What follows belongs to an exercise in optimizing a design on an open flow for small area and a short achievable clock period; a production flow would make more cautious choices. Where RTL was checked, it was by simulation tests only, not by an equivalence proof against the original. The series may have gaps, and a smaller design here may also do less where the tests do not look. Only the layout flow was run in run 10; the RTL was not checked for function there.

**flow/run.sh**
```bash
#!/bin/bash
# synth_recipe.tcl (not shown) runs the flow's synth.tcl, then flattens the netlist and writes it again
# the make line also repeats each setting of config.mk as NAME=value (left out here)
make -C /OpenROAD-flow-scripts/flow DESIGN_CONFIG=/design/flow/config.mk WORK_HOME=/design/flow/orfs CLKGATE_MAP_FILE= SYNTH_SCRIPT=/design/flow/synth_recipe.tcl finish
```
**flow/config.mk**
```make
export PLATFORM = sky130hd
export DESIGN_NAME = alu_d
export DESIGN_NICKNAME = alu_d
export VERILOG_FILES = /design/flow/design.v
export SDC_FILE = /design/flow/constraint.sdc
export NUM_CORES = 4
export LEC_CHECK = 0
export CAP_MARGIN = 20
export CORE_MARGIN = 2
export CORE_UTILIZATION = 40
export CTS_CLUSTER_DIAMETER = 60
export CTS_CLUSTER_SIZE = 10
export PLACE_DENSITY = 0.6
export SLEW_MARGIN = 20
```
**flow/constraint.sdc**
```tcl
create_clock -name core_clock -period 11.0 [get_ports {clk}]
set_input_delay 2.2000 -clock core_clock [delete_from_list [all_inputs] [get_ports {clk}]]
set_output_delay 2.2000 -clock core_clock [all_outputs]
set_load 0.01 [all_outputs]
```
**flow/design.v**
```verilog
module alu_d #(parameter N = 32)
(
  input clk, rst,
  input [1:0] inp_valid,
  input mode,
  input [3:0] cmd,
  input ce, cin,
  input [N-1:0] opa, opb,
  output reg err, oflow, cout, g, l, e,
  output reg [(2*N-1):0] res
);
  wire go   = ce & ~rst;
  wire v3   = inp_valid[0] & inp_valid[1];
  wire va   = inp_valid[0];
  wire vb   = inp_valid[1];
  wire am   = go & mode;
  wire lm   = go & ~mode;
  wire c0   = (cmd == 4'd0),  c1 = (cmd == 4'd1),  c2 = (cmd == 4'd2),  c3 = (cmd == 4'd3);
  wire c4   = (cmd == 4'd4),  c5 = (cmd == 4'd5),  c6 = (cmd == 4'd6),  c7 = (cmd == 4'd7);
  wire c8   = (cmd == 4'd8),  c9 = (cmd == 4'd9),  c10 = (cmd == 4'd10), c11 = (cmd == 4'd11);
  wire c12  = (cmd == 4'd12), c13 = (cmd == 4'd13);
  wire m_add  = am & c0 & v3;
  wire m_sub  = am & c1 & v3;
  wire m_adc  = am & c2 & v3;
  wire m_sbc  = am & c3 & v3;
  wire m_inca = am & c4 & va;
  wire m_deca = am & c5 & va;
  wire m_incb = am & c6 & vb;
  wire m_decb = am & c7 & vb;
  wire m_cmp  = am & c8 & v3;
  wire m_mul  = am & c9 & v3;
  wire m_mul1 = am & c10 & v3;
  wire m_sadd = am & c11 & v3;
  wire m_ssub = am & c12 & v3;
  wire l_and  = lm & c0 & v3;
  wire l_nand = lm & c1 & v3;
  wire l_or   = lm & c2 & v3;
  wire l_nor  = lm & c3 & v3;
  wire l_xor  = lm & c4 & v3;
  wire l_xnor = lm & c5 & v3;
  wire l_nota = lm & c6 & va;
  wire l_notb = lm & c7 & vb;
  wire l_shra = lm & c8 & va;
  wire l_shrb = lm & c9 & vb;
  wire l_shla = lm & c10 & va;
  wire l_shlb = lm & c11 & vb;
  wire l_rol  = lm & c12 & v3;
  wire l_ror  = lm & c13 & v3;
  wire rot_err = |opb[N-1:5];
  wire l_rolok = l_rol & ~rot_err;
  wire inv_log = l_nand | l_nor | l_xnor | l_nota | l_notb;
  wire sgn     = m_sadd | m_ssub;
  wire [3:0] tt = ({4{m_add | m_adc | m_incb | m_decb | m_mul | m_sadd}} & 4'b1010)
                | ({4{m_sub | m_sbc | m_ssub}} & 4'b0101)
                | ({4{m_deca}} & 4'b1111)
                | ({4{l_and}}  & 4'b1000)
                | ({4{l_nand}} & 4'b0111)
                | ({4{l_or}}   & 4'b1110)
                | ({4{l_nor}}  & 4'b0001)
                | ({4{l_xor}}  & 4'b0110)
                | ({4{l_xnor}} & 4'b1001)
                | ({4{l_nota}} & 4'b0011)
                | ({4{l_notb}} & 4'b0101);
  wire [N:0] b_next;
  genvar gi;
  generate for (gi = 0; gi < N; gi = gi + 1) begin : brow
    wire sl = (gi > 0)   ? opb[(gi > 0) ? gi - 1 : 0] : 1'b0;
    wire sr = (gi < N-1) ? opb[(gi < N-1) ? gi + 1 : 0] : 1'b0;
    assign b_next[gi] = tt[{opa[gi], opb[gi]}] | (l_shlb & sl) | (l_shrb & sr);
  end endgenerate
  assign b_next[N] = m_sub | m_sbc | m_deca | inv_log | (m_sadd & opb[N-1]) | (m_ssub & ~opb[N-1]);
  wire c0_next = m_sub | m_ssub | m_inca | m_incb | m_mul | (m_adc & cin) | (m_sbc & ~cin);
  wire [33:0] y = ({34{m_mul}} & {2'b00, opb}) | ({34{m_mul1}} & {1'b0, opb, 1'b0});
  wire [4:0] ramt = ({5{l_rol}} & opb[4:0]) | ({5{l_ror}} & (5'd0 - opb[4:0]))
                  | ({5{l_shla}} & 5'd1) | ({5{l_shra}} & 5'd31);
  wire rsel = l_rol | l_ror | l_shla | l_shra;
  wire [16:0] neg_next, one_next, two_next;
  generate for (gi = 0; gi < 17; gi = gi + 1) begin : benc
    wire yh = y[2*gi+1];
    wire ym = y[2*gi];
    wire yl = (gi > 0) ? y[(gi > 0) ? 2*gi-1 : 0] : 1'b0;
    wire hit = rsel & (ramt[4:1] == gi);
    assign neg_next[gi] = yh & ~(ym & yl);
    assign one_next[gi] = (ym ^ yl) | (hit & ~ramt[0]);
    assign two_next[gi] = (yh & ~ym & ~yl) | (~yh & ym & yl) | (hit & ramt[0]);
  end endgenerate
  wire csel = m_cmp | sgn;
  wire [N-1:0] ax = {opa[N-1] ^ sgn, opa[N-2:0]};
  wire [N-1:0] bx = {opb[N-1] ^ sgn, opb[N-2:0]};
  wire lt = ax < bx;
  wire eq = opa == opb;
  reg [N-1:0] a_r;
  reg [N:0]   b_r;
  reg [16:0]  dneg, done, dtwo;
  reg c0_r, ena_r, seta_r, sxa_r;
  reg sel_lo, sel_hi, sel_t32, sel_mul, sel_ext, sel_cout, sel_subov, sel_sov;
  reg g_r, l_r, e_r, err_r;
  always @(posedge clk) begin
    a_r  <= opa;
    b_r  <= b_next;
    dneg <= neg_next;
    done <= one_next;
    dtwo <= two_next;
    c0_r <= c0_next;
    ena_r  <= m_add | m_sub | m_adc | m_sbc | m_inca | m_deca | m_mul | sgn;
    seta_r <= m_decb;
    sxa_r  <= sgn;
    sel_lo  <= m_add | m_sub | m_adc | m_sbc | m_inca | m_deca | m_incb | m_decb | m_mul | m_mul1 | sgn
             | l_and | l_or | l_xor | inv_log | l_shrb | l_shlb | l_shla | l_rolok | l_ror;
    sel_hi  <= l_rolok | l_ror | l_shra;
    sel_t32 <= m_add | m_sub | m_adc | m_sbc | m_inca | m_deca | m_incb | m_decb | m_mul | m_mul1 | sgn | inv_log;
    sel_mul <= m_mul | m_mul1;
    sel_ext <= m_sub | m_sbc | m_deca | m_decb | sgn | inv_log;
    sel_cout <= m_add | m_adc | m_sbc | sgn;
    sel_subov <= m_sub;
    sel_sov <= sgn & (opa[N-1] == opb[N-1]);
    g_r <= csel & ~lt & ~eq;
    l_r <= csel & lt;
    e_r <= csel & eq;
    err_r <= (l_rol | l_ror) & rot_err;
  end
  wire [N:0] arow = {(a_r[N-1] & sxa_r) | seta_r, (a_r & {N{ena_r}}) | {N{seta_r}}};
  wire [32:0] pp [0:16];
  generate for (gi = 0; gi < 17; gi = gi + 1) begin : ppg
    wire [33:0] ax2 = {1'b0, a_r, 1'b0};
    genvar gj;
    for (gj = 0; gj < 33; gj = gj + 1) begin : ppb
      assign pp[gi][gj] = ((ax2[gj+1] & done[gi]) | (ax2[gj] & dtwo[gi])) ^ dneg[gi];
    end
  end endgenerate
  wire s1;
  wire k2;
  wire s3;
  wire k4;
  wire s5;
  wire k6;
  wire s7;
  wire k8;
  wire s9;
  wire k10;
  wire s11;
  wire k12;
  wire s13;
  wire k14;
  wire s15;
  wire k16;
  wire s17;
  wire k18;
  wire s19;
  wire k20;
  wire s21;
  wire k22;
  wire s23;
  wire k24;
  wire s25;
  wire k26;
  wire s27;
  wire k28;
  wire s29;
  wire k30;
  wire s31;
  wire k32;
  wire s33;
  wire k34;
  wire s35;
  wire k36;
  wire s37;
  wire k38;
  wire s39;
  wire k40;
  wire s41;
  wire k42;
  wire s43;
  wire k44;
  wire s45;
  wire k46;
  wire s47;
  wire k48;
  wire s49;
  wire k50;
  wire s51;
  wire k52;
  wire s53;
  wire k54;
  wire s55;
  wire k56;
  wire s57;
  wire k58;
  wire s59;
  wire k60;
  wire s61;
  wire k62;
  wire s63;
  wire k64;
  wire s65;
  wire k66;
  wire s67;
  wire k68;
  wire s69;
  wire k70;
  wire s71;
  wire k72;
  wire s73;
  wire k74;
  wire s75;
  wire k76;
  wire s77;
  wire k78;
  wire s79;
  wire k80;
  wire s81;
  wire k82;
  wire s83;
  wire k84;
  wire s85;
  wire k86;
  wire s87;
  wire k88;
  wire s89;
  wire k90;
  wire s91;
  wire k92;
  wire s93;
  wire k94;
  wire s95;
  wire k96;
  wire s97;
  wire k98;
  wire s99;
  wire k100;
  wire s101;
  wire k102;
  wire s103;
  wire k104;
  wire s105;
  wire k106;
  wire s107;
  wire k108;
  wire s109;
  wire k110;
  wire s111;
  wire k112;
  wire s113;
  wire k114;
  wire s115;
  wire k116;
  wire s117;
  wire k118;
  wire s119;
  wire k120;
  wire s121;
  wire k122;
  wire s123;
  wire k124;
  wire s125;
  wire k126;
  wire s127;
  wire k128;
  wire s129;
  wire k130;
  wire s131;
  wire k132;
  wire s133;
  wire k134;
  wire s135;
  wire k136;
  wire s137;
  wire k138;
  wire s139;
  wire k140;
  wire s141;
  wire k142;
  wire s143;
  wire k144;
  wire s145;
  wire k146;
  wire s147;
  wire k148;
  wire s149;
  wire k150;
  wire s151;
  wire k152;
  wire s153;
  wire k154;
  wire s155;
  wire k156;
  wire s157;
  wire k158;
  wire s159;
  wire k160;
  wire s161;
  wire k162;
  wire s163;
  wire k164;
  wire s165;
  wire k166;
  wire s167;
  wire k168;
  wire s169;
  wire k170;
  wire s171;
  wire k172;
  wire s173;
  wire k174;
  wire s175;
  wire k176;
  wire s177;
  wire k178;
  wire s179;
  wire k180;
  wire s181;
  wire k182;
  wire s183;
  wire k184;
  wire s185;
  wire k186;
  wire s187;
  wire k188;
  wire s189;
  wire k190;
  wire s191;
  wire k192;
  wire s193;
  wire k194;
  wire s195;
  wire k196;
  wire s197;
  wire k198;
  wire s199;
  wire k200;
  wire s201;
  wire k202;
  wire s203;
  wire k204;
  wire s205;
  wire k206;
  wire s207;
  wire k208;
  wire s209;
  wire k210;
  wire s211;
  wire k212;
  wire s213;
  wire k214;
  wire s215;
  wire k216;
  wire s217;
  wire k218;
  wire s219;
  wire k220;
  wire s221;
  wire k222;
  wire s223;
  wire k224;
  wire s225;
  wire k226;
  wire s227;
  wire k228;
  wire s229;
  wire k230;
  wire s231;
  wire k232;
  wire s233;
  wire k234;
  wire s235;
  wire k236;
  wire s237;
  wire k238;
  wire s239;
  wire k240;
  wire s241;
  wire k242;
  wire s243;
  wire k244;
  wire s245;
  wire k246;
  wire s247;
  wire k248;
  wire s249;
  wire k250;
  wire s251;
  wire k252;
  wire s253;
  wire k254;
  wire s255;
  wire k256;
  wire s257;
  wire k258;
  wire s259;
  wire k260;
  wire s261;
  wire k262;
  wire s263;
  wire k264;
  wire s265;
  wire k266;
  wire s267;
  wire k268;
  wire s269;
  wire k270;
  wire s271;
  wire k272;
  wire s273;
  wire k274;
  wire s275;
  wire k276;
  wire s277;
  wire k278;
  wire s279;
  wire k280;
  wire s281;
  wire k282;
  wire s283;
  wire k284;
  wire s285;
  wire k286;
  wire s287;
  wire k288;
  wire s289;
  wire k290;
  wire s291;
  wire k292;
  wire s293;
  wire k294;
  wire s295;
  wire k296;
  wire s297;
  wire k298;
  wire s299;
  wire k300;
  wire s301;
  wire k302;
  wire s303;
  wire k304;
  wire s305;
  wire k306;
  wire s307;
  wire k308;
  wire s309;
  wire k310;
  wire s311;
  wire k312;
  wire s313;
  wire k314;
  wire s315;
  wire k316;
  wire s317;
  wire k318;
  wire s319;
  wire k320;
  wire s321;
  wire k322;
  wire s323;
  wire k324;
  wire s325;
  wire k326;
  wire s327;
  wire k328;
  wire s329;
  wire k330;
  wire s331;
  wire k332;
  wire s333;
  wire k334;
  wire s335;
  wire k336;
  wire s337;
  wire k338;
  wire s339;
  wire k340;
  wire s341;
  wire k342;
  wire s343;
  wire k344;
  wire s345;
  wire k346;
  wire s347;
  wire k348;
  wire s349;
  wire k350;
  wire s351;
  wire k352;
  wire s353;
  wire k354;
  wire s355;
  wire k356;
  wire s357;
  wire k358;
  wire s359;
  wire k360;
  wire s361;
  wire k362;
  wire s363;
  wire k364;
  wire s365;
  wire k366;
  wire s367;
  wire k368;
  wire s369;
  wire k370;
  wire s371;
  wire k372;
  wire s373;
  wire k374;
  wire s375;
  wire k376;
  wire s377;
  wire k378;
  wire s379;
  wire k380;
  wire s381;
  wire k382;
  wire s383;
  wire k384;
  wire s385;
  wire k386;
  wire s387;
  wire k388;
  wire s389;
  wire k390;
  wire s391;
  wire k392;
  wire s393;
  wire k394;
  wire s395;
  wire k396;
  wire s397;
  wire k398;
  wire s399;
  wire k400;
  wire s401;
  wire k402;
  wire s403;
  wire k404;
  wire s405;
  wire k406;
  wire s407;
  wire k408;
  wire s409;
  wire k410;
  wire s411;
  wire k412;
  wire s413;
  wire k414;
  wire s415;
  wire k416;
  wire s417;
  wire k418;
  wire s419;
  wire k420;
  wire s421;
  wire k422;
  wire s423;
  wire k424;
  wire s425;
  wire k426;
  wire s427;
  wire k428;
  wire s429;
  wire k430;
  wire s431;
  wire k432;
  wire s433;
  wire k434;
  wire s435;
  wire k436;
  wire s437;
  wire k438;
  wire s439;
  wire k440;
  wire s441;
  wire k442;
  wire s443;
  wire k444;
  wire s445;
  wire k446;
  wire s447;
  wire k448;
  wire s449;
  wire k450;
  wire s451;
  wire k452;
  wire s453;
  wire k454;
  wire s455;
  wire k456;
  wire s457;
  wire k458;
  wire s459;
  wire k460;
  wire s461;
  wire k462;
  wire s463;
  wire k464;
  wire s465;
  wire k466;
  wire s467;
  wire k468;
  wire s469;
  wire k470;
  wire s471;
  wire k472;
  wire s473;
  wire k474;
  wire s475;
  wire k476;
  wire s477;
  wire k478;
  wire s479;
  wire k480;
  wire s481;
  wire k482;
  wire s483;
  wire k484;
  wire s485;
  wire k486;
  wire s487;
  wire k488;
  wire s489;
  wire k490;
  wire s491;
  wire k492;
  wire s493;
  wire k494;
  wire s495;
  wire k496;
  wire s497;
  wire k498;
  wire s499;
  wire k500;
  wire s501;
  wire k502;
  wire s503;
  wire k504;
  wire s505;
  wire k506;
  wire s507;
  wire k508;
  wire s509;
  wire k510;
  wire s511;
  wire k512;
  wire s513;
  wire k514;
  wire s515;
  wire k516;
  wire s517;
  wire k518;
  wire s519;
  wire k520;
  wire s521;
  wire k522;
  wire s523;
  wire k524;
  wire s525;
  wire k526;
  wire s527;
  wire k528;
  wire s529;
  wire k530;
  wire s531;
  wire k532;
  wire s533;
  wire k534;
  wire s535;
  wire k536;
  wire s537;
  wire k538;
  wire s539;
  wire k540;
  wire s541;
  wire k542;
  wire s543;
  wire k544;
  wire s545;
  wire k546;
  wire s547;
  wire k548;
  wire s549;
  wire k550;
  wire s551;
  wire k552;
  wire s553;
  wire k554;
  wire s555;
  wire k556;
  wire s557;
  wire k558;
  wire s559;
  wire k560;
  wire s561;
  wire k562;
  wire s563;
  wire k564;
  wire s565;
  wire k566;
  wire s567;
  wire k568;
  wire s569;
  wire k570;
  wire s571;
  wire k572;
  wire s573;
  wire k574;
  wire s575;
  wire k576;
  wire s577;
  wire k578;
  wire s579;
  wire k580;
  wire s581;
  wire k582;
  wire s583;
  wire k584;
  wire s585;
  wire k586;
  wire s587;
  wire k588;
  wire s589;
  wire k590;
  wire s591;
  wire k592;
  wire s593;
  wire k594;
  wire s595;
  wire k596;
  wire s597;
  wire k598;
  wire s599;
  wire k600;
  wire s601;
  wire k602;
  wire s603;
  wire k604;
  wire s605;
  wire k606;
  wire s607;
  wire k608;
  wire s609;
  wire k610;
  wire s611;
  wire k612;
  wire s613;
  wire k614;
  wire s615;
  wire k616;
  wire s617;
  wire k618;
  wire s619;
  wire k620;
  wire s621;
  wire k622;
  wire s623;
  wire k624;
  wire s625;
  wire k626;
  wire s627;
  wire k628;
  wire s629;
  wire k630;
  wire s631;
  wire k632;
  wire s633;
  wire k634;
  wire s635;
  wire k636;
  wire s637;
  wire k638;
  wire s639;
  wire k640;
  wire s641;
  wire k642;
  wire s643;
  wire k644;
  wire s645;
  wire k646;
  wire s647;
  wire k648;
  wire s649;
  wire k650;
  wire s651;
  wire k652;
  wire s653;
  wire k654;
  wire s655;
  wire k656;
  wire s657;
  wire k658;
  wire s659;
  wire k660;
  wire s661;
  wire k662;
  wire s663;
  wire k664;
  wire s665;
  wire k666;
  wire s667;
  wire k668;
  wire s669;
  wire k670;
  wire s671;
  wire k672;
  wire s673;
  wire k674;
  wire s675;
  wire k676;
  wire s677;
  wire k678;
  wire s679;
  wire k680;
  wire s681;
  wire k682;
  wire s683;
  wire k684;
  wire s685;
  wire k686;
  wire s687;
  wire k688;
  wire s689;
  wire k690;
  wire s691;
  wire k692;
  wire s693;
  wire k694;
  wire s695;
  wire k696;
  wire s697;
  wire k698;
  wire s699;
  wire k700;
  wire s701;
  wire k702;
  wire s703;
  wire k704;
  wire s705;
  wire k706;
  wire s707;
  wire k708;
  wire s709;
  wire k710;
  wire s711;
  wire k712;
  wire s713;
  wire k714;
  wire s715;
  wire k716;
  wire s717;
  wire k718;
  wire s719;
  wire k720;
  wire s721;
  wire k722;
  wire s723;
  wire k724;
  wire s725;
  wire k726;
  wire s727;
  wire k728;
  wire s729;
  wire k730;
  wire s731;
  wire k732;
  wire s733;
  wire k734;
  wire s735;
  wire k736;
  wire s737;
  wire k738;
  wire s739;
  wire k740;
  wire s741;
  wire k742;
  wire s743;
  wire k744;
  wire s745;
  wire k746;
  wire s747;
  wire k748;
  wire s749;
  wire k750;
  wire s751;
  wire k752;
  wire s753;
  wire k754;
  wire s755;
  wire k756;
  wire s757;
  wire k758;
  wire s759;
  wire k760;
  wire s761;
  wire k762;
  wire s763;
  wire k764;
  wire s765;
  wire k766;
  wire s767;
  wire k768;
  wire s769;
  wire k770;
  wire s771;
  wire k772;
  wire s773;
  wire k774;
  wire s775;
  wire k776;
  wire s777;
  wire k778;
  wire s779;
  wire k780;
  wire s781;
  wire k782;
  wire s783;
  wire k784;
  wire s785;
  wire k786;
  wire s787;
  wire k788;
  wire s789;
  wire k790;
  wire s791;
  wire k792;
  wire s793;
  wire k794;
  wire s795;
  wire k796;
  wire s797;
  wire k798;
  wire s799;
  wire k800;
  wire s801;
  wire k802;
  wire s803;
  wire k804;
  wire s805;
  wire k806;
  wire s807;
  wire k808;
  wire s809;
  wire k810;
  wire s811;
  wire k812;
  wire s813;
  wire k814;
  wire s815;
  wire k816;
  wire s817;
  wire k818;
  wire s819;
  wire k820;
  wire s821;
  wire k822;
  wire s823;
  wire k824;
  wire s825;
  wire k826;
  wire s827;
  wire k828;
  wire s829;
  wire k830;
  wire s831;
  wire k832;
  wire s833;
  wire k834;
  wire s835;
  wire k836;
  wire s837;
  wire k838;
  wire s839;
  wire k840;
  wire s841;
  wire k842;
  wire s843;
  wire k844;
  wire s845;
  wire k846;
  wire s847;
  wire k848;
  wire s849;
  wire k850;
  wire s851;
  wire k852;
  wire s853;
  wire k854;
  wire s855;
  wire k856;
  wire s857;
  wire k858;
  wire s859;
  wire k860;
  wire s861;
  wire k862;
  wire s863;
  wire k864;
  wire s865;
  wire k866;
  wire s867;
  wire k868;
  wire s869;
  wire k870;
  wire s871;
  wire k872;
  wire s873;
  wire k874;
  wire s875;
  wire k876;
  wire s877;
  wire k878;
  wire s879;
  wire k880;
  wire s881;
  wire k882;
  wire s883;
  wire k884;
  wire s885;
  wire k886;
  wire s887;
  wire k888;
  wire s889;
  wire k890;
  wire s891;
  wire k892;
  wire s893;
  wire k894;
  wire s895;
  wire k896;
  wire s897;
  wire k898;
  wire s899;
  wire k900;
  wire s901;
  wire k902;
  wire s903;
  wire k904;
  wire s905;
  wire k906;
  wire s907;
  wire k908;
  wire s909;
  wire k910;
  wire s911;
  wire k912;
  wire s913;
  wire k914;
  wire s915;
  wire k916;
  wire s917;
  wire k918;
  wire s919;
  wire k920;
  wire s921;
  wire k922;
  wire s923;
  wire k924;
  wire s925;
  wire k926;
  wire s927;
  wire k928;
  wire s929;
  wire k930;
  wire s931;
  wire k932;
  wire s933;
  wire k934;
  wire s935;
  wire k936;
  wire s937;
  wire k938;
  wire s939;
  wire k940;
  wire s941;
  wire k942;
  wire s943;
  wire k944;
  wire s945;
  wire k946;
  wire s947;
  wire k948;
  wire s949;
  wire k950;
  wire s951;
  wire k952;
  wire s953;
  wire k954;
  wire s955;
  wire k956;
  wire s957;
  wire k958;
  wire s959;
  wire k960;
  wire s961;
  wire k962;
  wire s963;
  wire k964;
  wire s965;
  wire k966;
  wire s967;
  wire k968;
  wire s969;
  wire k970;
  wire s971;
  wire k972;
  wire s973;
  wire k974;
  wire s975;
  wire k976;
  wire s977;
  wire k978;
  wire s979;
  wire k980;
  wire s981;
  wire k982;
  wire s983;
  wire k984;
  wire s985;
  wire k986;
  wire s987;
  wire k988;
  wire s989;
  wire k990;
  wire s991;
  wire k992;
  wire s993;
  wire k994;
  wire s995;
  wire k996;
  wire s997;
  wire k998;
  wire s999;
  wire k1000;
  wire s1001;
  wire k1002;
  wire s1003;
  wire k1004;
  wire s1005;
  wire k1006;
  wire s1007;
  wire k1008;
  wire s1009;
  wire k1010;
  wire s1011;
  wire k1012;
  wire s1013;
  wire k1014;
  wire s1015;
  wire k1016;
  wire s1017;
  wire k1018;
  wire s1019;
  wire k1020;
  wire s1021;
  wire k1022;
  wire s1023;
  wire k1024;
  wire s1025;
  wire k1026;
  wire s1027;
  wire k1028;
  wire s1029;
  wire k1030;
  wire s1031;
  wire k1032;
  wire s1033;
  wire k1034;
  wire s1035;
  wire k1036;
  wire s1037;
  wire k1038;
  wire s1039;
  wire k1040;
  wire s1041;
  wire k1042;
  wire s1043;
  wire k1044;
  wire s1045;
  wire k1046;
  wire s1047;
  wire k1048;
  wire s1049;
  wire k1050;
  wire s1051;
  wire k1052;
  wire s1053;
  wire k1054;
  wire s1055;
  wire k1056;
  wire s1057;
  wire k1058;
  wire s1059;
  wire k1060;
  wire s1061;
  wire k1062;
  wire s1063;
  wire k1064;
  wire s1065;
  wire k1066;
  wire s1067;
  wire k1068;
  wire s1069;
  wire k1070;
  wire s1071;
  wire k1072;
  wire s1073;
  wire k1074;
  wire s1075;
  wire k1076;
  wire s1077;
  wire k1078;
  wire s1079;
  wire k1080;
  wire s1081;
  wire k1082;
  wire s1083;
  wire k1084;
  wire s1085;
  wire k1086;
  wire s1087;
  wire k1088;
  wire s1089;
  wire k1090;
  wire s1091;
  wire k1092;
  wire s1093;
  wire k1094;
  wire s1095;
  wire k1096;
  wire s1097;
  wire k1098;
  wire s1099;
  wire k1100;
  wire s1101;
  wire k1102;
  wire s1103;
  wire k1104;
  wire s1105;
  wire k1106;
  wire s1107;
  wire k1108;
  wire s1109;
  wire k1110;
  wire s1111;
  wire k1112;
  wire s1113;
  wire k1114;
  wire s1115;
  wire k1116;
  wire s1117;
  wire k1118;
  wire s1119;
  wire k1120;
  wire s1121;
  wire k1122;
  wire s1123;
  wire k1124;
  wire s1125;
  wire k1126;
  wire s1127;
  wire k1128;
  wire s1129;
  wire k1130;
  wire s1131;
  wire k1132;
  wire s1133;
  wire k1134;
  wire s1135;
  wire k1136;
  wire s1137;
  wire k1138;
  wire s1139;
  wire k1140;
  wire s1141;
  wire k1142;
  wire s1143;
  wire k1144;
  wire s1145;
  wire k1146;
  wire s1147;
  wire k1148;
  wire s1149;
  wire k1150;
  wire s1151;
  wire k1152;
  wire s1153;
  wire k1154;
  wire s1155;
  wire k1156;
  wire s1157;
  wire k1158;
  wire s1159;
  wire k1160;
  wire s1161;
  wire k1162;
  wire s1163;
  wire k1164;
  wire s1165;
  wire k1166;
  wire s1167;
  wire k1168;
  wire s1169;
  wire k1170;
  wire s1171;
  wire k1172;
  wire s1173;
  wire k1174;
  wire s1175;
  wire k1176;
  wire s1177;
  wire k1178;
  wire s1179;
  wire k1180;
  wire s1181;
  wire k1182;
  wire s1183;
  wire k1184;
  wire s1185;
  wire k1186;
  assign s1 = dneg[0] ^ arow[0] ^ b_r[0];
  assign k2 = (dneg[0] & arow[0]) | (dneg[0] & b_r[0]) | (arow[0] & b_r[0]);
  assign s3 = c0_r ^ s1;
  assign k4 = c0_r & s1;
  assign s5 = arow[1] ^ b_r[1] ^ k2;
  assign k6 = (arow[1] & b_r[1]) | (arow[1] & k2) | (b_r[1] & k2);
  assign s7 = pp[0][1] ^ k4;
  assign k8 = pp[0][1] & k4;
  assign s9 = dneg[1] ^ arow[2] ^ b_r[2];
  assign k10 = (dneg[1] & arow[2]) | (dneg[1] & b_r[2]) | (arow[2] & b_r[2]);
  assign s11 = s9 ^ pp[0][2] ^ pp[1][0];
  assign k12 = (s9 & pp[0][2]) | (s9 & pp[1][0]) | (pp[0][2] & pp[1][0]);
  assign s13 = k6 ^ k8;
  assign k14 = k6 & k8;
  assign s15 = arow[3] ^ b_r[3] ^ k10;
  assign k16 = (arow[3] & b_r[3]) | (arow[3] & k10) | (b_r[3] & k10);
  assign s17 = pp[0][3] ^ pp[1][1] ^ s15;
  assign k18 = (pp[0][3] & pp[1][1]) | (pp[0][3] & s15) | (pp[1][1] & s15);
  assign s19 = k12 ^ k14;
  assign k20 = k12 & k14;
  assign s21 = dneg[2] ^ arow[4] ^ b_r[4];
  assign k22 = (dneg[2] & arow[4]) | (dneg[2] & b_r[4]) | (arow[4] & b_r[4]);
  assign s23 = s21 ^ pp[0][4] ^ pp[1][2];
  assign k24 = (s21 & pp[0][4]) | (s21 & pp[1][2]) | (pp[0][4] & pp[1][2]);
  assign s25 = pp[2][0] ^ k16 ^ s23;
  assign k26 = (pp[2][0] & k16) | (pp[2][0] & s23) | (k16 & s23);
  assign s27 = k18 ^ s25;
  assign k28 = k18 & s25;
  assign s29 = arow[5] ^ b_r[5] ^ k22;
  assign k30 = (arow[5] & b_r[5]) | (arow[5] & k22) | (b_r[5] & k22);
  assign s31 = pp[0][5] ^ pp[1][3] ^ pp[2][1];
  assign k32 = (pp[0][5] & pp[1][3]) | (pp[0][5] & pp[2][1]) | (pp[1][3] & pp[2][1]);
  assign s33 = s29 ^ k24 ^ s31;
  assign k34 = (s29 & k24) | (s29 & s31) | (k24 & s31);
  assign s35 = k26 ^ s33;
  assign k36 = k26 & s33;
  assign s37 = dneg[3] ^ arow[6] ^ b_r[6];
  assign k38 = (dneg[3] & arow[6]) | (dneg[3] & b_r[6]) | (arow[6] & b_r[6]);
  assign s39 = s37 ^ pp[0][6] ^ pp[1][4];
  assign k40 = (s37 & pp[0][6]) | (s37 & pp[1][4]) | (pp[0][6] & pp[1][4]);
  assign s41 = pp[2][2] ^ pp[3][0] ^ k30;
  assign k42 = (pp[2][2] & pp[3][0]) | (pp[2][2] & k30) | (pp[3][0] & k30);
  assign s43 = k32 ^ s39 ^ s41;
  assign k44 = (k32 & s39) | (k32 & s41) | (s39 & s41);
  assign s45 = k34 ^ s43;
  assign k46 = k34 & s43;
  assign s47 = arow[7] ^ b_r[7] ^ k38;
  assign k48 = (arow[7] & b_r[7]) | (arow[7] & k38) | (b_r[7] & k38);
  assign s49 = pp[0][7] ^ pp[1][5] ^ pp[2][3];
  assign k50 = (pp[0][7] & pp[1][5]) | (pp[0][7] & pp[2][3]) | (pp[1][5] & pp[2][3]);
  assign s51 = pp[3][1] ^ s47 ^ k40;
  assign k52 = (pp[3][1] & s47) | (pp[3][1] & k40) | (s47 & k40);
  assign s53 = s49 ^ k42 ^ s51;
  assign k54 = (s49 & k42) | (s49 & s51) | (k42 & s51);
  assign s55 = k44 ^ s53;
  assign k56 = k44 & s53;
  assign s57 = dneg[4] ^ arow[8] ^ b_r[8];
  assign k58 = (dneg[4] & arow[8]) | (dneg[4] & b_r[8]) | (arow[8] & b_r[8]);
  assign s59 = s57 ^ pp[0][8] ^ pp[1][6];
  assign k60 = (s57 & pp[0][8]) | (s57 & pp[1][6]) | (pp[0][8] & pp[1][6]);
  assign s61 = pp[2][4] ^ pp[3][2] ^ pp[4][0];
  assign k62 = (pp[2][4] & pp[3][2]) | (pp[2][4] & pp[4][0]) | (pp[3][2] & pp[4][0]);
  assign s63 = k48 ^ k50 ^ s59;
  assign k64 = (k48 & k50) | (k48 & s59) | (k50 & s59);
  assign s65 = s61 ^ k52 ^ s63;
  assign k66 = (s61 & k52) | (s61 & s63) | (k52 & s63);
  assign s67 = k54 ^ s65;
  assign k68 = k54 & s65;
  assign s69 = arow[9] ^ b_r[9] ^ k58;
  assign k70 = (arow[9] & b_r[9]) | (arow[9] & k58) | (b_r[9] & k58);
  assign s71 = pp[0][9] ^ pp[1][7] ^ pp[2][5];
  assign k72 = (pp[0][9] & pp[1][7]) | (pp[0][9] & pp[2][5]) | (pp[1][7] & pp[2][5]);
  assign s73 = pp[3][3] ^ pp[4][1] ^ s69;
  assign k74 = (pp[3][3] & pp[4][1]) | (pp[3][3] & s69) | (pp[4][1] & s69);
  assign s75 = k60 ^ k62 ^ s71;
  assign k76 = (k60 & k62) | (k60 & s71) | (k62 & s71);
  assign s77 = s73 ^ k64 ^ s75;
  assign k78 = (s73 & k64) | (s73 & s75) | (k64 & s75);
  assign s79 = k66 ^ s77;
  assign k80 = k66 & s77;
  assign s81 = dneg[5] ^ arow[10] ^ b_r[10];
  assign k82 = (dneg[5] & arow[10]) | (dneg[5] & b_r[10]) | (arow[10] & b_r[10]);
  assign s83 = s81 ^ pp[0][10] ^ pp[1][8];
  assign k84 = (s81 & pp[0][10]) | (s81 & pp[1][8]) | (pp[0][10] & pp[1][8]);
  assign s85 = pp[2][6] ^ pp[3][4] ^ pp[4][2];
  assign k86 = (pp[2][6] & pp[3][4]) | (pp[2][6] & pp[4][2]) | (pp[3][4] & pp[4][2]);
  assign s87 = pp[5][0] ^ k70 ^ k72;
  assign k88 = (pp[5][0] & k70) | (pp[5][0] & k72) | (k70 & k72);
  assign s89 = s83 ^ s85 ^ k74;
  assign k90 = (s83 & s85) | (s83 & k74) | (s85 & k74);
  assign s91 = k76 ^ s87 ^ s89;
  assign k92 = (k76 & s87) | (k76 & s89) | (s87 & s89);
  assign s93 = k78 ^ s91;
  assign k94 = k78 & s91;
  assign s95 = arow[11] ^ b_r[11] ^ k82;
  assign k96 = (arow[11] & b_r[11]) | (arow[11] & k82) | (b_r[11] & k82);
  assign s97 = pp[0][11] ^ pp[1][9] ^ pp[2][7];
  assign k98 = (pp[0][11] & pp[1][9]) | (pp[0][11] & pp[2][7]) | (pp[1][9] & pp[2][7]);
  assign s99 = pp[3][5] ^ pp[4][3] ^ pp[5][1];
  assign k100 = (pp[3][5] & pp[4][3]) | (pp[3][5] & pp[5][1]) | (pp[4][3] & pp[5][1]);
  assign s101 = s95 ^ k84 ^ k86;
  assign k102 = (s95 & k84) | (s95 & k86) | (k84 & k86);
  assign s103 = s97 ^ s99 ^ k88;
  assign k104 = (s97 & s99) | (s97 & k88) | (s99 & k88);
  assign s105 = s101 ^ k90 ^ s103;
  assign k106 = (s101 & k90) | (s101 & s103) | (k90 & s103);
  assign s107 = k92 ^ s105;
  assign k108 = k92 & s105;
  assign s109 = dneg[6] ^ arow[12] ^ b_r[12];
  assign k110 = (dneg[6] & arow[12]) | (dneg[6] & b_r[12]) | (arow[12] & b_r[12]);
  assign s111 = s109 ^ pp[0][12] ^ pp[1][10];
  assign k112 = (s109 & pp[0][12]) | (s109 & pp[1][10]) | (pp[0][12] & pp[1][10]);
  assign s113 = pp[2][8] ^ pp[3][6] ^ pp[4][4];
  assign k114 = (pp[2][8] & pp[3][6]) | (pp[2][8] & pp[4][4]) | (pp[3][6] & pp[4][4]);
  assign s115 = pp[5][2] ^ pp[6][0] ^ k96;
  assign k116 = (pp[5][2] & pp[6][0]) | (pp[5][2] & k96) | (pp[6][0] & k96);
  assign s117 = k98 ^ k100 ^ s111;
  assign k118 = (k98 & k100) | (k98 & s111) | (k100 & s111);
  assign s119 = s113 ^ s115 ^ k102;
  assign k120 = (s113 & s115) | (s113 & k102) | (s115 & k102);
  assign s121 = s117 ^ k104 ^ s119;
  assign k122 = (s117 & k104) | (s117 & s119) | (k104 & s119);
  assign s123 = k106 ^ s121;
  assign k124 = k106 & s121;
  assign s125 = arow[13] ^ b_r[13] ^ k110;
  assign k126 = (arow[13] & b_r[13]) | (arow[13] & k110) | (b_r[13] & k110);
  assign s127 = pp[0][13] ^ pp[1][11] ^ pp[2][9];
  assign k128 = (pp[0][13] & pp[1][11]) | (pp[0][13] & pp[2][9]) | (pp[1][11] & pp[2][9]);
  assign s129 = pp[3][7] ^ pp[4][5] ^ pp[5][3];
  assign k130 = (pp[3][7] & pp[4][5]) | (pp[3][7] & pp[5][3]) | (pp[4][5] & pp[5][3]);
  assign s131 = pp[6][1] ^ s125 ^ k112;
  assign k132 = (pp[6][1] & s125) | (pp[6][1] & k112) | (s125 & k112);
  assign s133 = k114 ^ s127 ^ s129;
  assign k134 = (k114 & s127) | (k114 & s129) | (s127 & s129);
  assign s135 = k116 ^ k118 ^ s131;
  assign k136 = (k116 & k118) | (k116 & s131) | (k118 & s131);
  assign s137 = s133 ^ k120 ^ s135;
  assign k138 = (s133 & k120) | (s133 & s135) | (k120 & s135);
  assign s139 = k122 ^ s137;
  assign k140 = k122 & s137;
  assign s141 = dneg[7] ^ arow[14] ^ b_r[14];
  assign k142 = (dneg[7] & arow[14]) | (dneg[7] & b_r[14]) | (arow[14] & b_r[14]);
  assign s143 = s141 ^ pp[0][14] ^ pp[1][12];
  assign k144 = (s141 & pp[0][14]) | (s141 & pp[1][12]) | (pp[0][14] & pp[1][12]);
  assign s145 = pp[2][10] ^ pp[3][8] ^ pp[4][6];
  assign k146 = (pp[2][10] & pp[3][8]) | (pp[2][10] & pp[4][6]) | (pp[3][8] & pp[4][6]);
  assign s147 = pp[5][4] ^ pp[6][2] ^ pp[7][0];
  assign k148 = (pp[5][4] & pp[6][2]) | (pp[5][4] & pp[7][0]) | (pp[6][2] & pp[7][0]);
  assign s149 = k126 ^ k128 ^ k130;
  assign k150 = (k126 & k128) | (k126 & k130) | (k128 & k130);
  assign s151 = s143 ^ s145 ^ s147;
  assign k152 = (s143 & s145) | (s143 & s147) | (s145 & s147);
  assign s153 = k132 ^ k134 ^ s149;
  assign k154 = (k132 & k134) | (k132 & s149) | (k134 & s149);
  assign s155 = s151 ^ k136 ^ s153;
  assign k156 = (s151 & k136) | (s151 & s153) | (k136 & s153);
  assign s157 = k138 ^ s155;
  assign k158 = k138 & s155;
  assign s159 = arow[15] ^ b_r[15] ^ k142;
  assign k160 = (arow[15] & b_r[15]) | (arow[15] & k142) | (b_r[15] & k142);
  assign s161 = pp[0][15] ^ pp[1][13] ^ pp[2][11];
  assign k162 = (pp[0][15] & pp[1][13]) | (pp[0][15] & pp[2][11]) | (pp[1][13] & pp[2][11]);
  assign s163 = pp[3][9] ^ pp[4][7] ^ pp[5][5];
  assign k164 = (pp[3][9] & pp[4][7]) | (pp[3][9] & pp[5][5]) | (pp[4][7] & pp[5][5]);
  assign s165 = pp[6][3] ^ pp[7][1] ^ s159;
  assign k166 = (pp[6][3] & pp[7][1]) | (pp[6][3] & s159) | (pp[7][1] & s159);
  assign s167 = k144 ^ k146 ^ k148;
  assign k168 = (k144 & k146) | (k144 & k148) | (k146 & k148);
  assign s169 = s161 ^ s163 ^ s165;
  assign k170 = (s161 & s163) | (s161 & s165) | (s163 & s165);
  assign s171 = k150 ^ k152 ^ s167;
  assign k172 = (k150 & k152) | (k150 & s167) | (k152 & s167);
  assign s173 = s169 ^ k154 ^ s171;
  assign k174 = (s169 & k154) | (s169 & s171) | (k154 & s171);
  assign s175 = k156 ^ s173;
  assign k176 = k156 & s173;
  assign s177 = dneg[8] ^ arow[16] ^ b_r[16];
  assign k178 = (dneg[8] & arow[16]) | (dneg[8] & b_r[16]) | (arow[16] & b_r[16]);
  assign s179 = s177 ^ pp[0][16] ^ pp[1][14];
  assign k180 = (s177 & pp[0][16]) | (s177 & pp[1][14]) | (pp[0][16] & pp[1][14]);
  assign s181 = pp[2][12] ^ pp[3][10] ^ pp[4][8];
  assign k182 = (pp[2][12] & pp[3][10]) | (pp[2][12] & pp[4][8]) | (pp[3][10] & pp[4][8]);
  assign s183 = pp[5][6] ^ pp[6][4] ^ pp[7][2];
  assign k184 = (pp[5][6] & pp[6][4]) | (pp[5][6] & pp[7][2]) | (pp[6][4] & pp[7][2]);
  assign s185 = pp[8][0] ^ k160 ^ k162;
  assign k186 = (pp[8][0] & k160) | (pp[8][0] & k162) | (k160 & k162);
  assign s187 = k164 ^ s179 ^ s181;
  assign k188 = (k164 & s179) | (k164 & s181) | (s179 & s181);
  assign s189 = s183 ^ k166 ^ k168;
  assign k190 = (s183 & k166) | (s183 & k168) | (k166 & k168);
  assign s191 = s185 ^ s187 ^ k170;
  assign k192 = (s185 & s187) | (s185 & k170) | (s187 & k170);
  assign s193 = k172 ^ s189 ^ s191;
  assign k194 = (k172 & s189) | (k172 & s191) | (s189 & s191);
  assign s195 = k174 ^ k176;
  assign k196 = k174 & k176;
  assign s197 = arow[17] ^ b_r[17] ^ k178;
  assign k198 = (arow[17] & b_r[17]) | (arow[17] & k178) | (b_r[17] & k178);
  assign s199 = pp[0][17] ^ pp[1][15] ^ pp[2][13];
  assign k200 = (pp[0][17] & pp[1][15]) | (pp[0][17] & pp[2][13]) | (pp[1][15] & pp[2][13]);
  assign s201 = pp[3][11] ^ pp[4][9] ^ pp[5][7];
  assign k202 = (pp[3][11] & pp[4][9]) | (pp[3][11] & pp[5][7]) | (pp[4][9] & pp[5][7]);
  assign s203 = pp[6][5] ^ pp[7][3] ^ pp[8][1];
  assign k204 = (pp[6][5] & pp[7][3]) | (pp[6][5] & pp[8][1]) | (pp[7][3] & pp[8][1]);
  assign s205 = s197 ^ k180 ^ k182;
  assign k206 = (s197 & k180) | (s197 & k182) | (k180 & k182);
  assign s207 = k184 ^ s199 ^ s201;
  assign k208 = (k184 & s199) | (k184 & s201) | (s199 & s201);
  assign s209 = s203 ^ k186 ^ k188;
  assign k210 = (s203 & k186) | (s203 & k188) | (k186 & k188);
  assign s211 = s205 ^ s207 ^ k190;
  assign k212 = (s205 & s207) | (s205 & k190) | (s207 & k190);
  assign s213 = s209 ^ k192 ^ s211;
  assign k214 = (s209 & k192) | (s209 & s211) | (k192 & s211);
  assign s215 = k194 ^ s213;
  assign k216 = k194 & s213;
  assign s217 = dneg[9] ^ arow[18] ^ b_r[18];
  assign k218 = (dneg[9] & arow[18]) | (dneg[9] & b_r[18]) | (arow[18] & b_r[18]);
  assign s219 = s217 ^ pp[0][18] ^ pp[1][16];
  assign k220 = (s217 & pp[0][18]) | (s217 & pp[1][16]) | (pp[0][18] & pp[1][16]);
  assign s221 = pp[2][14] ^ pp[3][12] ^ pp[4][10];
  assign k222 = (pp[2][14] & pp[3][12]) | (pp[2][14] & pp[4][10]) | (pp[3][12] & pp[4][10]);
  assign s223 = pp[5][8] ^ pp[6][6] ^ pp[7][4];
  assign k224 = (pp[5][8] & pp[6][6]) | (pp[5][8] & pp[7][4]) | (pp[6][6] & pp[7][4]);
  assign s225 = pp[8][2] ^ pp[9][0] ^ k198;
  assign k226 = (pp[8][2] & pp[9][0]) | (pp[8][2] & k198) | (pp[9][0] & k198);
  assign s227 = k200 ^ k202 ^ k204;
  assign k228 = (k200 & k202) | (k200 & k204) | (k202 & k204);
  assign s229 = s219 ^ s221 ^ s223;
  assign k230 = (s219 & s221) | (s219 & s223) | (s221 & s223);
  assign s231 = s225 ^ k206 ^ k208;
  assign k232 = (s225 & k206) | (s225 & k208) | (k206 & k208);
  assign s233 = s227 ^ s229 ^ k210;
  assign k234 = (s227 & s229) | (s227 & k210) | (s229 & k210);
  assign s235 = s231 ^ k212 ^ s233;
  assign k236 = (s231 & k212) | (s231 & s233) | (k212 & s233);
  assign s237 = k214 ^ s235;
  assign k238 = k214 & s235;
  assign s239 = arow[19] ^ b_r[19] ^ k218;
  assign k240 = (arow[19] & b_r[19]) | (arow[19] & k218) | (b_r[19] & k218);
  assign s241 = pp[0][19] ^ pp[1][17] ^ pp[2][15];
  assign k242 = (pp[0][19] & pp[1][17]) | (pp[0][19] & pp[2][15]) | (pp[1][17] & pp[2][15]);
  assign s243 = pp[3][13] ^ pp[4][11] ^ pp[5][9];
  assign k244 = (pp[3][13] & pp[4][11]) | (pp[3][13] & pp[5][9]) | (pp[4][11] & pp[5][9]);
  assign s245 = pp[6][7] ^ pp[7][5] ^ pp[8][3];
  assign k246 = (pp[6][7] & pp[7][5]) | (pp[6][7] & pp[8][3]) | (pp[7][5] & pp[8][3]);
  assign s247 = pp[9][1] ^ s239 ^ k220;
  assign k248 = (pp[9][1] & s239) | (pp[9][1] & k220) | (s239 & k220);
  assign s249 = k222 ^ k224 ^ s241;
  assign k250 = (k222 & k224) | (k222 & s241) | (k224 & s241);
  assign s251 = s243 ^ s245 ^ k226;
  assign k252 = (s243 & s245) | (s243 & k226) | (s245 & k226);
  assign s253 = k228 ^ k230 ^ s247;
  assign k254 = (k228 & k230) | (k228 & s247) | (k230 & s247);
  assign s255 = s249 ^ s251 ^ k232;
  assign k256 = (s249 & s251) | (s249 & k232) | (s251 & k232);
  assign s257 = s253 ^ k234 ^ s255;
  assign k258 = (s253 & k234) | (s253 & s255) | (k234 & s255);
  assign s259 = k236 ^ s257;
  assign k260 = k236 & s257;
  assign s261 = dneg[10] ^ arow[20] ^ b_r[20];
  assign k262 = (dneg[10] & arow[20]) | (dneg[10] & b_r[20]) | (arow[20] & b_r[20]);
  assign s263 = s261 ^ pp[0][20] ^ pp[1][18];
  assign k264 = (s261 & pp[0][20]) | (s261 & pp[1][18]) | (pp[0][20] & pp[1][18]);
  assign s265 = pp[2][16] ^ pp[3][14] ^ pp[4][12];
  assign k266 = (pp[2][16] & pp[3][14]) | (pp[2][16] & pp[4][12]) | (pp[3][14] & pp[4][12]);
  assign s267 = pp[5][10] ^ pp[6][8] ^ pp[7][6];
  assign k268 = (pp[5][10] & pp[6][8]) | (pp[5][10] & pp[7][6]) | (pp[6][8] & pp[7][6]);
  assign s269 = pp[8][4] ^ pp[9][2] ^ pp[10][0];
  assign k270 = (pp[8][4] & pp[9][2]) | (pp[8][4] & pp[10][0]) | (pp[9][2] & pp[10][0]);
  assign s271 = k240 ^ k242 ^ k244;
  assign k272 = (k240 & k242) | (k240 & k244) | (k242 & k244);
  assign s273 = k246 ^ s263 ^ s265;
  assign k274 = (k246 & s263) | (k246 & s265) | (s263 & s265);
  assign s275 = s267 ^ s269 ^ k248;
  assign k276 = (s267 & s269) | (s267 & k248) | (s269 & k248);
  assign s277 = k250 ^ s271 ^ s273;
  assign k278 = (k250 & s271) | (k250 & s273) | (s271 & s273);
  assign s279 = k252 ^ k254 ^ s275;
  assign k280 = (k252 & k254) | (k252 & s275) | (k254 & s275);
  assign s281 = s277 ^ k256 ^ s279;
  assign k282 = (s277 & k256) | (s277 & s279) | (k256 & s279);
  assign s283 = k258 ^ s281;
  assign k284 = k258 & s281;
  assign s285 = arow[21] ^ b_r[21] ^ k262;
  assign k286 = (arow[21] & b_r[21]) | (arow[21] & k262) | (b_r[21] & k262);
  assign s287 = pp[0][21] ^ pp[1][19] ^ pp[2][17];
  assign k288 = (pp[0][21] & pp[1][19]) | (pp[0][21] & pp[2][17]) | (pp[1][19] & pp[2][17]);
  assign s289 = pp[3][15] ^ pp[4][13] ^ pp[5][11];
  assign k290 = (pp[3][15] & pp[4][13]) | (pp[3][15] & pp[5][11]) | (pp[4][13] & pp[5][11]);
  assign s291 = pp[6][9] ^ pp[7][7] ^ pp[8][5];
  assign k292 = (pp[6][9] & pp[7][7]) | (pp[6][9] & pp[8][5]) | (pp[7][7] & pp[8][5]);
  assign s293 = pp[9][3] ^ pp[10][1] ^ s285;
  assign k294 = (pp[9][3] & pp[10][1]) | (pp[9][3] & s285) | (pp[10][1] & s285);
  assign s295 = k264 ^ k266 ^ k268;
  assign k296 = (k264 & k266) | (k264 & k268) | (k266 & k268);
  assign s297 = k270 ^ s287 ^ s289;
  assign k298 = (k270 & s287) | (k270 & s289) | (s287 & s289);
  assign s299 = s291 ^ s293 ^ k272;
  assign k300 = (s291 & s293) | (s291 & k272) | (s293 & k272);
  assign s301 = k274 ^ s295 ^ s297;
  assign k302 = (k274 & s295) | (k274 & s297) | (s295 & s297);
  assign s303 = k276 ^ s299 ^ k278;
  assign k304 = (k276 & s299) | (k276 & k278) | (s299 & k278);
  assign s305 = s301 ^ k280 ^ s303;
  assign k306 = (s301 & k280) | (s301 & s303) | (k280 & s303);
  assign s307 = k282 ^ s305;
  assign k308 = k282 & s305;
  assign s309 = dneg[11] ^ arow[22] ^ b_r[22];
  assign k310 = (dneg[11] & arow[22]) | (dneg[11] & b_r[22]) | (arow[22] & b_r[22]);
  assign s311 = s309 ^ pp[0][22] ^ pp[1][20];
  assign k312 = (s309 & pp[0][22]) | (s309 & pp[1][20]) | (pp[0][22] & pp[1][20]);
  assign s313 = pp[2][18] ^ pp[3][16] ^ pp[4][14];
  assign k314 = (pp[2][18] & pp[3][16]) | (pp[2][18] & pp[4][14]) | (pp[3][16] & pp[4][14]);
  assign s315 = pp[5][12] ^ pp[6][10] ^ pp[7][8];
  assign k316 = (pp[5][12] & pp[6][10]) | (pp[5][12] & pp[7][8]) | (pp[6][10] & pp[7][8]);
  assign s317 = pp[8][6] ^ pp[9][4] ^ pp[10][2];
  assign k318 = (pp[8][6] & pp[9][4]) | (pp[8][6] & pp[10][2]) | (pp[9][4] & pp[10][2]);
  assign s319 = pp[11][0] ^ k286 ^ k288;
  assign k320 = (pp[11][0] & k286) | (pp[11][0] & k288) | (k286 & k288);
  assign s321 = k290 ^ k292 ^ s311;
  assign k322 = (k290 & k292) | (k290 & s311) | (k292 & s311);
  assign s323 = s313 ^ s315 ^ s317;
  assign k324 = (s313 & s315) | (s313 & s317) | (s315 & s317);
  assign s325 = k294 ^ k296 ^ k298;
  assign k326 = (k294 & k296) | (k294 & k298) | (k296 & k298);
  assign s327 = s319 ^ s321 ^ s323;
  assign k328 = (s319 & s321) | (s319 & s323) | (s321 & s323);
  assign s329 = k300 ^ k302 ^ s325;
  assign k330 = (k300 & k302) | (k300 & s325) | (k302 & s325);
  assign s331 = s327 ^ k304 ^ s329;
  assign k332 = (s327 & k304) | (s327 & s329) | (k304 & s329);
  assign s333 = k306 ^ s331;
  assign k334 = k306 & s331;
  assign s335 = arow[23] ^ b_r[23] ^ k310;
  assign k336 = (arow[23] & b_r[23]) | (arow[23] & k310) | (b_r[23] & k310);
  assign s337 = pp[0][23] ^ pp[1][21] ^ pp[2][19];
  assign k338 = (pp[0][23] & pp[1][21]) | (pp[0][23] & pp[2][19]) | (pp[1][21] & pp[2][19]);
  assign s339 = pp[3][17] ^ pp[4][15] ^ pp[5][13];
  assign k340 = (pp[3][17] & pp[4][15]) | (pp[3][17] & pp[5][13]) | (pp[4][15] & pp[5][13]);
  assign s341 = pp[6][11] ^ pp[7][9] ^ pp[8][7];
  assign k342 = (pp[6][11] & pp[7][9]) | (pp[6][11] & pp[8][7]) | (pp[7][9] & pp[8][7]);
  assign s343 = pp[9][5] ^ pp[10][3] ^ pp[11][1];
  assign k344 = (pp[9][5] & pp[10][3]) | (pp[9][5] & pp[11][1]) | (pp[10][3] & pp[11][1]);
  assign s345 = s335 ^ k312 ^ k314;
  assign k346 = (s335 & k312) | (s335 & k314) | (k312 & k314);
  assign s347 = k316 ^ k318 ^ s337;
  assign k348 = (k316 & k318) | (k316 & s337) | (k318 & s337);
  assign s349 = s339 ^ s341 ^ s343;
  assign k350 = (s339 & s341) | (s339 & s343) | (s341 & s343);
  assign s351 = k320 ^ k322 ^ k324;
  assign k352 = (k320 & k322) | (k320 & k324) | (k322 & k324);
  assign s353 = s345 ^ s347 ^ s349;
  assign k354 = (s345 & s347) | (s345 & s349) | (s347 & s349);
  assign s355 = k326 ^ k328 ^ s351;
  assign k356 = (k326 & k328) | (k326 & s351) | (k328 & s351);
  assign s357 = s353 ^ k330 ^ s355;
  assign k358 = (s353 & k330) | (s353 & s355) | (k330 & s355);
  assign s359 = k332 ^ s357;
  assign k360 = k332 & s357;
  assign s361 = dneg[12] ^ arow[24] ^ b_r[24];
  assign k362 = (dneg[12] & arow[24]) | (dneg[12] & b_r[24]) | (arow[24] & b_r[24]);
  assign s363 = s361 ^ pp[0][24] ^ pp[1][22];
  assign k364 = (s361 & pp[0][24]) | (s361 & pp[1][22]) | (pp[0][24] & pp[1][22]);
  assign s365 = pp[2][20] ^ pp[3][18] ^ pp[4][16];
  assign k366 = (pp[2][20] & pp[3][18]) | (pp[2][20] & pp[4][16]) | (pp[3][18] & pp[4][16]);
  assign s367 = pp[5][14] ^ pp[6][12] ^ pp[7][10];
  assign k368 = (pp[5][14] & pp[6][12]) | (pp[5][14] & pp[7][10]) | (pp[6][12] & pp[7][10]);
  assign s369 = pp[8][8] ^ pp[9][6] ^ pp[10][4];
  assign k370 = (pp[8][8] & pp[9][6]) | (pp[8][8] & pp[10][4]) | (pp[9][6] & pp[10][4]);
  assign s371 = pp[11][2] ^ pp[12][0] ^ k336;
  assign k372 = (pp[11][2] & pp[12][0]) | (pp[11][2] & k336) | (pp[12][0] & k336);
  assign s373 = k338 ^ k340 ^ k342;
  assign k374 = (k338 & k340) | (k338 & k342) | (k340 & k342);
  assign s375 = k344 ^ s363 ^ s365;
  assign k376 = (k344 & s363) | (k344 & s365) | (s363 & s365);
  assign s377 = s367 ^ s369 ^ s371;
  assign k378 = (s367 & s369) | (s367 & s371) | (s369 & s371);
  assign s379 = k346 ^ k348 ^ k350;
  assign k380 = (k346 & k348) | (k346 & k350) | (k348 & k350);
  assign s381 = s373 ^ s375 ^ s377;
  assign k382 = (s373 & s375) | (s373 & s377) | (s375 & s377);
  assign s383 = k352 ^ k354 ^ s379;
  assign k384 = (k352 & k354) | (k352 & s379) | (k354 & s379);
  assign s385 = s381 ^ k356 ^ s383;
  assign k386 = (s381 & k356) | (s381 & s383) | (k356 & s383);
  assign s387 = k358 ^ s385;
  assign k388 = k358 & s385;
  assign s389 = arow[25] ^ b_r[25] ^ k362;
  assign k390 = (arow[25] & b_r[25]) | (arow[25] & k362) | (b_r[25] & k362);
  assign s391 = pp[0][25] ^ pp[1][23] ^ pp[2][21];
  assign k392 = (pp[0][25] & pp[1][23]) | (pp[0][25] & pp[2][21]) | (pp[1][23] & pp[2][21]);
  assign s393 = pp[3][19] ^ pp[4][17] ^ pp[5][15];
  assign k394 = (pp[3][19] & pp[4][17]) | (pp[3][19] & pp[5][15]) | (pp[4][17] & pp[5][15]);
  assign s395 = pp[6][13] ^ pp[7][11] ^ pp[8][9];
  assign k396 = (pp[6][13] & pp[7][11]) | (pp[6][13] & pp[8][9]) | (pp[7][11] & pp[8][9]);
  assign s397 = pp[9][7] ^ pp[10][5] ^ pp[11][3];
  assign k398 = (pp[9][7] & pp[10][5]) | (pp[9][7] & pp[11][3]) | (pp[10][5] & pp[11][3]);
  assign s399 = pp[12][1] ^ s389 ^ k364;
  assign k400 = (pp[12][1] & s389) | (pp[12][1] & k364) | (s389 & k364);
  assign s401 = k366 ^ k368 ^ k370;
  assign k402 = (k366 & k368) | (k366 & k370) | (k368 & k370);
  assign s403 = s391 ^ s393 ^ s395;
  assign k404 = (s391 & s393) | (s391 & s395) | (s393 & s395);
  assign s405 = s397 ^ k372 ^ k374;
  assign k406 = (s397 & k372) | (s397 & k374) | (k372 & k374);
  assign s407 = k376 ^ s399 ^ s401;
  assign k408 = (k376 & s399) | (k376 & s401) | (s399 & s401);
  assign s409 = s403 ^ k378 ^ k380;
  assign k410 = (s403 & k378) | (s403 & k380) | (k378 & k380);
  assign s411 = s405 ^ s407 ^ k382;
  assign k412 = (s405 & s407) | (s405 & k382) | (s407 & k382);
  assign s413 = k384 ^ s409 ^ s411;
  assign k414 = (k384 & s409) | (k384 & s411) | (s409 & s411);
  assign s415 = k386 ^ s413;
  assign k416 = k386 & s413;
  assign s417 = dneg[13] ^ arow[26] ^ b_r[26];
  assign k418 = (dneg[13] & arow[26]) | (dneg[13] & b_r[26]) | (arow[26] & b_r[26]);
  assign s419 = s417 ^ pp[0][26] ^ pp[1][24];
  assign k420 = (s417 & pp[0][26]) | (s417 & pp[1][24]) | (pp[0][26] & pp[1][24]);
  assign s421 = pp[2][22] ^ pp[3][20] ^ pp[4][18];
  assign k422 = (pp[2][22] & pp[3][20]) | (pp[2][22] & pp[4][18]) | (pp[3][20] & pp[4][18]);
  assign s423 = pp[5][16] ^ pp[6][14] ^ pp[7][12];
  assign k424 = (pp[5][16] & pp[6][14]) | (pp[5][16] & pp[7][12]) | (pp[6][14] & pp[7][12]);
  assign s425 = pp[8][10] ^ pp[9][8] ^ pp[10][6];
  assign k426 = (pp[8][10] & pp[9][8]) | (pp[8][10] & pp[10][6]) | (pp[9][8] & pp[10][6]);
  assign s427 = pp[11][4] ^ pp[12][2] ^ pp[13][0];
  assign k428 = (pp[11][4] & pp[12][2]) | (pp[11][4] & pp[13][0]) | (pp[12][2] & pp[13][0]);
  assign s429 = k390 ^ k392 ^ k394;
  assign k430 = (k390 & k392) | (k390 & k394) | (k392 & k394);
  assign s431 = k396 ^ k398 ^ s419;
  assign k432 = (k396 & k398) | (k396 & s419) | (k398 & s419);
  assign s433 = s421 ^ s423 ^ s425;
  assign k434 = (s421 & s423) | (s421 & s425) | (s423 & s425);
  assign s435 = s427 ^ k400 ^ k402;
  assign k436 = (s427 & k400) | (s427 & k402) | (k400 & k402);
  assign s437 = k404 ^ s429 ^ s431;
  assign k438 = (k404 & s429) | (k404 & s431) | (s429 & s431);
  assign s439 = s433 ^ k406 ^ k408;
  assign k440 = (s433 & k406) | (s433 & k408) | (k406 & k408);
  assign s441 = s435 ^ s437 ^ k410;
  assign k442 = (s435 & s437) | (s435 & k410) | (s437 & k410);
  assign s443 = s439 ^ k412 ^ s441;
  assign k444 = (s439 & k412) | (s439 & s441) | (k412 & s441);
  assign s445 = k414 ^ s443;
  assign k446 = k414 & s443;
  assign s447 = arow[27] ^ b_r[27] ^ k418;
  assign k448 = (arow[27] & b_r[27]) | (arow[27] & k418) | (b_r[27] & k418);
  assign s449 = pp[0][27] ^ pp[1][25] ^ pp[2][23];
  assign k450 = (pp[0][27] & pp[1][25]) | (pp[0][27] & pp[2][23]) | (pp[1][25] & pp[2][23]);
  assign s451 = pp[3][21] ^ pp[4][19] ^ pp[5][17];
  assign k452 = (pp[3][21] & pp[4][19]) | (pp[3][21] & pp[5][17]) | (pp[4][19] & pp[5][17]);
  assign s453 = pp[6][15] ^ pp[7][13] ^ pp[8][11];
  assign k454 = (pp[6][15] & pp[7][13]) | (pp[6][15] & pp[8][11]) | (pp[7][13] & pp[8][11]);
  assign s455 = pp[9][9] ^ pp[10][7] ^ pp[11][5];
  assign k456 = (pp[9][9] & pp[10][7]) | (pp[9][9] & pp[11][5]) | (pp[10][7] & pp[11][5]);
  assign s457 = pp[12][3] ^ pp[13][1] ^ s447;
  assign k458 = (pp[12][3] & pp[13][1]) | (pp[12][3] & s447) | (pp[13][1] & s447);
  assign s459 = k420 ^ k422 ^ k424;
  assign k460 = (k420 & k422) | (k420 & k424) | (k422 & k424);
  assign s461 = k426 ^ k428 ^ s449;
  assign k462 = (k426 & k428) | (k426 & s449) | (k428 & s449);
  assign s463 = s451 ^ s453 ^ s455;
  assign k464 = (s451 & s453) | (s451 & s455) | (s453 & s455);
  assign s465 = s457 ^ k430 ^ k432;
  assign k466 = (s457 & k430) | (s457 & k432) | (k430 & k432);
  assign s467 = k434 ^ s459 ^ s461;
  assign k468 = (k434 & s459) | (k434 & s461) | (s459 & s461);
  assign s469 = s463 ^ k436 ^ k438;
  assign k470 = (s463 & k436) | (s463 & k438) | (k436 & k438);
  assign s471 = s465 ^ s467 ^ k440;
  assign k472 = (s465 & s467) | (s465 & k440) | (s467 & k440);
  assign s473 = s469 ^ k442 ^ s471;
  assign k474 = (s469 & k442) | (s469 & s471) | (k442 & s471);
  assign s475 = k444 ^ s473;
  assign k476 = k444 & s473;
  assign s477 = dneg[14] ^ arow[28] ^ b_r[28];
  assign k478 = (dneg[14] & arow[28]) | (dneg[14] & b_r[28]) | (arow[28] & b_r[28]);
  assign s479 = s477 ^ pp[0][28] ^ pp[1][26];
  assign k480 = (s477 & pp[0][28]) | (s477 & pp[1][26]) | (pp[0][28] & pp[1][26]);
  assign s481 = pp[2][24] ^ pp[3][22] ^ pp[4][20];
  assign k482 = (pp[2][24] & pp[3][22]) | (pp[2][24] & pp[4][20]) | (pp[3][22] & pp[4][20]);
  assign s483 = pp[5][18] ^ pp[6][16] ^ pp[7][14];
  assign k484 = (pp[5][18] & pp[6][16]) | (pp[5][18] & pp[7][14]) | (pp[6][16] & pp[7][14]);
  assign s485 = pp[8][12] ^ pp[9][10] ^ pp[10][8];
  assign k486 = (pp[8][12] & pp[9][10]) | (pp[8][12] & pp[10][8]) | (pp[9][10] & pp[10][8]);
  assign s487 = pp[11][6] ^ pp[12][4] ^ pp[13][2];
  assign k488 = (pp[11][6] & pp[12][4]) | (pp[11][6] & pp[13][2]) | (pp[12][4] & pp[13][2]);
  assign s489 = pp[14][0] ^ k448 ^ k450;
  assign k490 = (pp[14][0] & k448) | (pp[14][0] & k450) | (k448 & k450);
  assign s491 = k452 ^ k454 ^ k456;
  assign k492 = (k452 & k454) | (k452 & k456) | (k454 & k456);
  assign s493 = s479 ^ s481 ^ s483;
  assign k494 = (s479 & s481) | (s479 & s483) | (s481 & s483);
  assign s495 = s485 ^ s487 ^ k458;
  assign k496 = (s485 & s487) | (s485 & k458) | (s487 & k458);
  assign s497 = k460 ^ k462 ^ k464;
  assign k498 = (k460 & k462) | (k460 & k464) | (k462 & k464);
  assign s499 = s489 ^ s491 ^ s493;
  assign k500 = (s489 & s491) | (s489 & s493) | (s491 & s493);
  assign s501 = s495 ^ k466 ^ k468;
  assign k502 = (s495 & k466) | (s495 & k468) | (k466 & k468);
  assign s503 = s497 ^ s499 ^ k470;
  assign k504 = (s497 & s499) | (s497 & k470) | (s499 & k470);
  assign s505 = s501 ^ k472 ^ s503;
  assign k506 = (s501 & k472) | (s501 & s503) | (k472 & s503);
  assign s507 = k474 ^ s505;
  assign k508 = k474 & s505;
  assign s509 = arow[29] ^ b_r[29] ^ k478;
  assign k510 = (arow[29] & b_r[29]) | (arow[29] & k478) | (b_r[29] & k478);
  assign s511 = pp[0][29] ^ pp[1][27] ^ pp[2][25];
  assign k512 = (pp[0][29] & pp[1][27]) | (pp[0][29] & pp[2][25]) | (pp[1][27] & pp[2][25]);
  assign s513 = pp[3][23] ^ pp[4][21] ^ pp[5][19];
  assign k514 = (pp[3][23] & pp[4][21]) | (pp[3][23] & pp[5][19]) | (pp[4][21] & pp[5][19]);
  assign s515 = pp[6][17] ^ pp[7][15] ^ pp[8][13];
  assign k516 = (pp[6][17] & pp[7][15]) | (pp[6][17] & pp[8][13]) | (pp[7][15] & pp[8][13]);
  assign s517 = pp[9][11] ^ pp[10][9] ^ pp[11][7];
  assign k518 = (pp[9][11] & pp[10][9]) | (pp[9][11] & pp[11][7]) | (pp[10][9] & pp[11][7]);
  assign s519 = pp[12][5] ^ pp[13][3] ^ pp[14][1];
  assign k520 = (pp[12][5] & pp[13][3]) | (pp[12][5] & pp[14][1]) | (pp[13][3] & pp[14][1]);
  assign s521 = s509 ^ k480 ^ k482;
  assign k522 = (s509 & k480) | (s509 & k482) | (k480 & k482);
  assign s523 = k484 ^ k486 ^ k488;
  assign k524 = (k484 & k486) | (k484 & k488) | (k486 & k488);
  assign s525 = s511 ^ s513 ^ s515;
  assign k526 = (s511 & s513) | (s511 & s515) | (s513 & s515);
  assign s527 = s517 ^ s519 ^ k490;
  assign k528 = (s517 & s519) | (s517 & k490) | (s519 & k490);
  assign s529 = k492 ^ k494 ^ s521;
  assign k530 = (k492 & k494) | (k492 & s521) | (k494 & s521);
  assign s531 = s523 ^ s525 ^ k496;
  assign k532 = (s523 & s525) | (s523 & k496) | (s525 & k496);
  assign s533 = k498 ^ s527 ^ k500;
  assign k534 = (k498 & s527) | (k498 & k500) | (s527 & k500);
  assign s535 = s529 ^ s531 ^ k502;
  assign k536 = (s529 & s531) | (s529 & k502) | (s531 & k502);
  assign s537 = s533 ^ k504 ^ s535;
  assign k538 = (s533 & k504) | (s533 & s535) | (k504 & s535);
  assign s539 = k506 ^ s537;
  assign k540 = k506 & s537;
  assign s541 = dneg[15] ^ arow[30] ^ b_r[30];
  assign k542 = (dneg[15] & arow[30]) | (dneg[15] & b_r[30]) | (arow[30] & b_r[30]);
  assign s543 = s541 ^ pp[0][30] ^ pp[1][28];
  assign k544 = (s541 & pp[0][30]) | (s541 & pp[1][28]) | (pp[0][30] & pp[1][28]);
  assign s545 = pp[2][26] ^ pp[3][24] ^ pp[4][22];
  assign k546 = (pp[2][26] & pp[3][24]) | (pp[2][26] & pp[4][22]) | (pp[3][24] & pp[4][22]);
  assign s547 = pp[5][20] ^ pp[6][18] ^ pp[7][16];
  assign k548 = (pp[5][20] & pp[6][18]) | (pp[5][20] & pp[7][16]) | (pp[6][18] & pp[7][16]);
  assign s549 = pp[8][14] ^ pp[9][12] ^ pp[10][10];
  assign k550 = (pp[8][14] & pp[9][12]) | (pp[8][14] & pp[10][10]) | (pp[9][12] & pp[10][10]);
  assign s551 = pp[11][8] ^ pp[12][6] ^ pp[13][4];
  assign k552 = (pp[11][8] & pp[12][6]) | (pp[11][8] & pp[13][4]) | (pp[12][6] & pp[13][4]);
  assign s553 = pp[14][2] ^ pp[15][0] ^ k510;
  assign k554 = (pp[14][2] & pp[15][0]) | (pp[14][2] & k510) | (pp[15][0] & k510);
  assign s555 = k512 ^ k514 ^ k516;
  assign k556 = (k512 & k514) | (k512 & k516) | (k514 & k516);
  assign s557 = k518 ^ k520 ^ s543;
  assign k558 = (k518 & k520) | (k518 & s543) | (k520 & s543);
  assign s559 = s545 ^ s547 ^ s549;
  assign k560 = (s545 & s547) | (s545 & s549) | (s547 & s549);
  assign s561 = s551 ^ s553 ^ k522;
  assign k562 = (s551 & s553) | (s551 & k522) | (s553 & k522);
  assign s563 = k524 ^ k526 ^ s555;
  assign k564 = (k524 & k526) | (k524 & s555) | (k526 & s555);
  assign s565 = s557 ^ s559 ^ k528;
  assign k566 = (s557 & s559) | (s557 & k528) | (s559 & k528);
  assign s567 = k530 ^ s561 ^ s563;
  assign k568 = (k530 & s561) | (k530 & s563) | (s561 & s563);
  assign s569 = k532 ^ s565 ^ k534;
  assign k570 = (k532 & s565) | (k532 & k534) | (s565 & k534);
  assign s571 = s567 ^ k536 ^ s569;
  assign k572 = (s567 & k536) | (s567 & s569) | (k536 & s569);
  assign s573 = k538 ^ s571;
  assign k574 = k538 & s571;
  assign s575 = arow[31] ^ b_r[31] ^ k542;
  assign k576 = (arow[31] & b_r[31]) | (arow[31] & k542) | (b_r[31] & k542);
  assign s577 = pp[0][31] ^ pp[1][29] ^ pp[2][27];
  assign k578 = (pp[0][31] & pp[1][29]) | (pp[0][31] & pp[2][27]) | (pp[1][29] & pp[2][27]);
  assign s579 = pp[3][25] ^ pp[4][23] ^ pp[5][21];
  assign k580 = (pp[3][25] & pp[4][23]) | (pp[3][25] & pp[5][21]) | (pp[4][23] & pp[5][21]);
  assign s581 = pp[6][19] ^ pp[7][17] ^ pp[8][15];
  assign k582 = (pp[6][19] & pp[7][17]) | (pp[6][19] & pp[8][15]) | (pp[7][17] & pp[8][15]);
  assign s583 = pp[9][13] ^ pp[10][11] ^ pp[11][9];
  assign k584 = (pp[9][13] & pp[10][11]) | (pp[9][13] & pp[11][9]) | (pp[10][11] & pp[11][9]);
  assign s585 = pp[12][7] ^ pp[13][5] ^ pp[14][3];
  assign k586 = (pp[12][7] & pp[13][5]) | (pp[12][7] & pp[14][3]) | (pp[13][5] & pp[14][3]);
  assign s587 = pp[15][1] ^ s575 ^ k544;
  assign k588 = (pp[15][1] & s575) | (pp[15][1] & k544) | (s575 & k544);
  assign s589 = k546 ^ k548 ^ k550;
  assign k590 = (k546 & k548) | (k546 & k550) | (k548 & k550);
  assign s591 = k552 ^ s577 ^ s579;
  assign k592 = (k552 & s577) | (k552 & s579) | (s577 & s579);
  assign s593 = s581 ^ s583 ^ s585;
  assign k594 = (s581 & s583) | (s581 & s585) | (s583 & s585);
  assign s595 = k554 ^ k556 ^ k558;
  assign k596 = (k554 & k556) | (k554 & k558) | (k556 & k558);
  assign s597 = k560 ^ s587 ^ s589;
  assign k598 = (k560 & s587) | (k560 & s589) | (s587 & s589);
  assign s599 = s591 ^ s593 ^ k562;
  assign k600 = (s591 & s593) | (s591 & k562) | (s593 & k562);
  assign s601 = k564 ^ s595 ^ s597;
  assign k602 = (k564 & s595) | (k564 & s597) | (s595 & s597);
  assign s603 = k566 ^ s599 ^ k568;
  assign k604 = (k566 & s599) | (k566 & k568) | (s599 & k568);
  assign s605 = s601 ^ k570 ^ s603;
  assign k606 = (s601 & k570) | (s601 & s603) | (k570 & s603);
  assign s607 = k572 ^ s605;
  assign k608 = k572 & s605;
  assign s609 = arow[32] ^ b_r[32] ^ pp[0][32];
  assign k610 = (arow[32] & b_r[32]) | (arow[32] & pp[0][32]) | (b_r[32] & pp[0][32]);
  assign s611 = pp[1][30] ^ pp[2][28] ^ pp[3][26];
  assign k612 = (pp[1][30] & pp[2][28]) | (pp[1][30] & pp[3][26]) | (pp[2][28] & pp[3][26]);
  assign s613 = pp[4][24] ^ pp[5][22] ^ pp[6][20];
  assign k614 = (pp[4][24] & pp[5][22]) | (pp[4][24] & pp[6][20]) | (pp[5][22] & pp[6][20]);
  assign s615 = pp[7][18] ^ pp[8][16] ^ pp[9][14];
  assign k616 = (pp[7][18] & pp[8][16]) | (pp[7][18] & pp[9][14]) | (pp[8][16] & pp[9][14]);
  assign s617 = pp[10][12] ^ pp[11][10] ^ pp[12][8];
  assign k618 = (pp[10][12] & pp[11][10]) | (pp[10][12] & pp[12][8]) | (pp[11][10] & pp[12][8]);
  assign s619 = pp[13][6] ^ pp[14][4] ^ pp[15][2];
  assign k620 = (pp[13][6] & pp[14][4]) | (pp[13][6] & pp[15][2]) | (pp[14][4] & pp[15][2]);
  assign s621 = pp[16][0] ^ k576 ^ k578;
  assign k622 = (pp[16][0] & k576) | (pp[16][0] & k578) | (k576 & k578);
  assign s623 = k580 ^ k582 ^ k584;
  assign k624 = (k580 & k582) | (k580 & k584) | (k582 & k584);
  assign s625 = k586 ^ s609 ^ s611;
  assign k626 = (k586 & s609) | (k586 & s611) | (s609 & s611);
  assign s627 = s613 ^ s615 ^ s617;
  assign k628 = (s613 & s615) | (s613 & s617) | (s615 & s617);
  assign s629 = s619 ^ k588 ^ k590;
  assign k630 = (s619 & k588) | (s619 & k590) | (k588 & k590);
  assign s631 = k592 ^ k594 ^ s621;
  assign k632 = (k592 & k594) | (k592 & s621) | (k594 & s621);
  assign s633 = s623 ^ s625 ^ s627;
  assign k634 = (s623 & s625) | (s623 & s627) | (s625 & s627);
  assign s635 = k596 ^ k598 ^ s629;
  assign k636 = (k596 & k598) | (k596 & s629) | (k598 & s629);
  assign s637 = s631 ^ s633 ^ k600;
  assign k638 = (s631 & s633) | (s631 & k600) | (s633 & k600);
  assign s639 = k602 ^ s635 ^ s637;
  assign k640 = (k602 & s635) | (k602 & s637) | (s635 & s637);
  assign s641 = k604 ^ s639 ^ k606;
  assign k642 = (k604 & s639) | (k604 & k606) | (s639 & k606);
  assign s643 = 1'b1 ^ ~dneg[0] ^ pp[1][31];
  assign k644 = (1'b1 & ~dneg[0]) | (1'b1 & pp[1][31]) | (~dneg[0] & pp[1][31]);
  assign s645 = pp[2][29] ^ pp[3][27] ^ pp[4][25];
  assign k646 = (pp[2][29] & pp[3][27]) | (pp[2][29] & pp[4][25]) | (pp[3][27] & pp[4][25]);
  assign s647 = pp[5][23] ^ pp[6][21] ^ pp[7][19];
  assign k648 = (pp[5][23] & pp[6][21]) | (pp[5][23] & pp[7][19]) | (pp[6][21] & pp[7][19]);
  assign s649 = pp[8][17] ^ pp[9][15] ^ pp[10][13];
  assign k650 = (pp[8][17] & pp[9][15]) | (pp[8][17] & pp[10][13]) | (pp[9][15] & pp[10][13]);
  assign s651 = pp[11][11] ^ pp[12][9] ^ pp[13][7];
  assign k652 = (pp[11][11] & pp[12][9]) | (pp[11][11] & pp[13][7]) | (pp[12][9] & pp[13][7]);
  assign s653 = pp[14][5] ^ pp[15][3] ^ pp[16][1];
  assign k654 = (pp[14][5] & pp[15][3]) | (pp[14][5] & pp[16][1]) | (pp[15][3] & pp[16][1]);
  assign s655 = k610 ^ k612 ^ k614;
  assign k656 = (k610 & k612) | (k610 & k614) | (k612 & k614);
  assign s657 = k616 ^ k618 ^ k620;
  assign k658 = (k616 & k618) | (k616 & k620) | (k618 & k620);
  assign s659 = s643 ^ s645 ^ s647;
  assign k660 = (s643 & s645) | (s643 & s647) | (s645 & s647);
  assign s661 = s649 ^ s651 ^ s653;
  assign k662 = (s649 & s651) | (s649 & s653) | (s651 & s653);
  assign s663 = k622 ^ k624 ^ k626;
  assign k664 = (k622 & k624) | (k622 & k626) | (k624 & k626);
  assign s665 = k628 ^ s655 ^ s657;
  assign k666 = (k628 & s655) | (k628 & s657) | (s655 & s657);
  assign s667 = s659 ^ s661 ^ k630;
  assign k668 = (s659 & s661) | (s659 & k630) | (s661 & k630);
  assign s669 = k632 ^ k634 ^ s663;
  assign k670 = (k632 & k634) | (k632 & s663) | (k634 & s663);
  assign s671 = s665 ^ k636 ^ s667;
  assign k672 = (s665 & k636) | (s665 & s667) | (k636 & s667);
  assign s673 = s669 ^ k638 ^ s671;
  assign k674 = (s669 & k638) | (s669 & s671) | (k638 & s671);
  assign s675 = k640 ^ s673;
  assign k676 = k640 & s673;
  assign s677 = 1'b1 ^ pp[1][32] ^ pp[2][30];
  assign k678 = (1'b1 & pp[1][32]) | (1'b1 & pp[2][30]) | (pp[1][32] & pp[2][30]);
  assign s679 = pp[3][28] ^ pp[4][26] ^ pp[5][24];
  assign k680 = (pp[3][28] & pp[4][26]) | (pp[3][28] & pp[5][24]) | (pp[4][26] & pp[5][24]);
  assign s681 = pp[6][22] ^ pp[7][20] ^ pp[8][18];
  assign k682 = (pp[6][22] & pp[7][20]) | (pp[6][22] & pp[8][18]) | (pp[7][20] & pp[8][18]);
  assign s683 = pp[9][16] ^ pp[10][14] ^ pp[11][12];
  assign k684 = (pp[9][16] & pp[10][14]) | (pp[9][16] & pp[11][12]) | (pp[10][14] & pp[11][12]);
  assign s685 = pp[12][10] ^ pp[13][8] ^ pp[14][6];
  assign k686 = (pp[12][10] & pp[13][8]) | (pp[12][10] & pp[14][6]) | (pp[13][8] & pp[14][6]);
  assign s687 = pp[15][4] ^ pp[16][2] ^ k644;
  assign k688 = (pp[15][4] & pp[16][2]) | (pp[15][4] & k644) | (pp[16][2] & k644);
  assign s689 = k646 ^ k648 ^ k650;
  assign k690 = (k646 & k648) | (k646 & k650) | (k648 & k650);
  assign s691 = k652 ^ k654 ^ s677;
  assign k692 = (k652 & k654) | (k652 & s677) | (k654 & s677);
  assign s693 = s679 ^ s681 ^ s683;
  assign k694 = (s679 & s681) | (s679 & s683) | (s681 & s683);
  assign s695 = s685 ^ k656 ^ k658;
  assign k696 = (s685 & k656) | (s685 & k658) | (k656 & k658);
  assign s697 = k660 ^ k662 ^ s687;
  assign k698 = (k660 & k662) | (k660 & s687) | (k662 & s687);
  assign s699 = s689 ^ s691 ^ s693;
  assign k700 = (s689 & s691) | (s689 & s693) | (s691 & s693);
  assign s701 = k664 ^ k666 ^ s695;
  assign k702 = (k664 & k666) | (k664 & s695) | (k666 & s695);
  assign s703 = s697 ^ s699 ^ k668;
  assign k704 = (s697 & s699) | (s697 & k668) | (s699 & k668);
  assign s705 = k670 ^ s701 ^ k672;
  assign k706 = (k670 & s701) | (k670 & k672) | (s701 & k672);
  assign s707 = s703 ^ k674 ^ s705;
  assign k708 = (s703 & k674) | (s703 & s705) | (k674 & s705);
  assign s709 = ~dneg[1] ^ pp[2][31] ^ pp[3][29];
  assign k710 = (~dneg[1] & pp[2][31]) | (~dneg[1] & pp[3][29]) | (pp[2][31] & pp[3][29]);
  assign s711 = pp[4][27] ^ pp[5][25] ^ pp[6][23];
  assign k712 = (pp[4][27] & pp[5][25]) | (pp[4][27] & pp[6][23]) | (pp[5][25] & pp[6][23]);
  assign s713 = pp[7][21] ^ pp[8][19] ^ pp[9][17];
  assign k714 = (pp[7][21] & pp[8][19]) | (pp[7][21] & pp[9][17]) | (pp[8][19] & pp[9][17]);
  assign s715 = pp[10][15] ^ pp[11][13] ^ pp[12][11];
  assign k716 = (pp[10][15] & pp[11][13]) | (pp[10][15] & pp[12][11]) | (pp[11][13] & pp[12][11]);
  assign s717 = pp[13][9] ^ pp[14][7] ^ pp[15][5];
  assign k718 = (pp[13][9] & pp[14][7]) | (pp[13][9] & pp[15][5]) | (pp[14][7] & pp[15][5]);
  assign s719 = pp[16][3] ^ k678 ^ k680;
  assign k720 = (pp[16][3] & k678) | (pp[16][3] & k680) | (k678 & k680);
  assign s721 = k682 ^ k684 ^ k686;
  assign k722 = (k682 & k684) | (k682 & k686) | (k684 & k686);
  assign s723 = s709 ^ s711 ^ s713;
  assign k724 = (s709 & s711) | (s709 & s713) | (s711 & s713);
  assign s725 = s715 ^ s717 ^ k688;
  assign k726 = (s715 & s717) | (s715 & k688) | (s717 & k688);
  assign s727 = k690 ^ k692 ^ k694;
  assign k728 = (k690 & k692) | (k690 & k694) | (k692 & k694);
  assign s729 = s719 ^ s721 ^ s723;
  assign k730 = (s719 & s721) | (s719 & s723) | (s721 & s723);
  assign s731 = k696 ^ k698 ^ s725;
  assign k732 = (k696 & k698) | (k696 & s725) | (k698 & s725);
  assign s733 = k700 ^ s727 ^ s729;
  assign k734 = (k700 & s727) | (k700 & s729) | (s727 & s729);
  assign s735 = k702 ^ s731 ^ s733;
  assign k736 = (k702 & s731) | (k702 & s733) | (s731 & s733);
  assign s737 = k704 ^ s735 ^ k706;
  assign k738 = (k704 & s735) | (k704 & k706) | (s735 & k706);
  assign s739 = 1'b1 ^ pp[2][32] ^ pp[3][30];
  assign k740 = (1'b1 & pp[2][32]) | (1'b1 & pp[3][30]) | (pp[2][32] & pp[3][30]);
  assign s741 = pp[4][28] ^ pp[5][26] ^ pp[6][24];
  assign k742 = (pp[4][28] & pp[5][26]) | (pp[4][28] & pp[6][24]) | (pp[5][26] & pp[6][24]);
  assign s743 = pp[7][22] ^ pp[8][20] ^ pp[9][18];
  assign k744 = (pp[7][22] & pp[8][20]) | (pp[7][22] & pp[9][18]) | (pp[8][20] & pp[9][18]);
  assign s745 = pp[10][16] ^ pp[11][14] ^ pp[12][12];
  assign k746 = (pp[10][16] & pp[11][14]) | (pp[10][16] & pp[12][12]) | (pp[11][14] & pp[12][12]);
  assign s747 = pp[13][10] ^ pp[14][8] ^ pp[15][6];
  assign k748 = (pp[13][10] & pp[14][8]) | (pp[13][10] & pp[15][6]) | (pp[14][8] & pp[15][6]);
  assign s749 = pp[16][4] ^ k710 ^ k712;
  assign k750 = (pp[16][4] & k710) | (pp[16][4] & k712) | (k710 & k712);
  assign s751 = k714 ^ k716 ^ k718;
  assign k752 = (k714 & k716) | (k714 & k718) | (k716 & k718);
  assign s753 = s739 ^ s741 ^ s743;
  assign k754 = (s739 & s741) | (s739 & s743) | (s741 & s743);
  assign s755 = s745 ^ s747 ^ k720;
  assign k756 = (s745 & s747) | (s745 & k720) | (s747 & k720);
  assign s757 = k722 ^ k724 ^ s749;
  assign k758 = (k722 & k724) | (k722 & s749) | (k724 & s749);
  assign s759 = s751 ^ s753 ^ k726;
  assign k760 = (s751 & s753) | (s751 & k726) | (s753 & k726);
  assign s761 = k728 ^ s755 ^ k730;
  assign k762 = (k728 & s755) | (k728 & k730) | (s755 & k730);
  assign s763 = s757 ^ k732 ^ s759;
  assign k764 = (s757 & k732) | (s757 & s759) | (k732 & s759);
  assign s765 = k734 ^ s761 ^ s763;
  assign k766 = (k734 & s761) | (k734 & s763) | (s761 & s763);
  assign s767 = k736 ^ s765;
  assign k768 = k736 & s765;
  assign s769 = ~dneg[2] ^ pp[3][31] ^ pp[4][29];
  assign k770 = (~dneg[2] & pp[3][31]) | (~dneg[2] & pp[4][29]) | (pp[3][31] & pp[4][29]);
  assign s771 = pp[5][27] ^ pp[6][25] ^ pp[7][23];
  assign k772 = (pp[5][27] & pp[6][25]) | (pp[5][27] & pp[7][23]) | (pp[6][25] & pp[7][23]);
  assign s773 = pp[8][21] ^ pp[9][19] ^ pp[10][17];
  assign k774 = (pp[8][21] & pp[9][19]) | (pp[8][21] & pp[10][17]) | (pp[9][19] & pp[10][17]);
  assign s775 = pp[11][15] ^ pp[12][13] ^ pp[13][11];
  assign k776 = (pp[11][15] & pp[12][13]) | (pp[11][15] & pp[13][11]) | (pp[12][13] & pp[13][11]);
  assign s777 = pp[14][9] ^ pp[15][7] ^ pp[16][5];
  assign k778 = (pp[14][9] & pp[15][7]) | (pp[14][9] & pp[16][5]) | (pp[15][7] & pp[16][5]);
  assign s779 = k740 ^ k742 ^ k744;
  assign k780 = (k740 & k742) | (k740 & k744) | (k742 & k744);
  assign s781 = k746 ^ k748 ^ s769;
  assign k782 = (k746 & k748) | (k746 & s769) | (k748 & s769);
  assign s783 = s771 ^ s773 ^ s775;
  assign k784 = (s771 & s773) | (s771 & s775) | (s773 & s775);
  assign s785 = s777 ^ k750 ^ k752;
  assign k786 = (s777 & k750) | (s777 & k752) | (k750 & k752);
  assign s787 = k754 ^ s779 ^ s781;
  assign k788 = (k754 & s779) | (k754 & s781) | (s779 & s781);
  assign s789 = s783 ^ k756 ^ k758;
  assign k790 = (s783 & k756) | (s783 & k758) | (k756 & k758);
  assign s791 = s785 ^ s787 ^ k760;
  assign k792 = (s785 & s787) | (s785 & k760) | (s787 & k760);
  assign s793 = k762 ^ s789 ^ k764;
  assign k794 = (k762 & s789) | (k762 & k764) | (s789 & k764);
  assign s795 = s791 ^ k766 ^ s793;
  assign k796 = (s791 & k766) | (s791 & s793) | (k766 & s793);
  assign s797 = 1'b1 ^ pp[3][32] ^ pp[4][30];
  assign k798 = (1'b1 & pp[3][32]) | (1'b1 & pp[4][30]) | (pp[3][32] & pp[4][30]);
  assign s799 = pp[5][28] ^ pp[6][26] ^ pp[7][24];
  assign k800 = (pp[5][28] & pp[6][26]) | (pp[5][28] & pp[7][24]) | (pp[6][26] & pp[7][24]);
  assign s801 = pp[8][22] ^ pp[9][20] ^ pp[10][18];
  assign k802 = (pp[8][22] & pp[9][20]) | (pp[8][22] & pp[10][18]) | (pp[9][20] & pp[10][18]);
  assign s803 = pp[11][16] ^ pp[12][14] ^ pp[13][12];
  assign k804 = (pp[11][16] & pp[12][14]) | (pp[11][16] & pp[13][12]) | (pp[12][14] & pp[13][12]);
  assign s805 = pp[14][10] ^ pp[15][8] ^ pp[16][6];
  assign k806 = (pp[14][10] & pp[15][8]) | (pp[14][10] & pp[16][6]) | (pp[15][8] & pp[16][6]);
  assign s807 = k770 ^ k772 ^ k774;
  assign k808 = (k770 & k772) | (k770 & k774) | (k772 & k774);
  assign s809 = k776 ^ k778 ^ s797;
  assign k810 = (k776 & k778) | (k776 & s797) | (k778 & s797);
  assign s811 = s799 ^ s801 ^ s803;
  assign k812 = (s799 & s801) | (s799 & s803) | (s801 & s803);
  assign s813 = s805 ^ k780 ^ k782;
  assign k814 = (s805 & k780) | (s805 & k782) | (k780 & k782);
  assign s815 = k784 ^ s807 ^ s809;
  assign k816 = (k784 & s807) | (k784 & s809) | (s807 & s809);
  assign s817 = s811 ^ k786 ^ k788;
  assign k818 = (s811 & k786) | (s811 & k788) | (k786 & k788);
  assign s819 = s813 ^ s815 ^ k790;
  assign k820 = (s813 & s815) | (s813 & k790) | (s815 & k790);
  assign s821 = s817 ^ k792 ^ s819;
  assign k822 = (s817 & k792) | (s817 & s819) | (k792 & s819);
  assign s823 = k794 ^ s821;
  assign k824 = k794 & s821;
  assign s825 = ~dneg[3] ^ pp[4][31] ^ pp[5][29];
  assign k826 = (~dneg[3] & pp[4][31]) | (~dneg[3] & pp[5][29]) | (pp[4][31] & pp[5][29]);
  assign s827 = pp[6][27] ^ pp[7][25] ^ pp[8][23];
  assign k828 = (pp[6][27] & pp[7][25]) | (pp[6][27] & pp[8][23]) | (pp[7][25] & pp[8][23]);
  assign s829 = pp[9][21] ^ pp[10][19] ^ pp[11][17];
  assign k830 = (pp[9][21] & pp[10][19]) | (pp[9][21] & pp[11][17]) | (pp[10][19] & pp[11][17]);
  assign s831 = pp[12][15] ^ pp[13][13] ^ pp[14][11];
  assign k832 = (pp[12][15] & pp[13][13]) | (pp[12][15] & pp[14][11]) | (pp[13][13] & pp[14][11]);
  assign s833 = pp[15][9] ^ pp[16][7] ^ k798;
  assign k834 = (pp[15][9] & pp[16][7]) | (pp[15][9] & k798) | (pp[16][7] & k798);
  assign s835 = k800 ^ k802 ^ k804;
  assign k836 = (k800 & k802) | (k800 & k804) | (k802 & k804);
  assign s837 = k806 ^ s825 ^ s827;
  assign k838 = (k806 & s825) | (k806 & s827) | (s825 & s827);
  assign s839 = s829 ^ s831 ^ k808;
  assign k840 = (s829 & s831) | (s829 & k808) | (s831 & k808);
  assign s841 = k810 ^ k812 ^ s833;
  assign k842 = (k810 & k812) | (k810 & s833) | (k812 & s833);
  assign s843 = s835 ^ s837 ^ k814;
  assign k844 = (s835 & s837) | (s835 & k814) | (s837 & k814);
  assign s845 = s839 ^ k816 ^ s841;
  assign k846 = (s839 & k816) | (s839 & s841) | (k816 & s841);
  assign s847 = k818 ^ s843 ^ s845;
  assign k848 = (k818 & s843) | (k818 & s845) | (s843 & s845);
  assign s849 = k820 ^ s847 ^ k822;
  assign k850 = (k820 & s847) | (k820 & k822) | (s847 & k822);
  assign s851 = 1'b1 ^ pp[4][32] ^ pp[5][30];
  assign k852 = (1'b1 & pp[4][32]) | (1'b1 & pp[5][30]) | (pp[4][32] & pp[5][30]);
  assign s853 = pp[6][28] ^ pp[7][26] ^ pp[8][24];
  assign k854 = (pp[6][28] & pp[7][26]) | (pp[6][28] & pp[8][24]) | (pp[7][26] & pp[8][24]);
  assign s855 = pp[9][22] ^ pp[10][20] ^ pp[11][18];
  assign k856 = (pp[9][22] & pp[10][20]) | (pp[9][22] & pp[11][18]) | (pp[10][20] & pp[11][18]);
  assign s857 = pp[12][16] ^ pp[13][14] ^ pp[14][12];
  assign k858 = (pp[12][16] & pp[13][14]) | (pp[12][16] & pp[14][12]) | (pp[13][14] & pp[14][12]);
  assign s859 = pp[15][10] ^ pp[16][8] ^ k826;
  assign k860 = (pp[15][10] & pp[16][8]) | (pp[15][10] & k826) | (pp[16][8] & k826);
  assign s861 = k828 ^ k830 ^ k832;
  assign k862 = (k828 & k830) | (k828 & k832) | (k830 & k832);
  assign s863 = s851 ^ s853 ^ s855;
  assign k864 = (s851 & s853) | (s851 & s855) | (s853 & s855);
  assign s865 = s857 ^ k834 ^ k836;
  assign k866 = (s857 & k834) | (s857 & k836) | (k834 & k836);
  assign s867 = k838 ^ s859 ^ s861;
  assign k868 = (k838 & s859) | (k838 & s861) | (s859 & s861);
  assign s869 = s863 ^ k840 ^ k842;
  assign k870 = (s863 & k840) | (s863 & k842) | (k840 & k842);
  assign s871 = s865 ^ s867 ^ k844;
  assign k872 = (s865 & s867) | (s865 & k844) | (s867 & k844);
  assign s873 = k846 ^ s869 ^ s871;
  assign k874 = (k846 & s869) | (k846 & s871) | (s869 & s871);
  assign s875 = k848 ^ s873;
  assign k876 = k848 & s873;
  assign s877 = ~dneg[4] ^ pp[5][31] ^ pp[6][29];
  assign k878 = (~dneg[4] & pp[5][31]) | (~dneg[4] & pp[6][29]) | (pp[5][31] & pp[6][29]);
  assign s879 = pp[7][27] ^ pp[8][25] ^ pp[9][23];
  assign k880 = (pp[7][27] & pp[8][25]) | (pp[7][27] & pp[9][23]) | (pp[8][25] & pp[9][23]);
  assign s881 = pp[10][21] ^ pp[11][19] ^ pp[12][17];
  assign k882 = (pp[10][21] & pp[11][19]) | (pp[10][21] & pp[12][17]) | (pp[11][19] & pp[12][17]);
  assign s883 = pp[13][15] ^ pp[14][13] ^ pp[15][11];
  assign k884 = (pp[13][15] & pp[14][13]) | (pp[13][15] & pp[15][11]) | (pp[14][13] & pp[15][11]);
  assign s885 = pp[16][9] ^ k852 ^ k854;
  assign k886 = (pp[16][9] & k852) | (pp[16][9] & k854) | (k852 & k854);
  assign s887 = k856 ^ k858 ^ s877;
  assign k888 = (k856 & k858) | (k856 & s877) | (k858 & s877);
  assign s889 = s879 ^ s881 ^ s883;
  assign k890 = (s879 & s881) | (s879 & s883) | (s881 & s883);
  assign s891 = k860 ^ k862 ^ k864;
  assign k892 = (k860 & k862) | (k860 & k864) | (k862 & k864);
  assign s893 = s885 ^ s887 ^ s889;
  assign k894 = (s885 & s887) | (s885 & s889) | (s887 & s889);
  assign s895 = k866 ^ k868 ^ s891;
  assign k896 = (k866 & k868) | (k866 & s891) | (k868 & s891);
  assign s897 = s893 ^ k870 ^ s895;
  assign k898 = (s893 & k870) | (s893 & s895) | (k870 & s895);
  assign s899 = k872 ^ s897 ^ k874;
  assign k900 = (k872 & s897) | (k872 & k874) | (s897 & k874);
  assign s901 = 1'b1 ^ pp[5][32] ^ pp[6][30];
  assign k902 = (1'b1 & pp[5][32]) | (1'b1 & pp[6][30]) | (pp[5][32] & pp[6][30]);
  assign s903 = pp[7][28] ^ pp[8][26] ^ pp[9][24];
  assign k904 = (pp[7][28] & pp[8][26]) | (pp[7][28] & pp[9][24]) | (pp[8][26] & pp[9][24]);
  assign s905 = pp[10][22] ^ pp[11][20] ^ pp[12][18];
  assign k906 = (pp[10][22] & pp[11][20]) | (pp[10][22] & pp[12][18]) | (pp[11][20] & pp[12][18]);
  assign s907 = pp[13][16] ^ pp[14][14] ^ pp[15][12];
  assign k908 = (pp[13][16] & pp[14][14]) | (pp[13][16] & pp[15][12]) | (pp[14][14] & pp[15][12]);
  assign s909 = pp[16][10] ^ k878 ^ k880;
  assign k910 = (pp[16][10] & k878) | (pp[16][10] & k880) | (k878 & k880);
  assign s911 = k882 ^ k884 ^ s901;
  assign k912 = (k882 & k884) | (k882 & s901) | (k884 & s901);
  assign s913 = s903 ^ s905 ^ s907;
  assign k914 = (s903 & s905) | (s903 & s907) | (s905 & s907);
  assign s915 = k886 ^ k888 ^ k890;
  assign k916 = (k886 & k888) | (k886 & k890) | (k888 & k890);
  assign s917 = s909 ^ s911 ^ s913;
  assign k918 = (s909 & s911) | (s909 & s913) | (s911 & s913);
  assign s919 = k892 ^ k894 ^ s915;
  assign k920 = (k892 & k894) | (k892 & s915) | (k894 & s915);
  assign s921 = s917 ^ k896 ^ s919;
  assign k922 = (s917 & k896) | (s917 & s919) | (k896 & s919);
  assign s923 = k898 ^ s921;
  assign k924 = k898 & s921;
  assign s925 = ~dneg[5] ^ pp[6][31] ^ pp[7][29];
  assign k926 = (~dneg[5] & pp[6][31]) | (~dneg[5] & pp[7][29]) | (pp[6][31] & pp[7][29]);
  assign s927 = pp[8][27] ^ pp[9][25] ^ pp[10][23];
  assign k928 = (pp[8][27] & pp[9][25]) | (pp[8][27] & pp[10][23]) | (pp[9][25] & pp[10][23]);
  assign s929 = pp[11][21] ^ pp[12][19] ^ pp[13][17];
  assign k930 = (pp[11][21] & pp[12][19]) | (pp[11][21] & pp[13][17]) | (pp[12][19] & pp[13][17]);
  assign s931 = pp[14][15] ^ pp[15][13] ^ pp[16][11];
  assign k932 = (pp[14][15] & pp[15][13]) | (pp[14][15] & pp[16][11]) | (pp[15][13] & pp[16][11]);
  assign s933 = k902 ^ k904 ^ k906;
  assign k934 = (k902 & k904) | (k902 & k906) | (k904 & k906);
  assign s935 = k908 ^ s925 ^ s927;
  assign k936 = (k908 & s925) | (k908 & s927) | (s925 & s927);
  assign s937 = s929 ^ s931 ^ k910;
  assign k938 = (s929 & s931) | (s929 & k910) | (s931 & k910);
  assign s939 = k912 ^ k914 ^ s933;
  assign k940 = (k912 & k914) | (k912 & s933) | (k914 & s933);
  assign s941 = s935 ^ k916 ^ s937;
  assign k942 = (s935 & k916) | (s935 & s937) | (k916 & s937);
  assign s943 = k918 ^ s939 ^ k920;
  assign k944 = (k918 & s939) | (k918 & k920) | (s939 & k920);
  assign s945 = s941 ^ k922 ^ s943;
  assign k946 = (s941 & k922) | (s941 & s943) | (k922 & s943);
  assign s947 = 1'b1 ^ pp[6][32] ^ pp[7][30];
  assign k948 = (1'b1 & pp[6][32]) | (1'b1 & pp[7][30]) | (pp[6][32] & pp[7][30]);
  assign s949 = pp[8][28] ^ pp[9][26] ^ pp[10][24];
  assign k950 = (pp[8][28] & pp[9][26]) | (pp[8][28] & pp[10][24]) | (pp[9][26] & pp[10][24]);
  assign s951 = pp[11][22] ^ pp[12][20] ^ pp[13][18];
  assign k952 = (pp[11][22] & pp[12][20]) | (pp[11][22] & pp[13][18]) | (pp[12][20] & pp[13][18]);
  assign s953 = pp[14][16] ^ pp[15][14] ^ pp[16][12];
  assign k954 = (pp[14][16] & pp[15][14]) | (pp[14][16] & pp[16][12]) | (pp[15][14] & pp[16][12]);
  assign s955 = k926 ^ k928 ^ k930;
  assign k956 = (k926 & k928) | (k926 & k930) | (k928 & k930);
  assign s957 = k932 ^ s947 ^ s949;
  assign k958 = (k932 & s947) | (k932 & s949) | (s947 & s949);
  assign s959 = s951 ^ s953 ^ k934;
  assign k960 = (s951 & s953) | (s951 & k934) | (s953 & k934);
  assign s961 = k936 ^ s955 ^ s957;
  assign k962 = (k936 & s955) | (k936 & s957) | (s955 & s957);
  assign s963 = k938 ^ k940 ^ s959;
  assign k964 = (k938 & k940) | (k938 & s959) | (k940 & s959);
  assign s965 = s961 ^ k942 ^ s963;
  assign k966 = (s961 & k942) | (s961 & s963) | (k942 & s963);
  assign s967 = k944 ^ s965;
  assign k968 = k944 & s965;
  assign s969 = ~dneg[6] ^ pp[7][31] ^ pp[8][29];
  assign k970 = (~dneg[6] & pp[7][31]) | (~dneg[6] & pp[8][29]) | (pp[7][31] & pp[8][29]);
  assign s971 = pp[9][27] ^ pp[10][25] ^ pp[11][23];
  assign k972 = (pp[9][27] & pp[10][25]) | (pp[9][27] & pp[11][23]) | (pp[10][25] & pp[11][23]);
  assign s973 = pp[12][21] ^ pp[13][19] ^ pp[14][17];
  assign k974 = (pp[12][21] & pp[13][19]) | (pp[12][21] & pp[14][17]) | (pp[13][19] & pp[14][17]);
  assign s975 = pp[15][15] ^ pp[16][13] ^ k948;
  assign k976 = (pp[15][15] & pp[16][13]) | (pp[15][15] & k948) | (pp[16][13] & k948);
  assign s977 = k950 ^ k952 ^ k954;
  assign k978 = (k950 & k952) | (k950 & k954) | (k952 & k954);
  assign s979 = s969 ^ s971 ^ s973;
  assign k980 = (s969 & s971) | (s969 & s973) | (s971 & s973);
  assign s981 = k956 ^ k958 ^ s975;
  assign k982 = (k956 & k958) | (k956 & s975) | (k958 & s975);
  assign s983 = s977 ^ s979 ^ k960;
  assign k984 = (s977 & s979) | (s977 & k960) | (s979 & k960);
  assign s985 = k962 ^ s981 ^ k964;
  assign k986 = (k962 & s981) | (k962 & k964) | (s981 & k964);
  assign s987 = s983 ^ k966 ^ s985;
  assign k988 = (s983 & k966) | (s983 & s985) | (k966 & s985);
  assign s989 = 1'b1 ^ pp[7][32] ^ pp[8][30];
  assign k990 = (1'b1 & pp[7][32]) | (1'b1 & pp[8][30]) | (pp[7][32] & pp[8][30]);
  assign s991 = pp[9][28] ^ pp[10][26] ^ pp[11][24];
  assign k992 = (pp[9][28] & pp[10][26]) | (pp[9][28] & pp[11][24]) | (pp[10][26] & pp[11][24]);
  assign s993 = pp[12][22] ^ pp[13][20] ^ pp[14][18];
  assign k994 = (pp[12][22] & pp[13][20]) | (pp[12][22] & pp[14][18]) | (pp[13][20] & pp[14][18]);
  assign s995 = pp[15][16] ^ pp[16][14] ^ k970;
  assign k996 = (pp[15][16] & pp[16][14]) | (pp[15][16] & k970) | (pp[16][14] & k970);
  assign s997 = k972 ^ k974 ^ s989;
  assign k998 = (k972 & k974) | (k972 & s989) | (k974 & s989);
  assign s999 = s991 ^ s993 ^ k976;
  assign k1000 = (s991 & s993) | (s991 & k976) | (s993 & k976);
  assign s1001 = k978 ^ k980 ^ s995;
  assign k1002 = (k978 & k980) | (k978 & s995) | (k980 & s995);
  assign s1003 = s997 ^ k982 ^ s999;
  assign k1004 = (s997 & k982) | (s997 & s999) | (k982 & s999);
  assign s1005 = s1001 ^ k984 ^ s1003;
  assign k1006 = (s1001 & k984) | (s1001 & s1003) | (k984 & s1003);
  assign s1007 = k986 ^ s1005;
  assign k1008 = k986 & s1005;
  assign s1009 = ~dneg[7] ^ pp[8][31] ^ pp[9][29];
  assign k1010 = (~dneg[7] & pp[8][31]) | (~dneg[7] & pp[9][29]) | (pp[8][31] & pp[9][29]);
  assign s1011 = pp[10][27] ^ pp[11][25] ^ pp[12][23];
  assign k1012 = (pp[10][27] & pp[11][25]) | (pp[10][27] & pp[12][23]) | (pp[11][25] & pp[12][23]);
  assign s1013 = pp[13][21] ^ pp[14][19] ^ pp[15][17];
  assign k1014 = (pp[13][21] & pp[14][19]) | (pp[13][21] & pp[15][17]) | (pp[14][19] & pp[15][17]);
  assign s1015 = pp[16][15] ^ k990 ^ k992;
  assign k1016 = (pp[16][15] & k990) | (pp[16][15] & k992) | (k990 & k992);
  assign s1017 = k994 ^ s1009 ^ s1011;
  assign k1018 = (k994 & s1009) | (k994 & s1011) | (s1009 & s1011);
  assign s1019 = s1013 ^ k996 ^ k998;
  assign k1020 = (s1013 & k996) | (s1013 & k998) | (k996 & k998);
  assign s1021 = s1015 ^ s1017 ^ k1000;
  assign k1022 = (s1015 & s1017) | (s1015 & k1000) | (s1017 & k1000);
  assign s1023 = k1002 ^ s1019 ^ k1004;
  assign k1024 = (k1002 & s1019) | (k1002 & k1004) | (s1019 & k1004);
  assign s1025 = s1021 ^ k1006 ^ s1023;
  assign k1026 = (s1021 & k1006) | (s1021 & s1023) | (k1006 & s1023);
  assign s1027 = 1'b1 ^ pp[8][32] ^ pp[9][30];
  assign k1028 = (1'b1 & pp[8][32]) | (1'b1 & pp[9][30]) | (pp[8][32] & pp[9][30]);
  assign s1029 = pp[10][28] ^ pp[11][26] ^ pp[12][24];
  assign k1030 = (pp[10][28] & pp[11][26]) | (pp[10][28] & pp[12][24]) | (pp[11][26] & pp[12][24]);
  assign s1031 = pp[13][22] ^ pp[14][20] ^ pp[15][18];
  assign k1032 = (pp[13][22] & pp[14][20]) | (pp[13][22] & pp[15][18]) | (pp[14][20] & pp[15][18]);
  assign s1033 = pp[16][16] ^ k1010 ^ k1012;
  assign k1034 = (pp[16][16] & k1010) | (pp[16][16] & k1012) | (k1010 & k1012);
  assign s1035 = k1014 ^ s1027 ^ s1029;
  assign k1036 = (k1014 & s1027) | (k1014 & s1029) | (s1027 & s1029);
  assign s1037 = s1031 ^ k1016 ^ k1018;
  assign k1038 = (s1031 & k1016) | (s1031 & k1018) | (k1016 & k1018);
  assign s1039 = s1033 ^ s1035 ^ k1020;
  assign k1040 = (s1033 & s1035) | (s1033 & k1020) | (s1035 & k1020);
  assign s1041 = s1037 ^ k1022 ^ s1039;
  assign k1042 = (s1037 & k1022) | (s1037 & s1039) | (k1022 & s1039);
  assign s1043 = k1024 ^ s1041;
  assign k1044 = k1024 & s1041;
  assign s1045 = ~dneg[8] ^ pp[9][31] ^ pp[10][29];
  assign k1046 = (~dneg[8] & pp[9][31]) | (~dneg[8] & pp[10][29]) | (pp[9][31] & pp[10][29]);
  assign s1047 = pp[11][27] ^ pp[12][25] ^ pp[13][23];
  assign k1048 = (pp[11][27] & pp[12][25]) | (pp[11][27] & pp[13][23]) | (pp[12][25] & pp[13][23]);
  assign s1049 = pp[14][21] ^ pp[15][19] ^ pp[16][17];
  assign k1050 = (pp[14][21] & pp[15][19]) | (pp[14][21] & pp[16][17]) | (pp[15][19] & pp[16][17]);
  assign s1051 = k1028 ^ k1030 ^ k1032;
  assign k1052 = (k1028 & k1030) | (k1028 & k1032) | (k1030 & k1032);
  assign s1053 = s1045 ^ s1047 ^ s1049;
  assign k1054 = (s1045 & s1047) | (s1045 & s1049) | (s1047 & s1049);
  assign s1055 = k1034 ^ k1036 ^ s1051;
  assign k1056 = (k1034 & k1036) | (k1034 & s1051) | (k1036 & s1051);
  assign s1057 = s1053 ^ k1038 ^ s1055;
  assign k1058 = (s1053 & k1038) | (s1053 & s1055) | (k1038 & s1055);
  assign s1059 = k1040 ^ s1057 ^ k1042;
  assign k1060 = (k1040 & s1057) | (k1040 & k1042) | (s1057 & k1042);
  assign s1061 = 1'b1 ^ pp[9][32] ^ pp[10][30];
  assign k1062 = (1'b1 & pp[9][32]) | (1'b1 & pp[10][30]) | (pp[9][32] & pp[10][30]);
  assign s1063 = pp[11][28] ^ pp[12][26] ^ pp[13][24];
  assign k1064 = (pp[11][28] & pp[12][26]) | (pp[11][28] & pp[13][24]) | (pp[12][26] & pp[13][24]);
  assign s1065 = pp[14][22] ^ pp[15][20] ^ pp[16][18];
  assign k1066 = (pp[14][22] & pp[15][20]) | (pp[14][22] & pp[16][18]) | (pp[15][20] & pp[16][18]);
  assign s1067 = k1046 ^ k1048 ^ k1050;
  assign k1068 = (k1046 & k1048) | (k1046 & k1050) | (k1048 & k1050);
  assign s1069 = s1061 ^ s1063 ^ s1065;
  assign k1070 = (s1061 & s1063) | (s1061 & s1065) | (s1063 & s1065);
  assign s1071 = k1052 ^ k1054 ^ s1067;
  assign k1072 = (k1052 & k1054) | (k1052 & s1067) | (k1054 & s1067);
  assign s1073 = s1069 ^ k1056 ^ s1071;
  assign k1074 = (s1069 & k1056) | (s1069 & s1071) | (k1056 & s1071);
  assign s1075 = k1058 ^ s1073;
  assign k1076 = k1058 & s1073;
  assign s1077 = ~dneg[9] ^ pp[10][31] ^ pp[11][29];
  assign k1078 = (~dneg[9] & pp[10][31]) | (~dneg[9] & pp[11][29]) | (pp[10][31] & pp[11][29]);
  assign s1079 = pp[12][27] ^ pp[13][25] ^ pp[14][23];
  assign k1080 = (pp[12][27] & pp[13][25]) | (pp[12][27] & pp[14][23]) | (pp[13][25] & pp[14][23]);
  assign s1081 = pp[15][21] ^ pp[16][19] ^ k1062;
  assign k1082 = (pp[15][21] & pp[16][19]) | (pp[15][21] & k1062) | (pp[16][19] & k1062);
  assign s1083 = k1064 ^ k1066 ^ s1077;
  assign k1084 = (k1064 & k1066) | (k1064 & s1077) | (k1066 & s1077);
  assign s1085 = s1079 ^ k1068 ^ k1070;
  assign k1086 = (s1079 & k1068) | (s1079 & k1070) | (k1068 & k1070);
  assign s1087 = s1081 ^ s1083 ^ k1072;
  assign k1088 = (s1081 & s1083) | (s1081 & k1072) | (s1083 & k1072);
  assign s1089 = s1085 ^ k1074 ^ s1087;
  assign k1090 = (s1085 & k1074) | (s1085 & s1087) | (k1074 & s1087);
  assign s1091 = 1'b1 ^ pp[10][32] ^ pp[11][30];
  assign k1092 = (1'b1 & pp[10][32]) | (1'b1 & pp[11][30]) | (pp[10][32] & pp[11][30]);
  assign s1093 = pp[12][28] ^ pp[13][26] ^ pp[14][24];
  assign k1094 = (pp[12][28] & pp[13][26]) | (pp[12][28] & pp[14][24]) | (pp[13][26] & pp[14][24]);
  assign s1095 = pp[15][22] ^ pp[16][20] ^ k1078;
  assign k1096 = (pp[15][22] & pp[16][20]) | (pp[15][22] & k1078) | (pp[16][20] & k1078);
  assign s1097 = k1080 ^ s1091 ^ s1093;
  assign k1098 = (k1080 & s1091) | (k1080 & s1093) | (s1091 & s1093);
  assign s1099 = k1082 ^ k1084 ^ s1095;
  assign k1100 = (k1082 & k1084) | (k1082 & s1095) | (k1084 & s1095);
  assign s1101 = s1097 ^ k1086 ^ s1099;
  assign k1102 = (s1097 & k1086) | (s1097 & s1099) | (k1086 & s1099);
  assign s1103 = k1088 ^ s1101;
  assign k1104 = k1088 & s1101;
  assign s1105 = ~dneg[10] ^ pp[11][31] ^ pp[12][29];
  assign k1106 = (~dneg[10] & pp[11][31]) | (~dneg[10] & pp[12][29]) | (pp[11][31] & pp[12][29]);
  assign s1107 = pp[13][27] ^ pp[14][25] ^ pp[15][23];
  assign k1108 = (pp[13][27] & pp[14][25]) | (pp[13][27] & pp[15][23]) | (pp[14][25] & pp[15][23]);
  assign s1109 = pp[16][21] ^ k1092 ^ k1094;
  assign k1110 = (pp[16][21] & k1092) | (pp[16][21] & k1094) | (k1092 & k1094);
  assign s1111 = s1105 ^ s1107 ^ k1096;
  assign k1112 = (s1105 & s1107) | (s1105 & k1096) | (s1107 & k1096);
  assign s1113 = k1098 ^ s1109 ^ k1100;
  assign k1114 = (k1098 & s1109) | (k1098 & k1100) | (s1109 & k1100);
  assign s1115 = s1111 ^ k1102 ^ s1113;
  assign k1116 = (s1111 & k1102) | (s1111 & s1113) | (k1102 & s1113);
  assign s1117 = 1'b1 ^ pp[11][32] ^ pp[12][30];
  assign k1118 = (1'b1 & pp[11][32]) | (1'b1 & pp[12][30]) | (pp[11][32] & pp[12][30]);
  assign s1119 = pp[13][28] ^ pp[14][26] ^ pp[15][24];
  assign k1120 = (pp[13][28] & pp[14][26]) | (pp[13][28] & pp[15][24]) | (pp[14][26] & pp[15][24]);
  assign s1121 = pp[16][22] ^ k1106 ^ k1108;
  assign k1122 = (pp[16][22] & k1106) | (pp[16][22] & k1108) | (k1106 & k1108);
  assign s1123 = s1117 ^ s1119 ^ k1110;
  assign k1124 = (s1117 & s1119) | (s1117 & k1110) | (s1119 & k1110);
  assign s1125 = s1121 ^ k1112 ^ s1123;
  assign k1126 = (s1121 & k1112) | (s1121 & s1123) | (k1112 & s1123);
  assign s1127 = k1114 ^ s1125;
  assign k1128 = k1114 & s1125;
  assign s1129 = ~dneg[11] ^ pp[12][31] ^ pp[13][29];
  assign k1130 = (~dneg[11] & pp[12][31]) | (~dneg[11] & pp[13][29]) | (pp[12][31] & pp[13][29]);
  assign s1131 = pp[14][27] ^ pp[15][25] ^ pp[16][23];
  assign k1132 = (pp[14][27] & pp[15][25]) | (pp[14][27] & pp[16][23]) | (pp[15][25] & pp[16][23]);
  assign s1133 = k1118 ^ k1120 ^ s1129;
  assign k1134 = (k1118 & k1120) | (k1118 & s1129) | (k1120 & s1129);
  assign s1135 = s1131 ^ k1122 ^ s1133;
  assign k1136 = (s1131 & k1122) | (s1131 & s1133) | (k1122 & s1133);
  assign s1137 = k1124 ^ s1135 ^ k1126;
  assign k1138 = (k1124 & s1135) | (k1124 & k1126) | (s1135 & k1126);
  assign s1139 = 1'b1 ^ pp[12][32] ^ pp[13][30];
  assign k1140 = (1'b1 & pp[12][32]) | (1'b1 & pp[13][30]) | (pp[12][32] & pp[13][30]);
  assign s1141 = pp[14][28] ^ pp[15][26] ^ pp[16][24];
  assign k1142 = (pp[14][28] & pp[15][26]) | (pp[14][28] & pp[16][24]) | (pp[15][26] & pp[16][24]);
  assign s1143 = k1130 ^ k1132 ^ s1139;
  assign k1144 = (k1130 & k1132) | (k1130 & s1139) | (k1132 & s1139);
  assign s1145 = s1141 ^ k1134 ^ s1143;
  assign k1146 = (s1141 & k1134) | (s1141 & s1143) | (k1134 & s1143);
  assign s1147 = k1136 ^ s1145;
  assign k1148 = k1136 & s1145;
  assign s1149 = ~dneg[12] ^ pp[13][31] ^ pp[14][29];
  assign k1150 = (~dneg[12] & pp[13][31]) | (~dneg[12] & pp[14][29]) | (pp[13][31] & pp[14][29]);
  assign s1151 = pp[15][27] ^ pp[16][25] ^ k1140;
  assign k1152 = (pp[15][27] & pp[16][25]) | (pp[15][27] & k1140) | (pp[16][25] & k1140);
  assign s1153 = k1142 ^ s1149 ^ k1144;
  assign k1154 = (k1142 & s1149) | (k1142 & k1144) | (s1149 & k1144);
  assign s1155 = s1151 ^ k1146 ^ s1153;
  assign k1156 = (s1151 & k1146) | (s1151 & s1153) | (k1146 & s1153);
  assign s1157 = 1'b1 ^ pp[13][32] ^ pp[14][30];
  assign k1158 = (1'b1 & pp[13][32]) | (1'b1 & pp[14][30]) | (pp[13][32] & pp[14][30]);
  assign s1159 = pp[15][28] ^ pp[16][26] ^ k1150;
  assign k1160 = (pp[15][28] & pp[16][26]) | (pp[15][28] & k1150) | (pp[16][26] & k1150);
  assign s1161 = s1157 ^ k1152 ^ s1159;
  assign k1162 = (s1157 & k1152) | (s1157 & s1159) | (k1152 & s1159);
  assign s1163 = k1154 ^ s1161;
  assign k1164 = k1154 & s1161;
  assign s1165 = ~dneg[13] ^ pp[14][31] ^ pp[15][29];
  assign k1166 = (~dneg[13] & pp[14][31]) | (~dneg[13] & pp[15][29]) | (pp[14][31] & pp[15][29]);
  assign s1167 = pp[16][27] ^ k1158 ^ s1165;
  assign k1168 = (pp[16][27] & k1158) | (pp[16][27] & s1165) | (k1158 & s1165);
  assign s1169 = k1160 ^ s1167 ^ k1162;
  assign k1170 = (k1160 & s1167) | (k1160 & k1162) | (s1167 & k1162);
  assign s1171 = 1'b1 ^ pp[14][32] ^ pp[15][30];
  assign k1172 = (1'b1 & pp[14][32]) | (1'b1 & pp[15][30]) | (pp[14][32] & pp[15][30]);
  assign s1173 = pp[16][28] ^ k1166 ^ s1171;
  assign k1174 = (pp[16][28] & k1166) | (pp[16][28] & s1171) | (k1166 & s1171);
  assign s1175 = k1168 ^ s1173;
  assign k1176 = k1168 & s1173;
  assign s1177 = ~dneg[14] ^ pp[15][31] ^ pp[16][29];
  assign k1178 = (~dneg[14] & pp[15][31]) | (~dneg[14] & pp[16][29]) | (pp[15][31] & pp[16][29]);
  assign s1179 = k1172 ^ s1177 ^ k1174;
  assign k1180 = (k1172 & s1177) | (k1172 & k1174) | (s1177 & k1174);
  assign s1181 = 1'b1 ^ pp[15][32] ^ pp[16][30];
  assign k1182 = (1'b1 & pp[15][32]) | (1'b1 & pp[16][30]) | (pp[15][32] & pp[16][30]);
  assign s1183 = k1178 ^ s1181;
  assign k1184 = k1178 & s1181;
  assign s1185 = ~dneg[15] ^ pp[16][31] ^ k1182;
  assign k1186 = (~dneg[15] & pp[16][31]) | (~dneg[15] & k1182) | (pp[16][31] & k1182);
  wire [63:0] ts = {k1184, k1180, k1176, k1170, k1164, k1156, k1148, k1138, k1128, k1116, k1104, k1090, k1076, k1060, k1044, k1026, k1008, k988, k968, k946, k924, k900, k876, k850, k824, k796, k768, k738, k708, k676, k642, k608, k574, k540, k508, k476, k446, k416, k388, k360, k334, k308, k284, k260, k238, k216, k196, s193, k158, k140, k124, k108, k94, k80, k68, k56, k46, k36, k28, k20, s17, s11, s5, pp[0][0]};
  wire [63:0] tc = {s1185, s1183, s1179, s1175, s1169, s1163, s1155, s1147, s1137, s1127, s1115, s1103, s1089, s1075, s1059, s1043, s1025, s1007, s987, s967, s945, s923, s899, s875, s849, s823, s795, s767, s737, s707, s675, s641, s607, s573, s539, s507, s475, s445, s415, s387, s359, s333, s307, s283, s259, s237, s215, s195, s175, s157, s139, s123, s107, s93, s79, s67, s55, s45, s35, s27, s19, s13, s7, s3};
  wire [63:0] t = ts + tc;
  wire nr = ~rst;
  wire [63:0] res_next;
  assign res_next[31:0]  = ({32{sel_lo & nr}} & t[31:0]) | ({32{sel_hi & nr}} & t[63:32]);
  assign res_next[32]    = sel_t32 & nr & t[32];
  assign res_next[63:33] = ({31{sel_mul & nr}} & t[63:33]) | ({31{sel_ext & nr}} & {31{t[32]}});
  always @(posedge clk) begin
    res   <= res_next;
    cout  <= sel_cout & nr & t[32];
    oflow <= nr & ((sel_subov & t[32]) | (sel_sov & (t[31] ^ a_r[N-1])));
    g     <= g_r & nr;
    l     <= l_r & nr;
    e     <= e_r & nr;
    err   <= err_r & nr;
  end
endmodule
```
==> out/qor.yml, run 1 <==
outcome: "timing/DRC/antenna clean"
grt_overflow: 0
rsz0062_at_grt: "false"
final_cell_mix: "594 x inv_1, 538 x a22oi_1, 530 x fa_1"
ys_warn_count: 1
synthCells: 3915
final_max_slew_viol_count: 0
grt_usage_pct: 30.4
avgSynthCellArea_um2: 9.12
worst_pin_slew_ps: 1160
syn_to_final_growth_pct: 8.49
io_pins: 145
relSlewSlack_pct: 22.5
wl_per_cell_um: 28.1
crit_path_end_kind: "flop"
ys_types: 92
hpwl_mm: 100
final_common_cell: "inv_1"
worstSetupPathType: "reg2reg"
grt_pass1_wl_mm: 207
synthArstFlopShare_pct: 0
start_kind: "flop"
viasPerCell: 6.09
nets: 4594
hold_class: "reg2reg"
drc: 0
fin_setup_tns_ps: 0
hold_end: "res[32]"
synth_seq_cells: 201
drt-initial-drc-count: 3834
clockBufferDepth: 3
crit_required_ps: 11470
r2r_start: "dneg[6]"
r2r_end: "res[63]"
ys.flop_type: "dfxtp_1"
holdBufCountCts: 0
antenna_found_initial: 3
core_area_um2: 88500
cts_max_level: 1
cp_common_cell: "fa_1"
hp-start: "sel_t32"
firstDrtPassIters: 30
clk_latency_ps: 590
cts_resized: 0
fin_ws_ps: 2530
initial_core_util_pct: 40.4
grt_pass1_vias: 30700
r2r_slack_ps: 2530
path_clk_slew_ps: 60
cp_slowest_stage_delay_ps: 970
hold_violations: 0
dieArea_um2: 91700
syn_area_um2: 35700
clock_skew_ps: 17.0
crit_arrival_ps: 8950
cp_slowest_cell: "dfxtp_1"
whs_path_depth: 1
place_congestion: 0.973
min_period_over_period_pct: 77.0
die_w_um: 303
drive_above_1_share_pct: 5.81
synth_edf_count: 0
-- run 1: layout make-up --
| class | count | area share, % |
|---|---|---|
| multi-input combinational | 2742 | 72.2 |
| sequential | 201 | 10.4 |
| inverter | 603 | 5.84 |
| timing repair buffer | 239 | 5.56 |
| tap | 1165 | 3.76 |
| clock buffer | 30 | 1.85 |
| clock inverter | 9 | 0.300 |
| antenna | 3 | 0.0194 |
-- run 1: flip-flops by register name, indices dropped and copies added (netlist names), 16 cells and up --
register / count
res: 64
dtwo: 17
b_r: 33
done: 17
dneg: 16
a_r: 32
-- run 1: cell usage after synthesis, drive strengths merged, types with 16 or more instances --
cell / count / area share [%]
xnor2: 421 / 10
mux4: 32 / 2.0
buf: 52 / 0.72
nor3: 24 / 0.35
a31oi: 16 / 0.32
a22oi: 538 / 11
nand4: 31 / 0.56
a21o: 74 / 1.6
xor2: 173 / 4.2
inv: 601 / 6.3
clkbuf: 316 / 3.4
a22o: 21 / 0.51
a21oi: 115 / 1.7
o211ai: 17 / 0.39
o21ai: 86 / 1.2
dfxtp: 201 / 11
nor2: 84 / 0.88
ha: 174 / 6.1
a221o: 31 / 0.87
o21bai: 23 / 0.48
o22ai: 24 / 0.44
fa: 530 / 30
nand2: 127 / 1.3
nand3: 39 / 0.56
-- run 1: metrics by stage --
stage	cells	area (um^2)	utilization, %	hold WS (ps)
after floorplan	3915	35700	-	406
after global placement	4950	37900	42.8	428
after detailed placement	4950	37900	42.8	429
after CTS	4989	38700	43.8	434
after global routing	4989	38700	43.8	455
final	4992	38800	43.8	439
-- run 1: critical path: cells and delay by family, from the launching register on --
kind,cells,cell delay [ps]
muxes,1,70
DFF,1,970
buffers and inverters,2,740
xor gates and xnor gates,1,390
adders and majority gates,8,3950
AOI/OAI and AO/OA,6,1630
and+or+nand+nor,3,550
-- run 1: per-layer routing --
metal,up-vias,routed length (um),global-route usage (%)
li1,12900,-,-
met1,15000,55800,40.5
met2,2145,59400,45.2
met3,370,19600,11.6
met4,4,5540,10.4
met5,-,15,0
-- run 1: worst max-delay path by stage --
stage / start / end / slack (ps)
floorplan: dneg[3] / res[58] / 3910
global placement: dneg[6] / res[63] / 2940
detailed placement: dneg[6] / res[27] / 2770
CTS: dneg[6] / res[27] / 2750
global route: dneg[6] / res[51] / 2290
finish: dneg[6] / res[63] / 2530
-- run 1: cell families (layout without fill, tap and decap cells) --
group                      count (synthesis)  in the layout  synth area share, %
AOI/OAI and AO/OA                       1005           1005                 20.2
xor gates and xnor gates                 594            594                 14.6
adders and majority gates                704            704                 35.8
buffers and inverters                    972            881                 10.4
DFF                                      201            201                 11.3
muxes                                     40             40                 2.25
other                                      0              3                    0
and+or+nand+nor                          399            399                 5.46
### Where the registers sit, run 1

Bar = 100 um. Other sequential cells in the stronger gray, the rest of the logic in the fainter gray.
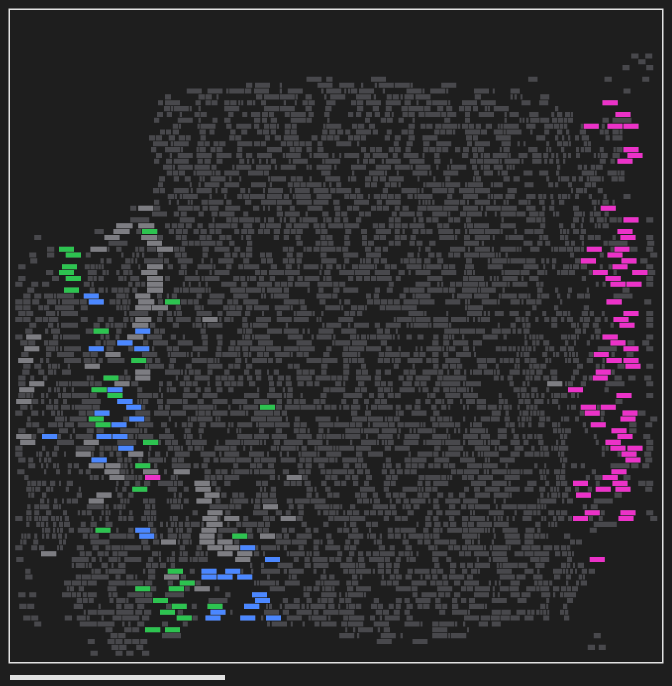
| name in the netlist | color | placed flops |
|---|---|---|
| `a_r` | green | 32 |
| `b_r` | blue | 33 |
| `res` | magenta | 64 |
not colored: 72
post-layout util: 43.8%
FF+latch area: 4050 um^2
Seq area share: 10.4%

### Clock routing, run 1

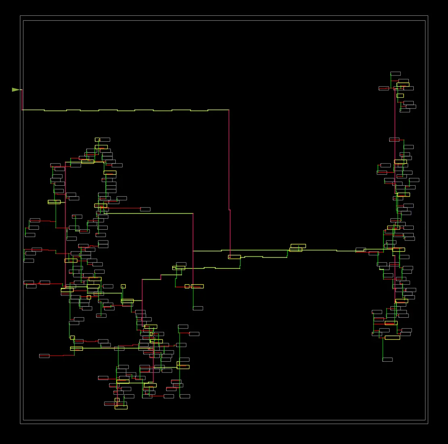
clock sink count: 201
CTS buffer count: 28

### Signal wires on met1, run 1

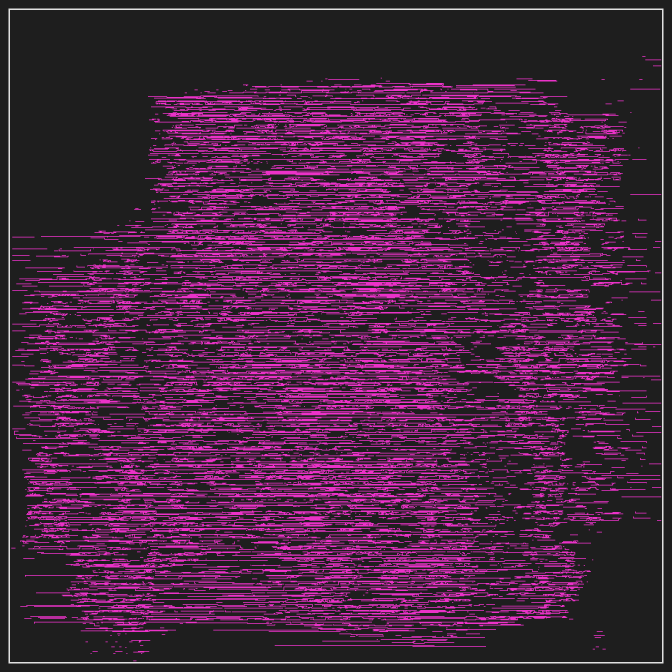
nets with wire on the layer: 4,200
wire length on this layer: 55.8 mm
share of all routed wire: 40%
GR Util met1: 40.5%
vias post-DR: 30,400
Routed Wire Length: 140 mm

### Gate-type map, run 1

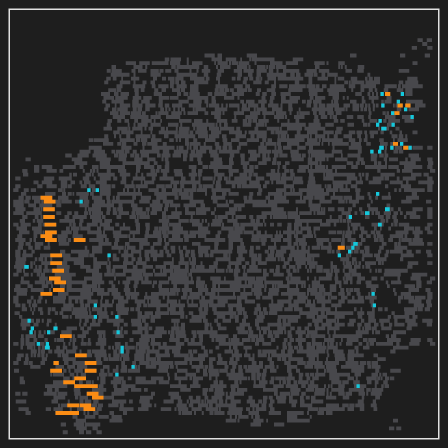

==> run 2, diff against run 1 <==
--- a/flow/design.v
+++ b/flow/design.v
@@ -6,8 +6,9 @@
   input [3:0] cmd,
   input ce, cin,
   input [N-1:0] opa, opb,
-  output reg err, oflow, cout, g, l, e,
-  output reg [(2*N-1):0] res
+  output reg err, g, l, e,
+  output oflow, cout,
+  output [(2*N-1):0] res
 );
   wire go   = ce & ~rst;
   wire v3   = inp_valid[0] & inp_valid[1];
@@ -2502,19 +2503,480 @@
   assign k1186 = (~dneg[15] & pp[16][31]) | (~dneg[15] & k1182) | (pp[16][31] & k1182);
   wire [63:0] ts = {k1184, k1180, k1176, k1170, k1164, k1156, k1148, k1138, k1128, k1116, k1104, k1090, k1076, k1060, k1044, k1026, k1008, k988, k968, k946, k924, k900, k876, k850, k824, k796, k768, k738, k708, k676, k642, k608, k574, k540, k508, k476, k446, k416, k388, k360, k334, k308, k284, k260, k238, k216, k196, s193, k158, k140, k124, k108, k94, k80, k68, k56, k46, k36, k28, k20, s17, s11, s5, pp[0][0]};
   wire [63:0] tc = {s1185, s1183, s1179, s1175, s1169, s1163, s1155, s1147, s1137, s1127, s1115, s1103, s1089, s1075, s1059, s1043, s1025, s1007, s987, s967, s945, s923, s899, s875, s849, s823, s795, s767, s737, s707, s675, s641, s607, s573, s539, s507, s475, s445, s415, s387, s359, s333, s307, s283, s259, s237, s215, s195, s175, s157, s139, s123, s107, s93, s79, s67, s55, s45, s35, s27, s19, s13, s7, s3};
-  wire [63:0] t = ts + tc;
   wire nr = ~rst;
-  wire [63:0] res_next;
-  assign res_next[31:0]  = ({32{sel_lo & nr}} & t[31:0]) | ({32{sel_hi & nr}} & t[63:32]);
-  assign res_next[32]    = sel_t32 & nr & t[32];
-  assign res_next[63:33] = ({31{sel_mul & nr}} & t[63:33]) | ({31{sel_ext & nr}} & {31{t[32]}});
+  reg [63:0] s_r, c_r;
+  reg o_lo, o_hi, o_t32, o_mul, o_ext, o_cout, o_subov, o_sov, o_sova;
   always @(posedge clk) begin
-    res   <= res_next;
-    cout  <= sel_cout & nr & t[32];
-    oflow <= nr & ((sel_subov & t[32]) | (sel_sov & (t[31] ^ a_r[N-1])));
+    s_r <= ts;
+    c_r <= tc;
+    o_lo    <= sel_lo & nr;
+    o_hi    <= sel_hi & nr;
+    o_t32   <= sel_t32 & nr;
+    o_mul   <= sel_mul & nr;
+    o_ext   <= sel_ext & nr;
+    o_cout  <= sel_cout & nr;
+    o_subov <= sel_subov & nr;
+    o_sov   <= sel_sov & nr;
+    o_sova  <= a_r[N-1];
     g     <= g_r & nr;
     l     <= l_r & nr;
     e     <= e_r & nr;
     err   <= err_r & nr;
   end
+  wire [63:0] t;
+  wire [63:0] pg_p = s_r ^ c_r;
+  wire [63:0] pg_g = s_r & c_r;
+  wire sg0_1 = pg_g[1] | (pg_p[1] & pg_g[0]);
+  wire sp0_1 = pg_p[1] & pg_p[0];
+  wire sg0_3 = pg_g[3] | (pg_p[3] & pg_g[2]);
+  wire sp0_3 = pg_p[3] & pg_p[2];
+  wire sg0_5 = pg_g[5] | (pg_p[5] & pg_g[4]);
+  wire sp0_5 = pg_p[5] & pg_p[4];
+  wire sg0_7 = pg_g[7] | (pg_p[7] & pg_g[6]);
+  wire sp0_7 = pg_p[7] & pg_p[6];
+  wire sg0_9 = pg_g[9] | (pg_p[9] & pg_g[8]);
+  wire sp0_9 = pg_p[9] & pg_p[8];
+  wire sg0_11 = pg_g[11] | (pg_p[11] & pg_g[10]);
+  wire sp0_11 = pg_p[11] & pg_p[10];
+  wire sg0_13 = pg_g[13] | (pg_p[13] & pg_g[12]);
+  wire sp0_13 = pg_p[13] & pg_p[12];
+  wire sg0_15 = pg_g[15] | (pg_p[15] & pg_g[14]);
+  wire sp0_15 = pg_p[15] & pg_p[14];
+  wire sg0_17 = pg_g[17] | (pg_p[17] & pg_g[16]);
+  wire sp0_17 = pg_p[17] & pg_p[16];
+  wire sg0_19 = pg_g[19] | (pg_p[19] & pg_g[18]);
+  wire sp0_19 = pg_p[19] & pg_p[18];
+  wire sg0_21 = pg_g[21] | (pg_p[21] & pg_g[20]);
+  wire sp0_21 = pg_p[21] & pg_p[20];
+  wire sg0_23 = pg_g[23] | (pg_p[23] & pg_g[22]);
+  wire sp0_23 = pg_p[23] & pg_p[22];
+  wire sg0_25 = pg_g[25] | (pg_p[25] & pg_g[24]);
+  wire sp0_25 = pg_p[25] & pg_p[24];
+  wire sg0_27 = pg_g[27] | (pg_p[27] & pg_g[26]);
+  wire sp0_27 = pg_p[27] & pg_p[26];
+  wire sg0_29 = pg_g[29] | (pg_p[29] & pg_g[28]);
+  wire sp0_29 = pg_p[29] & pg_p[28];
+  wire sg0_31 = pg_g[31] | (pg_p[31] & pg_g[30]);
+  wire sp0_31 = pg_p[31] & pg_p[30];
+  wire sg0_33 = pg_g[33] | (pg_p[33] & pg_g[32]);
+  wire sp0_33 = pg_p[33] & pg_p[32];
+  wire sg0_35 = pg_g[35] | (pg_p[35] & pg_g[34]);
+  wire sp0_35 = pg_p[35] & pg_p[34];
+  wire sg0_37 = pg_g[37] | (pg_p[37] & pg_g[36]);
+  wire sp0_37 = pg_p[37] & pg_p[36];
+  wire sg0_39 = pg_g[39] | (pg_p[39] & pg_g[38]);
+  wire sp0_39 = pg_p[39] & pg_p[38];
+  wire sg0_41 = pg_g[41] | (pg_p[41] & pg_g[40]);
+  wire sp0_41 = pg_p[41] & pg_p[40];
+  wire sg0_43 = pg_g[43] | (pg_p[43] & pg_g[42]);
+  wire sp0_43 = pg_p[43] & pg_p[42];
+  wire sg0_45 = pg_g[45] | (pg_p[45] & pg_g[44]);
+  wire sp0_45 = pg_p[45] & pg_p[44];
+  wire sg0_47 = pg_g[47] | (pg_p[47] & pg_g[46]);
+  wire sp0_47 = pg_p[47] & pg_p[46];
+  wire sg0_49 = pg_g[49] | (pg_p[49] & pg_g[48]);
+  wire sp0_49 = pg_p[49] & pg_p[48];
+  wire sg0_51 = pg_g[51] | (pg_p[51] & pg_g[50]);
+  wire sp0_51 = pg_p[51] & pg_p[50];
+  wire sg0_53 = pg_g[53] | (pg_p[53] & pg_g[52]);
+  wire sp0_53 = pg_p[53] & pg_p[52];
+  wire sg0_55 = pg_g[55] | (pg_p[55] & pg_g[54]);
+  wire sp0_55 = pg_p[55] & pg_p[54];
+  wire sg0_57 = pg_g[57] | (pg_p[57] & pg_g[56]);
+  wire sp0_57 = pg_p[57] & pg_p[56];
+  wire sg0_59 = pg_g[59] | (pg_p[59] & pg_g[58]);
+  wire sp0_59 = pg_p[59] & pg_p[58];
+  wire sg0_61 = pg_g[61] | (pg_p[61] & pg_g[60]);
+  wire sp0_61 = pg_p[61] & pg_p[60];
+  wire sg0_63 = pg_g[63] | (pg_p[63] & pg_g[62]);
+  wire sp0_63 = pg_p[63] & pg_p[62];
+  wire sg1_2 = pg_g[2] | (pg_p[2] & sg0_1);
+  wire sp1_2 = pg_p[2] & sp0_1;
+  wire sg1_3 = sg0_3 | (sp0_3 & sg0_1);
+  wire sp1_3 = sp0_3 & sp0_1;
+  wire sg1_6 = pg_g[6] | (pg_p[6] & sg0_5);
+  wire sp1_6 = pg_p[6] & sp0_5;
+  wire sg1_7 = sg0_7 | (sp0_7 & sg0_5);
+  wire sp1_7 = sp0_7 & sp0_5;
+  wire sg1_10 = pg_g[10] | (pg_p[10] & sg0_9);
+  wire sp1_10 = pg_p[10] & sp0_9;
+  wire sg1_11 = sg0_11 | (sp0_11 & sg0_9);
+  wire sp1_11 = sp0_11 & sp0_9;
+  wire sg1_14 = pg_g[14] | (pg_p[14] & sg0_13);
+  wire sp1_14 = pg_p[14] & sp0_13;
+  wire sg1_15 = sg0_15 | (sp0_15 & sg0_13);
+  wire sp1_15 = sp0_15 & sp0_13;
+  wire sg1_18 = pg_g[18] | (pg_p[18] & sg0_17);
+  wire sp1_18 = pg_p[18] & sp0_17;
+  wire sg1_19 = sg0_19 | (sp0_19 & sg0_17);
+  wire sp1_19 = sp0_19 & sp0_17;
+  wire sg1_22 = pg_g[22] | (pg_p[22] & sg0_21);
+  wire sp1_22 = pg_p[22] & sp0_21;
+  wire sg1_23 = sg0_23 | (sp0_23 & sg0_21);
+  wire sp1_23 = sp0_23 & sp0_21;
+  wire sg1_26 = pg_g[26] | (pg_p[26] & sg0_25);
+  wire sp1_26 = pg_p[26] & sp0_25;
+  wire sg1_27 = sg0_27 | (sp0_27 & sg0_25);
+  wire sp1_27 = sp0_27 & sp0_25;
+  wire sg1_30 = pg_g[30] | (pg_p[30] & sg0_29);
+  wire sp1_30 = pg_p[30] & sp0_29;
+  wire sg1_31 = sg0_31 | (sp0_31 & sg0_29);
+  wire sp1_31 = sp0_31 & sp0_29;
+  wire sg1_34 = pg_g[34] | (pg_p[34] & sg0_33);
+  wire sp1_34 = pg_p[34] & sp0_33;
+  wire sg1_35 = sg0_35 | (sp0_35 & sg0_33);
+  wire sp1_35 = sp0_35 & sp0_33;
+  wire sg1_38 = pg_g[38] | (pg_p[38] & sg0_37);
+  wire sp1_38 = pg_p[38] & sp0_37;
+  wire sg1_39 = sg0_39 | (sp0_39 & sg0_37);
+  wire sp1_39 = sp0_39 & sp0_37;
+  wire sg1_42 = pg_g[42] | (pg_p[42] & sg0_41);
+  wire sp1_42 = pg_p[42] & sp0_41;
+  wire sg1_43 = sg0_43 | (sp0_43 & sg0_41);
+  wire sp1_43 = sp0_43 & sp0_41;
+  wire sg1_46 = pg_g[46] | (pg_p[46] & sg0_45);
+  wire sp1_46 = pg_p[46] & sp0_45;
+  wire sg1_47 = sg0_47 | (sp0_47 & sg0_45);
+  wire sp1_47 = sp0_47 & sp0_45;
+  wire sg1_50 = pg_g[50] | (pg_p[50] & sg0_49);
+  wire sp1_50 = pg_p[50] & sp0_49;
+  wire sg1_51 = sg0_51 | (sp0_51 & sg0_49);
+  wire sp1_51 = sp0_51 & sp0_49;
+  wire sg1_54 = pg_g[54] | (pg_p[54] & sg0_53);
+  wire sp1_54 = pg_p[54] & sp0_53;
+  wire sg1_55 = sg0_55 | (sp0_55 & sg0_53);
+  wire sp1_55 = sp0_55 & sp0_53;
+  wire sg1_58 = pg_g[58] | (pg_p[58] & sg0_57);
+  wire sp1_58 = pg_p[58] & sp0_57;
+  wire sg1_59 = sg0_59 | (sp0_59 & sg0_57);
+  wire sp1_59 = sp0_59 & sp0_57;
+  wire sg1_62 = pg_g[62] | (pg_p[62] & sg0_61);
+  wire sp1_62 = pg_p[62] & sp0_61;
+  wire sg1_63 = sg0_63 | (sp0_63 & sg0_61);
+  wire sp1_63 = sp0_63 & sp0_61;
+  wire sg2_4 = pg_g[4] | (pg_p[4] & sg1_3);
+  wire sp2_4 = pg_p[4] & sp1_3;
+  wire sg2_5 = sg0_5 | (sp0_5 & sg1_3);
+  wire sp2_5 = sp0_5 & sp1_3;
+  wire sg2_6 = sg1_6 | (sp1_6 & sg1_3);
+  wire sp2_6 = sp1_6 & sp1_3;
+  wire sg2_7 = sg1_7 | (sp1_7 & sg1_3);
+  wire sp2_7 = sp1_7 & sp1_3;
+  wire sg2_12 = pg_g[12] | (pg_p[12] & sg1_11);
+  wire sp2_12 = pg_p[12] & sp1_11;
+  wire sg2_13 = sg0_13 | (sp0_13 & sg1_11);
+  wire sp2_13 = sp0_13 & sp1_11;
+  wire sg2_14 = sg1_14 | (sp1_14 & sg1_11);
+  wire sp2_14 = sp1_14 & sp1_11;
+  wire sg2_15 = sg1_15 | (sp1_15 & sg1_11);
+  wire sp2_15 = sp1_15 & sp1_11;
+  wire sg2_20 = pg_g[20] | (pg_p[20] & sg1_19);
+  wire sp2_20 = pg_p[20] & sp1_19;
+  wire sg2_21 = sg0_21 | (sp0_21 & sg1_19);
+  wire sp2_21 = sp0_21 & sp1_19;
+  wire sg2_22 = sg1_22 | (sp1_22 & sg1_19);
+  wire sp2_22 = sp1_22 & sp1_19;
+  wire sg2_23 = sg1_23 | (sp1_23 & sg1_19);
+  wire sp2_23 = sp1_23 & sp1_19;
+  wire sg2_28 = pg_g[28] | (pg_p[28] & sg1_27);
+  wire sp2_28 = pg_p[28] & sp1_27;
+  wire sg2_29 = sg0_29 | (sp0_29 & sg1_27);
+  wire sp2_29 = sp0_29 & sp1_27;
+  wire sg2_30 = sg1_30 | (sp1_30 & sg1_27);
+  wire sp2_30 = sp1_30 & sp1_27;
+  wire sg2_31 = sg1_31 | (sp1_31 & sg1_27);
+  wire sp2_31 = sp1_31 & sp1_27;
+  wire sg2_36 = pg_g[36] | (pg_p[36] & sg1_35);
+  wire sp2_36 = pg_p[36] & sp1_35;
+  wire sg2_37 = sg0_37 | (sp0_37 & sg1_35);
+  wire sp2_37 = sp0_37 & sp1_35;
+  wire sg2_38 = sg1_38 | (sp1_38 & sg1_35);
+  wire sp2_38 = sp1_38 & sp1_35;
+  wire sg2_39 = sg1_39 | (sp1_39 & sg1_35);
+  wire sp2_39 = sp1_39 & sp1_35;
+  wire sg2_44 = pg_g[44] | (pg_p[44] & sg1_43);
+  wire sp2_44 = pg_p[44] & sp1_43;
+  wire sg2_45 = sg0_45 | (sp0_45 & sg1_43);
+  wire sp2_45 = sp0_45 & sp1_43;
+  wire sg2_46 = sg1_46 | (sp1_46 & sg1_43);
+  wire sp2_46 = sp1_46 & sp1_43;
+  wire sg2_47 = sg1_47 | (sp1_47 & sg1_43);
+  wire sp2_47 = sp1_47 & sp1_43;
+  wire sg2_52 = pg_g[52] | (pg_p[52] & sg1_51);
+  wire sp2_52 = pg_p[52] & sp1_51;
+  wire sg2_53 = sg0_53 | (sp0_53 & sg1_51);
+  wire sp2_53 = sp0_53 & sp1_51;
+  wire sg2_54 = sg1_54 | (sp1_54 & sg1_51);
+  wire sp2_54 = sp1_54 & sp1_51;
+  wire sg2_55 = sg1_55 | (sp1_55 & sg1_51);
+  wire sp2_55 = sp1_55 & sp1_51;
+  wire sg2_60 = pg_g[60] | (pg_p[60] & sg1_59);
+  wire sp2_60 = pg_p[60] & sp1_59;
+  wire sg2_61 = sg0_61 | (sp0_61 & sg1_59);
+  wire sp2_61 = sp0_61 & sp1_59;
+  wire sg2_62 = sg1_62 | (sp1_62 & sg1_59);
+  wire sp2_62 = sp1_62 & sp1_59;
+  wire sg2_63 = sg1_63 | (sp1_63 & sg1_59);
+  wire sp2_63 = sp1_63 & sp1_59;
+  wire sg3_8 = pg_g[8] | (pg_p[8] & sg2_7);
+  wire sp3_8 = pg_p[8] & sp2_7;
+  wire sg3_9 = sg0_9 | (sp0_9 & sg2_7);
+  wire sp3_9 = sp0_9 & sp2_7;
+  wire sg3_10 = sg1_10 | (sp1_10 & sg2_7);
+  wire sp3_10 = sp1_10 & sp2_7;
+  wire sg3_11 = sg1_11 | (sp1_11 & sg2_7);
+  wire sp3_11 = sp1_11 & sp2_7;
+  wire sg3_12 = sg2_12 | (sp2_12 & sg2_7);
+  wire sp3_12 = sp2_12 & sp2_7;
+  wire sg3_13 = sg2_13 | (sp2_13 & sg2_7);
+  wire sp3_13 = sp2_13 & sp2_7;
+  wire sg3_14 = sg2_14 | (sp2_14 & sg2_7);
+  wire sp3_14 = sp2_14 & sp2_7;
+  wire sg3_15 = sg2_15 | (sp2_15 & sg2_7);
+  wire sp3_15 = sp2_15 & sp2_7;
+  wire sg3_24 = pg_g[24] | (pg_p[24] & sg2_23);
+  wire sp3_24 = pg_p[24] & sp2_23;
+  wire sg3_25 = sg0_25 | (sp0_25 & sg2_23);
+  wire sp3_25 = sp0_25 & sp2_23;
+  wire sg3_26 = sg1_26 | (sp1_26 & sg2_23);
+  wire sp3_26 = sp1_26 & sp2_23;
+  wire sg3_27 = sg1_27 | (sp1_27 & sg2_23);
+  wire sp3_27 = sp1_27 & sp2_23;
+  wire sg3_28 = sg2_28 | (sp2_28 & sg2_23);
+  wire sp3_28 = sp2_28 & sp2_23;
+  wire sg3_29 = sg2_29 | (sp2_29 & sg2_23);
+  wire sp3_29 = sp2_29 & sp2_23;
+  wire sg3_30 = sg2_30 | (sp2_30 & sg2_23);
+  wire sp3_30 = sp2_30 & sp2_23;
+  wire sg3_31 = sg2_31 | (sp2_31 & sg2_23);
+  wire sp3_31 = sp2_31 & sp2_23;
+  wire sg3_40 = pg_g[40] | (pg_p[40] & sg2_39);
+  wire sp3_40 = pg_p[40] & sp2_39;
+  wire sg3_41 = sg0_41 | (sp0_41 & sg2_39);
+  wire sp3_41 = sp0_41 & sp2_39;
+  wire sg3_42 = sg1_42 | (sp1_42 & sg2_39);
+  wire sp3_42 = sp1_42 & sp2_39;
+  wire sg3_43 = sg1_43 | (sp1_43 & sg2_39);
+  wire sp3_43 = sp1_43 & sp2_39;
+  wire sg3_44 = sg2_44 | (sp2_44 & sg2_39);
+  wire sp3_44 = sp2_44 & sp2_39;
+  wire sg3_45 = sg2_45 | (sp2_45 & sg2_39);
+  wire sp3_45 = sp2_45 & sp2_39;
+  wire sg3_46 = sg2_46 | (sp2_46 & sg2_39);
+  wire sp3_46 = sp2_46 & sp2_39;
+  wire sg3_47 = sg2_47 | (sp2_47 & sg2_39);
+  wire sp3_47 = sp2_47 & sp2_39;
+  wire sg3_56 = pg_g[56] | (pg_p[56] & sg2_55);
+  wire sp3_56 = pg_p[56] & sp2_55;
+  wire sg3_57 = sg0_57 | (sp0_57 & sg2_55);
+  wire sp3_57 = sp0_57 & sp2_55;
+  wire sg3_58 = sg1_58 | (sp1_58 & sg2_55);
+  wire sp3_58 = sp1_58 & sp2_55;
+  wire sg3_59 = sg1_59 | (sp1_59 & sg2_55);
+  wire sp3_59 = sp1_59 & sp2_55;
+  wire sg3_60 = sg2_60 | (sp2_60 & sg2_55);
+  wire sp3_60 = sp2_60 & sp2_55;
+  wire sg3_61 = sg2_61 | (sp2_61 & sg2_55);
+  wire sp3_61 = sp2_61 & sp2_55;
+  wire sg3_62 = sg2_62 | (sp2_62 & sg2_55);
+  wire sp3_62 = sp2_62 & sp2_55;
+  wire sg3_63 = sg2_63 | (sp2_63 & sg2_55);
+  wire sp3_63 = sp2_63 & sp2_55;
+  wire sg4_16 = pg_g[16] | (pg_p[16] & sg3_15);
+  wire sp4_16 = pg_p[16] & sp3_15;
+  wire sg4_17 = sg0_17 | (sp0_17 & sg3_15);
+  wire sp4_17 = sp0_17 & sp3_15;
+  wire sg4_18 = sg1_18 | (sp1_18 & sg3_15);
+  wire sp4_18 = sp1_18 & sp3_15;
+  wire sg4_19 = sg1_19 | (sp1_19 & sg3_15);
+  wire sp4_19 = sp1_19 & sp3_15;
+  wire sg4_20 = sg2_20 | (sp2_20 & sg3_15);
+  wire sp4_20 = sp2_20 & sp3_15;
+  wire sg4_21 = sg2_21 | (sp2_21 & sg3_15);
+  wire sp4_21 = sp2_21 & sp3_15;
+  wire sg4_22 = sg2_22 | (sp2_22 & sg3_15);
+  wire sp4_22 = sp2_22 & sp3_15;
+  wire sg4_23 = sg2_23 | (sp2_23 & sg3_15);
+  wire sp4_23 = sp2_23 & sp3_15;
+  wire sg4_24 = sg3_24 | (sp3_24 & sg3_15);
+  wire sp4_24 = sp3_24 & sp3_15;
+  wire sg4_25 = sg3_25 | (sp3_25 & sg3_15);
+  wire sp4_25 = sp3_25 & sp3_15;
+  wire sg4_26 = sg3_26 | (sp3_26 & sg3_15);
+  wire sp4_26 = sp3_26 & sp3_15;
+  wire sg4_27 = sg3_27 | (sp3_27 & sg3_15);
+  wire sp4_27 = sp3_27 & sp3_15;
+  wire sg4_28 = sg3_28 | (sp3_28 & sg3_15);
+  wire sp4_28 = sp3_28 & sp3_15;
+  wire sg4_29 = sg3_29 | (sp3_29 & sg3_15);
+  wire sp4_29 = sp3_29 & sp3_15;
+  wire sg4_30 = sg3_30 | (sp3_30 & sg3_15);
+  wire sp4_30 = sp3_30 & sp3_15;
+  wire sg4_31 = sg3_31 | (sp3_31 & sg3_15);
+  wire sp4_31 = sp3_31 & sp3_15;
+  wire sg4_48 = pg_g[48] | (pg_p[48] & sg3_47);
+  wire sp4_48 = pg_p[48] & sp3_47;
+  wire sg4_49 = sg0_49 | (sp0_49 & sg3_47);
+  wire sp4_49 = sp0_49 & sp3_47;
+  wire sg4_50 = sg1_50 | (sp1_50 & sg3_47);
+  wire sp4_50 = sp1_50 & sp3_47;
+  wire sg4_51 = sg1_51 | (sp1_51 & sg3_47);
+  wire sp4_51 = sp1_51 & sp3_47;
+  wire sg4_52 = sg2_52 | (sp2_52 & sg3_47);
+  wire sp4_52 = sp2_52 & sp3_47;
+  wire sg4_53 = sg2_53 | (sp2_53 & sg3_47);
+  wire sp4_53 = sp2_53 & sp3_47;
+  wire sg4_54 = sg2_54 | (sp2_54 & sg3_47);
+  wire sp4_54 = sp2_54 & sp3_47;
+  wire sg4_55 = sg2_55 | (sp2_55 & sg3_47);
+  wire sp4_55 = sp2_55 & sp3_47;
+  wire sg4_56 = sg3_56 | (sp3_56 & sg3_47);
+  wire sp4_56 = sp3_56 & sp3_47;
+  wire sg4_57 = sg3_57 | (sp3_57 & sg3_47);
+  wire sp4_57 = sp3_57 & sp3_47;
+  wire sg4_58 = sg3_58 | (sp3_58 & sg3_47);
+  wire sp4_58 = sp3_58 & sp3_47;
+  wire sg4_59 = sg3_59 | (sp3_59 & sg3_47);
+  wire sp4_59 = sp3_59 & sp3_47;
+  wire sg4_60 = sg3_60 | (sp3_60 & sg3_47);
+  wire sp4_60 = sp3_60 & sp3_47;
+  wire sg4_61 = sg3_61 | (sp3_61 & sg3_47);
+  wire sp4_61 = sp3_61 & sp3_47;
+  wire sg4_62 = sg3_62 | (sp3_62 & sg3_47);
+  wire sp4_62 = sp3_62 & sp3_47;
+  wire sg4_63 = sg3_63 | (sp3_63 & sg3_47);
+  wire sp4_63 = sp3_63 & sp3_47;
+  wire sg5_32 = pg_g[32] | (pg_p[32] & sg4_31);
+  wire sp5_32 = pg_p[32] & sp4_31;
+  wire sg5_33 = sg0_33 | (sp0_33 & sg4_31);
+  wire sp5_33 = sp0_33 & sp4_31;
+  wire sg5_34 = sg1_34 | (sp1_34 & sg4_31);
+  wire sp5_34 = sp1_34 & sp4_31;
+  wire sg5_35 = sg1_35 | (sp1_35 & sg4_31);
+  wire sp5_35 = sp1_35 & sp4_31;
+  wire sg5_36 = sg2_36 | (sp2_36 & sg4_31);
+  wire sp5_36 = sp2_36 & sp4_31;
+  wire sg5_37 = sg2_37 | (sp2_37 & sg4_31);
+  wire sp5_37 = sp2_37 & sp4_31;
+  wire sg5_38 = sg2_38 | (sp2_38 & sg4_31);
+  wire sp5_38 = sp2_38 & sp4_31;
+  wire sg5_39 = sg2_39 | (sp2_39 & sg4_31);
+  wire sp5_39 = sp2_39 & sp4_31;
+  wire sg5_40 = sg3_40 | (sp3_40 & sg4_31);
+  wire sp5_40 = sp3_40 & sp4_31;
+  wire sg5_41 = sg3_41 | (sp3_41 & sg4_31);
+  wire sp5_41 = sp3_41 & sp4_31;
+  wire sg5_42 = sg3_42 | (sp3_42 & sg4_31);
+  wire sp5_42 = sp3_42 & sp4_31;
+  wire sg5_43 = sg3_43 | (sp3_43 & sg4_31);
+  wire sp5_43 = sp3_43 & sp4_31;
+  wire sg5_44 = sg3_44 | (sp3_44 & sg4_31);
+  wire sp5_44 = sp3_44 & sp4_31;
+  wire sg5_45 = sg3_45 | (sp3_45 & sg4_31);
+  wire sp5_45 = sp3_45 & sp4_31;
+  wire sg5_46 = sg3_46 | (sp3_46 & sg4_31);
+  wire sp5_46 = sp3_46 & sp4_31;
+  wire sg5_47 = sg3_47 | (sp3_47 & sg4_31);
+  wire sp5_47 = sp3_47 & sp4_31;
+  wire sg5_48 = sg4_48 | (sp4_48 & sg4_31);
+  wire sp5_48 = sp4_48 & sp4_31;
+  wire sg5_49 = sg4_49 | (sp4_49 & sg4_31);
+  wire sp5_49 = sp4_49 & sp4_31;
+  wire sg5_50 = sg4_50 | (sp4_50 & sg4_31);
+  wire sp5_50 = sp4_50 & sp4_31;
+  wire sg5_51 = sg4_51 | (sp4_51 & sg4_31);
+  wire sp5_51 = sp4_51 & sp4_31;
+  wire sg5_52 = sg4_52 | (sp4_52 & sg4_31);
+  wire sp5_52 = sp4_52 & sp4_31;
+  wire sg5_53 = sg4_53 | (sp4_53 & sg4_31);
+  wire sp5_53 = sp4_53 & sp4_31;
+  wire sg5_54 = sg4_54 | (sp4_54 & sg4_31);
+  wire sp5_54 = sp4_54 & sp4_31;
+  wire sg5_55 = sg4_55 | (sp4_55 & sg4_31);
+  wire sp5_55 = sp4_55 & sp4_31;
+  wire sg5_56 = sg4_56 | (sp4_56 & sg4_31);
+  wire sp5_56 = sp4_56 & sp4_31;
+  wire sg5_57 = sg4_57 | (sp4_57 & sg4_31);
+  wire sp5_57 = sp4_57 & sp4_31;
+  wire sg5_58 = sg4_58 | (sp4_58 & sg4_31);
+  wire sp5_58 = sp4_58 & sp4_31;
+  wire sg5_59 = sg4_59 | (sp4_59 & sg4_31);
+  wire sp5_59 = sp4_59 & sp4_31;
+  wire sg5_60 = sg4_60 | (sp4_60 & sg4_31);
+  wire sp5_60 = sp4_60 & sp4_31;
+  wire sg5_61 = sg4_61 | (sp4_61 & sg4_31);
+  wire sp5_61 = sp4_61 & sp4_31;
+  wire sg5_62 = sg4_62 | (sp4_62 & sg4_31);
+  wire sp5_62 = sp4_62 & sp4_31;
+  wire sg5_63 = sg4_63 | (sp4_63 & sg4_31);
+  wire sp5_63 = sp4_63 & sp4_31;
+  assign t[0] = pg_p[0];
+  assign t[1] = pg_p[1] ^ pg_g[0];
+  assign t[2] = pg_p[2] ^ sg0_1;
+  assign t[3] = pg_p[3] ^ sg1_2;
+  assign t[4] = pg_p[4] ^ sg1_3;
+  assign t[5] = pg_p[5] ^ sg2_4;
+  assign t[6] = pg_p[6] ^ sg2_5;
+  assign t[7] = pg_p[7] ^ sg2_6;
+  assign t[8] = pg_p[8] ^ sg2_7;
+  assign t[9] = pg_p[9] ^ sg3_8;
+  assign t[10] = pg_p[10] ^ sg3_9;
+  assign t[11] = pg_p[11] ^ sg3_10;
+  assign t[12] = pg_p[12] ^ sg3_11;
+  assign t[13] = pg_p[13] ^ sg3_12;
+  assign t[14] = pg_p[14] ^ sg3_13;
+  assign t[15] = pg_p[15] ^ sg3_14;
+  assign t[16] = pg_p[16] ^ sg3_15;
+  assign t[17] = pg_p[17] ^ sg4_16;
+  assign t[18] = pg_p[18] ^ sg4_17;
+  assign t[19] = pg_p[19] ^ sg4_18;
+  assign t[20] = pg_p[20] ^ sg4_19;
+  assign t[21] = pg_p[21] ^ sg4_20;
+  assign t[22] = pg_p[22] ^ sg4_21;
+  assign t[23] = pg_p[23] ^ sg4_22;
+  assign t[24] = pg_p[24] ^ sg4_23;
+  assign t[25] = pg_p[25] ^ sg4_24;
+  assign t[26] = pg_p[26] ^ sg4_25;
+  assign t[27] = pg_p[27] ^ sg4_26;
+  assign t[28] = pg_p[28] ^ sg4_27;
+  assign t[29] = pg_p[29] ^ sg4_28;
+  assign t[30] = pg_p[30] ^ sg4_29;
+  assign t[31] = pg_p[31] ^ sg4_30;
+  assign t[32] = pg_p[32] ^ sg4_31;
+  assign t[33] = pg_p[33] ^ sg5_32;
+  assign t[34] = pg_p[34] ^ sg5_33;
+  assign t[35] = pg_p[35] ^ sg5_34;
+  assign t[36] = pg_p[36] ^ sg5_35;
+  assign t[37] = pg_p[37] ^ sg5_36;
+  assign t[38] = pg_p[38] ^ sg5_37;
+  assign t[39] = pg_p[39] ^ sg5_38;
+  assign t[40] = pg_p[40] ^ sg5_39;
+  assign t[41] = pg_p[41] ^ sg5_40;
+  assign t[42] = pg_p[42] ^ sg5_41;
+  assign t[43] = pg_p[43] ^ sg5_42;
+  assign t[44] = pg_p[44] ^ sg5_43;
+  assign t[45] = pg_p[45] ^ sg5_44;
+  assign t[46] = pg_p[46] ^ sg5_45;
+  assign t[47] = pg_p[47] ^ sg5_46;
+  assign t[48] = pg_p[48] ^ sg5_47;
+  assign t[49] = pg_p[49] ^ sg5_48;
+  assign t[50] = pg_p[50] ^ sg5_49;
+  assign t[51] = pg_p[51] ^ sg5_50;
+  assign t[52] = pg_p[52] ^ sg5_51;
+  assign t[53] = pg_p[53] ^ sg5_52;
+  assign t[54] = pg_p[54] ^ sg5_53;
+  assign t[55] = pg_p[55] ^ sg5_54;
+  assign t[56] = pg_p[56] ^ sg5_55;
+  assign t[57] = pg_p[57] ^ sg5_56;
+  assign t[58] = pg_p[58] ^ sg5_57;
+  assign t[59] = pg_p[59] ^ sg5_58;
+  assign t[60] = pg_p[60] ^ sg5_59;
+  assign t[61] = pg_p[61] ^ sg5_60;
+  assign t[62] = pg_p[62] ^ sg5_61;
+  assign t[63] = pg_p[63] ^ sg5_62;
+  assign res[31:0]  = ({32{o_lo}} & t[31:0]) | ({32{o_hi}} & t[63:32]);
+  assign res[32]    = o_t32 & t[32];
+  assign res[63:33] = ({31{o_mul}} & t[63:33]) | ({31{o_ext}} & {31{t[32]}});
+  assign cout  = o_cout & t[32];
+  assign oflow = (o_subov & t[32]) | (o_sov & (t[31] ^ o_sova));
 endmodule
--- a/flow/config.mk
+++ b/flow/config.mk
@@ -5,10 +5,12 @@
 export SDC_FILE = /design/flow/constraint.sdc
 export NUM_CORES = 4
 export LEC_CHECK = 0
+export ABC_CLOCK_PERIOD_IN_PS = 5000
 export CAP_MARGIN = 20
 export CORE_MARGIN = 2
 export CORE_UTILIZATION = 40
 export CTS_CLUSTER_DIAMETER = 60
 export CTS_CLUSTER_SIZE = 10
 export PLACE_DENSITY = 0.6
+export SETUP_SLACK_MARGIN = 5
 export SLEW_MARGIN = 20
### Gate-type map, run 2

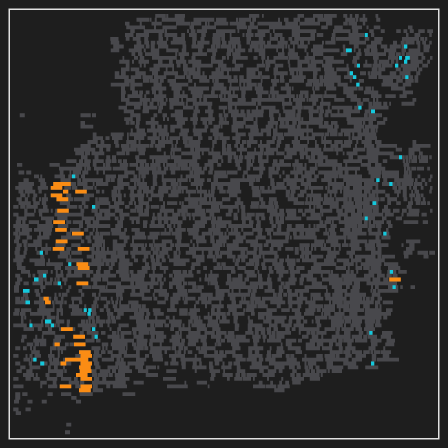
| family | color | cells |
|---|---|---|
| mux cells | orange | 37 |
| and/or cells | cyan | 45 |
final std cells w/o fill: 4,976
most common cell after layout, fill and taps aside: inv_1
multi-input combinational area share: 68.2%

### Track usage over the die, run 2

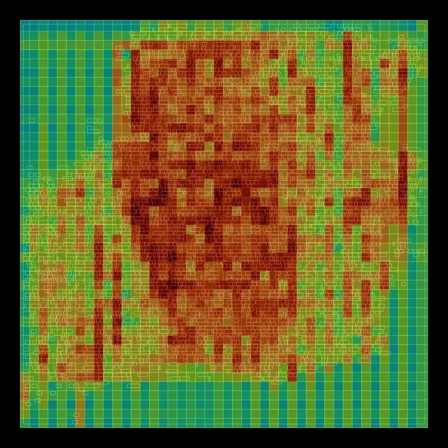
Total GRT Usage: 29.8%
post-layout util: 45.6%

### Clock routing, run 2

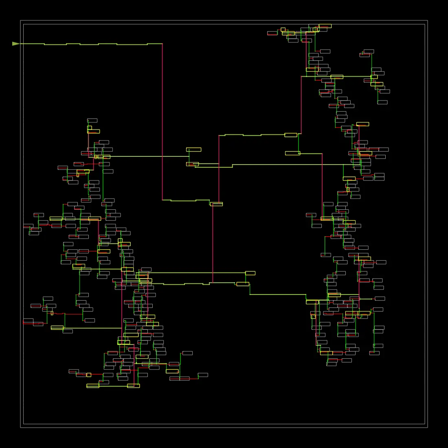
clock buffer count: 42

### Signal wires on met1, run 2

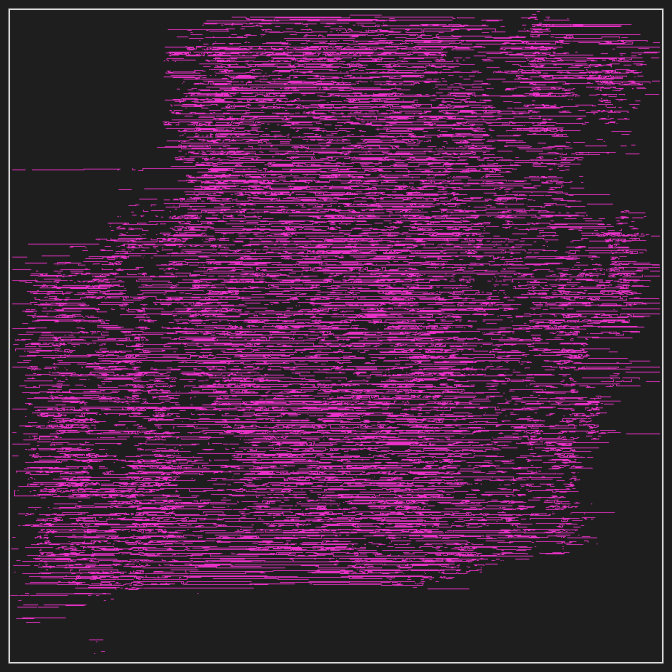
wire length on this layer: 55.5 mm
longest straight run: 106 um
main direction: horizontal
nets with wire on the layer: 4,175

==> run 2 against run 1 <==
  * Synthesized cell count is 3.4% lower
  * Area after synthesis rose by 1.3%
  * First-iteration DRC count increased by 1.8%
  * Clock skew grew 14 ps
  * Via count decreased by 1.2%
  * Critical endpoint is now res[10]
  * Largest cell class unchanged
==> out/qor.yml, run 2 <==
relSlewSlack_pct: 24.8  # +2.3 points
hp-start: "err_r"
hpwl_mm: 92.1  # -8.0%
crit_path_end_kind: "output pin"
fin_crit_ps: 6090
final_cell_mix: "589 x inv_1, 533 x a22oi_1, 532 x fa_1"
worstSetupPathType: "reg2out"
core_area_um2: 89900  # +1.5%
holdBufCountCts: 0  # unchanged
synth_area_leaders: "fa_1 30%, dfxtp_1 15%, xnor2_1 12%"
hold_violations: 0  # unchanged
routed-wl-met2_mm: 58.7  # -1.2%
avgSynthCellArea_um2: 9.57  # +4.9%
cts_sinks: 272  # +35%
place_congestion: 0.922  # -5.3%
dieArea_um2: 92900  # +1.3%
firstDrtPassIters: 8  # -73%
outcome: "timing/DRC/antenna clean"
yosysTopAreaCell: "fa_1"
maxCapViolCount: 0
hold_class: "reg2reg"
fin_setup_tns_ps: 0  # unchanged
cp_slowest_cell: "clkdlybuf4s50_1"
whs_path_depth: 1  # unchanged
ys_types: 75  # -18%
wl_met1_mm: 55.5  # -0.60%
ys_warn_count: 1  # unchanged
grt_overflow: 0  # unchanged
fin_ws_ps: 4910  # +2390 ps
cts_max_level: 2  # +1
wl_met3_mm: 19.5  # -0.64%
clockBufferDepth: 3  # unchanged
cp_slowest_stage_delay_ps: 490  # -480 ps
setup_viol: 0
ys.flop_type: "dfxtp_1"
io_pins: 145  # unchanged
cts-buffers-inserted: 38  # +36%
grt_pass1_vias: 30900  # +0.91%
vias: 30100  # -1.2%
cp_max_fo: 5
hold_end: "err"
synthTopCellsByCount: "591 x inv_1, 535 x fa_1, 533 x a22oi_1"
drive_above_1_share_pct: 11.5  # +5.7 points
top_layer_used: "met5"
final_max_slew_viol_count: 0  # unchanged
r2r_slack_ps: 5510  # +2980 ps
grt_max_degree: 37
diodes: 0  # -3
nets: 4569  # -0.54%
max_freq_ghz: 0.164
crit_chain: "ha_4, fa_2, a211oi_2, o21ai_2, o211ai_4, a21oi_4, o21ai_4, nand2_4, a21o_4, a211o_1, a32o_1, clkdlybuf4s50_1"
grt_pass1_wl_mm: 207  # about the same
clock_skew_ps: 31.2  # +14.1 ps
cts_tree: "done"
antenna_found_initial: 2  # -1
synthMostInstantiatedCell: "inv_1"
port_buffers: 144
path_clk_slew_ps: 60  # about the same
dieHeight_um: 305
initial_core_util_pct: 40.3  # -0.095 points
synth_edf_count: 0  # unchanged
r2r_cells: 12
dp_slack_ps: 4110
synthArstFlopShare_pct: 0  # unchanged
wl_per_cell_um: 28.2  # +0.24%
syn_to_final_growth_pct: 13.2
crit_arrival_ps: 3890  # -5060 ps
netlist.area_leader.share_pct: 29.6  # -0.10 points
ant_nets: 0
cts_root_buf: "clkbuf_16"
yosysSeqAreaShare_pct: 15.0
syn_area_um2: 36200  # +1.3%
syn_nets: 4564
clk_latency_ps: 590  # about the same
worst_pin_slew_ps: 1130  # -33.3 ps
drt-initial-drc-count: 3904  # +1.8%
r2r_start: "dneg[7]"
rows: 110
worst_hold_slack_ps: 434  # -5.48 ps
viasPerCell: 6.04  # -0.86%
start_kind: "flop"
drt_wl_total_mm: 140  # about the same
reg.largest.list: "c_r (64), s_r (64), b_r (33)"
drc: 0  # unchanged
synthCells: 3781  # -3.4%
crit_required_ps: 8800  # -2670 ps
r2r_end: "c_r[34]"
rsz0062_at_grt: "true"
die_w_um: 305  # +0.64%
synth_seq_cells: 272  # +35%
min_period_over_period_pct: 55.3  # -22 points
[run 2: cell count changes in the layout (fill, tap and decap cells not counted), sizes merged, moves of 22 or more]
cell / before / now
o22ai: 24 / 2
a21oi: 115 / 74
dfxtp: 201 / 272
nor2: 84 / 61
nand2: 127 / 97
xor2: 173 / 61
buf: 95 / 200
clkdlybuf4s50: 144 / 89
o21ai: 86 / 40
xnor2: 421 / 512
[run 2: critical path, delay by kind of cell (launching register included)]
kind	cells	cell delay, ps
AO/OA/AOI/OAI	8	1830
adder cells (fa/ha/maj)	2	520
buffers and inverters	1	490
flip-flops	1	320
AND/OR/NAND/NOR	1	110
[run 2: kinds of logic after synthesis]
| kind of cell | share of synthesized area (%) |
|---|---|
| compound gates | 19.1 |
| xor+xnor | 13.9 |
| fa+ha+maj | 35.6 |
| buf+inv | 9.79 |
| flops | 15.0 |
| mux | 2.07 |
| simple gates | 4.52 |
[run 2: stage by stage]
step / std cells / cell area (um^2)
6_report: 4976 / 41000
3_3_place_gp: 4859 / 38600
4_1_cts: 4959 / 40600
2_1_floorplan: 3781 / 36200
5_1_grt: 4976 / 41000
3_5_place_dp: 4859 / 38600
[run 2: timing repair]
item | in CTS | in global routing
buffers inserted | 44 | 16
cloned | 2 | 1
pin swaps | 36 | 32
gates resized for setup | 214 | 123
endpoints found under the setup margin | 65 | 64
[run 2: layout make-up]
type	instances	area (um^2)
clock inverter	12	198
timing repair buffer	307	2670
fill	8606	48900
inverter	601	2260
sequential	272	5470
tap	1176	1470
clock buffer	42	976
multi-input combinational	2566	27900
[run 2: routing by layer]
metal | up-vias | GRT usage (%)
met5 | - | 0
met4 | 2 | 11.5
met3 | 421 | 10.4
met2 | 2195 | 44.4
met1 | 14900 | 39.7
li1 | 12600 | -
[run 2: how the worst max path moves through the flow]
stage | start | to | slack (ps)
2_1_floorplan | s_r[0] | res[42] | 5550
3_3_place_gp | s_r[15] | res[63] | 4120
3_5_place_dp | s_r[0] | res[63] | 4110
4_1_cts | s_r[0] | res[37] | 4790
5_1_grt | s_r[0] | res[63] | 4780
6_report | c_r[0] | res[10] | 4910
### Where the registers sit, run 2

Bar = 100 um. Other sequential cells in the stronger gray, the rest of the logic in the fainter gray.
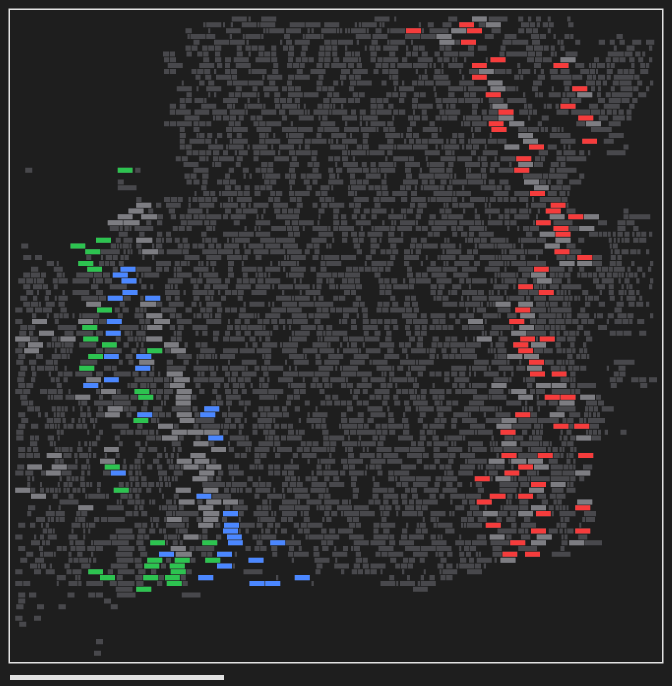

==> run 3, diff against run 2 <==
==> flow/config.mk (replaced) <==
export PLATFORM = sky130hd
export DESIGN_NAME = alu_d
export DESIGN_NICKNAME = alu_d
export VERILOG_FILES = /design/flow/design.v
export SDC_FILE = /design/flow/constraint.sdc
export NUM_CORES = 4
export LEC_CHECK = 0
export CAP_MARGIN = 20
export CORE_MARGIN = 2
export CORE_UTILIZATION = 40
export CTS_CLUSTER_DIAMETER = 60
export CTS_CLUSTER_SIZE = 10
export PLACE_DENSITY = 0.6
export SLEW_MARGIN = 20
### Where the registers sit, run 3

Bar = 100 um. Other sequential cells in the stronger gray, the rest of the logic in the fainter gray.
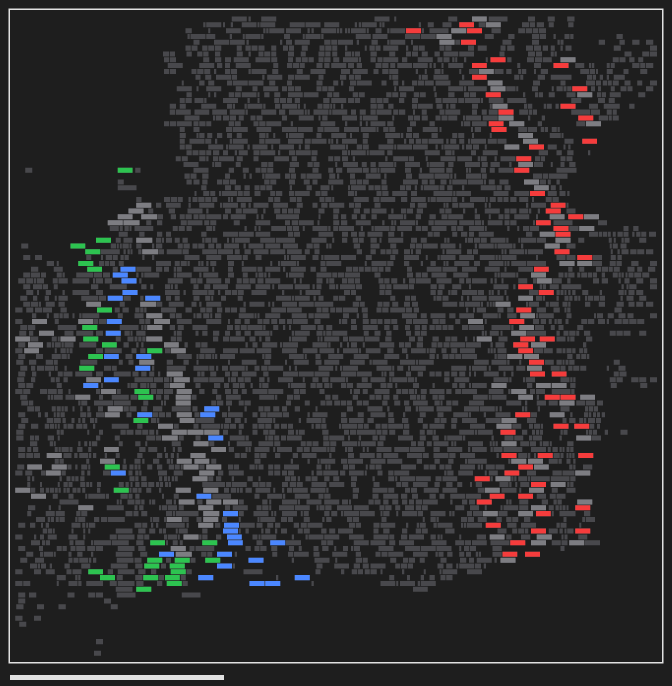
| name in the netlist | color | placed flops |
|---|---|---|
| `a_r` | green | 32 |
| `c_r` | red | 64 |
| `b_r` | blue | 33 |
not colored: 143
post-layout util: 44.3%
FF+latch area: 5460 um^2
Seq area share: 13.7%

### Gate-type map, run 3

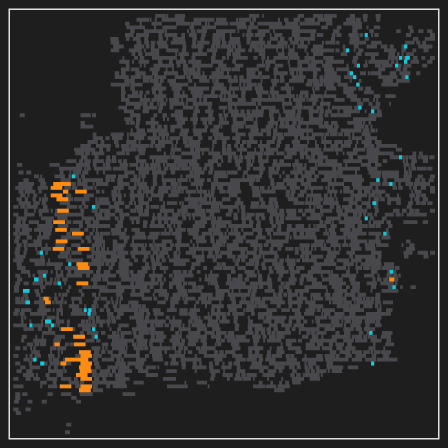
| family | color | cells |
|---|---|---|
| mux cells | orange | 37 |
| and/or cells | cyan | 45 |

### Track usage over the die, run 3

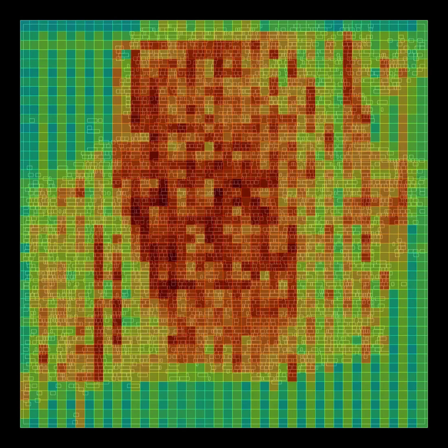
Total GRT Usage: 29.5%
routing usage on met2: 43.8%
GR Util met1: 39.4%
GR peak layer: met2

### Signal wires on met1, run 3

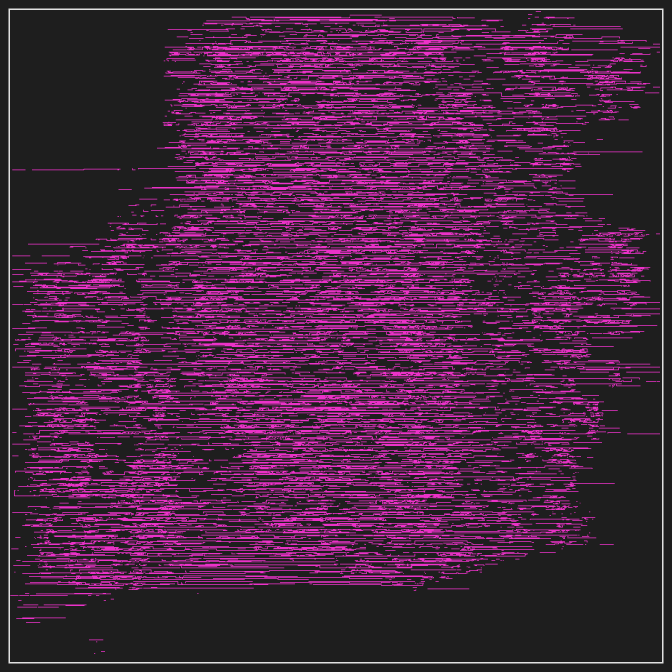
longest straight run: 71.3 um
nets with wire on the layer: 4,111
share of all routed wire: 40%

==> run 3 against run 2 <==
  * Register-to-register slack barely moved
  * Highest routed layer unchanged
  * Clock skew shrank 2.8 ps
  * Worst hold slack improved by 1.2 ps
  * Core utilization down 1.3 points
  * Largest cell class unchanged
==> out/qor.yml, run 3 <==
rows: 110  # unchanged
path_clk_slew_ps: 60  # about the same
fin_setup_tns_ps: 0  # unchanged
syn_area_um2: 36200  # unchanged
avgSynthCellArea_um2: 9.57  # unchanged
grt_overflow: 0  # unchanged
relSlewSlack_pct: 25.7  # +0.87 points
cp_max_fo: 25  # +20
firstDrtPassIters: 6  # -2
synth_edf_count: 0  # unchanged
max_freq_ghz: 0.139  # -15%
cts_root_buf: "clkbuf_16"
rsz0062_at_grt: "false"
netlist.area_leader.share_pct: 29.6  # unchanged
crit_path_end_kind: "output pin"
dieArea_um2: 92900  # unchanged
maxCapViolCount: 0  # unchanged
final_common_cell: "inv_1"
hold_class: "reg2reg"
cts_max_level: 2  # unchanged
holdBufCountCts: 0  # unchanged
clockBufferDepth: 3  # unchanged
syn_to_final_growth_pct: 9.96
synth_area_leaders: "fa_1 30%, dfxtp_1 15%, xnor2_1 12%"
place_congestion: 0.922  # unchanged
ys_types: 75  # unchanged
ys_warn_count: 1  # unchanged
yosysSeqAreaShare_pct: 15.0  # unchanged
initial_core_util_pct: 40.3  # unchanged
dieHeight_um: 305  # unchanged
die_w_um: 305  # unchanged
synthMostInstantiatedCell: "inv_1"
start_kind: "flop"
synthCells: 3781  # unchanged
reg.largest.list: "c_r (64), s_r (64), b_r (33)"
dp_cells: 4859  # unchanged
drt-initial-drc-count: 3754  # -3.8%
dpl-instance-area_um2: 38600  # unchanged
cts_resized: 0  # -100%
diodes: 0  # unchanged
setup_viol: 0  # unchanged
crit_start: "s_r[15]"
endpoint: "res[63]"
clk_latency_ps: 590  # about the same
grt_pass1_wl_mm: 204  # -1.1%
synthTopCellsByCount: "591 x inv_1, 535 x fa_1, 533 x a22oi_1"
outcome: "timing/DRC/antenna clean"
finalNonFillerCells: 4913  # -1.3%
drive_above_1_share_pct: 6.61  # -4.9 points
io_pins: 145  # unchanged
syn_nets: 4564  # unchanged
cts_tree: "done"
drt_wl_total_mm: 138  # -1.6%
postCtsSetupRepairBufs: 0  # -100%
yosysTopAreaCell: "fa_1"
r2r_end: "c_r[34]"
synthArstFlopShare_pct: 0  # unchanged
cts_sinks: 272  # unchanged
worstSetupPathType: "reg2out"
nets: 4506  # -1.4%
fin_area_um2: 39800  # -2.9%
port_buffers: 144  # unchanged
min_period_over_period_pct: 65.4  # +10 points
antenna_found_initial: 3  # +1
grt_pass1_vias: 30500  # -1.3%
clock_skew_ps: 28.4  # -2.75 ps
vias: 29700  # -1.0%
crit_arrival_ps: 4990  # +1100 ps
grt_max_degree: 37  # unchanged
wl_per_cell_um: 28.1  # -0.30%
final_cell_mix: "590 x inv_1, 535 x fa_1, 533 x a22oi_1"
hold_violations: 0  # unchanged
r2r_start: "dneg[6]"
crit_required_ps: 8800  # about the same
r2r_slack_ps: 5520  # about the same
viasPerCell: 6.05  # +0.24%
r2r_cells: 12  # unchanged
ys.flop_type: "dfxtp_1"
worst_pin_slew_ps: 1110  # -13.0 ps
fin_crit_ps: 7190  # +1110 ps
core_area_um2: 89900  # unchanged
hpwl_mm: 92.1  # unchanged
cts-buffers-inserted: 38  # unchanged
final_max_slew_viol_count: 0  # unchanged
drc: 0  # unchanged
ant_nets: 0  # unchanged
synth_seq_cells: 272  # unchanged
-- run 3: worst min path at each step --
stage | cells after the start | endpoint | slack [ps] | startpoint
5_1_grt | 1 | err | 440 | err_r
3_3_place_gp | 1 | o_cout | 420 | sel_cout
4_1_cts | 1 | err | 440 | err_r
6_report | 1 | err | 430 | err_r
2_1_floorplan | 0 | o_sova | 330 | a_r[31]
3_5_place_dp | 1 | err | 420 | err_r
-- run 3: worst max-delay path: stages, from the launching register on --
cell	delay, ps
dfxtp_1	300
ha_1	360
a21oi_1	300
o21ai_0	170
a221oi_1	320
nand2_1	260
o21ai_0	240
nand2_1	100
a21oi_1	190
fa_1	730
nor2b_4	660
a31oi_1	80
o211ai_1	120
clkdlybuf4s50_1	550
-- run 3: cells by family after synthesis --
logic type	share of synthesized area [%]
AO/OA/AOI/OAI	19.1
XOR/XNOR	13.9
adder cells (fa/ha/maj)	35.6
buffers and inverters	9.79
flip-flops	15.0
multiplexers	2.07
AND/OR/NAND/NOR	4.52
-- run 3: cell type report --
cell class,instances,area [um^2]
flip-flops and latches,272,5460
multi-input cells,2565,27200
clock buffers,42,976
inverters,601,2260
well taps,1176,1470
repair buffers,245,2200
clock inverters,12,198
fillers,8701,50100
-- run 3: metal layers --
layer | track usage [%] | routed length [um] | vias to the layer above
li1 | - | - | 12400
met1 | 39.4 | 54700 | 14700
met4 | 10.8 | 5890 | 4
met3 | 10.5 | 19800 | 405
met2 | 43.8 | 57600 | 2206
met5 | 0 | 27 | -
-- run 3: through the flow --
stage,util (%),worst slack (ps),hold WS (ps)
2_1_floorplan,-,5550,329
3_3_place_gp,43.0,4120,417
3_5_place_dp,43.0,4110,422
4_1_cts,44.3,3500,436
5_1_grt,44.3,3410,445
6_report,44.3,3810,435
### Local utilization, run 3

30 x 30 tiles, from white (low) to dark blue (high), 0 to 100% covered.
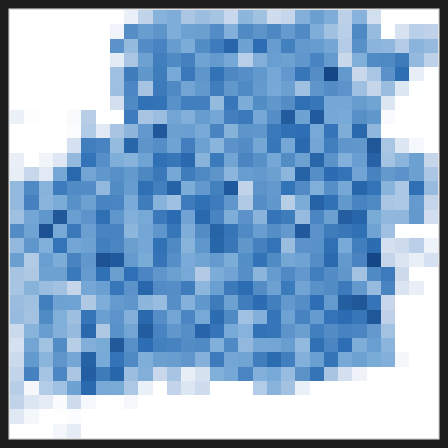

==> run 4, diff against run 3 <==
==> flow/flow/run.sh (new file) <==
#!/bin/bash
# The standard layout, with the port buffers made of a plain buffer cell
# (buf_2) instead of the delay-cell buffers buffer_ports picks by default.
set -o pipefail
export BUFFER_PORTS_ARGS="-buffer_cell sky130_fd_sc_hd__buf_2"
bash standard.sh > standard.log 2>&1
==> flow/standard.sh (new file) <==
#!/bin/bash
# synth_recipe.tcl (not shown) runs the flow's synth.tcl, then flattens the netlist and writes it again
# the make line also repeats each setting of config.mk as NAME=value (left out here)
make -C /OpenROAD-flow-scripts/flow DESIGN_CONFIG=/design/flow/config.mk WORK_HOME=/design/flow/orfs CLKGATE_MAP_FILE= SYNTH_SCRIPT=/design/flow/synth_recipe.tcl "${@:-finish}"
--- a/flow/config.mk
+++ b/flow/config.mk
@@ -5,10 +5,12 @@
 export SDC_FILE = /design/flow/constraint.sdc
 export NUM_CORES = 4
 export LEC_CHECK = 0
+export ABC_CLOCK_PERIOD_IN_PS = 5000
 export CAP_MARGIN = 20
 export CORE_MARGIN = 2
 export CORE_UTILIZATION = 40
 export CTS_CLUSTER_DIAMETER = 60
 export CTS_CLUSTER_SIZE = 10
 export PLACE_DENSITY = 0.6
+export SETUP_SLACK_MARGIN = 5
 export SLEW_MARGIN = 20
removed: flow/run.sh
### Local utilization, run 4

30 x 30 tiles, from white (low) to dark blue (high), 0 to 100% covered.
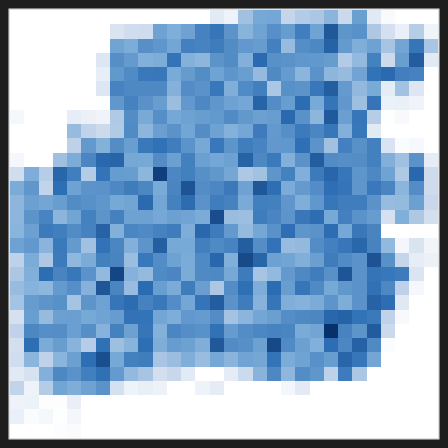
tiles over 75% full: 6.2%
nearly empty tiles: 23%
emptiest ninth of the die: north-west
mean over tiles: 41%
densest ninth of the die: center
initial core utilization: 40.3%
core footprint: 89,900 um^2
post-layout util: 44.1%

### Track usage over the die, run 4

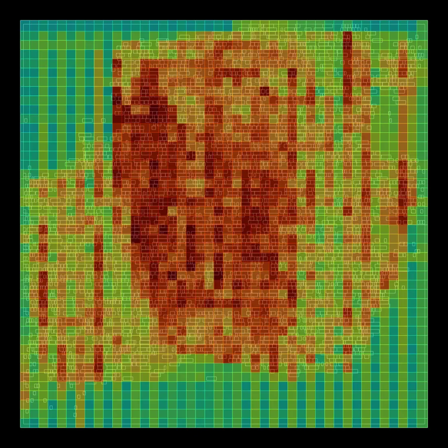
routing usage on met2: 43.7%
GR Util met1: 40.0%
met3 usage: 10.8%
Total GRT Usage: 30.0%
Routed WL per cell: 28.5 um

### Clock routing, run 4

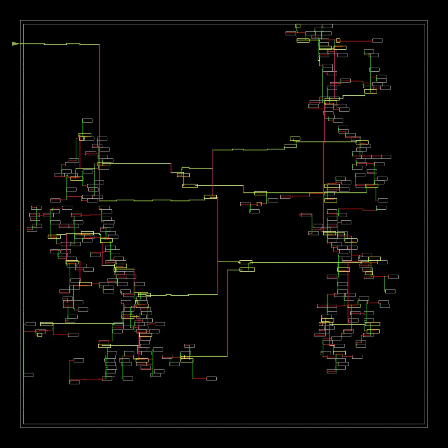
sequential cell count: 272
clock buffer count: 41

### Signal wires on met1, run 4

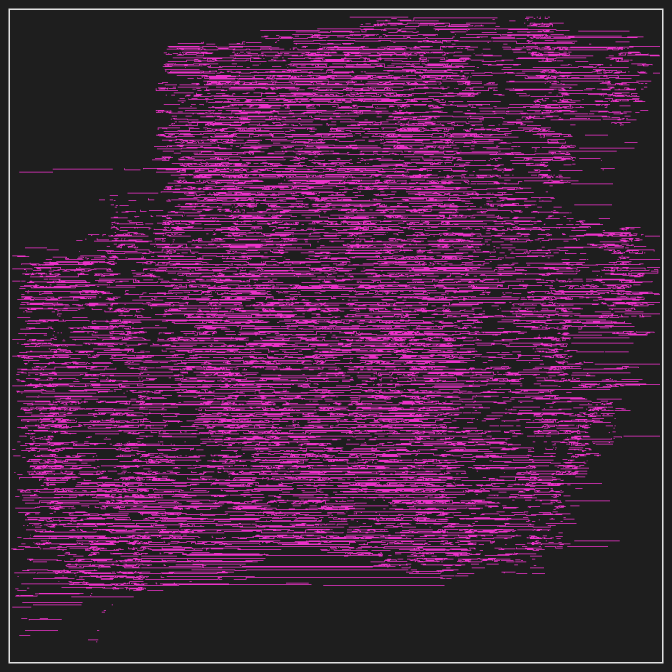
main direction: horizontal
share of all routed wire: 40%
nets with wire on the layer: 4,106

==> run 4 against run 3 <==
  * Count of clock-buffer cells in the layout is 1 lower
  * Sequential share of layout area rose by 0.053 points
  * Cell area fell by 0.39%
  * Largest cell class unchanged
  * Clock skew down 4.7 ps
  * Global-route usage is 0.54 points higher
  * Area after synthesis did not move
  * First-iteration DRC count rose by 12%
  * Critical path depth unchanged
  * Wire length increased by 1.8%
  * Die area is the same
==> out/qor.yml, run 4 <==
rows: 110  # unchanged
outcome: "timing/DRC/antenna clean"
drc: 0  # unchanged
routed-wl-met2_mm: 57.4  # -0.43%
cp_slowest_cell: "fa_2"
endpoint: "res[0]"
grt_overflow: 0  # unchanged
synth_seq_cells: 272  # unchanged
crit_arrival_ps: 3750  # -1240 ps
dieHeight_um: 305  # unchanged
place_congestion: 0.942  # +2.2%
die_w_um: 305  # unchanged
ys_warn_count: 1  # unchanged
critPathTopFamily: "compound AO/OA/AOI/OAI gates"
holdBufCountCts: 0  # unchanged
cts_root_buf: "clkbuf_16"
clockBufferDepth: 3  # unchanged
worstSetupPathType: "reg2out"
synthArstFlopShare_pct: 0  # unchanged
start_kind: "flop"
antenna_found_initial: 4  # +1
final_cell_mix: "591 x inv_1, 533 x a22oi_1, 533 x fa_1"
r2r_cells: 12  # unchanged
cp_slowest_stage_delay_ps: 520  # -210 ps
ant_nets: 0  # unchanged
crit_chain: "ha_4, fa_2, a211oi_2, o21ai_2, o211ai_4, a21oi_4, o21ai_1, nand2_1, a21oi_2, fa_2, buf_12, o21ai_0, buf_2"
ys_types: 75  # unchanged
crit_path_end_kind: "output pin"
yosysTopAreaCell: "fa_1"
syn_nets: 4564  # unchanged
hp-start: "sel_t32"
hold_class: "reg2reg"
fin_ws_ps: 5050  # +1240 ps
cts-buffers-inserted: 38  # unchanged
drive_above_1_share_pct: 12.2  # +5.5 points
yosysSeqAreaShare_pct: 15.0  # unchanged
crit_cells: 13  # unchanged
nets: 4522  # +0.36%
synthCells: 3781  # unchanged
rsz0062_at_grt: "true"
synth_area_leaders: "fa_1 30%, dfxtp_1 15%, xnor2_1 12%"
r2r_slack_ps: 5520  # about the same
cts_sinks: 272  # unchanged
io_pins: 145  # unchanged
setup_viol: 0  # unchanged
maxCapViolCount: 0  # unchanged
synthMostInstantiatedCell: "inv_1"
top_layer_used: "met4"
reg.largest.list: "c_r (64), s_r (64), b_r (33)"
synthTopCellsByCount: "591 x inv_1, 535 x fa_1, 533 x a22oi_1"
fin_setup_tns_ps: 0  # unchanged
wl_met1_mm: 55.8  # +2.0%
drt-initial-drc-count: 4189  # +12%
syn_area_um2: 36200  # unchanged
ys.flop_type: "dfxtp_1"
crit_start: "s_r[0]"
grt_pass1_wl_mm: 209  # +2.0%
netlist.area_leader.share_pct: 29.6  # unchanged
crit_buf_inv: 2  # +1
run 4: cell counts after synthesis:
Identical to the previous run, type by type.
run 4: final cells by class:
cell class | instances | area (um^2)
Fill cell | 8681 | 50200
Multi-Input combinational cell | 2566 | 27600
Sequential cell | 272 | 5460
Inverter | 601 | 2260
Timing Repair Buffer | 260 | 1650
Tap cell | 1176 | 1470
Clock buffer | 41 | 972
Clock inverter | 13 | 203
Antenna cell | 2 | 5.00
run 4: kinds of logic (layout without fill, tap and decap cells):
kind of cell | Yosys count | after routing | synth area share (%)
DFF | 272 | 272 | 15.0
and+or+nand+nor | 330 | 331 | 4.52
muxes | 37 | 37 | 2.07
AOI/OAI and AO/OA | 917 | 917 | 19.1
other | 0 | 2 | 0
adders and majority gates | 708 | 708 | 35.6
buffers and inverters | 944 | 915 | 9.79
xor gates and xnor gates | 573 | 573 | 13.9
run 4: worst min-delay path by stage:
stage | to | slack (ps) | depth (start not counted)
2_1_floorplan | o_sova | 330 | 0
3_3_place_gp | o_cout | 420 | 1
3_5_place_dp | o_t32 | 420 | 1
4_1_cts | o_t32 | 430 | 1
5_1_grt | o_t32 | 460 | 1
6_report | o_t32 | 430 | 1
run 4: per-layer routing:
metal | up-vias | GRT usage, %
li1 | 12500 | -
met4 | 0 | 13.1
met3 | 525 | 10.8
met2 | 2254 | 43.7
met5 | - | 0
met1 | 14700 | 40.0
run 4: per-stage QoR:
step           instance area, um^2  utilization [%]  hold WS (ps)  instances
6_report                     39600             44.1           433       4931
5_1_grt                      39600             44.1           461       4929
4_1_cts                      39300             43.8           435       4923
3_5_place_dp                 37900             42.1           422       4855
3_3_place_gp                 37900             42.1           418       4855
2_1_floorplan                36200                -           329       3781
run 4: timing repair:
item	in CTS	in global routing
gates cloned	1	0
buffers inserted	13	6
setup endpoints to repair	57	53
resized for setup	29	40
pin swaps	11	21
### Where the registers sit, run 4

Bar = 100 um. Other sequential cells in the stronger gray, the rest of the logic in the fainter gray.
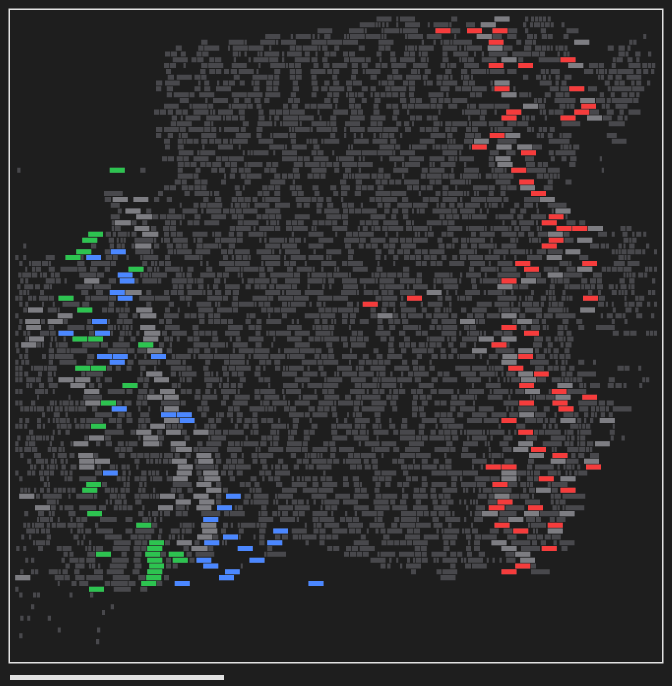

==> run 5, diff against run 4 <==
==> flow/flow/run.sh (replaced) <==
#!/bin/bash
# The standard layout, with the port buffers made of a plain buffer cell
# (buf_2) instead of the delay-cell buffers buffer_ports picks by default,
# and timing repair aimed at a larger setup slack.
set -o pipefail
export BUFFER_PORTS_ARGS="-buffer_cell sky130_fd_sc_hd__buf_2"
export SETUP_SLACK_MARGIN=6.5
bash standard.sh > standard.log 2>&1
--- a/flow/config.mk
+++ b/flow/config.mk
@@ -12,5 +12,4 @@
 export CTS_CLUSTER_DIAMETER = 60
 export CTS_CLUSTER_SIZE = 10
 export PLACE_DENSITY = 0.6
-export SETUP_SLACK_MARGIN = 5
 export SLEW_MARGIN = 20
### Where the registers sit, run 5

Bar = 100 um. Other sequential cells in the stronger gray, the rest of the logic in the fainter gray.
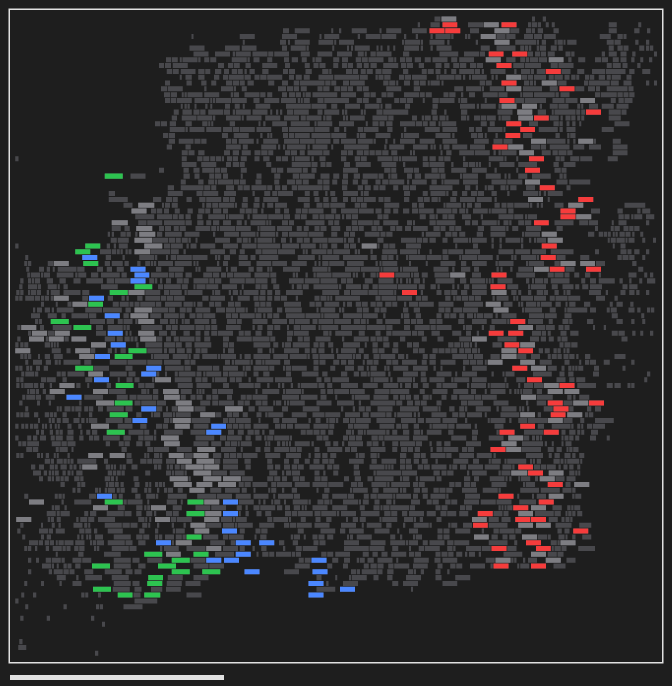
| name in the netlist | color | placed flops |
|---|---|---|
| `b_r` | blue | 33 |
| `c_r` | red | 64 |
| `a_r` | green | 32 |
not colored: 143

### Track usage over the die, run 5

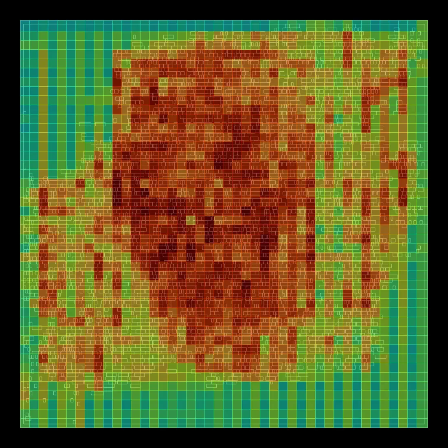
routing usage on met2: 45.7%
Routed WL per cell: 30.3 um

### Local utilization, run 5

30 x 30 tiles, from white (low) to dark blue (high), 0 to 100% covered.
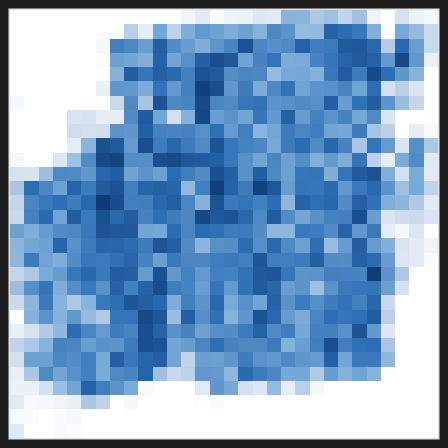
mean over tiles: 46%
nearly empty tiles: 20%
tiles over 75% full: 17%
fullest tile: 95%
densest ninth of the die: center
post-layout util: 48.8%

### Gate-type map, run 5

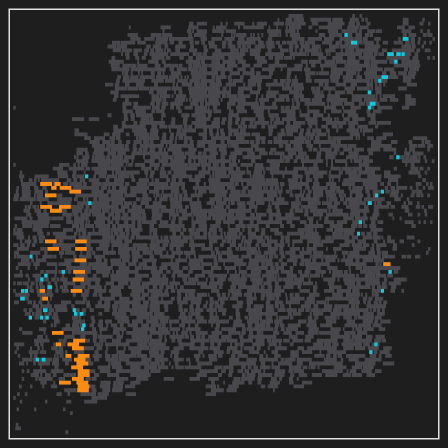
| family | color | cells |
|---|---|---|
| mux cells | orange | 37 |
| and/or cells | cyan | 45 |
multi-input combinational area share: 64.8%
final std cells w/o fill: 5,092

==> run 5 against run 4 <==
  * Still clean on timing, DRC and antenna
  * Count of clock-buffer cells in the layout increased by 2
  * Core utilization increased by 4.7 points
  * Area after synthesis unchanged
  * Wire length increased by 9.7%
  * Sequential share of layout area decreased by 0.97 points
  * Fmax decreased by 1.8%
  * Non-clock buffer count increased by 160
  * Flip-flop and latch count unchanged
  * Register-to-register slack improved by 950 ps
  * First-iteration DRC count increased by 13%
  * Synthesized cell count unchanged
  * Largest cell class unchanged
==> out/qor.yml, run 5 <==
fin_setup_tns_ps: 0  # unchanged
grt_max_degree: 37
dp_slack_ps: 4720
cp_max_fo: 13
crit_required_ps: 8800
drive_above_1_share_pct: 20.9  # +8.7 points
syn_nets: 4564  # unchanged
avgSynthCellArea_um2: 9.57
maxCapViolCount: 0  # unchanged
final_max_slew_viol_count: 0
fin_crit_ps: 6060
synth_seq_cells: 272  # unchanged
fin_ws_ps: 4940  # -107 ps
reg.largest.list: "c_r (64), s_r (64), b_r (33)"
ys_warn_count: 1  # unchanged
r2r_end: "c_r[34]"
relSlewSlack_pct: 37.2
nets: 4683  # +3.6%
final_cell_mix: "575 x inv_1, 517 x a22oi_1, 488 x xnor2_1"
syn_area_um2: 36200  # unchanged
clk_latency_ps: 600
synthArstFlopShare_pct: 0  # unchanged
r2r_cells: 12  # unchanged
core_area_um2: 89900  # unchanged
hold_class: "reg2reg"
ys_types: 75  # unchanged
vias: 31400
min_period_over_period_pct: 55.1
cts_sinks: 272  # unchanged
firstDrtPassIters: 8
dieHeight_um: 305  # unchanged
dp_cells: 4850  # -0.10%
holdBufCountCts: 0  # unchanged
final_common_cell: "inv_1"
r2r_slack_ps: 6470  # +950 ps
ant_nets: 0  # unchanged
grt_pass1_wl_mm: 215  # +3.1%
netlist.area_leader.share_pct: 29.6  # unchanged
rsz0062_at_grt: "true"
antenna_found_initial: 2  # -2
crit_path_end_kind: "output pin"
drt_wl_total_mm: 154
io_pins: 145  # unchanged
grt_pass1_vias: 31500
rows: 110  # unchanged
clockBufferDepth: 3  # unchanged
max_freq_ghz: 0.165
drt-initial-drc-count: 4739  # +13%
synthTopCellsByCount: "591 x inv_1, 535 x fa_1, 533 x a22oi_1"
initial_core_util_pct: 40.3  # unchanged
place_congestion: 0.939  # -0.37%
synth_area_leaders: "fa_1 30%, dfxtp_1 15%, xnor2_1 12%"
hold_violations: 0
crit_start: "s_r[0]"
yosysTopAreaCell: "fa_1"
path_clk_slew_ps: 60
fillCellCount: 8220  # -5.3%
worst_pin_slew_ps: 935
clock_skew_ps: 36.6
grt_overflow: 0  # unchanged
r2r_start: "dneg[15]"
syn_to_final_growth_pct: 21.2
drc: 0  # unchanged
hpwl_mm: 92.1
grt_usage_pct: 31.3  # +1.3 points
dpl-instance-area_um2: 38000  # +0.41%
port_buffers: 144
dieArea_um2: 92900
cts-buffers-inserted: 38  # unchanged
start_kind: "flop"
die_w_um: 305  # unchanged
crit_arrival_ps: 3860  # +110 ps
setup_viol: 0  # unchanged
synthMostInstantiatedCell: "inv_1"
cts_root_buf: "clkbuf_16"
synth_edf_count: 0
fin_area_um2: 43800  # +11%
viasPerCell: 6.18
ys.flop_type: "dfxtp_1"
worstSetupPathType: "reg2out"
endpoint: "res[63]"
cts_tree: "done"
yosysSeqAreaShare_pct: 15.0  # unchanged
cts_max_level: 2
outcome: "timing/DRC/antenna clean"
worst_hold_slack_ps: 435  # +1.67 ps
synthCells: 3781  # unchanged
## run 5: cells by family (layout without fill, tap and decap cells)
group	after synthesis	count (layout)	share of synthesized area [%]
buffers and inverters	944	1077	9.79
AO/OA/AOI/OAI	917	917	19.1
adder cells (fa/ha/maj)	708	708	35.6
XOR/XNOR	573	573	13.9
AND/OR/NAND/NOR	330	331	4.52
flip-flops	272	272	15.0
multiplexers	37	37	2.07
other	0	1	0
## run 5: critical path: stages, from the launching register on
cell	delay, ps
dfxtp_2	330
ha_4	150
fa_2	340
a211oi_2	260
o21ai_2	120
o211ai_4	240
a21oi_4	130
o21ai_2	140
nand2_2	100
a21oi_4	160
fa_2	500
buf_8	180
nor2b_4	130
buf_12	150
a31oi_1	50
o211ai_1	100
buf_2	150
## run 5: worst min path at each step
stage	from	to	slack [ps]	cells past startpoint
global placement	g_r	g	420	1
global route	sel_sov	o_sov	460	1
finish	sel_sov	o_sov	430	1
detailed placement	sel_t32	o_t32	420	1
CTS	sel_t32	o_t32	440	1
floorplan	a_r[31]	o_sova	330	0
## run 5: routing by layer
layer / track usage (%) / wire (um)
met5: 0.568 / 0
met1: 41.2 / 57100
met4: 14.5 / 10900
met3: 11.4 / 23800
met2: 45.7 / 62400
## run 5: layout make-up
cell class,count,area (um^2),share of cell area [%]
clock inverter,12,195,0.445
clock buffer,43,1000,2.28
timing repair buffer,420,4780,10.9
tap,1176,1470,3.36
antenna,1,2.50,0.00571
multi-input combinational,2566,28400,64.8
timing repair inverter,1,11.3,0.0257
inverter,601,2360,5.38
sequential,272,5620,12.8
## run 5: timing repair
action	4_1_cts	5_1_grt
buffers inserted	101	47
pin swaps	50	94
setup endpoints to repair	181	134
cloned	19	19
gates resized for setup	367	205
### Signal wires on met1, run 5

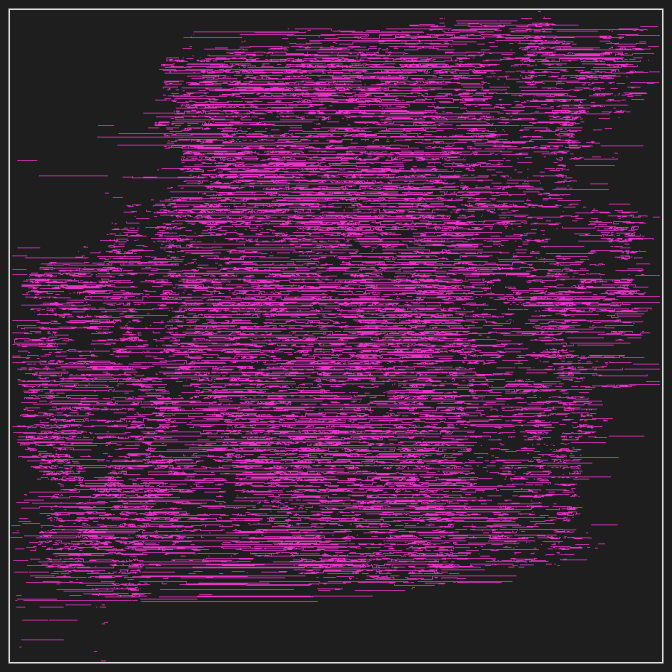

## Run 6: large edit since run 5, in outline
flow/design.v: 2982 -> 4086 lines; modules unchanged: 0
  alu_d: edited, 2982 -> 4086 lines
==> flow/flow/run.sh (replaced) <==
#!/bin/bash
# The standard layout, with the port buffers made of a plain buffer cell
# (buf_2) instead of the delay-cell buffers buffer_ports picks by default.
set -o pipefail
export BUFFER_PORTS_ARGS="-buffer_cell sky130_fd_sc_hd__buf_2"
bash standard.sh > standard.log 2>&1
--- a/flow/config.mk
+++ b/flow/config.mk
@@ -13,3 +13,4 @@
 export CTS_CLUSTER_SIZE = 10
 export PLACE_DENSITY = 0.6
+export SETUP_SLACK_MARGIN = 5
 export SLEW_MARGIN = 20
### Signal wires on met1, run 6

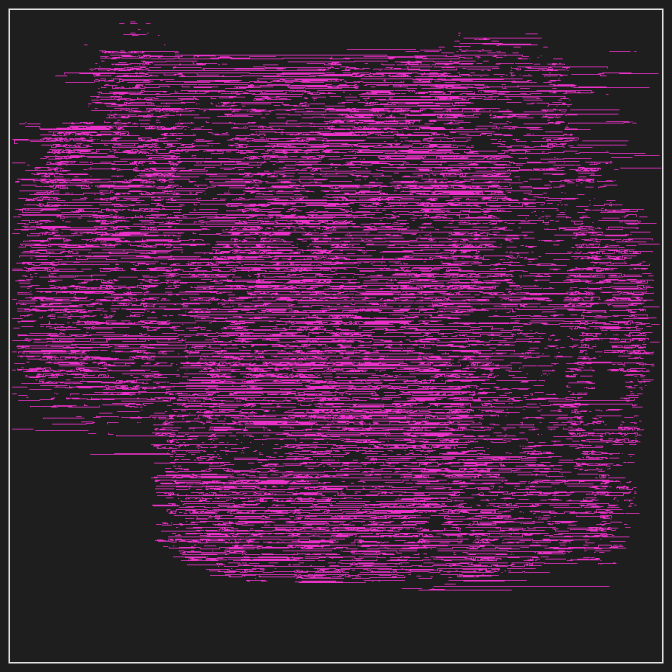
wire length on this layer: 53.4 mm
main direction: horizontal
longest straight run: 97.5 um

### Gate-type map, run 6

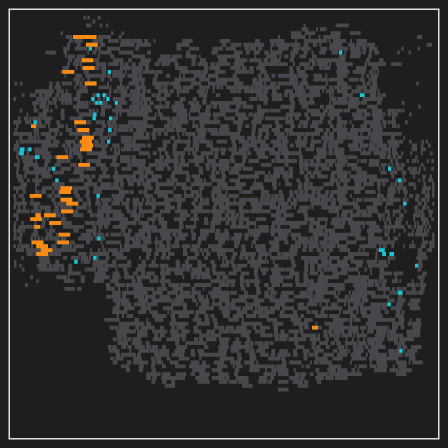
| family | color | cells | most used |
|---|---|---|---|
| mux cells | orange | 34 | mux4_2 |
| and/or cells | cyan | 37 | or3_1 |
final std cells w/o fill: 4,668
most common cell after layout, fill and taps aside: fa_1
multi-input combinational area share: 71.7%

### Where the registers sit, run 6

Bar = 100 um. Other sequential cells in the stronger gray, the rest of the logic in the fainter gray.
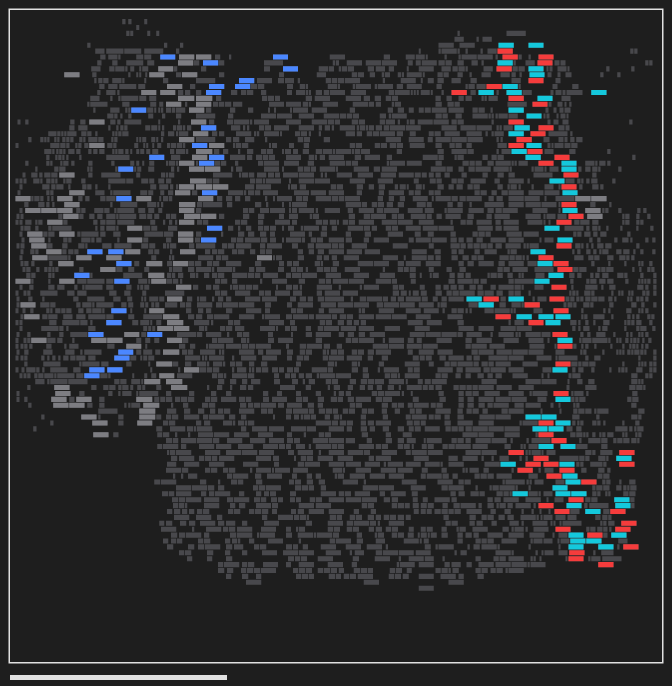
| name in the netlist | color | placed flops |
|---|---|---|
| `s_r` | cyan | 64 |
| `b_r` | blue | 33 |
| `c_r` | red | 63 |
not colored: 111
Seq area share: 14.4%
post-layout util: 43.5%
FF+latch area: 5450 um^2

### Local utilization, run 6

30 x 30 tiles, from white (low) to dark blue (high), 0 to 100% covered.
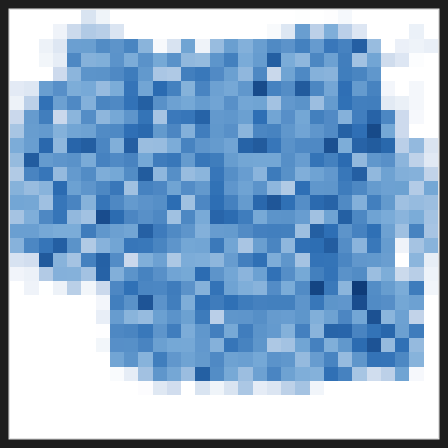
fullest tile: 95%
densest ninth of the die: center
tiles over 75% full: 6.2%
nearly empty tiles: 25%
initial core utilization: 40.5%
core footprint: 86,900 um^2

==> run 6 against run 5 <==
  * Die area shrank 2.8%
  * Clock skew shrank 6.6 ps
  * Critical path type unchanged
  * Synthesized cell count shrank 5.5%
  * First-iteration DRC count shrank 25%
==> out/qor.yml, run 6 <==
drt-initial-drc-count: 3568  # -25%
clockBufferDepth: 3  # unchanged
vias: 28600  # -9.0%
synthTopCellsByCount: "534 x fa_1, 531 x a22oi_1, 380 x xnor2_1"
yosysSeqAreaShare_pct: 15.4  # +0.38 points
synthCells: 3574  # -5.5%
crit_buf_inv: 1  # -2
syn_area_um2: 35200  # -2.8%
cp_slowest_cell: "xnor2_2"
firstDrtPassIters: 8  # unchanged
fin_crit_ps: 5870  # -189 ps
synth_area_leaders: "fa_1 30%, dfxtp_1 15%, a22oi_1 11%"
path_clk_slew_ps: 50  # about the same
rows: 108  # -1.8%
yosysTopAreaCell: "fa_1"
cts_root_buf: "clkbuf_16"
crit_start: "c_r[0]"
r2r_start: "dneg[9]"
drive_above_1_share_pct: 10.7  # -10 points
fillCellCount: 8349  # +1.6%
max_freq_ghz: 0.170  # +3.2%
hold_class: "reg2reg"
ys_warn_count: 1  # unchanged
drt_wl_total_mm: 134  # -13%
clk_latency_ps: 560  # -40 ps
crit_cells: 11  # -5
wl_per_cell_um: 28.7  # -5.1%
grt_pass1_wl_mm: 198  # -7.8%
grt_overflow: 0  # unchanged
r2r_slack_ps: 5130  # -1340 ps
syn_nets: 4354  # -4.6%
die_w_um: 300  # -1.4%
cp_slowest_stage_delay_ps: 620  # +120 ps
final_cell_mix: "534 x fa_1, 531 x a22oi_1, 376 x xnor2_1"
viasPerCell: 6.13  # -0.79%
worst_pin_slew_ps: 1060  # +129 ps
place_congestion: 0.943  # +0.47%
reg.largest.list: "s_r (64), c_r (63), b_r (33)"
cts_max_level: 2  # unchanged
rsz0062_at_grt: "true"
cts-buffers-inserted: 37  # -2.6%
setup_viol: 0  # unchanged
maxCapViolCount: 0  # unchanged
avgSynthCellArea_um2: 9.84  # +2.8%
min_period_over_period_pct: 53.3  # -1.7 points
fin_setup_tns_ps: 0  # unchanged
r2r_cells: 11  # -1
crit_required_ps: 8800  # about the same
synthMostInstantiatedCell: "fa_1"
cts_sinks: 271  # -0.37%
ant_nets: 0  # unchanged
cp_max_fo: 4  # -9
clock_skew_ps: 30.0  # -6.56 ps
critPathTopFamily: "compound AO/OA/AOI/OAI gates"
antenna_found_initial: 7  # +5
synthArstFlopShare_pct: 0  # unchanged
crit_chain: "ha_1, o211ai_1, a21oi_1, o31ai_4, a21oi_1, o21ai_1, o31a_1, xnor2_2, xor2_1, a22o_1, buf_2"
largest_register: "s_r"
nets: 4276  # -8.7%
hpwl_mm: 91.0  # -1.2%
crit_path_end_kind: "output pin"
netlist.area_leader.share_pct: 30.4  # +0.81 points
grt_pass1_vias: 29400  # -6.5%
final_max_slew_viol_count: 0  # unchanged
drc: 0  # unchanged
dieHeight_um: 300  # -1.4%
grt_max_degree: 38  # +2.7%
dieArea_um2: 90300  # -2.8%
ys_types: 75  # unchanged
start_kind: "flop"
syn_to_final_growth_pct: 7.62
holdBufCountCts: 0  # unchanged
hold_violations: 0  # unchanged
multi_input_area_um2: 27100  # -4.5%
cp_common_cell: "a21oi_1"
grt_usage_pct: 29.6  # -1.8 points
relSlewSlack_pct: 28.9  # -8.3 points
largest_reg_flops: 64
crit_arrival_ps: 3670  # -190 ps
ys.flop_type: "dfxtp_1"
worstSetupPathType: "reg2out"
synth_seq_cells: 271  # -0.37%
outcome: "timing/DRC/antenna clean"
endpoint: "oflow"
port_buffers: 144  # unchanged
io_pins: 145  # unchanged
synth_edf_count: 0  # unchanged
r2r_end: "s_r[36]"
cts_tree: "done"
[run 6: layout make-up]
class                           instances  area share, %
Tap cell                             1155           3.82
Clock buffer                           42           2.52
Sequential cell                       271           14.4
Inverter                              361           3.58
Multi-Input combinational cell       2595           71.7
Clock inverter                         10          0.314
Antenna cell                            4         0.0265
Timing Repair Buffer                  230           3.61
[run 6: logic make-up after synthesis]
| family | Yosys count | synth area share, % |
|---|---|---|
| buf+inv | 708 | 7.61 |
| simple gates | 388 | 5.15 |
| mux | 34 | 2.04 |
| xor+xnor | 585 | 14.6 |
| compound gates | 883 | 18.7 |
| flops | 271 | 15.4 |
| fa+ha+maj | 705 | 36.5 |
[run 6: worst min path at each step]
stage | start | end | slack, ps | cells past startpoint
2_1_floorplan | a_r[31] | o_sova | 330 | 0
3_3_place_gp | sel_sov | o_sov | 420 | 1
3_5_place_dp | sel_subov | o_subov | 420 | 1
4_1_cts | sel_subov | o_subov | 430 | 1
5_1_grt | sel_subov | o_subov | 450 | 1
6_report | sel_subov | o_subov | 430 | 1
[run 6: through the flow]
step	hold slack, ps	std cells	instance area, um^2	worst slack, ps
final	434	4668	37800	5130
after global routing	449	4665	37800	4900
after CTS	435	4663	37800	4990
after detailed placement	422	4611	36700	5180
after global placement	422	4611	36700	5300
after floorplan	329	3574	35200	5960
[run 6: per-layer routing]
layer	vias to the layer above	global-route usage, %	wire [um]
met5	-	0.635	97
li1	11900	-	-
met3	380	14.3	21500
met2	2202	41.1	53900
met1	14100	39.7	53400
met4	10	10.3	5270
[run 6: repair_timing]
action | in CTS | in global routing
gates resized for setup | 3 | 4
endpoints found under the setup margin | 29 | 34
setup buffers | 0 | 1
pin swaps | 0 | 1
### Track usage over the die, run 6

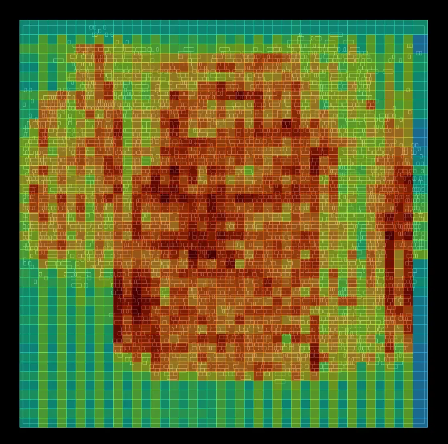

==> run 7, diff against run 6 <==
==> flow/flow/run.sh (replaced) <==
#!/bin/bash
# The standard layout, with the port buffers made of a plain buffer cell
# (buf_2) instead of the delay-cell buffers buffer_ports picks by default,
# and timing repair aimed at a larger setup slack.
set -o pipefail
export BUFFER_PORTS_ARGS="-buffer_cell sky130_fd_sc_hd__buf_2"
export SETUP_SLACK_MARGIN=6
bash standard.sh > standard.log 2>&1
--- a/flow/config.mk
+++ b/flow/config.mk
@@ -12,5 +12,4 @@
 export CTS_CLUSTER_DIAMETER = 60
 export CTS_CLUSTER_SIZE = 10
 export PLACE_DENSITY = 0.6
-export SETUP_SLACK_MARGIN = 5
 export SLEW_MARGIN = 20
### Track usage over the die, run 7

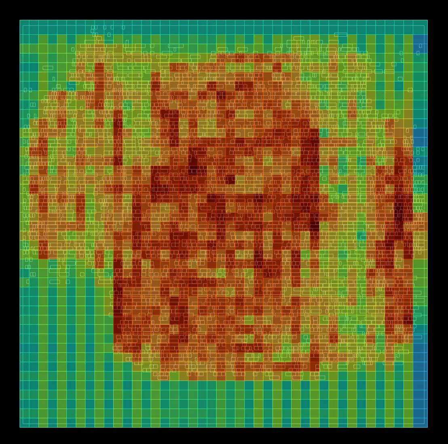
routing usage on met2: 42.0%
Total GRT Usage: 29.6%
post-layout util: 45.2%

### Gate-type map, run 7

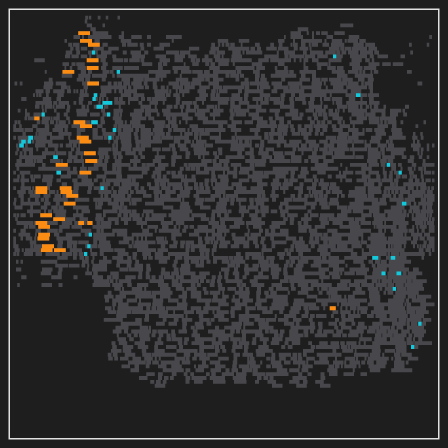
| family | color | cells | most used |
|---|---|---|---|
| and/or cells | cyan | 37 | or3_1 |
| mux cells | orange | 34 | mux4_2 |
final std cells w/o fill: 4,704
multi-input combinational area share: 71.4%

==> run 7 against run 6 <==
  * Register-to-register slack better by 840 ps
  * Global-route usage about the same
  * Core utilization up 1.7 points
  * Sequential share of layout area down 0.44 points
  * First-iteration DRC count up 4.8%
  * Clock skew down 6.6 ps
  * Synthesized cell count unchanged
  * Worst hold slack better by 1.2 ps
  * Setup slack better by 320 ps
==> out/qor.yml, run 7 <==
grt_overflow: 0  # unchanged
syn_nets: 4354  # unchanged
r2r_slack_ps: 5970  # +840 ps
synth_area_leaders: "fa_1 30%, dfxtp_1 15%, a22oi_1 11%"
initial_core_util_pct: 40.5  # unchanged
synth_fa_ha_area_share_pct: 36.5  # unchanged
firstDrtPassIters: 12  # +4
place_congestion: 0.970  # +2.9%
crit_start: "s_r[1]"
max_freq_ghz: 0.180  # +5.7%
syn_area_um2: 35200  # unchanged
ys_warn_count: 1  # unchanged
hold_class: "reg2reg"
rows: 108  # unchanged
ys_types: 75  # unchanged
die_w_um: 300  # unchanged
cts_max_level: 2  # unchanged
drive_above_1_share_pct: 15.0  # +4.4 points
cts-buffers-inserted: 36  # -2.7%
dp_cells: 4609  # -0.043%
grt_pass1_vias: 29500  # +0.20%
min_period_over_period_pct: 50.5  # -2.9 points
wl_per_cell_um: 28.9  # +0.53%
drt-initial-drc-count: 3741  # +4.8%
r2r_start: "a_r[24]"
r2r_end: "s_r[30]"
yosysTopAreaCell: "fa_1"
synthCells: 3574  # unchanged
viasPerCell: 6.17  # +0.68%
nets: 4317  # +0.96%
fin_setup_tns_ps: 0  # unchanged
worstSetupPathType: "reg2out"
cts_sinks: 271  # unchanged
r2r_cells: 11  # unchanged
largest_register: "s_r"
cts_tree: "done"
path_clk_slew_ps: 50  # about the same
synth_top_family_by_area: "adder cells"
crit_arrival_ps: 3350  # -320 ps
relSlewSlack_pct: 27.4  # -1.5 points
antenna_found_initial: 4  # -3
dieHeight_um: 300  # unchanged
worst_pin_slew_ps: 1090  # +22.7 ps
core_area_um2: 86900  # unchanged
synthTopCellsByCount: "534 x fa_1, 531 x a22oi_1, 380 x xnor2_1"
clock_skew_ps: 23.5  # -6.58 ps
netlist.area_leader.share_pct: 30.4  # unchanged
synth_edf_count: 0  # unchanged
hpwl_mm: 90.5  # -0.52%
start_kind: "flop"
largest_reg_flops: 64  # unchanged
io_pins: 145  # unchanged
clockBufferDepth: 3  # unchanged
grt_max_degree: 38  # unchanged
post_synth_xor_area_fraction_pct: 14.6  # unchanged
diodes: 0  # -4
drc: 0  # unchanged
maxCapViolCount: 0  # unchanged
avgSynthCellArea_um2: 9.84  # unchanged
fin_ws_ps: 5450  # +317 ps
synth-compound-area-share_pct: 18.7  # unchanged
dieArea_um2: 90300  # unchanged
synthMuxAreaShare_pct: 2.04  # unchanged
endpoint: "res[14]"
synthArstFlopShare_pct: 0  # unchanged
final_cell_mix: "534 x fa_1, 531 x a22oi_1, 359 x xnor2_1"
setup_viol: 0  # unchanged
synth_simple_gate_area_share_pct: 5.15  # unchanged
syn_to_final_growth_pct: 11.8
final_max_slew_viol_count: 0  # unchanged
ys.flop_type: "dfxtp_1"
crit_path_end_kind: "output pin"
cp_max_fo: 4  # unchanged
crit_required_ps: 8800  # about the same
rsz0062_at_grt: "true"
synth_seq_cells: 271  # unchanged
dp_slack_ps: 5260  # +77.3 ps
drt_wl_total_mm: 136  # +1.3%
port_buffers: 144  # unchanged
ant_nets: 0  # unchanged
hold_violations: 0  # unchanged
synthMostInstantiatedCell: "fa_1"
reg.largest.list: "s_r (64), c_r (63), b_r (33)"
yosysSeqAreaShare_pct: 15.4  # unchanged
whs_path_depth: 1  # unchanged
fin_crit_ps: 5550  # -317 ps
grt_pass1_wl_mm: 199  # +0.15%
cts_root_buf: "clkbuf_16"
final_common_cell: "fa_1"
vias: 29000  # +1.5%
outcome: "timing/DRC/antenna clean"
### Where the registers sit, run 7

Bar = 100 um. Other sequential cells in the stronger gray, the rest of the logic in the fainter gray.
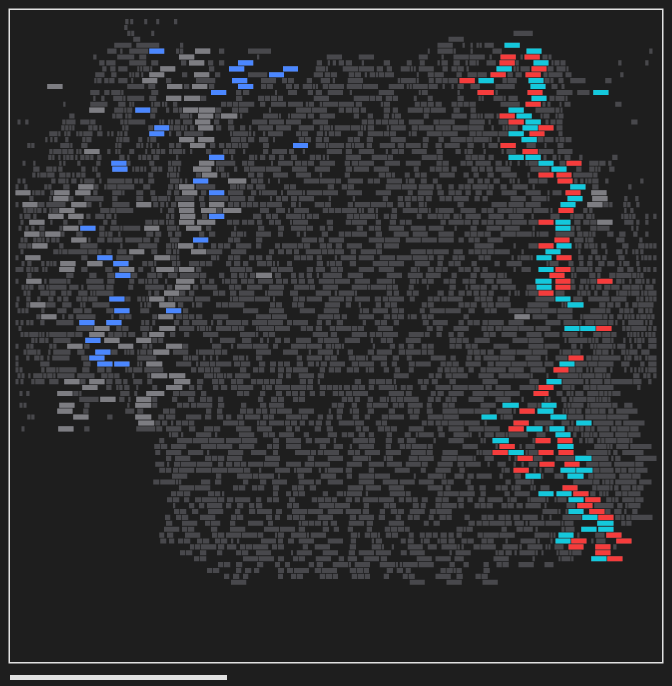
| name in the netlist | color | placed flops |
|---|---|---|
| `b_r` | blue | 33 |
| `c_r` | red | 63 |
| `s_r` | cyan | 64 |
not colored: 111

### Clock routing, run 7

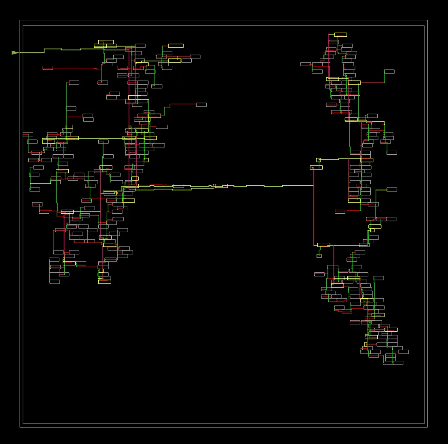
sequential cell count: 271
clock latency on the worst-skew pair: 540 ps

-- run 7: cell counts after synthesis --
No cell type changed its count.
-- run 7: routing by layer --
| metal | share of wire, % | wire [um] | global-route usage (%) | up-vias |
|---|---|---|---|---|
| met5 | 0.038 | 52 | 0 | - |
| met4 | 4.1 | 5570 | 9.90 | 8 |
| met3 | 16 | 21600 | 14.0 | 423 |
| met2 | 41 | 55100 | 42.0 | 2196 |
| met1 | 39 | 53600 | 39.4 | 14400 |
| li1 | - | - | - | 12000 |
-- run 7: cell type report --
cell class	count	area, um^2
clock buffers	42	965
repair buffers	269	1840
flip-flops and latches	271	5490
clock inverters	8	108
multi-input cells	2598	28100
inverters	361	1380
fillers	8184	47600
well taps	1155	1450
-- run 7: stage by stage --
stage	cell area (um^2)	hold WS [ps]	utilization, %
6_report	39300	435	45.2
2_1_floorplan	35200	329	-
4_1_cts	38700	436	44.6
3_3_place_gp	36700	424	42.2
3_5_place_dp	36700	427	42.2
5_1_grt	39300	462	45.2
-- run 7: worst min path at each step --
stage,start,endpoint,slack [ps]
finish,sel_t32,o_t32,440
global route,sel_subov,o_subov,460
CTS,sel_subov,o_subov,440
detailed placement,sel_t32,o_t32,430
global placement,sel_sov,o_sov,420
floorplan,a_r[31],o_sova,330
-- run 7: timing repair --
| item | CTS | global route |
|---|---|---|
| buffers inserted | 27 | 15 |
| cloned | 1 | 2 |
| endpoints found under the hold margin | 0 | 0 |
| hold buffers | 0 | 0 |
| pin swaps | 57 | 49 |
| gates resized for setup | 143 | 93 |
| setup endpoints to repair | 128 | 75 |
-- run 7: worst max-delay path, stage by stage (launching register included) --
cell and delay [ps]:
dfxtp_1 320, ha_4 150, o211ai_1 270, a21oi_2 130
o31ai_4 220, buf_12 170, a211oi_4 70, o211ai_2 280
a31oi_4 180, a221oi_4 340, o21ba_4 200, xor2_4 220
o22ai_1 90, buf_2 170
-- run 7: kinds of logic after synthesis --
group	Yosys count
DFF	271
and+or+nand+nor	388
muxes	34
xor gates and xnor gates	585
AOI/OAI and AO/OA	883
adders and majority gates	705
buffers and inverters	708
### Local utilization, run 7

30 x 30 tiles, from white (low) to dark blue (high), 0 to 100% covered.
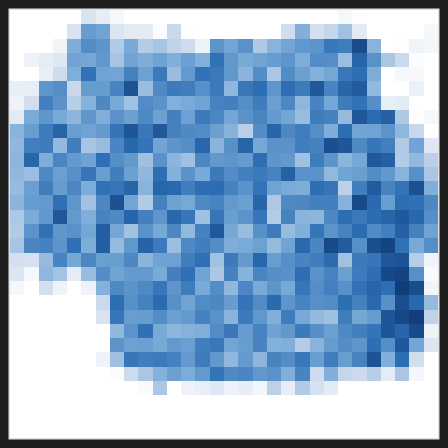

==> run 8, diff against run 7 <==
--- a/flow/config.mk
+++ b/flow/config.mk
@@ -5,7 +5,7 @@
 export SDC_FILE = /design/flow/constraint.sdc
 export NUM_CORES = 4
 export LEC_CHECK = 0
-export ABC_CLOCK_PERIOD_IN_PS = 5000
+export ABC_AREA = 1
 export CAP_MARGIN = 20
 export CORE_MARGIN = 2
 export CORE_UTILIZATION = 40
### Local utilization, run 8

30 x 30 tiles, from white (low) to dark blue (high), 0 to 100% covered.
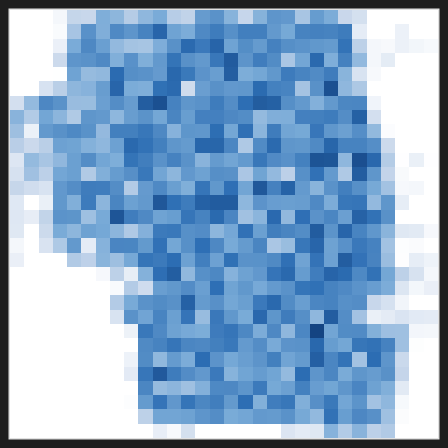
tiles over 75% full: 6.6%
fullest tile: 92%
mean over tiles: 41%
nearly empty tiles: 22%
emptiest ninth of the die: south-west
post-layout util: 44.3%
initial core utilization: 40.2%
core footprint: 89,700 um^2

### Gate-type map, run 8

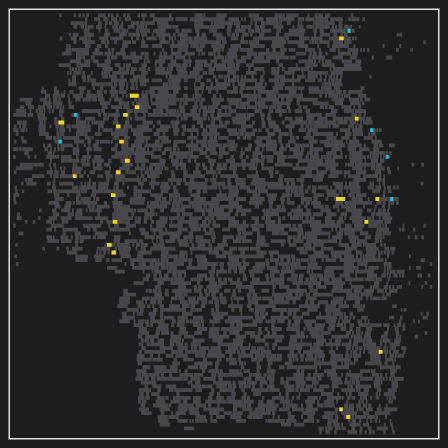
| family | color | cells | most used |
|---|---|---|---|
| non-inverting ao/oa cells | yellow | 22 | a31o_2 |
| and/or cells | cyan | 6 | or2_2 |

==> run 8 against run 7 <==
  * Global-route usage up 0.76 points
  * Setup slack better by 610 ps
  * Fmax up 12%
  * Final cell count up 16%
  * Cell area up 1.1%
  * Worst hold slack worse by 32 ps
  * Critical path type is now reg2reg
  * Clock skew up 1.3 ps
  * Wire length up 5.8%
  * First-iteration DRC count up 6.0%
==> out/qor.yml, run 8 <==
outcome: "timing/DRC/antenna clean"
max_freq_ghz: 0.203  # +12%
dieArea_um2: 92700  # +2.6%
fin_crit_ps: 4940  # -614 ps
path_clk_slew_ps: 50  # about the same
antenna_found_initial: 3  # -1
synthMostInstantiatedCell: "o22ai_1"
final_cell_mix: "575 x o22ai_1, 549 x inv_1, 534 x fa_1"
ys.flop_type: "dfxtp_1"
crit_path_end_kind: "flop"
reg.largest.list: "s_r (64), c_r (63), b_r (33)"
drive_above_1_share_pct: 11.9  # -3.1 points
place_congestion: 0.947  # -2.5%
fin_setup_tns_ps: 0  # unchanged
synth_area_leaders: "fa_1 30%, dfxtp_1 15%, xor2_1 13%"
viasPerCell: 5.89  # -4.5%
synth_edf_count: 0  # unchanged
synthTopCellsByCount: "575 x o22ai_1, 562 x inv_1, 534 x fa_1"
cts_sinks: 271  # unchanged
cts_tree: "done"
yosysTopAreaCell: "fa_1"
r2r_cells: 12  # +1
hold_end: "o_lo"
whs_path_depth: 2  # +1
synthArstFlopShare_pct: 0  # unchanged
crit_required_ps: 11460  # +2660 ps
clockBufferDepth: 3  # unchanged
hpwl_mm: 97.8  # +8.0%
vias: 32000  # +10%
start_kind: "flop"
synthCells: 4246  # +19%
r2r_end: "s_r[31]"
grt_pass1_vias: 32200  # +9.2%
finalNonFillerCells: 5440  # +16%
relSlewSlack_pct: 40.7  # +13 points
largest_register: "s_r"
drt-initial-drc-count: 3964  # +6.0%
cts-buffers-inserted: 39  # +8.3%
drt_wl_total_mm: 144  # +5.8%
syn_area_um2: 36100  # +2.7%
hold_class: "reg2reg"
rows: 110  # +1.9%
hp-start: "sel_lo"
syn_nets: 5026  # +15%
crit_arrival_ps: 5390  # +2040 ps
syn_to_final_growth_pct: 10.0
setup_viol: 0  # unchanged
grt_pass1_wl_mm: 211  # +6.1%
cp_max_fo: 24  # +20
worst_pin_slew_ps: 889  # -199 ps
drc: 0  # unchanged
firstDrtPassIters: 6  # -6
maxCapViolCount: 0  # unchanged
grt_overflow: 0  # unchanged
ys_warn_count: 1  # unchanged
hold_violations: 0  # unchanged
clk_latency_ps: 590  # +50 ps
dieHeight_um: 304  # +1.3%
r2r_start: "dneg[0]"
grt_usage_pct: 30.4  # +0.76 points
min_period_over_period_pct: 44.9  # -5.6 points
avgSynthCellArea_um2: 8.50  # -14%
cts_root_buf: "clkbuf_16"
die_w_um: 304  # +1.3%
final_common_cell: "o22ai_1"
port_buffers: 144  # unchanged
netlist.area_leader.share_pct: 29.6  # -0.79 points
r2r_slack_ps: 6060  # +90 ps
ant_nets: 0  # unchanged
synth_seq_cells: 271  # unchanged
grt_max_degree: 36  # -5.3%
clock_skew_ps: 24.8  # +1.30 ps
dp_cells: 5355  # +16%
cts_max_level: 2  # unchanged
io_pins: 145  # unchanged
nets: 5030  # +17%
rsz0062_at_grt: "true"
yosysSeqAreaShare_pct: 15.0  # -0.40 points
worstSetupPathType: "reg2reg"
final_max_slew_viol_count: 0  # unchanged
ys_types: 48  # -36%
largest_reg_flops: 64  # unchanged
### Track usage over the die, run 8

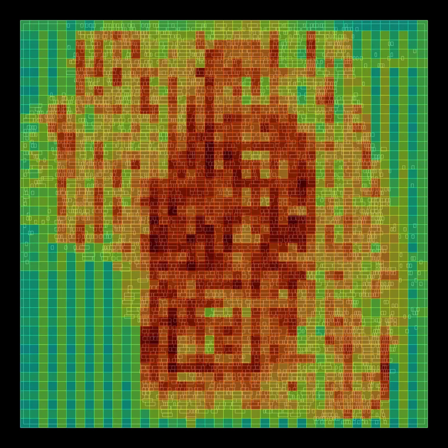
GR Util met1: 37.6%
Routed WL per cell: 26.4 um
met3 usage: 13.1%

### Where the registers sit, run 8

Bar = 100 um. Other sequential cells in the stronger gray, the rest of the logic in the fainter gray.
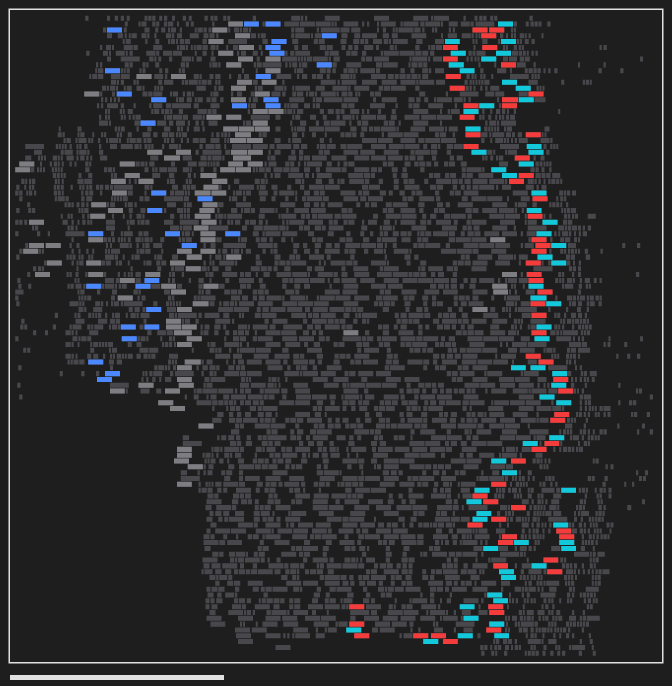
| name in the netlist | color | placed flops |
|---|---|---|
| `s_r` | cyan | 64 |
| `b_r` | blue | 33 |
| `c_r` | red | 63 |
not colored: 111
FF+latch area: 5450 um^2
Seq area share: 13.7%

run 8: cell count changes in the layout (fill, tap and decap cells not counted), sizes merged, moves of 36 or more:
cell	before	now
a21o	59	6
inv	357	585
a21oi	56	92
clkinv	6	59
a22oi	531	0
a22o	44	1
nand2	162	540
o22ai	7	589
xnor2	380	0
nor2	75	153
nand3b	1	38
nand3	36	174
o211ai	13	73
xor2	205	531
run 8: timing repair:
item                                    CTS  global route
pin swaps                                10            13
hold buffers                              0             0
resized for setup                        87            63
endpoints found under the setup margin   97            84
setup buffers                            12             9
gates cloned                              7             1
run 8: critical path, cell delays in order, from the launching register on:
cell,delay (ps)
dfxtp_1,330
buf_6,380
inv_1,80
buf_4,250
xor2_1,220
fa_1,540
fa_1,600
fa_1,460
fa_1,400
fa_1,510
fa_1,650
inv_1,80
ha_1,290
run 8: cell families after synthesis:
logic type	Yosys count	share of synthesized area, %
AOI/OAI and AO/OA	842	14.9
DFF	271	15.0
adders and majority gates	705	35.5
and+or+nand+nor	955	11.6
xor gates and xnor gates	531	12.9
buffers and inverters	942	10.1
run 8: how the worst max path moves through the flow:
stage / start / to / slack (ps) / cells after the start
final: dneg[0] / s_r[31] / 6060 / 12
after floorplan: dneg[7] / s_r[38] / 6250 / 12
after detailed placement: c_r[0] / res[33] / 5130 / 15
after CTS: s_r[9] / res[0] / 6000 / 12
after global routing: c_r[16] / res[23] / 5970 / 15
after global placement: c_r[0] / res[33] / 5180 / 15
run 8: layer usage:
| layer | up-vias | track usage (%) | wire [um] |
|---|---|---|---|
| met5 | - | 0 | 38 |
| met4 | 6 | 13.8 | 7620 |
| met3 | 528 | 13.1 | 20000 |
| met2 | 2207 | 45.6 | 61500 |
| met1 | 15400 | 37.6 | 54800 |
| li1 | 13900 | - | - |
run 8: metrics by stage:
stage	worst slack (ps)	area, um^2	utilization (%)	hold WS [ps]
2_1_floorplan	6250	36100	-	329
6_report	6060	39700	44.3	403
4_1_cts	6000	39400	43.9	402
3_3_place_gp	5180	37800	42.1	396
5_1_grt	5970	39700	44.3	417
3_5_place_dp	5130	37800	42.1	394
run 8: cell type report:
| class | instances | area, um^2 |
|---|---|---|
| Timing Repair Buffer | 259 | 1670 |
| Timing Repair inverter | 1 | 5.00 |
| Inverter | 638 | 2430 |
| Multi-Input combinational cell | 3040 | 27600 |
| Clock inverter | 13 | 134 |
| Sequential cell | 271 | 5450 |
| Fill cell | 8843 | 50000 |
| Tap cell | 1176 | 1470 |
| Antenna cell | 1 | 2.50 |
| Clock buffer | 41 | 983 |
### Clock routing, run 8

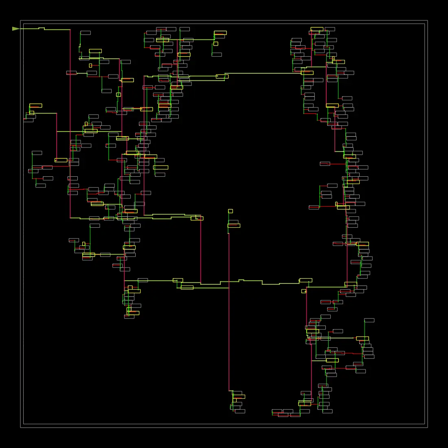

==> run 9, diff against run 8 <==
--- a/flow/flow/run.sh
+++ b/flow/flow/run.sh
@@ -4,5 +4,5 @@
 # and timing repair aimed at a larger setup slack.
 set -o pipefail
 export BUFFER_PORTS_ARGS="-buffer_cell sky130_fd_sc_hd__buf_2"
-export SETUP_SLACK_MARGIN=6
+export SETUP_SLACK_MARGIN=6.5
 bash standard.sh > standard.log 2>&1
### Clock routing, run 9

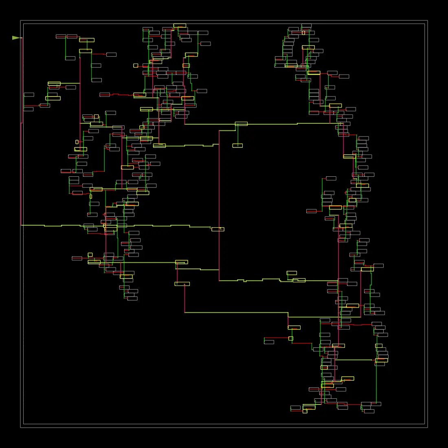
clock latency on the worst-skew pair: 600 ps
clock sink count: 271
final clock skew: 35.5 ps

### Where the registers sit, run 9

Bar = 100 um. Other sequential cells in the stronger gray, the rest of the logic in the fainter gray.
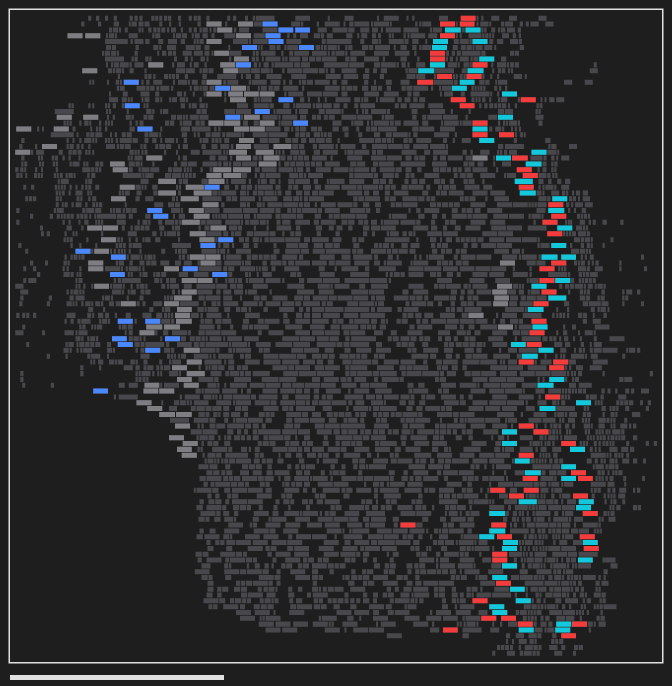
| name in the netlist | color | placed flops |
|---|---|---|
| `s_r` | cyan | 64 |
| `b_r` | blue | 33 |
| `c_r` | red | 63 |
not colored: 111
post-layout util: 49.4%
FF+latch area: 5530 um^2
Seq area share: 12.5%

==> run 9 against run 8 <==
  * Setup slack improved by 70 ps
  * Highest routed layer unchanged
  * Die area did not move
  * Area after synthesis did not move
  * Still clean
  * Count of clock-buffer cells in the layout rose by 4
  * Synthesized cell count did not move
  * Cell area rose by 12%
==> out/qor.yml, run 9 <==
fin_setup_tns_ps: 0  # unchanged
r2r_start: "dtwo[4]"
outcome: "timing/DRC/antenna clean"
nets: 5131  # +2.0%
reg.largest.list: "s_r (64), c_r (63), b_r (33)"
place_congestion: 0.961  # +1.5%
r2r_end: "s_r[33]"
largest_reg_flops: 64  # unchanged
io_pins: 145  # unchanged
initial_core_util_pct: 40.2  # unchanged
synthMostInstantiatedCell: "o22ai_1"
worst_pin_slew_ps: 1070  # +177 ps
netlist.area_leader.share_pct: 29.6  # unchanged
dp_cells: 5352  # -0.056%
cts-buffers-inserted: 39  # unchanged
cp_max_fo: 8  # -67%
ant_nets: 0  # unchanged
path_clk_slew_ps: 50  # about the same
fin_crit_ps: 4870  # -69.8 ps
whs_path_depth: 2  # unchanged
dp_slack_ps: 5110  # -14.7 ps
ys_types: 48  # unchanged
final_max_slew_viol_count: 0  # unchanged
synthArstFlopShare_pct: 0  # unchanged
endpoint: "res[19]"
core_area_um2: 89700  # unchanged
grt_overflow: 0  # unchanged
cp_slowest_cell: "dfxtp_2"
ys.flop_type: "dfxtp_1"
crit_path_end_kind: "output pin"
die_w_um: 304  # unchanged
holdBufCountCts: 0  # unchanged
rsz0062_at_grt: "true"
syn_to_final_growth_pct: 22.8
wl_per_cell_um: 27.7  # +4.8%
avgSynthCellArea_um2: 8.50  # unchanged
dieArea_um2: 92700  # unchanged
min_period_over_period_pct: 44.3  # -0.63 points
synth_area_leaders: "fa_1 30%, dfxtp_1 15%, xor2_1 13%"
cts_tree: "done"
drt_wl_total_mm: 154  # +6.9%
worstSetupPathType: "reg2out"
yosysSeqAreaShare_pct: 15.0  # unchanged
setup_viol: 0  # unchanged
vias: 33400  # +4.3%
port_buffers: 144  # unchanged
synth_seq_cells: 271  # unchanged
hold_violations: 0  # unchanged
firstDrtPassIters: 7  # +1
hpwl_mm: 98.0  # +0.19%
finalNonFillerCells: 5545  # +1.9%
hold_class: "reg2reg"
crit_arrival_ps: 2670  # -2720 ps
largest_register: "s_r"
grt_pass1_wl_mm: 216  # +2.7%
crit_start: "c_r[0]"
clockBufferDepth: 3  # unchanged
final_cell_mix: "536 x inv_1, 513 x o22ai_1, 510 x xor2_1"
yosysTopAreaCell: "fa_1"
grt_pass1_vias: 32800  # +2.0%
r2r_cells: 13  # +1
ys_warn_count: 1  # unchanged
synthTopCellsByCount: "575 x o22ai_1, 562 x inv_1, 534 x fa_1"
start_kind: "flop"
syn_area_um2: 36100  # unchanged
drt-initial-drc-count: 4414  # +11%
syn_nets: 5026  # unchanged
cp_slowest_stage_delay_ps: 320  # -330 ps
antenna_found_initial: 1  # -2
relSlewSlack_pct: 28.6  # -12 points
maxCapViolCount: 0  # unchanged
crit_chain: "ha_4, inv_2, nand2_2, nand2_2, nand2_2, nand2_2, nand2_2, nand2_2, nand2_4, nand2_8, buf_12, nand2_8, nand2_4, nand2_2, nand2_2, nand3_4, nand2_4, buf_6"
cts_root_buf: "clkbuf_16"
viasPerCell: 6.03  # +2.3%
### Track usage over the die, run 9

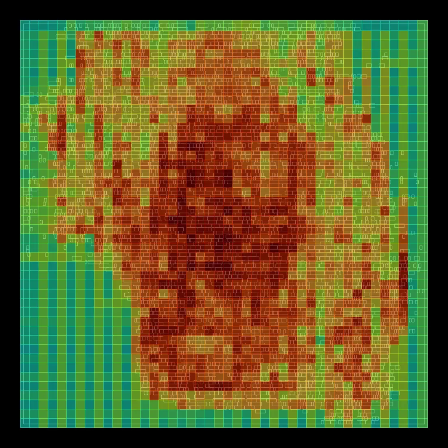
met3 usage: 13.2%
Total GRT Usage: 31.3%

### Local utilization, run 9

30 x 30 tiles, from white (low) to dark blue (high), 0 to 100% covered.
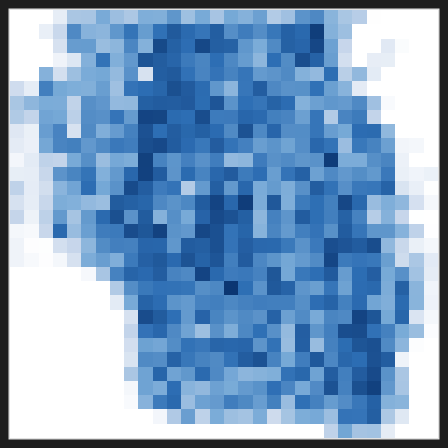
nearly empty tiles: 20%
mean over tiles: 46%
fullest tile: 98%

[run 9: cell counts after synthesis]
No cell type changed its count.
[run 9: metal layers]
| layer | vias to the layer above | track usage [%] | part of all wire (%) |
|---|---|---|---|
| met2 | 2496 | 46.4 | 42 |
| met5 | - | 0.827 | 0.14 |
| met1 | 16100 | 39.1 | 36 |
| met4 | 8 | 15.1 | 6.8 |
| li1 | 14100 | - | - |
| met3 | 671 | 13.2 | 15 |
[run 9: cell type report]
cell class / instances / area [um^2]
multi-input cells: 3038 / 29500
inverters: 638 / 2670
flip-flops and latches: 271 / 5530
repair inverters: 1 / 8.76
well taps: 1176 / 1470
clock buffers: 45 / 1040
diodes: 1 / 2.50
fillers: 8285 / 45400
clock inverters: 13 / 193
repair buffers: 362 / 3940
[run 9: worst min-delay path by stage]
stage,slack (ps),to,from
5_1_grt,430,o_sov,sel_sov
4_1_cts,410,o_sov,sel_sov
3_5_place_dp,400,l,l_r
2_1_floorplan,330,o_sova,a_r[31]
6_report,410,e,e_r
3_3_place_gp,410,g,g_r
[run 9: logic make-up (layout without fill, tap and decap cells)]
logic type	Yosys count	in the layout	synth area share (%)
other cells	0	1	0
fa+ha+maj	705	705	35.5
buf+inv	942	1059	10.1
xor+xnor	531	531	12.9
simple gates	955	960	11.6
compound gates	842	842	14.9
flops	271	271	15.0
[run 9: repair_timing]
action                                 4_1_cts  5_1_grt
setup endpoints to repair                  135      101
endpoints found under the hold margin        0        0
setup buffers                               46       61
pin swaps                                   82      217
gates resized for setup                    538      415
gates cloned                                12       15
[run 9: worst max-delay path, delay by kind of cell, from the launching register on]
kind | cells | cell delay (ps)
adder cells (fa/ha/maj) | 1 | 150
buffers and inverters | 3 | 290
flip-flops | 1 | 320
AND/OR/NAND/NOR | 14 | 1280
[run 9: through the flow]
step	cell area, um^2	hold WS, ps
floorplan	36200	330
global placement	37700	407
detailed placement	37700	399
CTS	41800	412
global route	44300	428
finish	44300	411
### Signal wires on met1, run 9

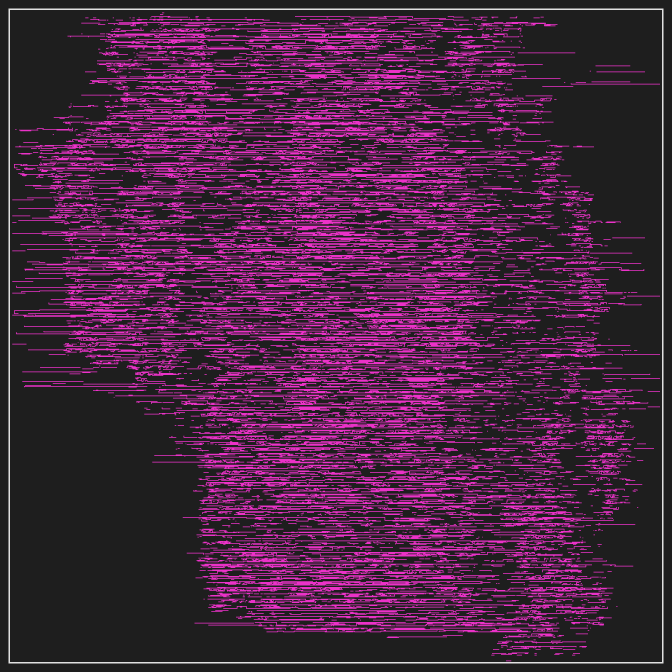

--- run 10: outline of the changes from run 9 ---
flow/design.v: 4086 -> 4137 lines; modules unchanged: 0
  alu_d: edited, 4086 -> 4137 lines
--- a/flow/flow/run.sh
+++ b/flow/flow/run.sh
@@ -5,4 +5,4 @@
 set -o pipefail
 export BUFFER_PORTS_ARGS="-buffer_cell sky130_fd_sc_hd__buf_2"
-export SETUP_SLACK_MARGIN=6.5
+export SETUP_SLACK_MARGIN=6
 bash standard.sh > standard.log 2>&1
--- a/flow/config.mk
+++ b/flow/config.mk
@@ -6,5 +6,5 @@
 export NUM_CORES = 4
 export LEC_CHECK = 0
-export ABC_AREA = 1
+export ABC_CLOCK_PERIOD_IN_PS = 5000
 export CAP_MARGIN = 20
 export CORE_MARGIN = 2
### Signal wires on met1, run 10

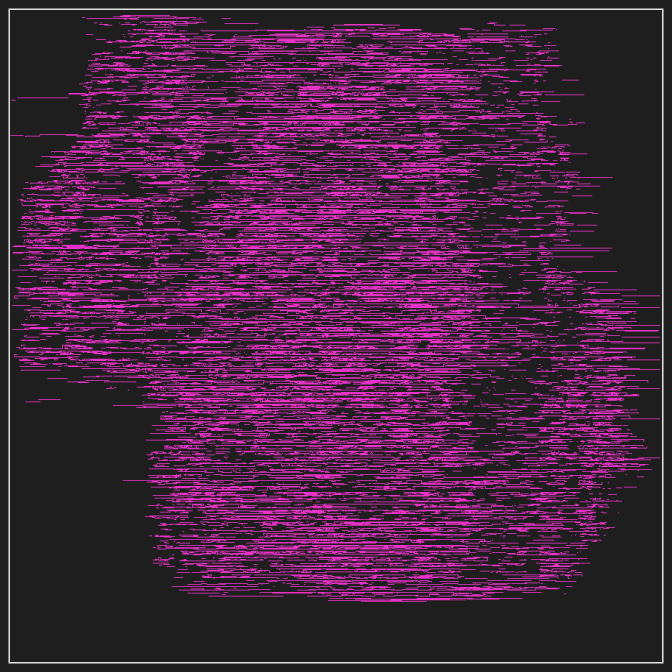
wire length on this layer: 54.1 mm
main direction: horizontal
nets with wire on the layer: 3,977
vias post-DR: 30,500
Routed Wire Length: 149 mm
GR Util met1: 38.5%

### Local utilization, run 10

30 x 30 tiles, from white (low) to dark blue (high), 0 to 100% covered.
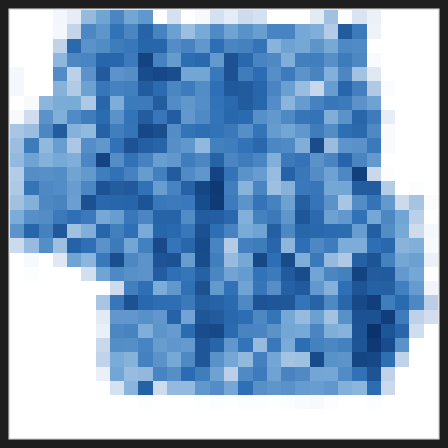
densest ninth of the die: center
tiles over 75% full: 18%
fullest tile: 99%
mean over tiles: 45%
nearly empty tiles: 26%
emptiest ninth of the die: south-west
initial core utilization: 40.2%
core footprint: 88,000 um^2

### Gate-type map, run 10

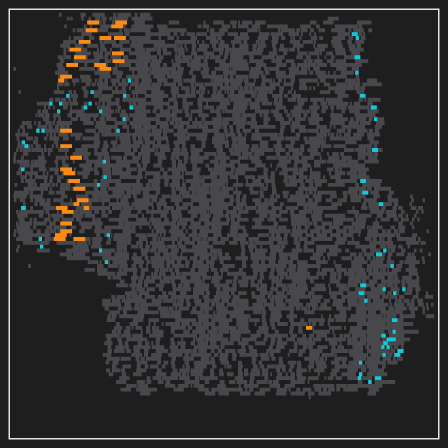
| family | color | cells | most used |
|---|---|---|---|
| mux cells | orange | 34 | mux4_2 |
| and/or cells | cyan | 64 | and3_1 |

### Where the registers sit, run 10

Bar = 100 um. Other sequential cells in the stronger gray, the rest of the logic in the fainter gray.
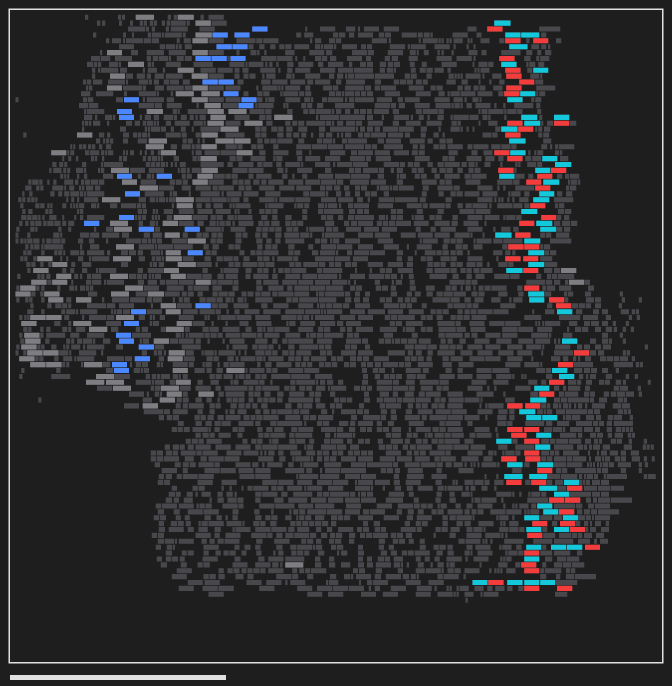
| name in the netlist | color | placed flops |
|---|---|---|
| `b_r` | blue | 33 |
| `c_r` | red | 63 |
| `s_r` | cyan | 64 |
not colored: 111

==> run 10 against run 9 <==
  * Area after synthesis fell by 2.1%
  * Cell area fell by 3.7%
  * Final cell count shrank 13%
  * Sequential share of layout area grew 0.71 points
  * Critical path depth down 9
  * Die area decreased by 2.1%
  * Critical path type unchanged
==> out/qor.yml, run 10 <==
port_buffers: 144  # unchanged
crit_required_ps: 8800
r2r_start: "a_r[30]"
final_max_slew_viol_count: 0  # unchanged
clockBufferDepth: 3  # unchanged
syn_nets: 4328  # -14%
maxCapViolCount: 0  # unchanged
viasPerCell: 6.32  # +4.8%
synthTopCellsByCount: "534 x fa_1, 529 x a22oi_1, 366 x inv_1"
final_common_cell: "fa_1"
fin_crit_ps: 5350  # +485 ps
rows: 109
syn_area_um2: 35300  # -2.1%
grt_pass1_wl_mm: 200  # -7.6%
crit_chain: "and3_1, a31oi_1, o31ai_2, a31o_4, or2_4, a221o_1, xor2_4, a22o_1, buf_2"
hold_class: "reg2reg"
drive_above_1_share_pct: 21.1
grt_max_degree: 36
syn_to_final_growth_pct: 20.8
r2r_cells: 15  # +2
antenna_found_initial: 8  # +7
synth_edf_count: 0
nets: 4423  # -14%
holdBufCountCts: 0  # unchanged
grt_overflow: 0  # unchanged
hp-start: "sel_hi"
largest_reg_flops: 64  # unchanged
fillCellCount: 7961  # -3.9%
final_util_pct: 48.5  # -0.89 points
relSlewSlack_pct: 28.9  # +0.37 points
dieHeight_um: 301
cp_max_fo: 6  # -2
reg.largest.list: "s_r (64), c_r (63), b_r (33)"
clock_skew_ps: 29.5  # -6.08 ps
fin_setup_tns_ps: 0  # unchanged
yosysSeqAreaShare_pct: 15.4  # +0.33 points
io_pins: 145  # unchanged
place_congestion: 0.926  # -3.6%
synth_area_leaders: "fa_1 30%, dfxtp_1 15%, a22oi_1 11%"
hold_end: "o_hi"
synth_seq_cells: 271  # unchanged
ys_types: 75  # +56%
grt_pass1_vias: 29700  # -9.4%
min_period_over_period_pct: 48.7  # +4.4 points
fin_area_um2: 42700  # -3.7%
outcome: "timing/DRC/antenna clean"
cts-buffers-inserted: 36  # -7.7%
max_freq_ghz: 0.187
hpwl_mm: 88.6  # -9.6%
drc: 0
path_clk_slew_ps: 50  # about the same
synthArstFlopShare_pct: 0  # unchanged
largest_register: "s_r"
r2r_end: "c_r[51]"
hold_violations: 0  # unchanged
grt_usage_pct: 29.7  # -1.6 points
cts_sinks: 271  # unchanged
dieArea_um2: 90700  # -2.1%
cts_max_level: 2
final_cell_mix: "502 x fa_1, 489 x a22oi_1, 359 x inv_1"
worst_pin_slew_ps: 1060  # -1.19 ps
start_kind: "flop"
ant_nets: 0  # unchanged
crit_path_end_kind: "output pin"
cts_root_buf: "clkbuf_16"
r2r_slack_ps: 5950
synthMostInstantiatedCell: "fa_1"
avgSynthCellArea_um2: 9.95  # +17%
wl_per_cell_um: 30.9  # +12%
worstSetupPathType: "reg2out"
ys_warn_count: 1  # unchanged
clk_latency_ps: 590  # about the same
cp_slowest_stage_delay_ps: 420  # +100 ps
crit_buf_inv: 1  # -2
firstDrtPassIters: 8  # +1
dpl-instance-area_um2: 36900  # -2.2%
crit_arrival_ps: 3150  # +480 ps
rsz0062_at_grt: "true"
netlist.area_leader.share_pct: 30.3  # +0.64 points
critPathTopFamily: "compound AO/OA/AOI/OAI gates"
ys.flop_type: "dfxtp_1"
drt-initial-drc-count: 4684  # +6.1%
die_w_um: 301  # -1.1%
synthCells: 3550
setup_viol: 0  # unchanged
cts_tree: "done"
whs_path_depth: 1  # -1
cp_slowest_cell: "dfxtp_1"
yosysTopAreaCell: "fa_1"
-- run 10: changes by cell type in the layout (fill, tap and decap cells not counted), sizes merged, moves of 105 or more --
cell | before | now
xnor2 | 0 | 358
a22oi | 0 | 529
o22ai | 589 | 3
a21o | 6 | 111
nand3 | 174 | 21
nand2 | 538 | 99
inv | 590 | 367
xor2 | 531 | 228
-- run 10: worst register-to-register path, cell delays in order, from the launching register on --
cell	delay, ps
dfxtp_4	390
buf_12	180
buf_8	170
buf_4	150
a22oi_1	230
xor2_1	200
fa_1	490
fa_1	470
fa_1	490
fa_1	500
fa_1	730
inv_1	90
ha_1	320
a21o_1	170
a21o_1	190
a21o_1	170
-- run 10: worst max-delay path by stage --
stage / start / cells after the start / endpoint / slack [ps]
after CTS: s_r[23] / 9 / res[29] / 5720
after floorplan: dneg[13] / 14 / c_r[39] / 6000
after detailed placement: dneg[12] / 14 / c_r[35] / 5130
after global routing: s_r[44] / 9 / res[21] / 5570
final: s_r[44] / 9 / res[21] / 5650
after global placement: dneg[12] / 14 / c_r[35] / 5220
-- run 10: logic make-up after synthesis --
family | share of synthesized area (%)
compound gates | 19.6
buf+inv | 7.79
fa+ha+maj | 36.2
xor+xnor | 14.5
simple gates | 4.45
flops | 15.4
mux | 2.04
-- run 10: final cells by class --
| class | count | area, um^2 | area share, % |
|---|---|---|---|
| diodes | 3 | 7.51 | 0.0176 |
| clock buffers | 39 | 922 | 2.16 |
| clock inverters | 11 | 153 | 0.358 |
| inverters | 371 | 1420 | 3.33 |
| multi-input cells | 2551 | 28300 | 66.4 |
| flip-flops and latches | 271 | 5630 | 13.2 |
| well taps | 1165 | 1460 | 3.42 |
| repair buffers | 414 | 4760 | 11.2 |
-- run 10: stage by stage --
stage	worst slack, ps	instances	hold WS [ps]
after CTS	5720	4693	432
after detailed placement	5130	4594	420
after global routing	5570	4824	453
final	5650	4825	431
after floorplan	6000	3550	329
after global placement	5220	4594	422
-- run 10: layer usage --
metal	global-route usage, %	wire length, um
met1	38.5	54100
met2	43.1	59800
met3	12.2	24400
met4	13.2	10300
met5	1.75	443
-- run 10: what timing repair did --
action                     4_1_cts  5_1_grt
setup endpoints to repair      108       67
gates cloned                     8       41
pin swaps                       56       91
buffers inserted                41       88
gates resized for setup        317      283

static timing again, ports no longer ideal:
The results above use ideal ports. As a check the final layouts listed here were re-extracted and re-timed, cells and wires unchanged.
Step 1 (the two cells are an assumption about what drives the block):
set clk [get_ports {clk}]
set_driving_cell -lib_cell sky130_fd_sc_hd__clkbuf_16 $clk
set_driving_cell -lib_cell sky130_fd_sc_hd__buf_2 [delete_from_list [all_inputs] $clk]
Step 2 times the ports against the registers' clock, not the clock port: input delays grow and output delays shrink by t, the midpoint of the rising clock arrivals with the driver on.
a / b / c = ideal ports / drivers / drivers and shift; a / b = the first two.
run	shift t [ns]	setup slack, ns	worst setup path after step 2	latest minus earliest clock arrival (ns)	worst data-port slew with drivers (ns)
run 1	0.657	2.529 / 2.529 / 2.529	register to register	0.019 / 0.019	0.06
run 2	0.645	4.914 / 4.848 / 5.077	input to register	0.032 / 0.031	0.06
run 3	0.643	3.806 / 3.738 / 4.381	register to output	0.029 / 0.029	0.06
run 4	0.639	5.049 / 4.986 / 5.522	register to register	0.025 / 0.025	0.07
run 5	0.651	4.943 / 4.877 / 5.528	register to output	0.040 / 0.040	0.06
run 6	0.621	5.132 / 5.058 / 5.133	register to register	0.033 / 0.033	0.05
run 7	0.595	5.449 / 5.383 / 5.972	register to register	0.023 / 0.023	0.05
run 8	0.651	6.063 / 6.033 / 6.063	register to register	0.028 / 0.028	0.07
run 9	0.655	6.132 / 6.064 / 6.382	register to register	0.036 / 0.037	0.04
run 10	0.638	5.648 / 5.581 / 5.947	register to register	0.030 / 0.030	0.07
After both steps setup and hold are still met in every run listed.
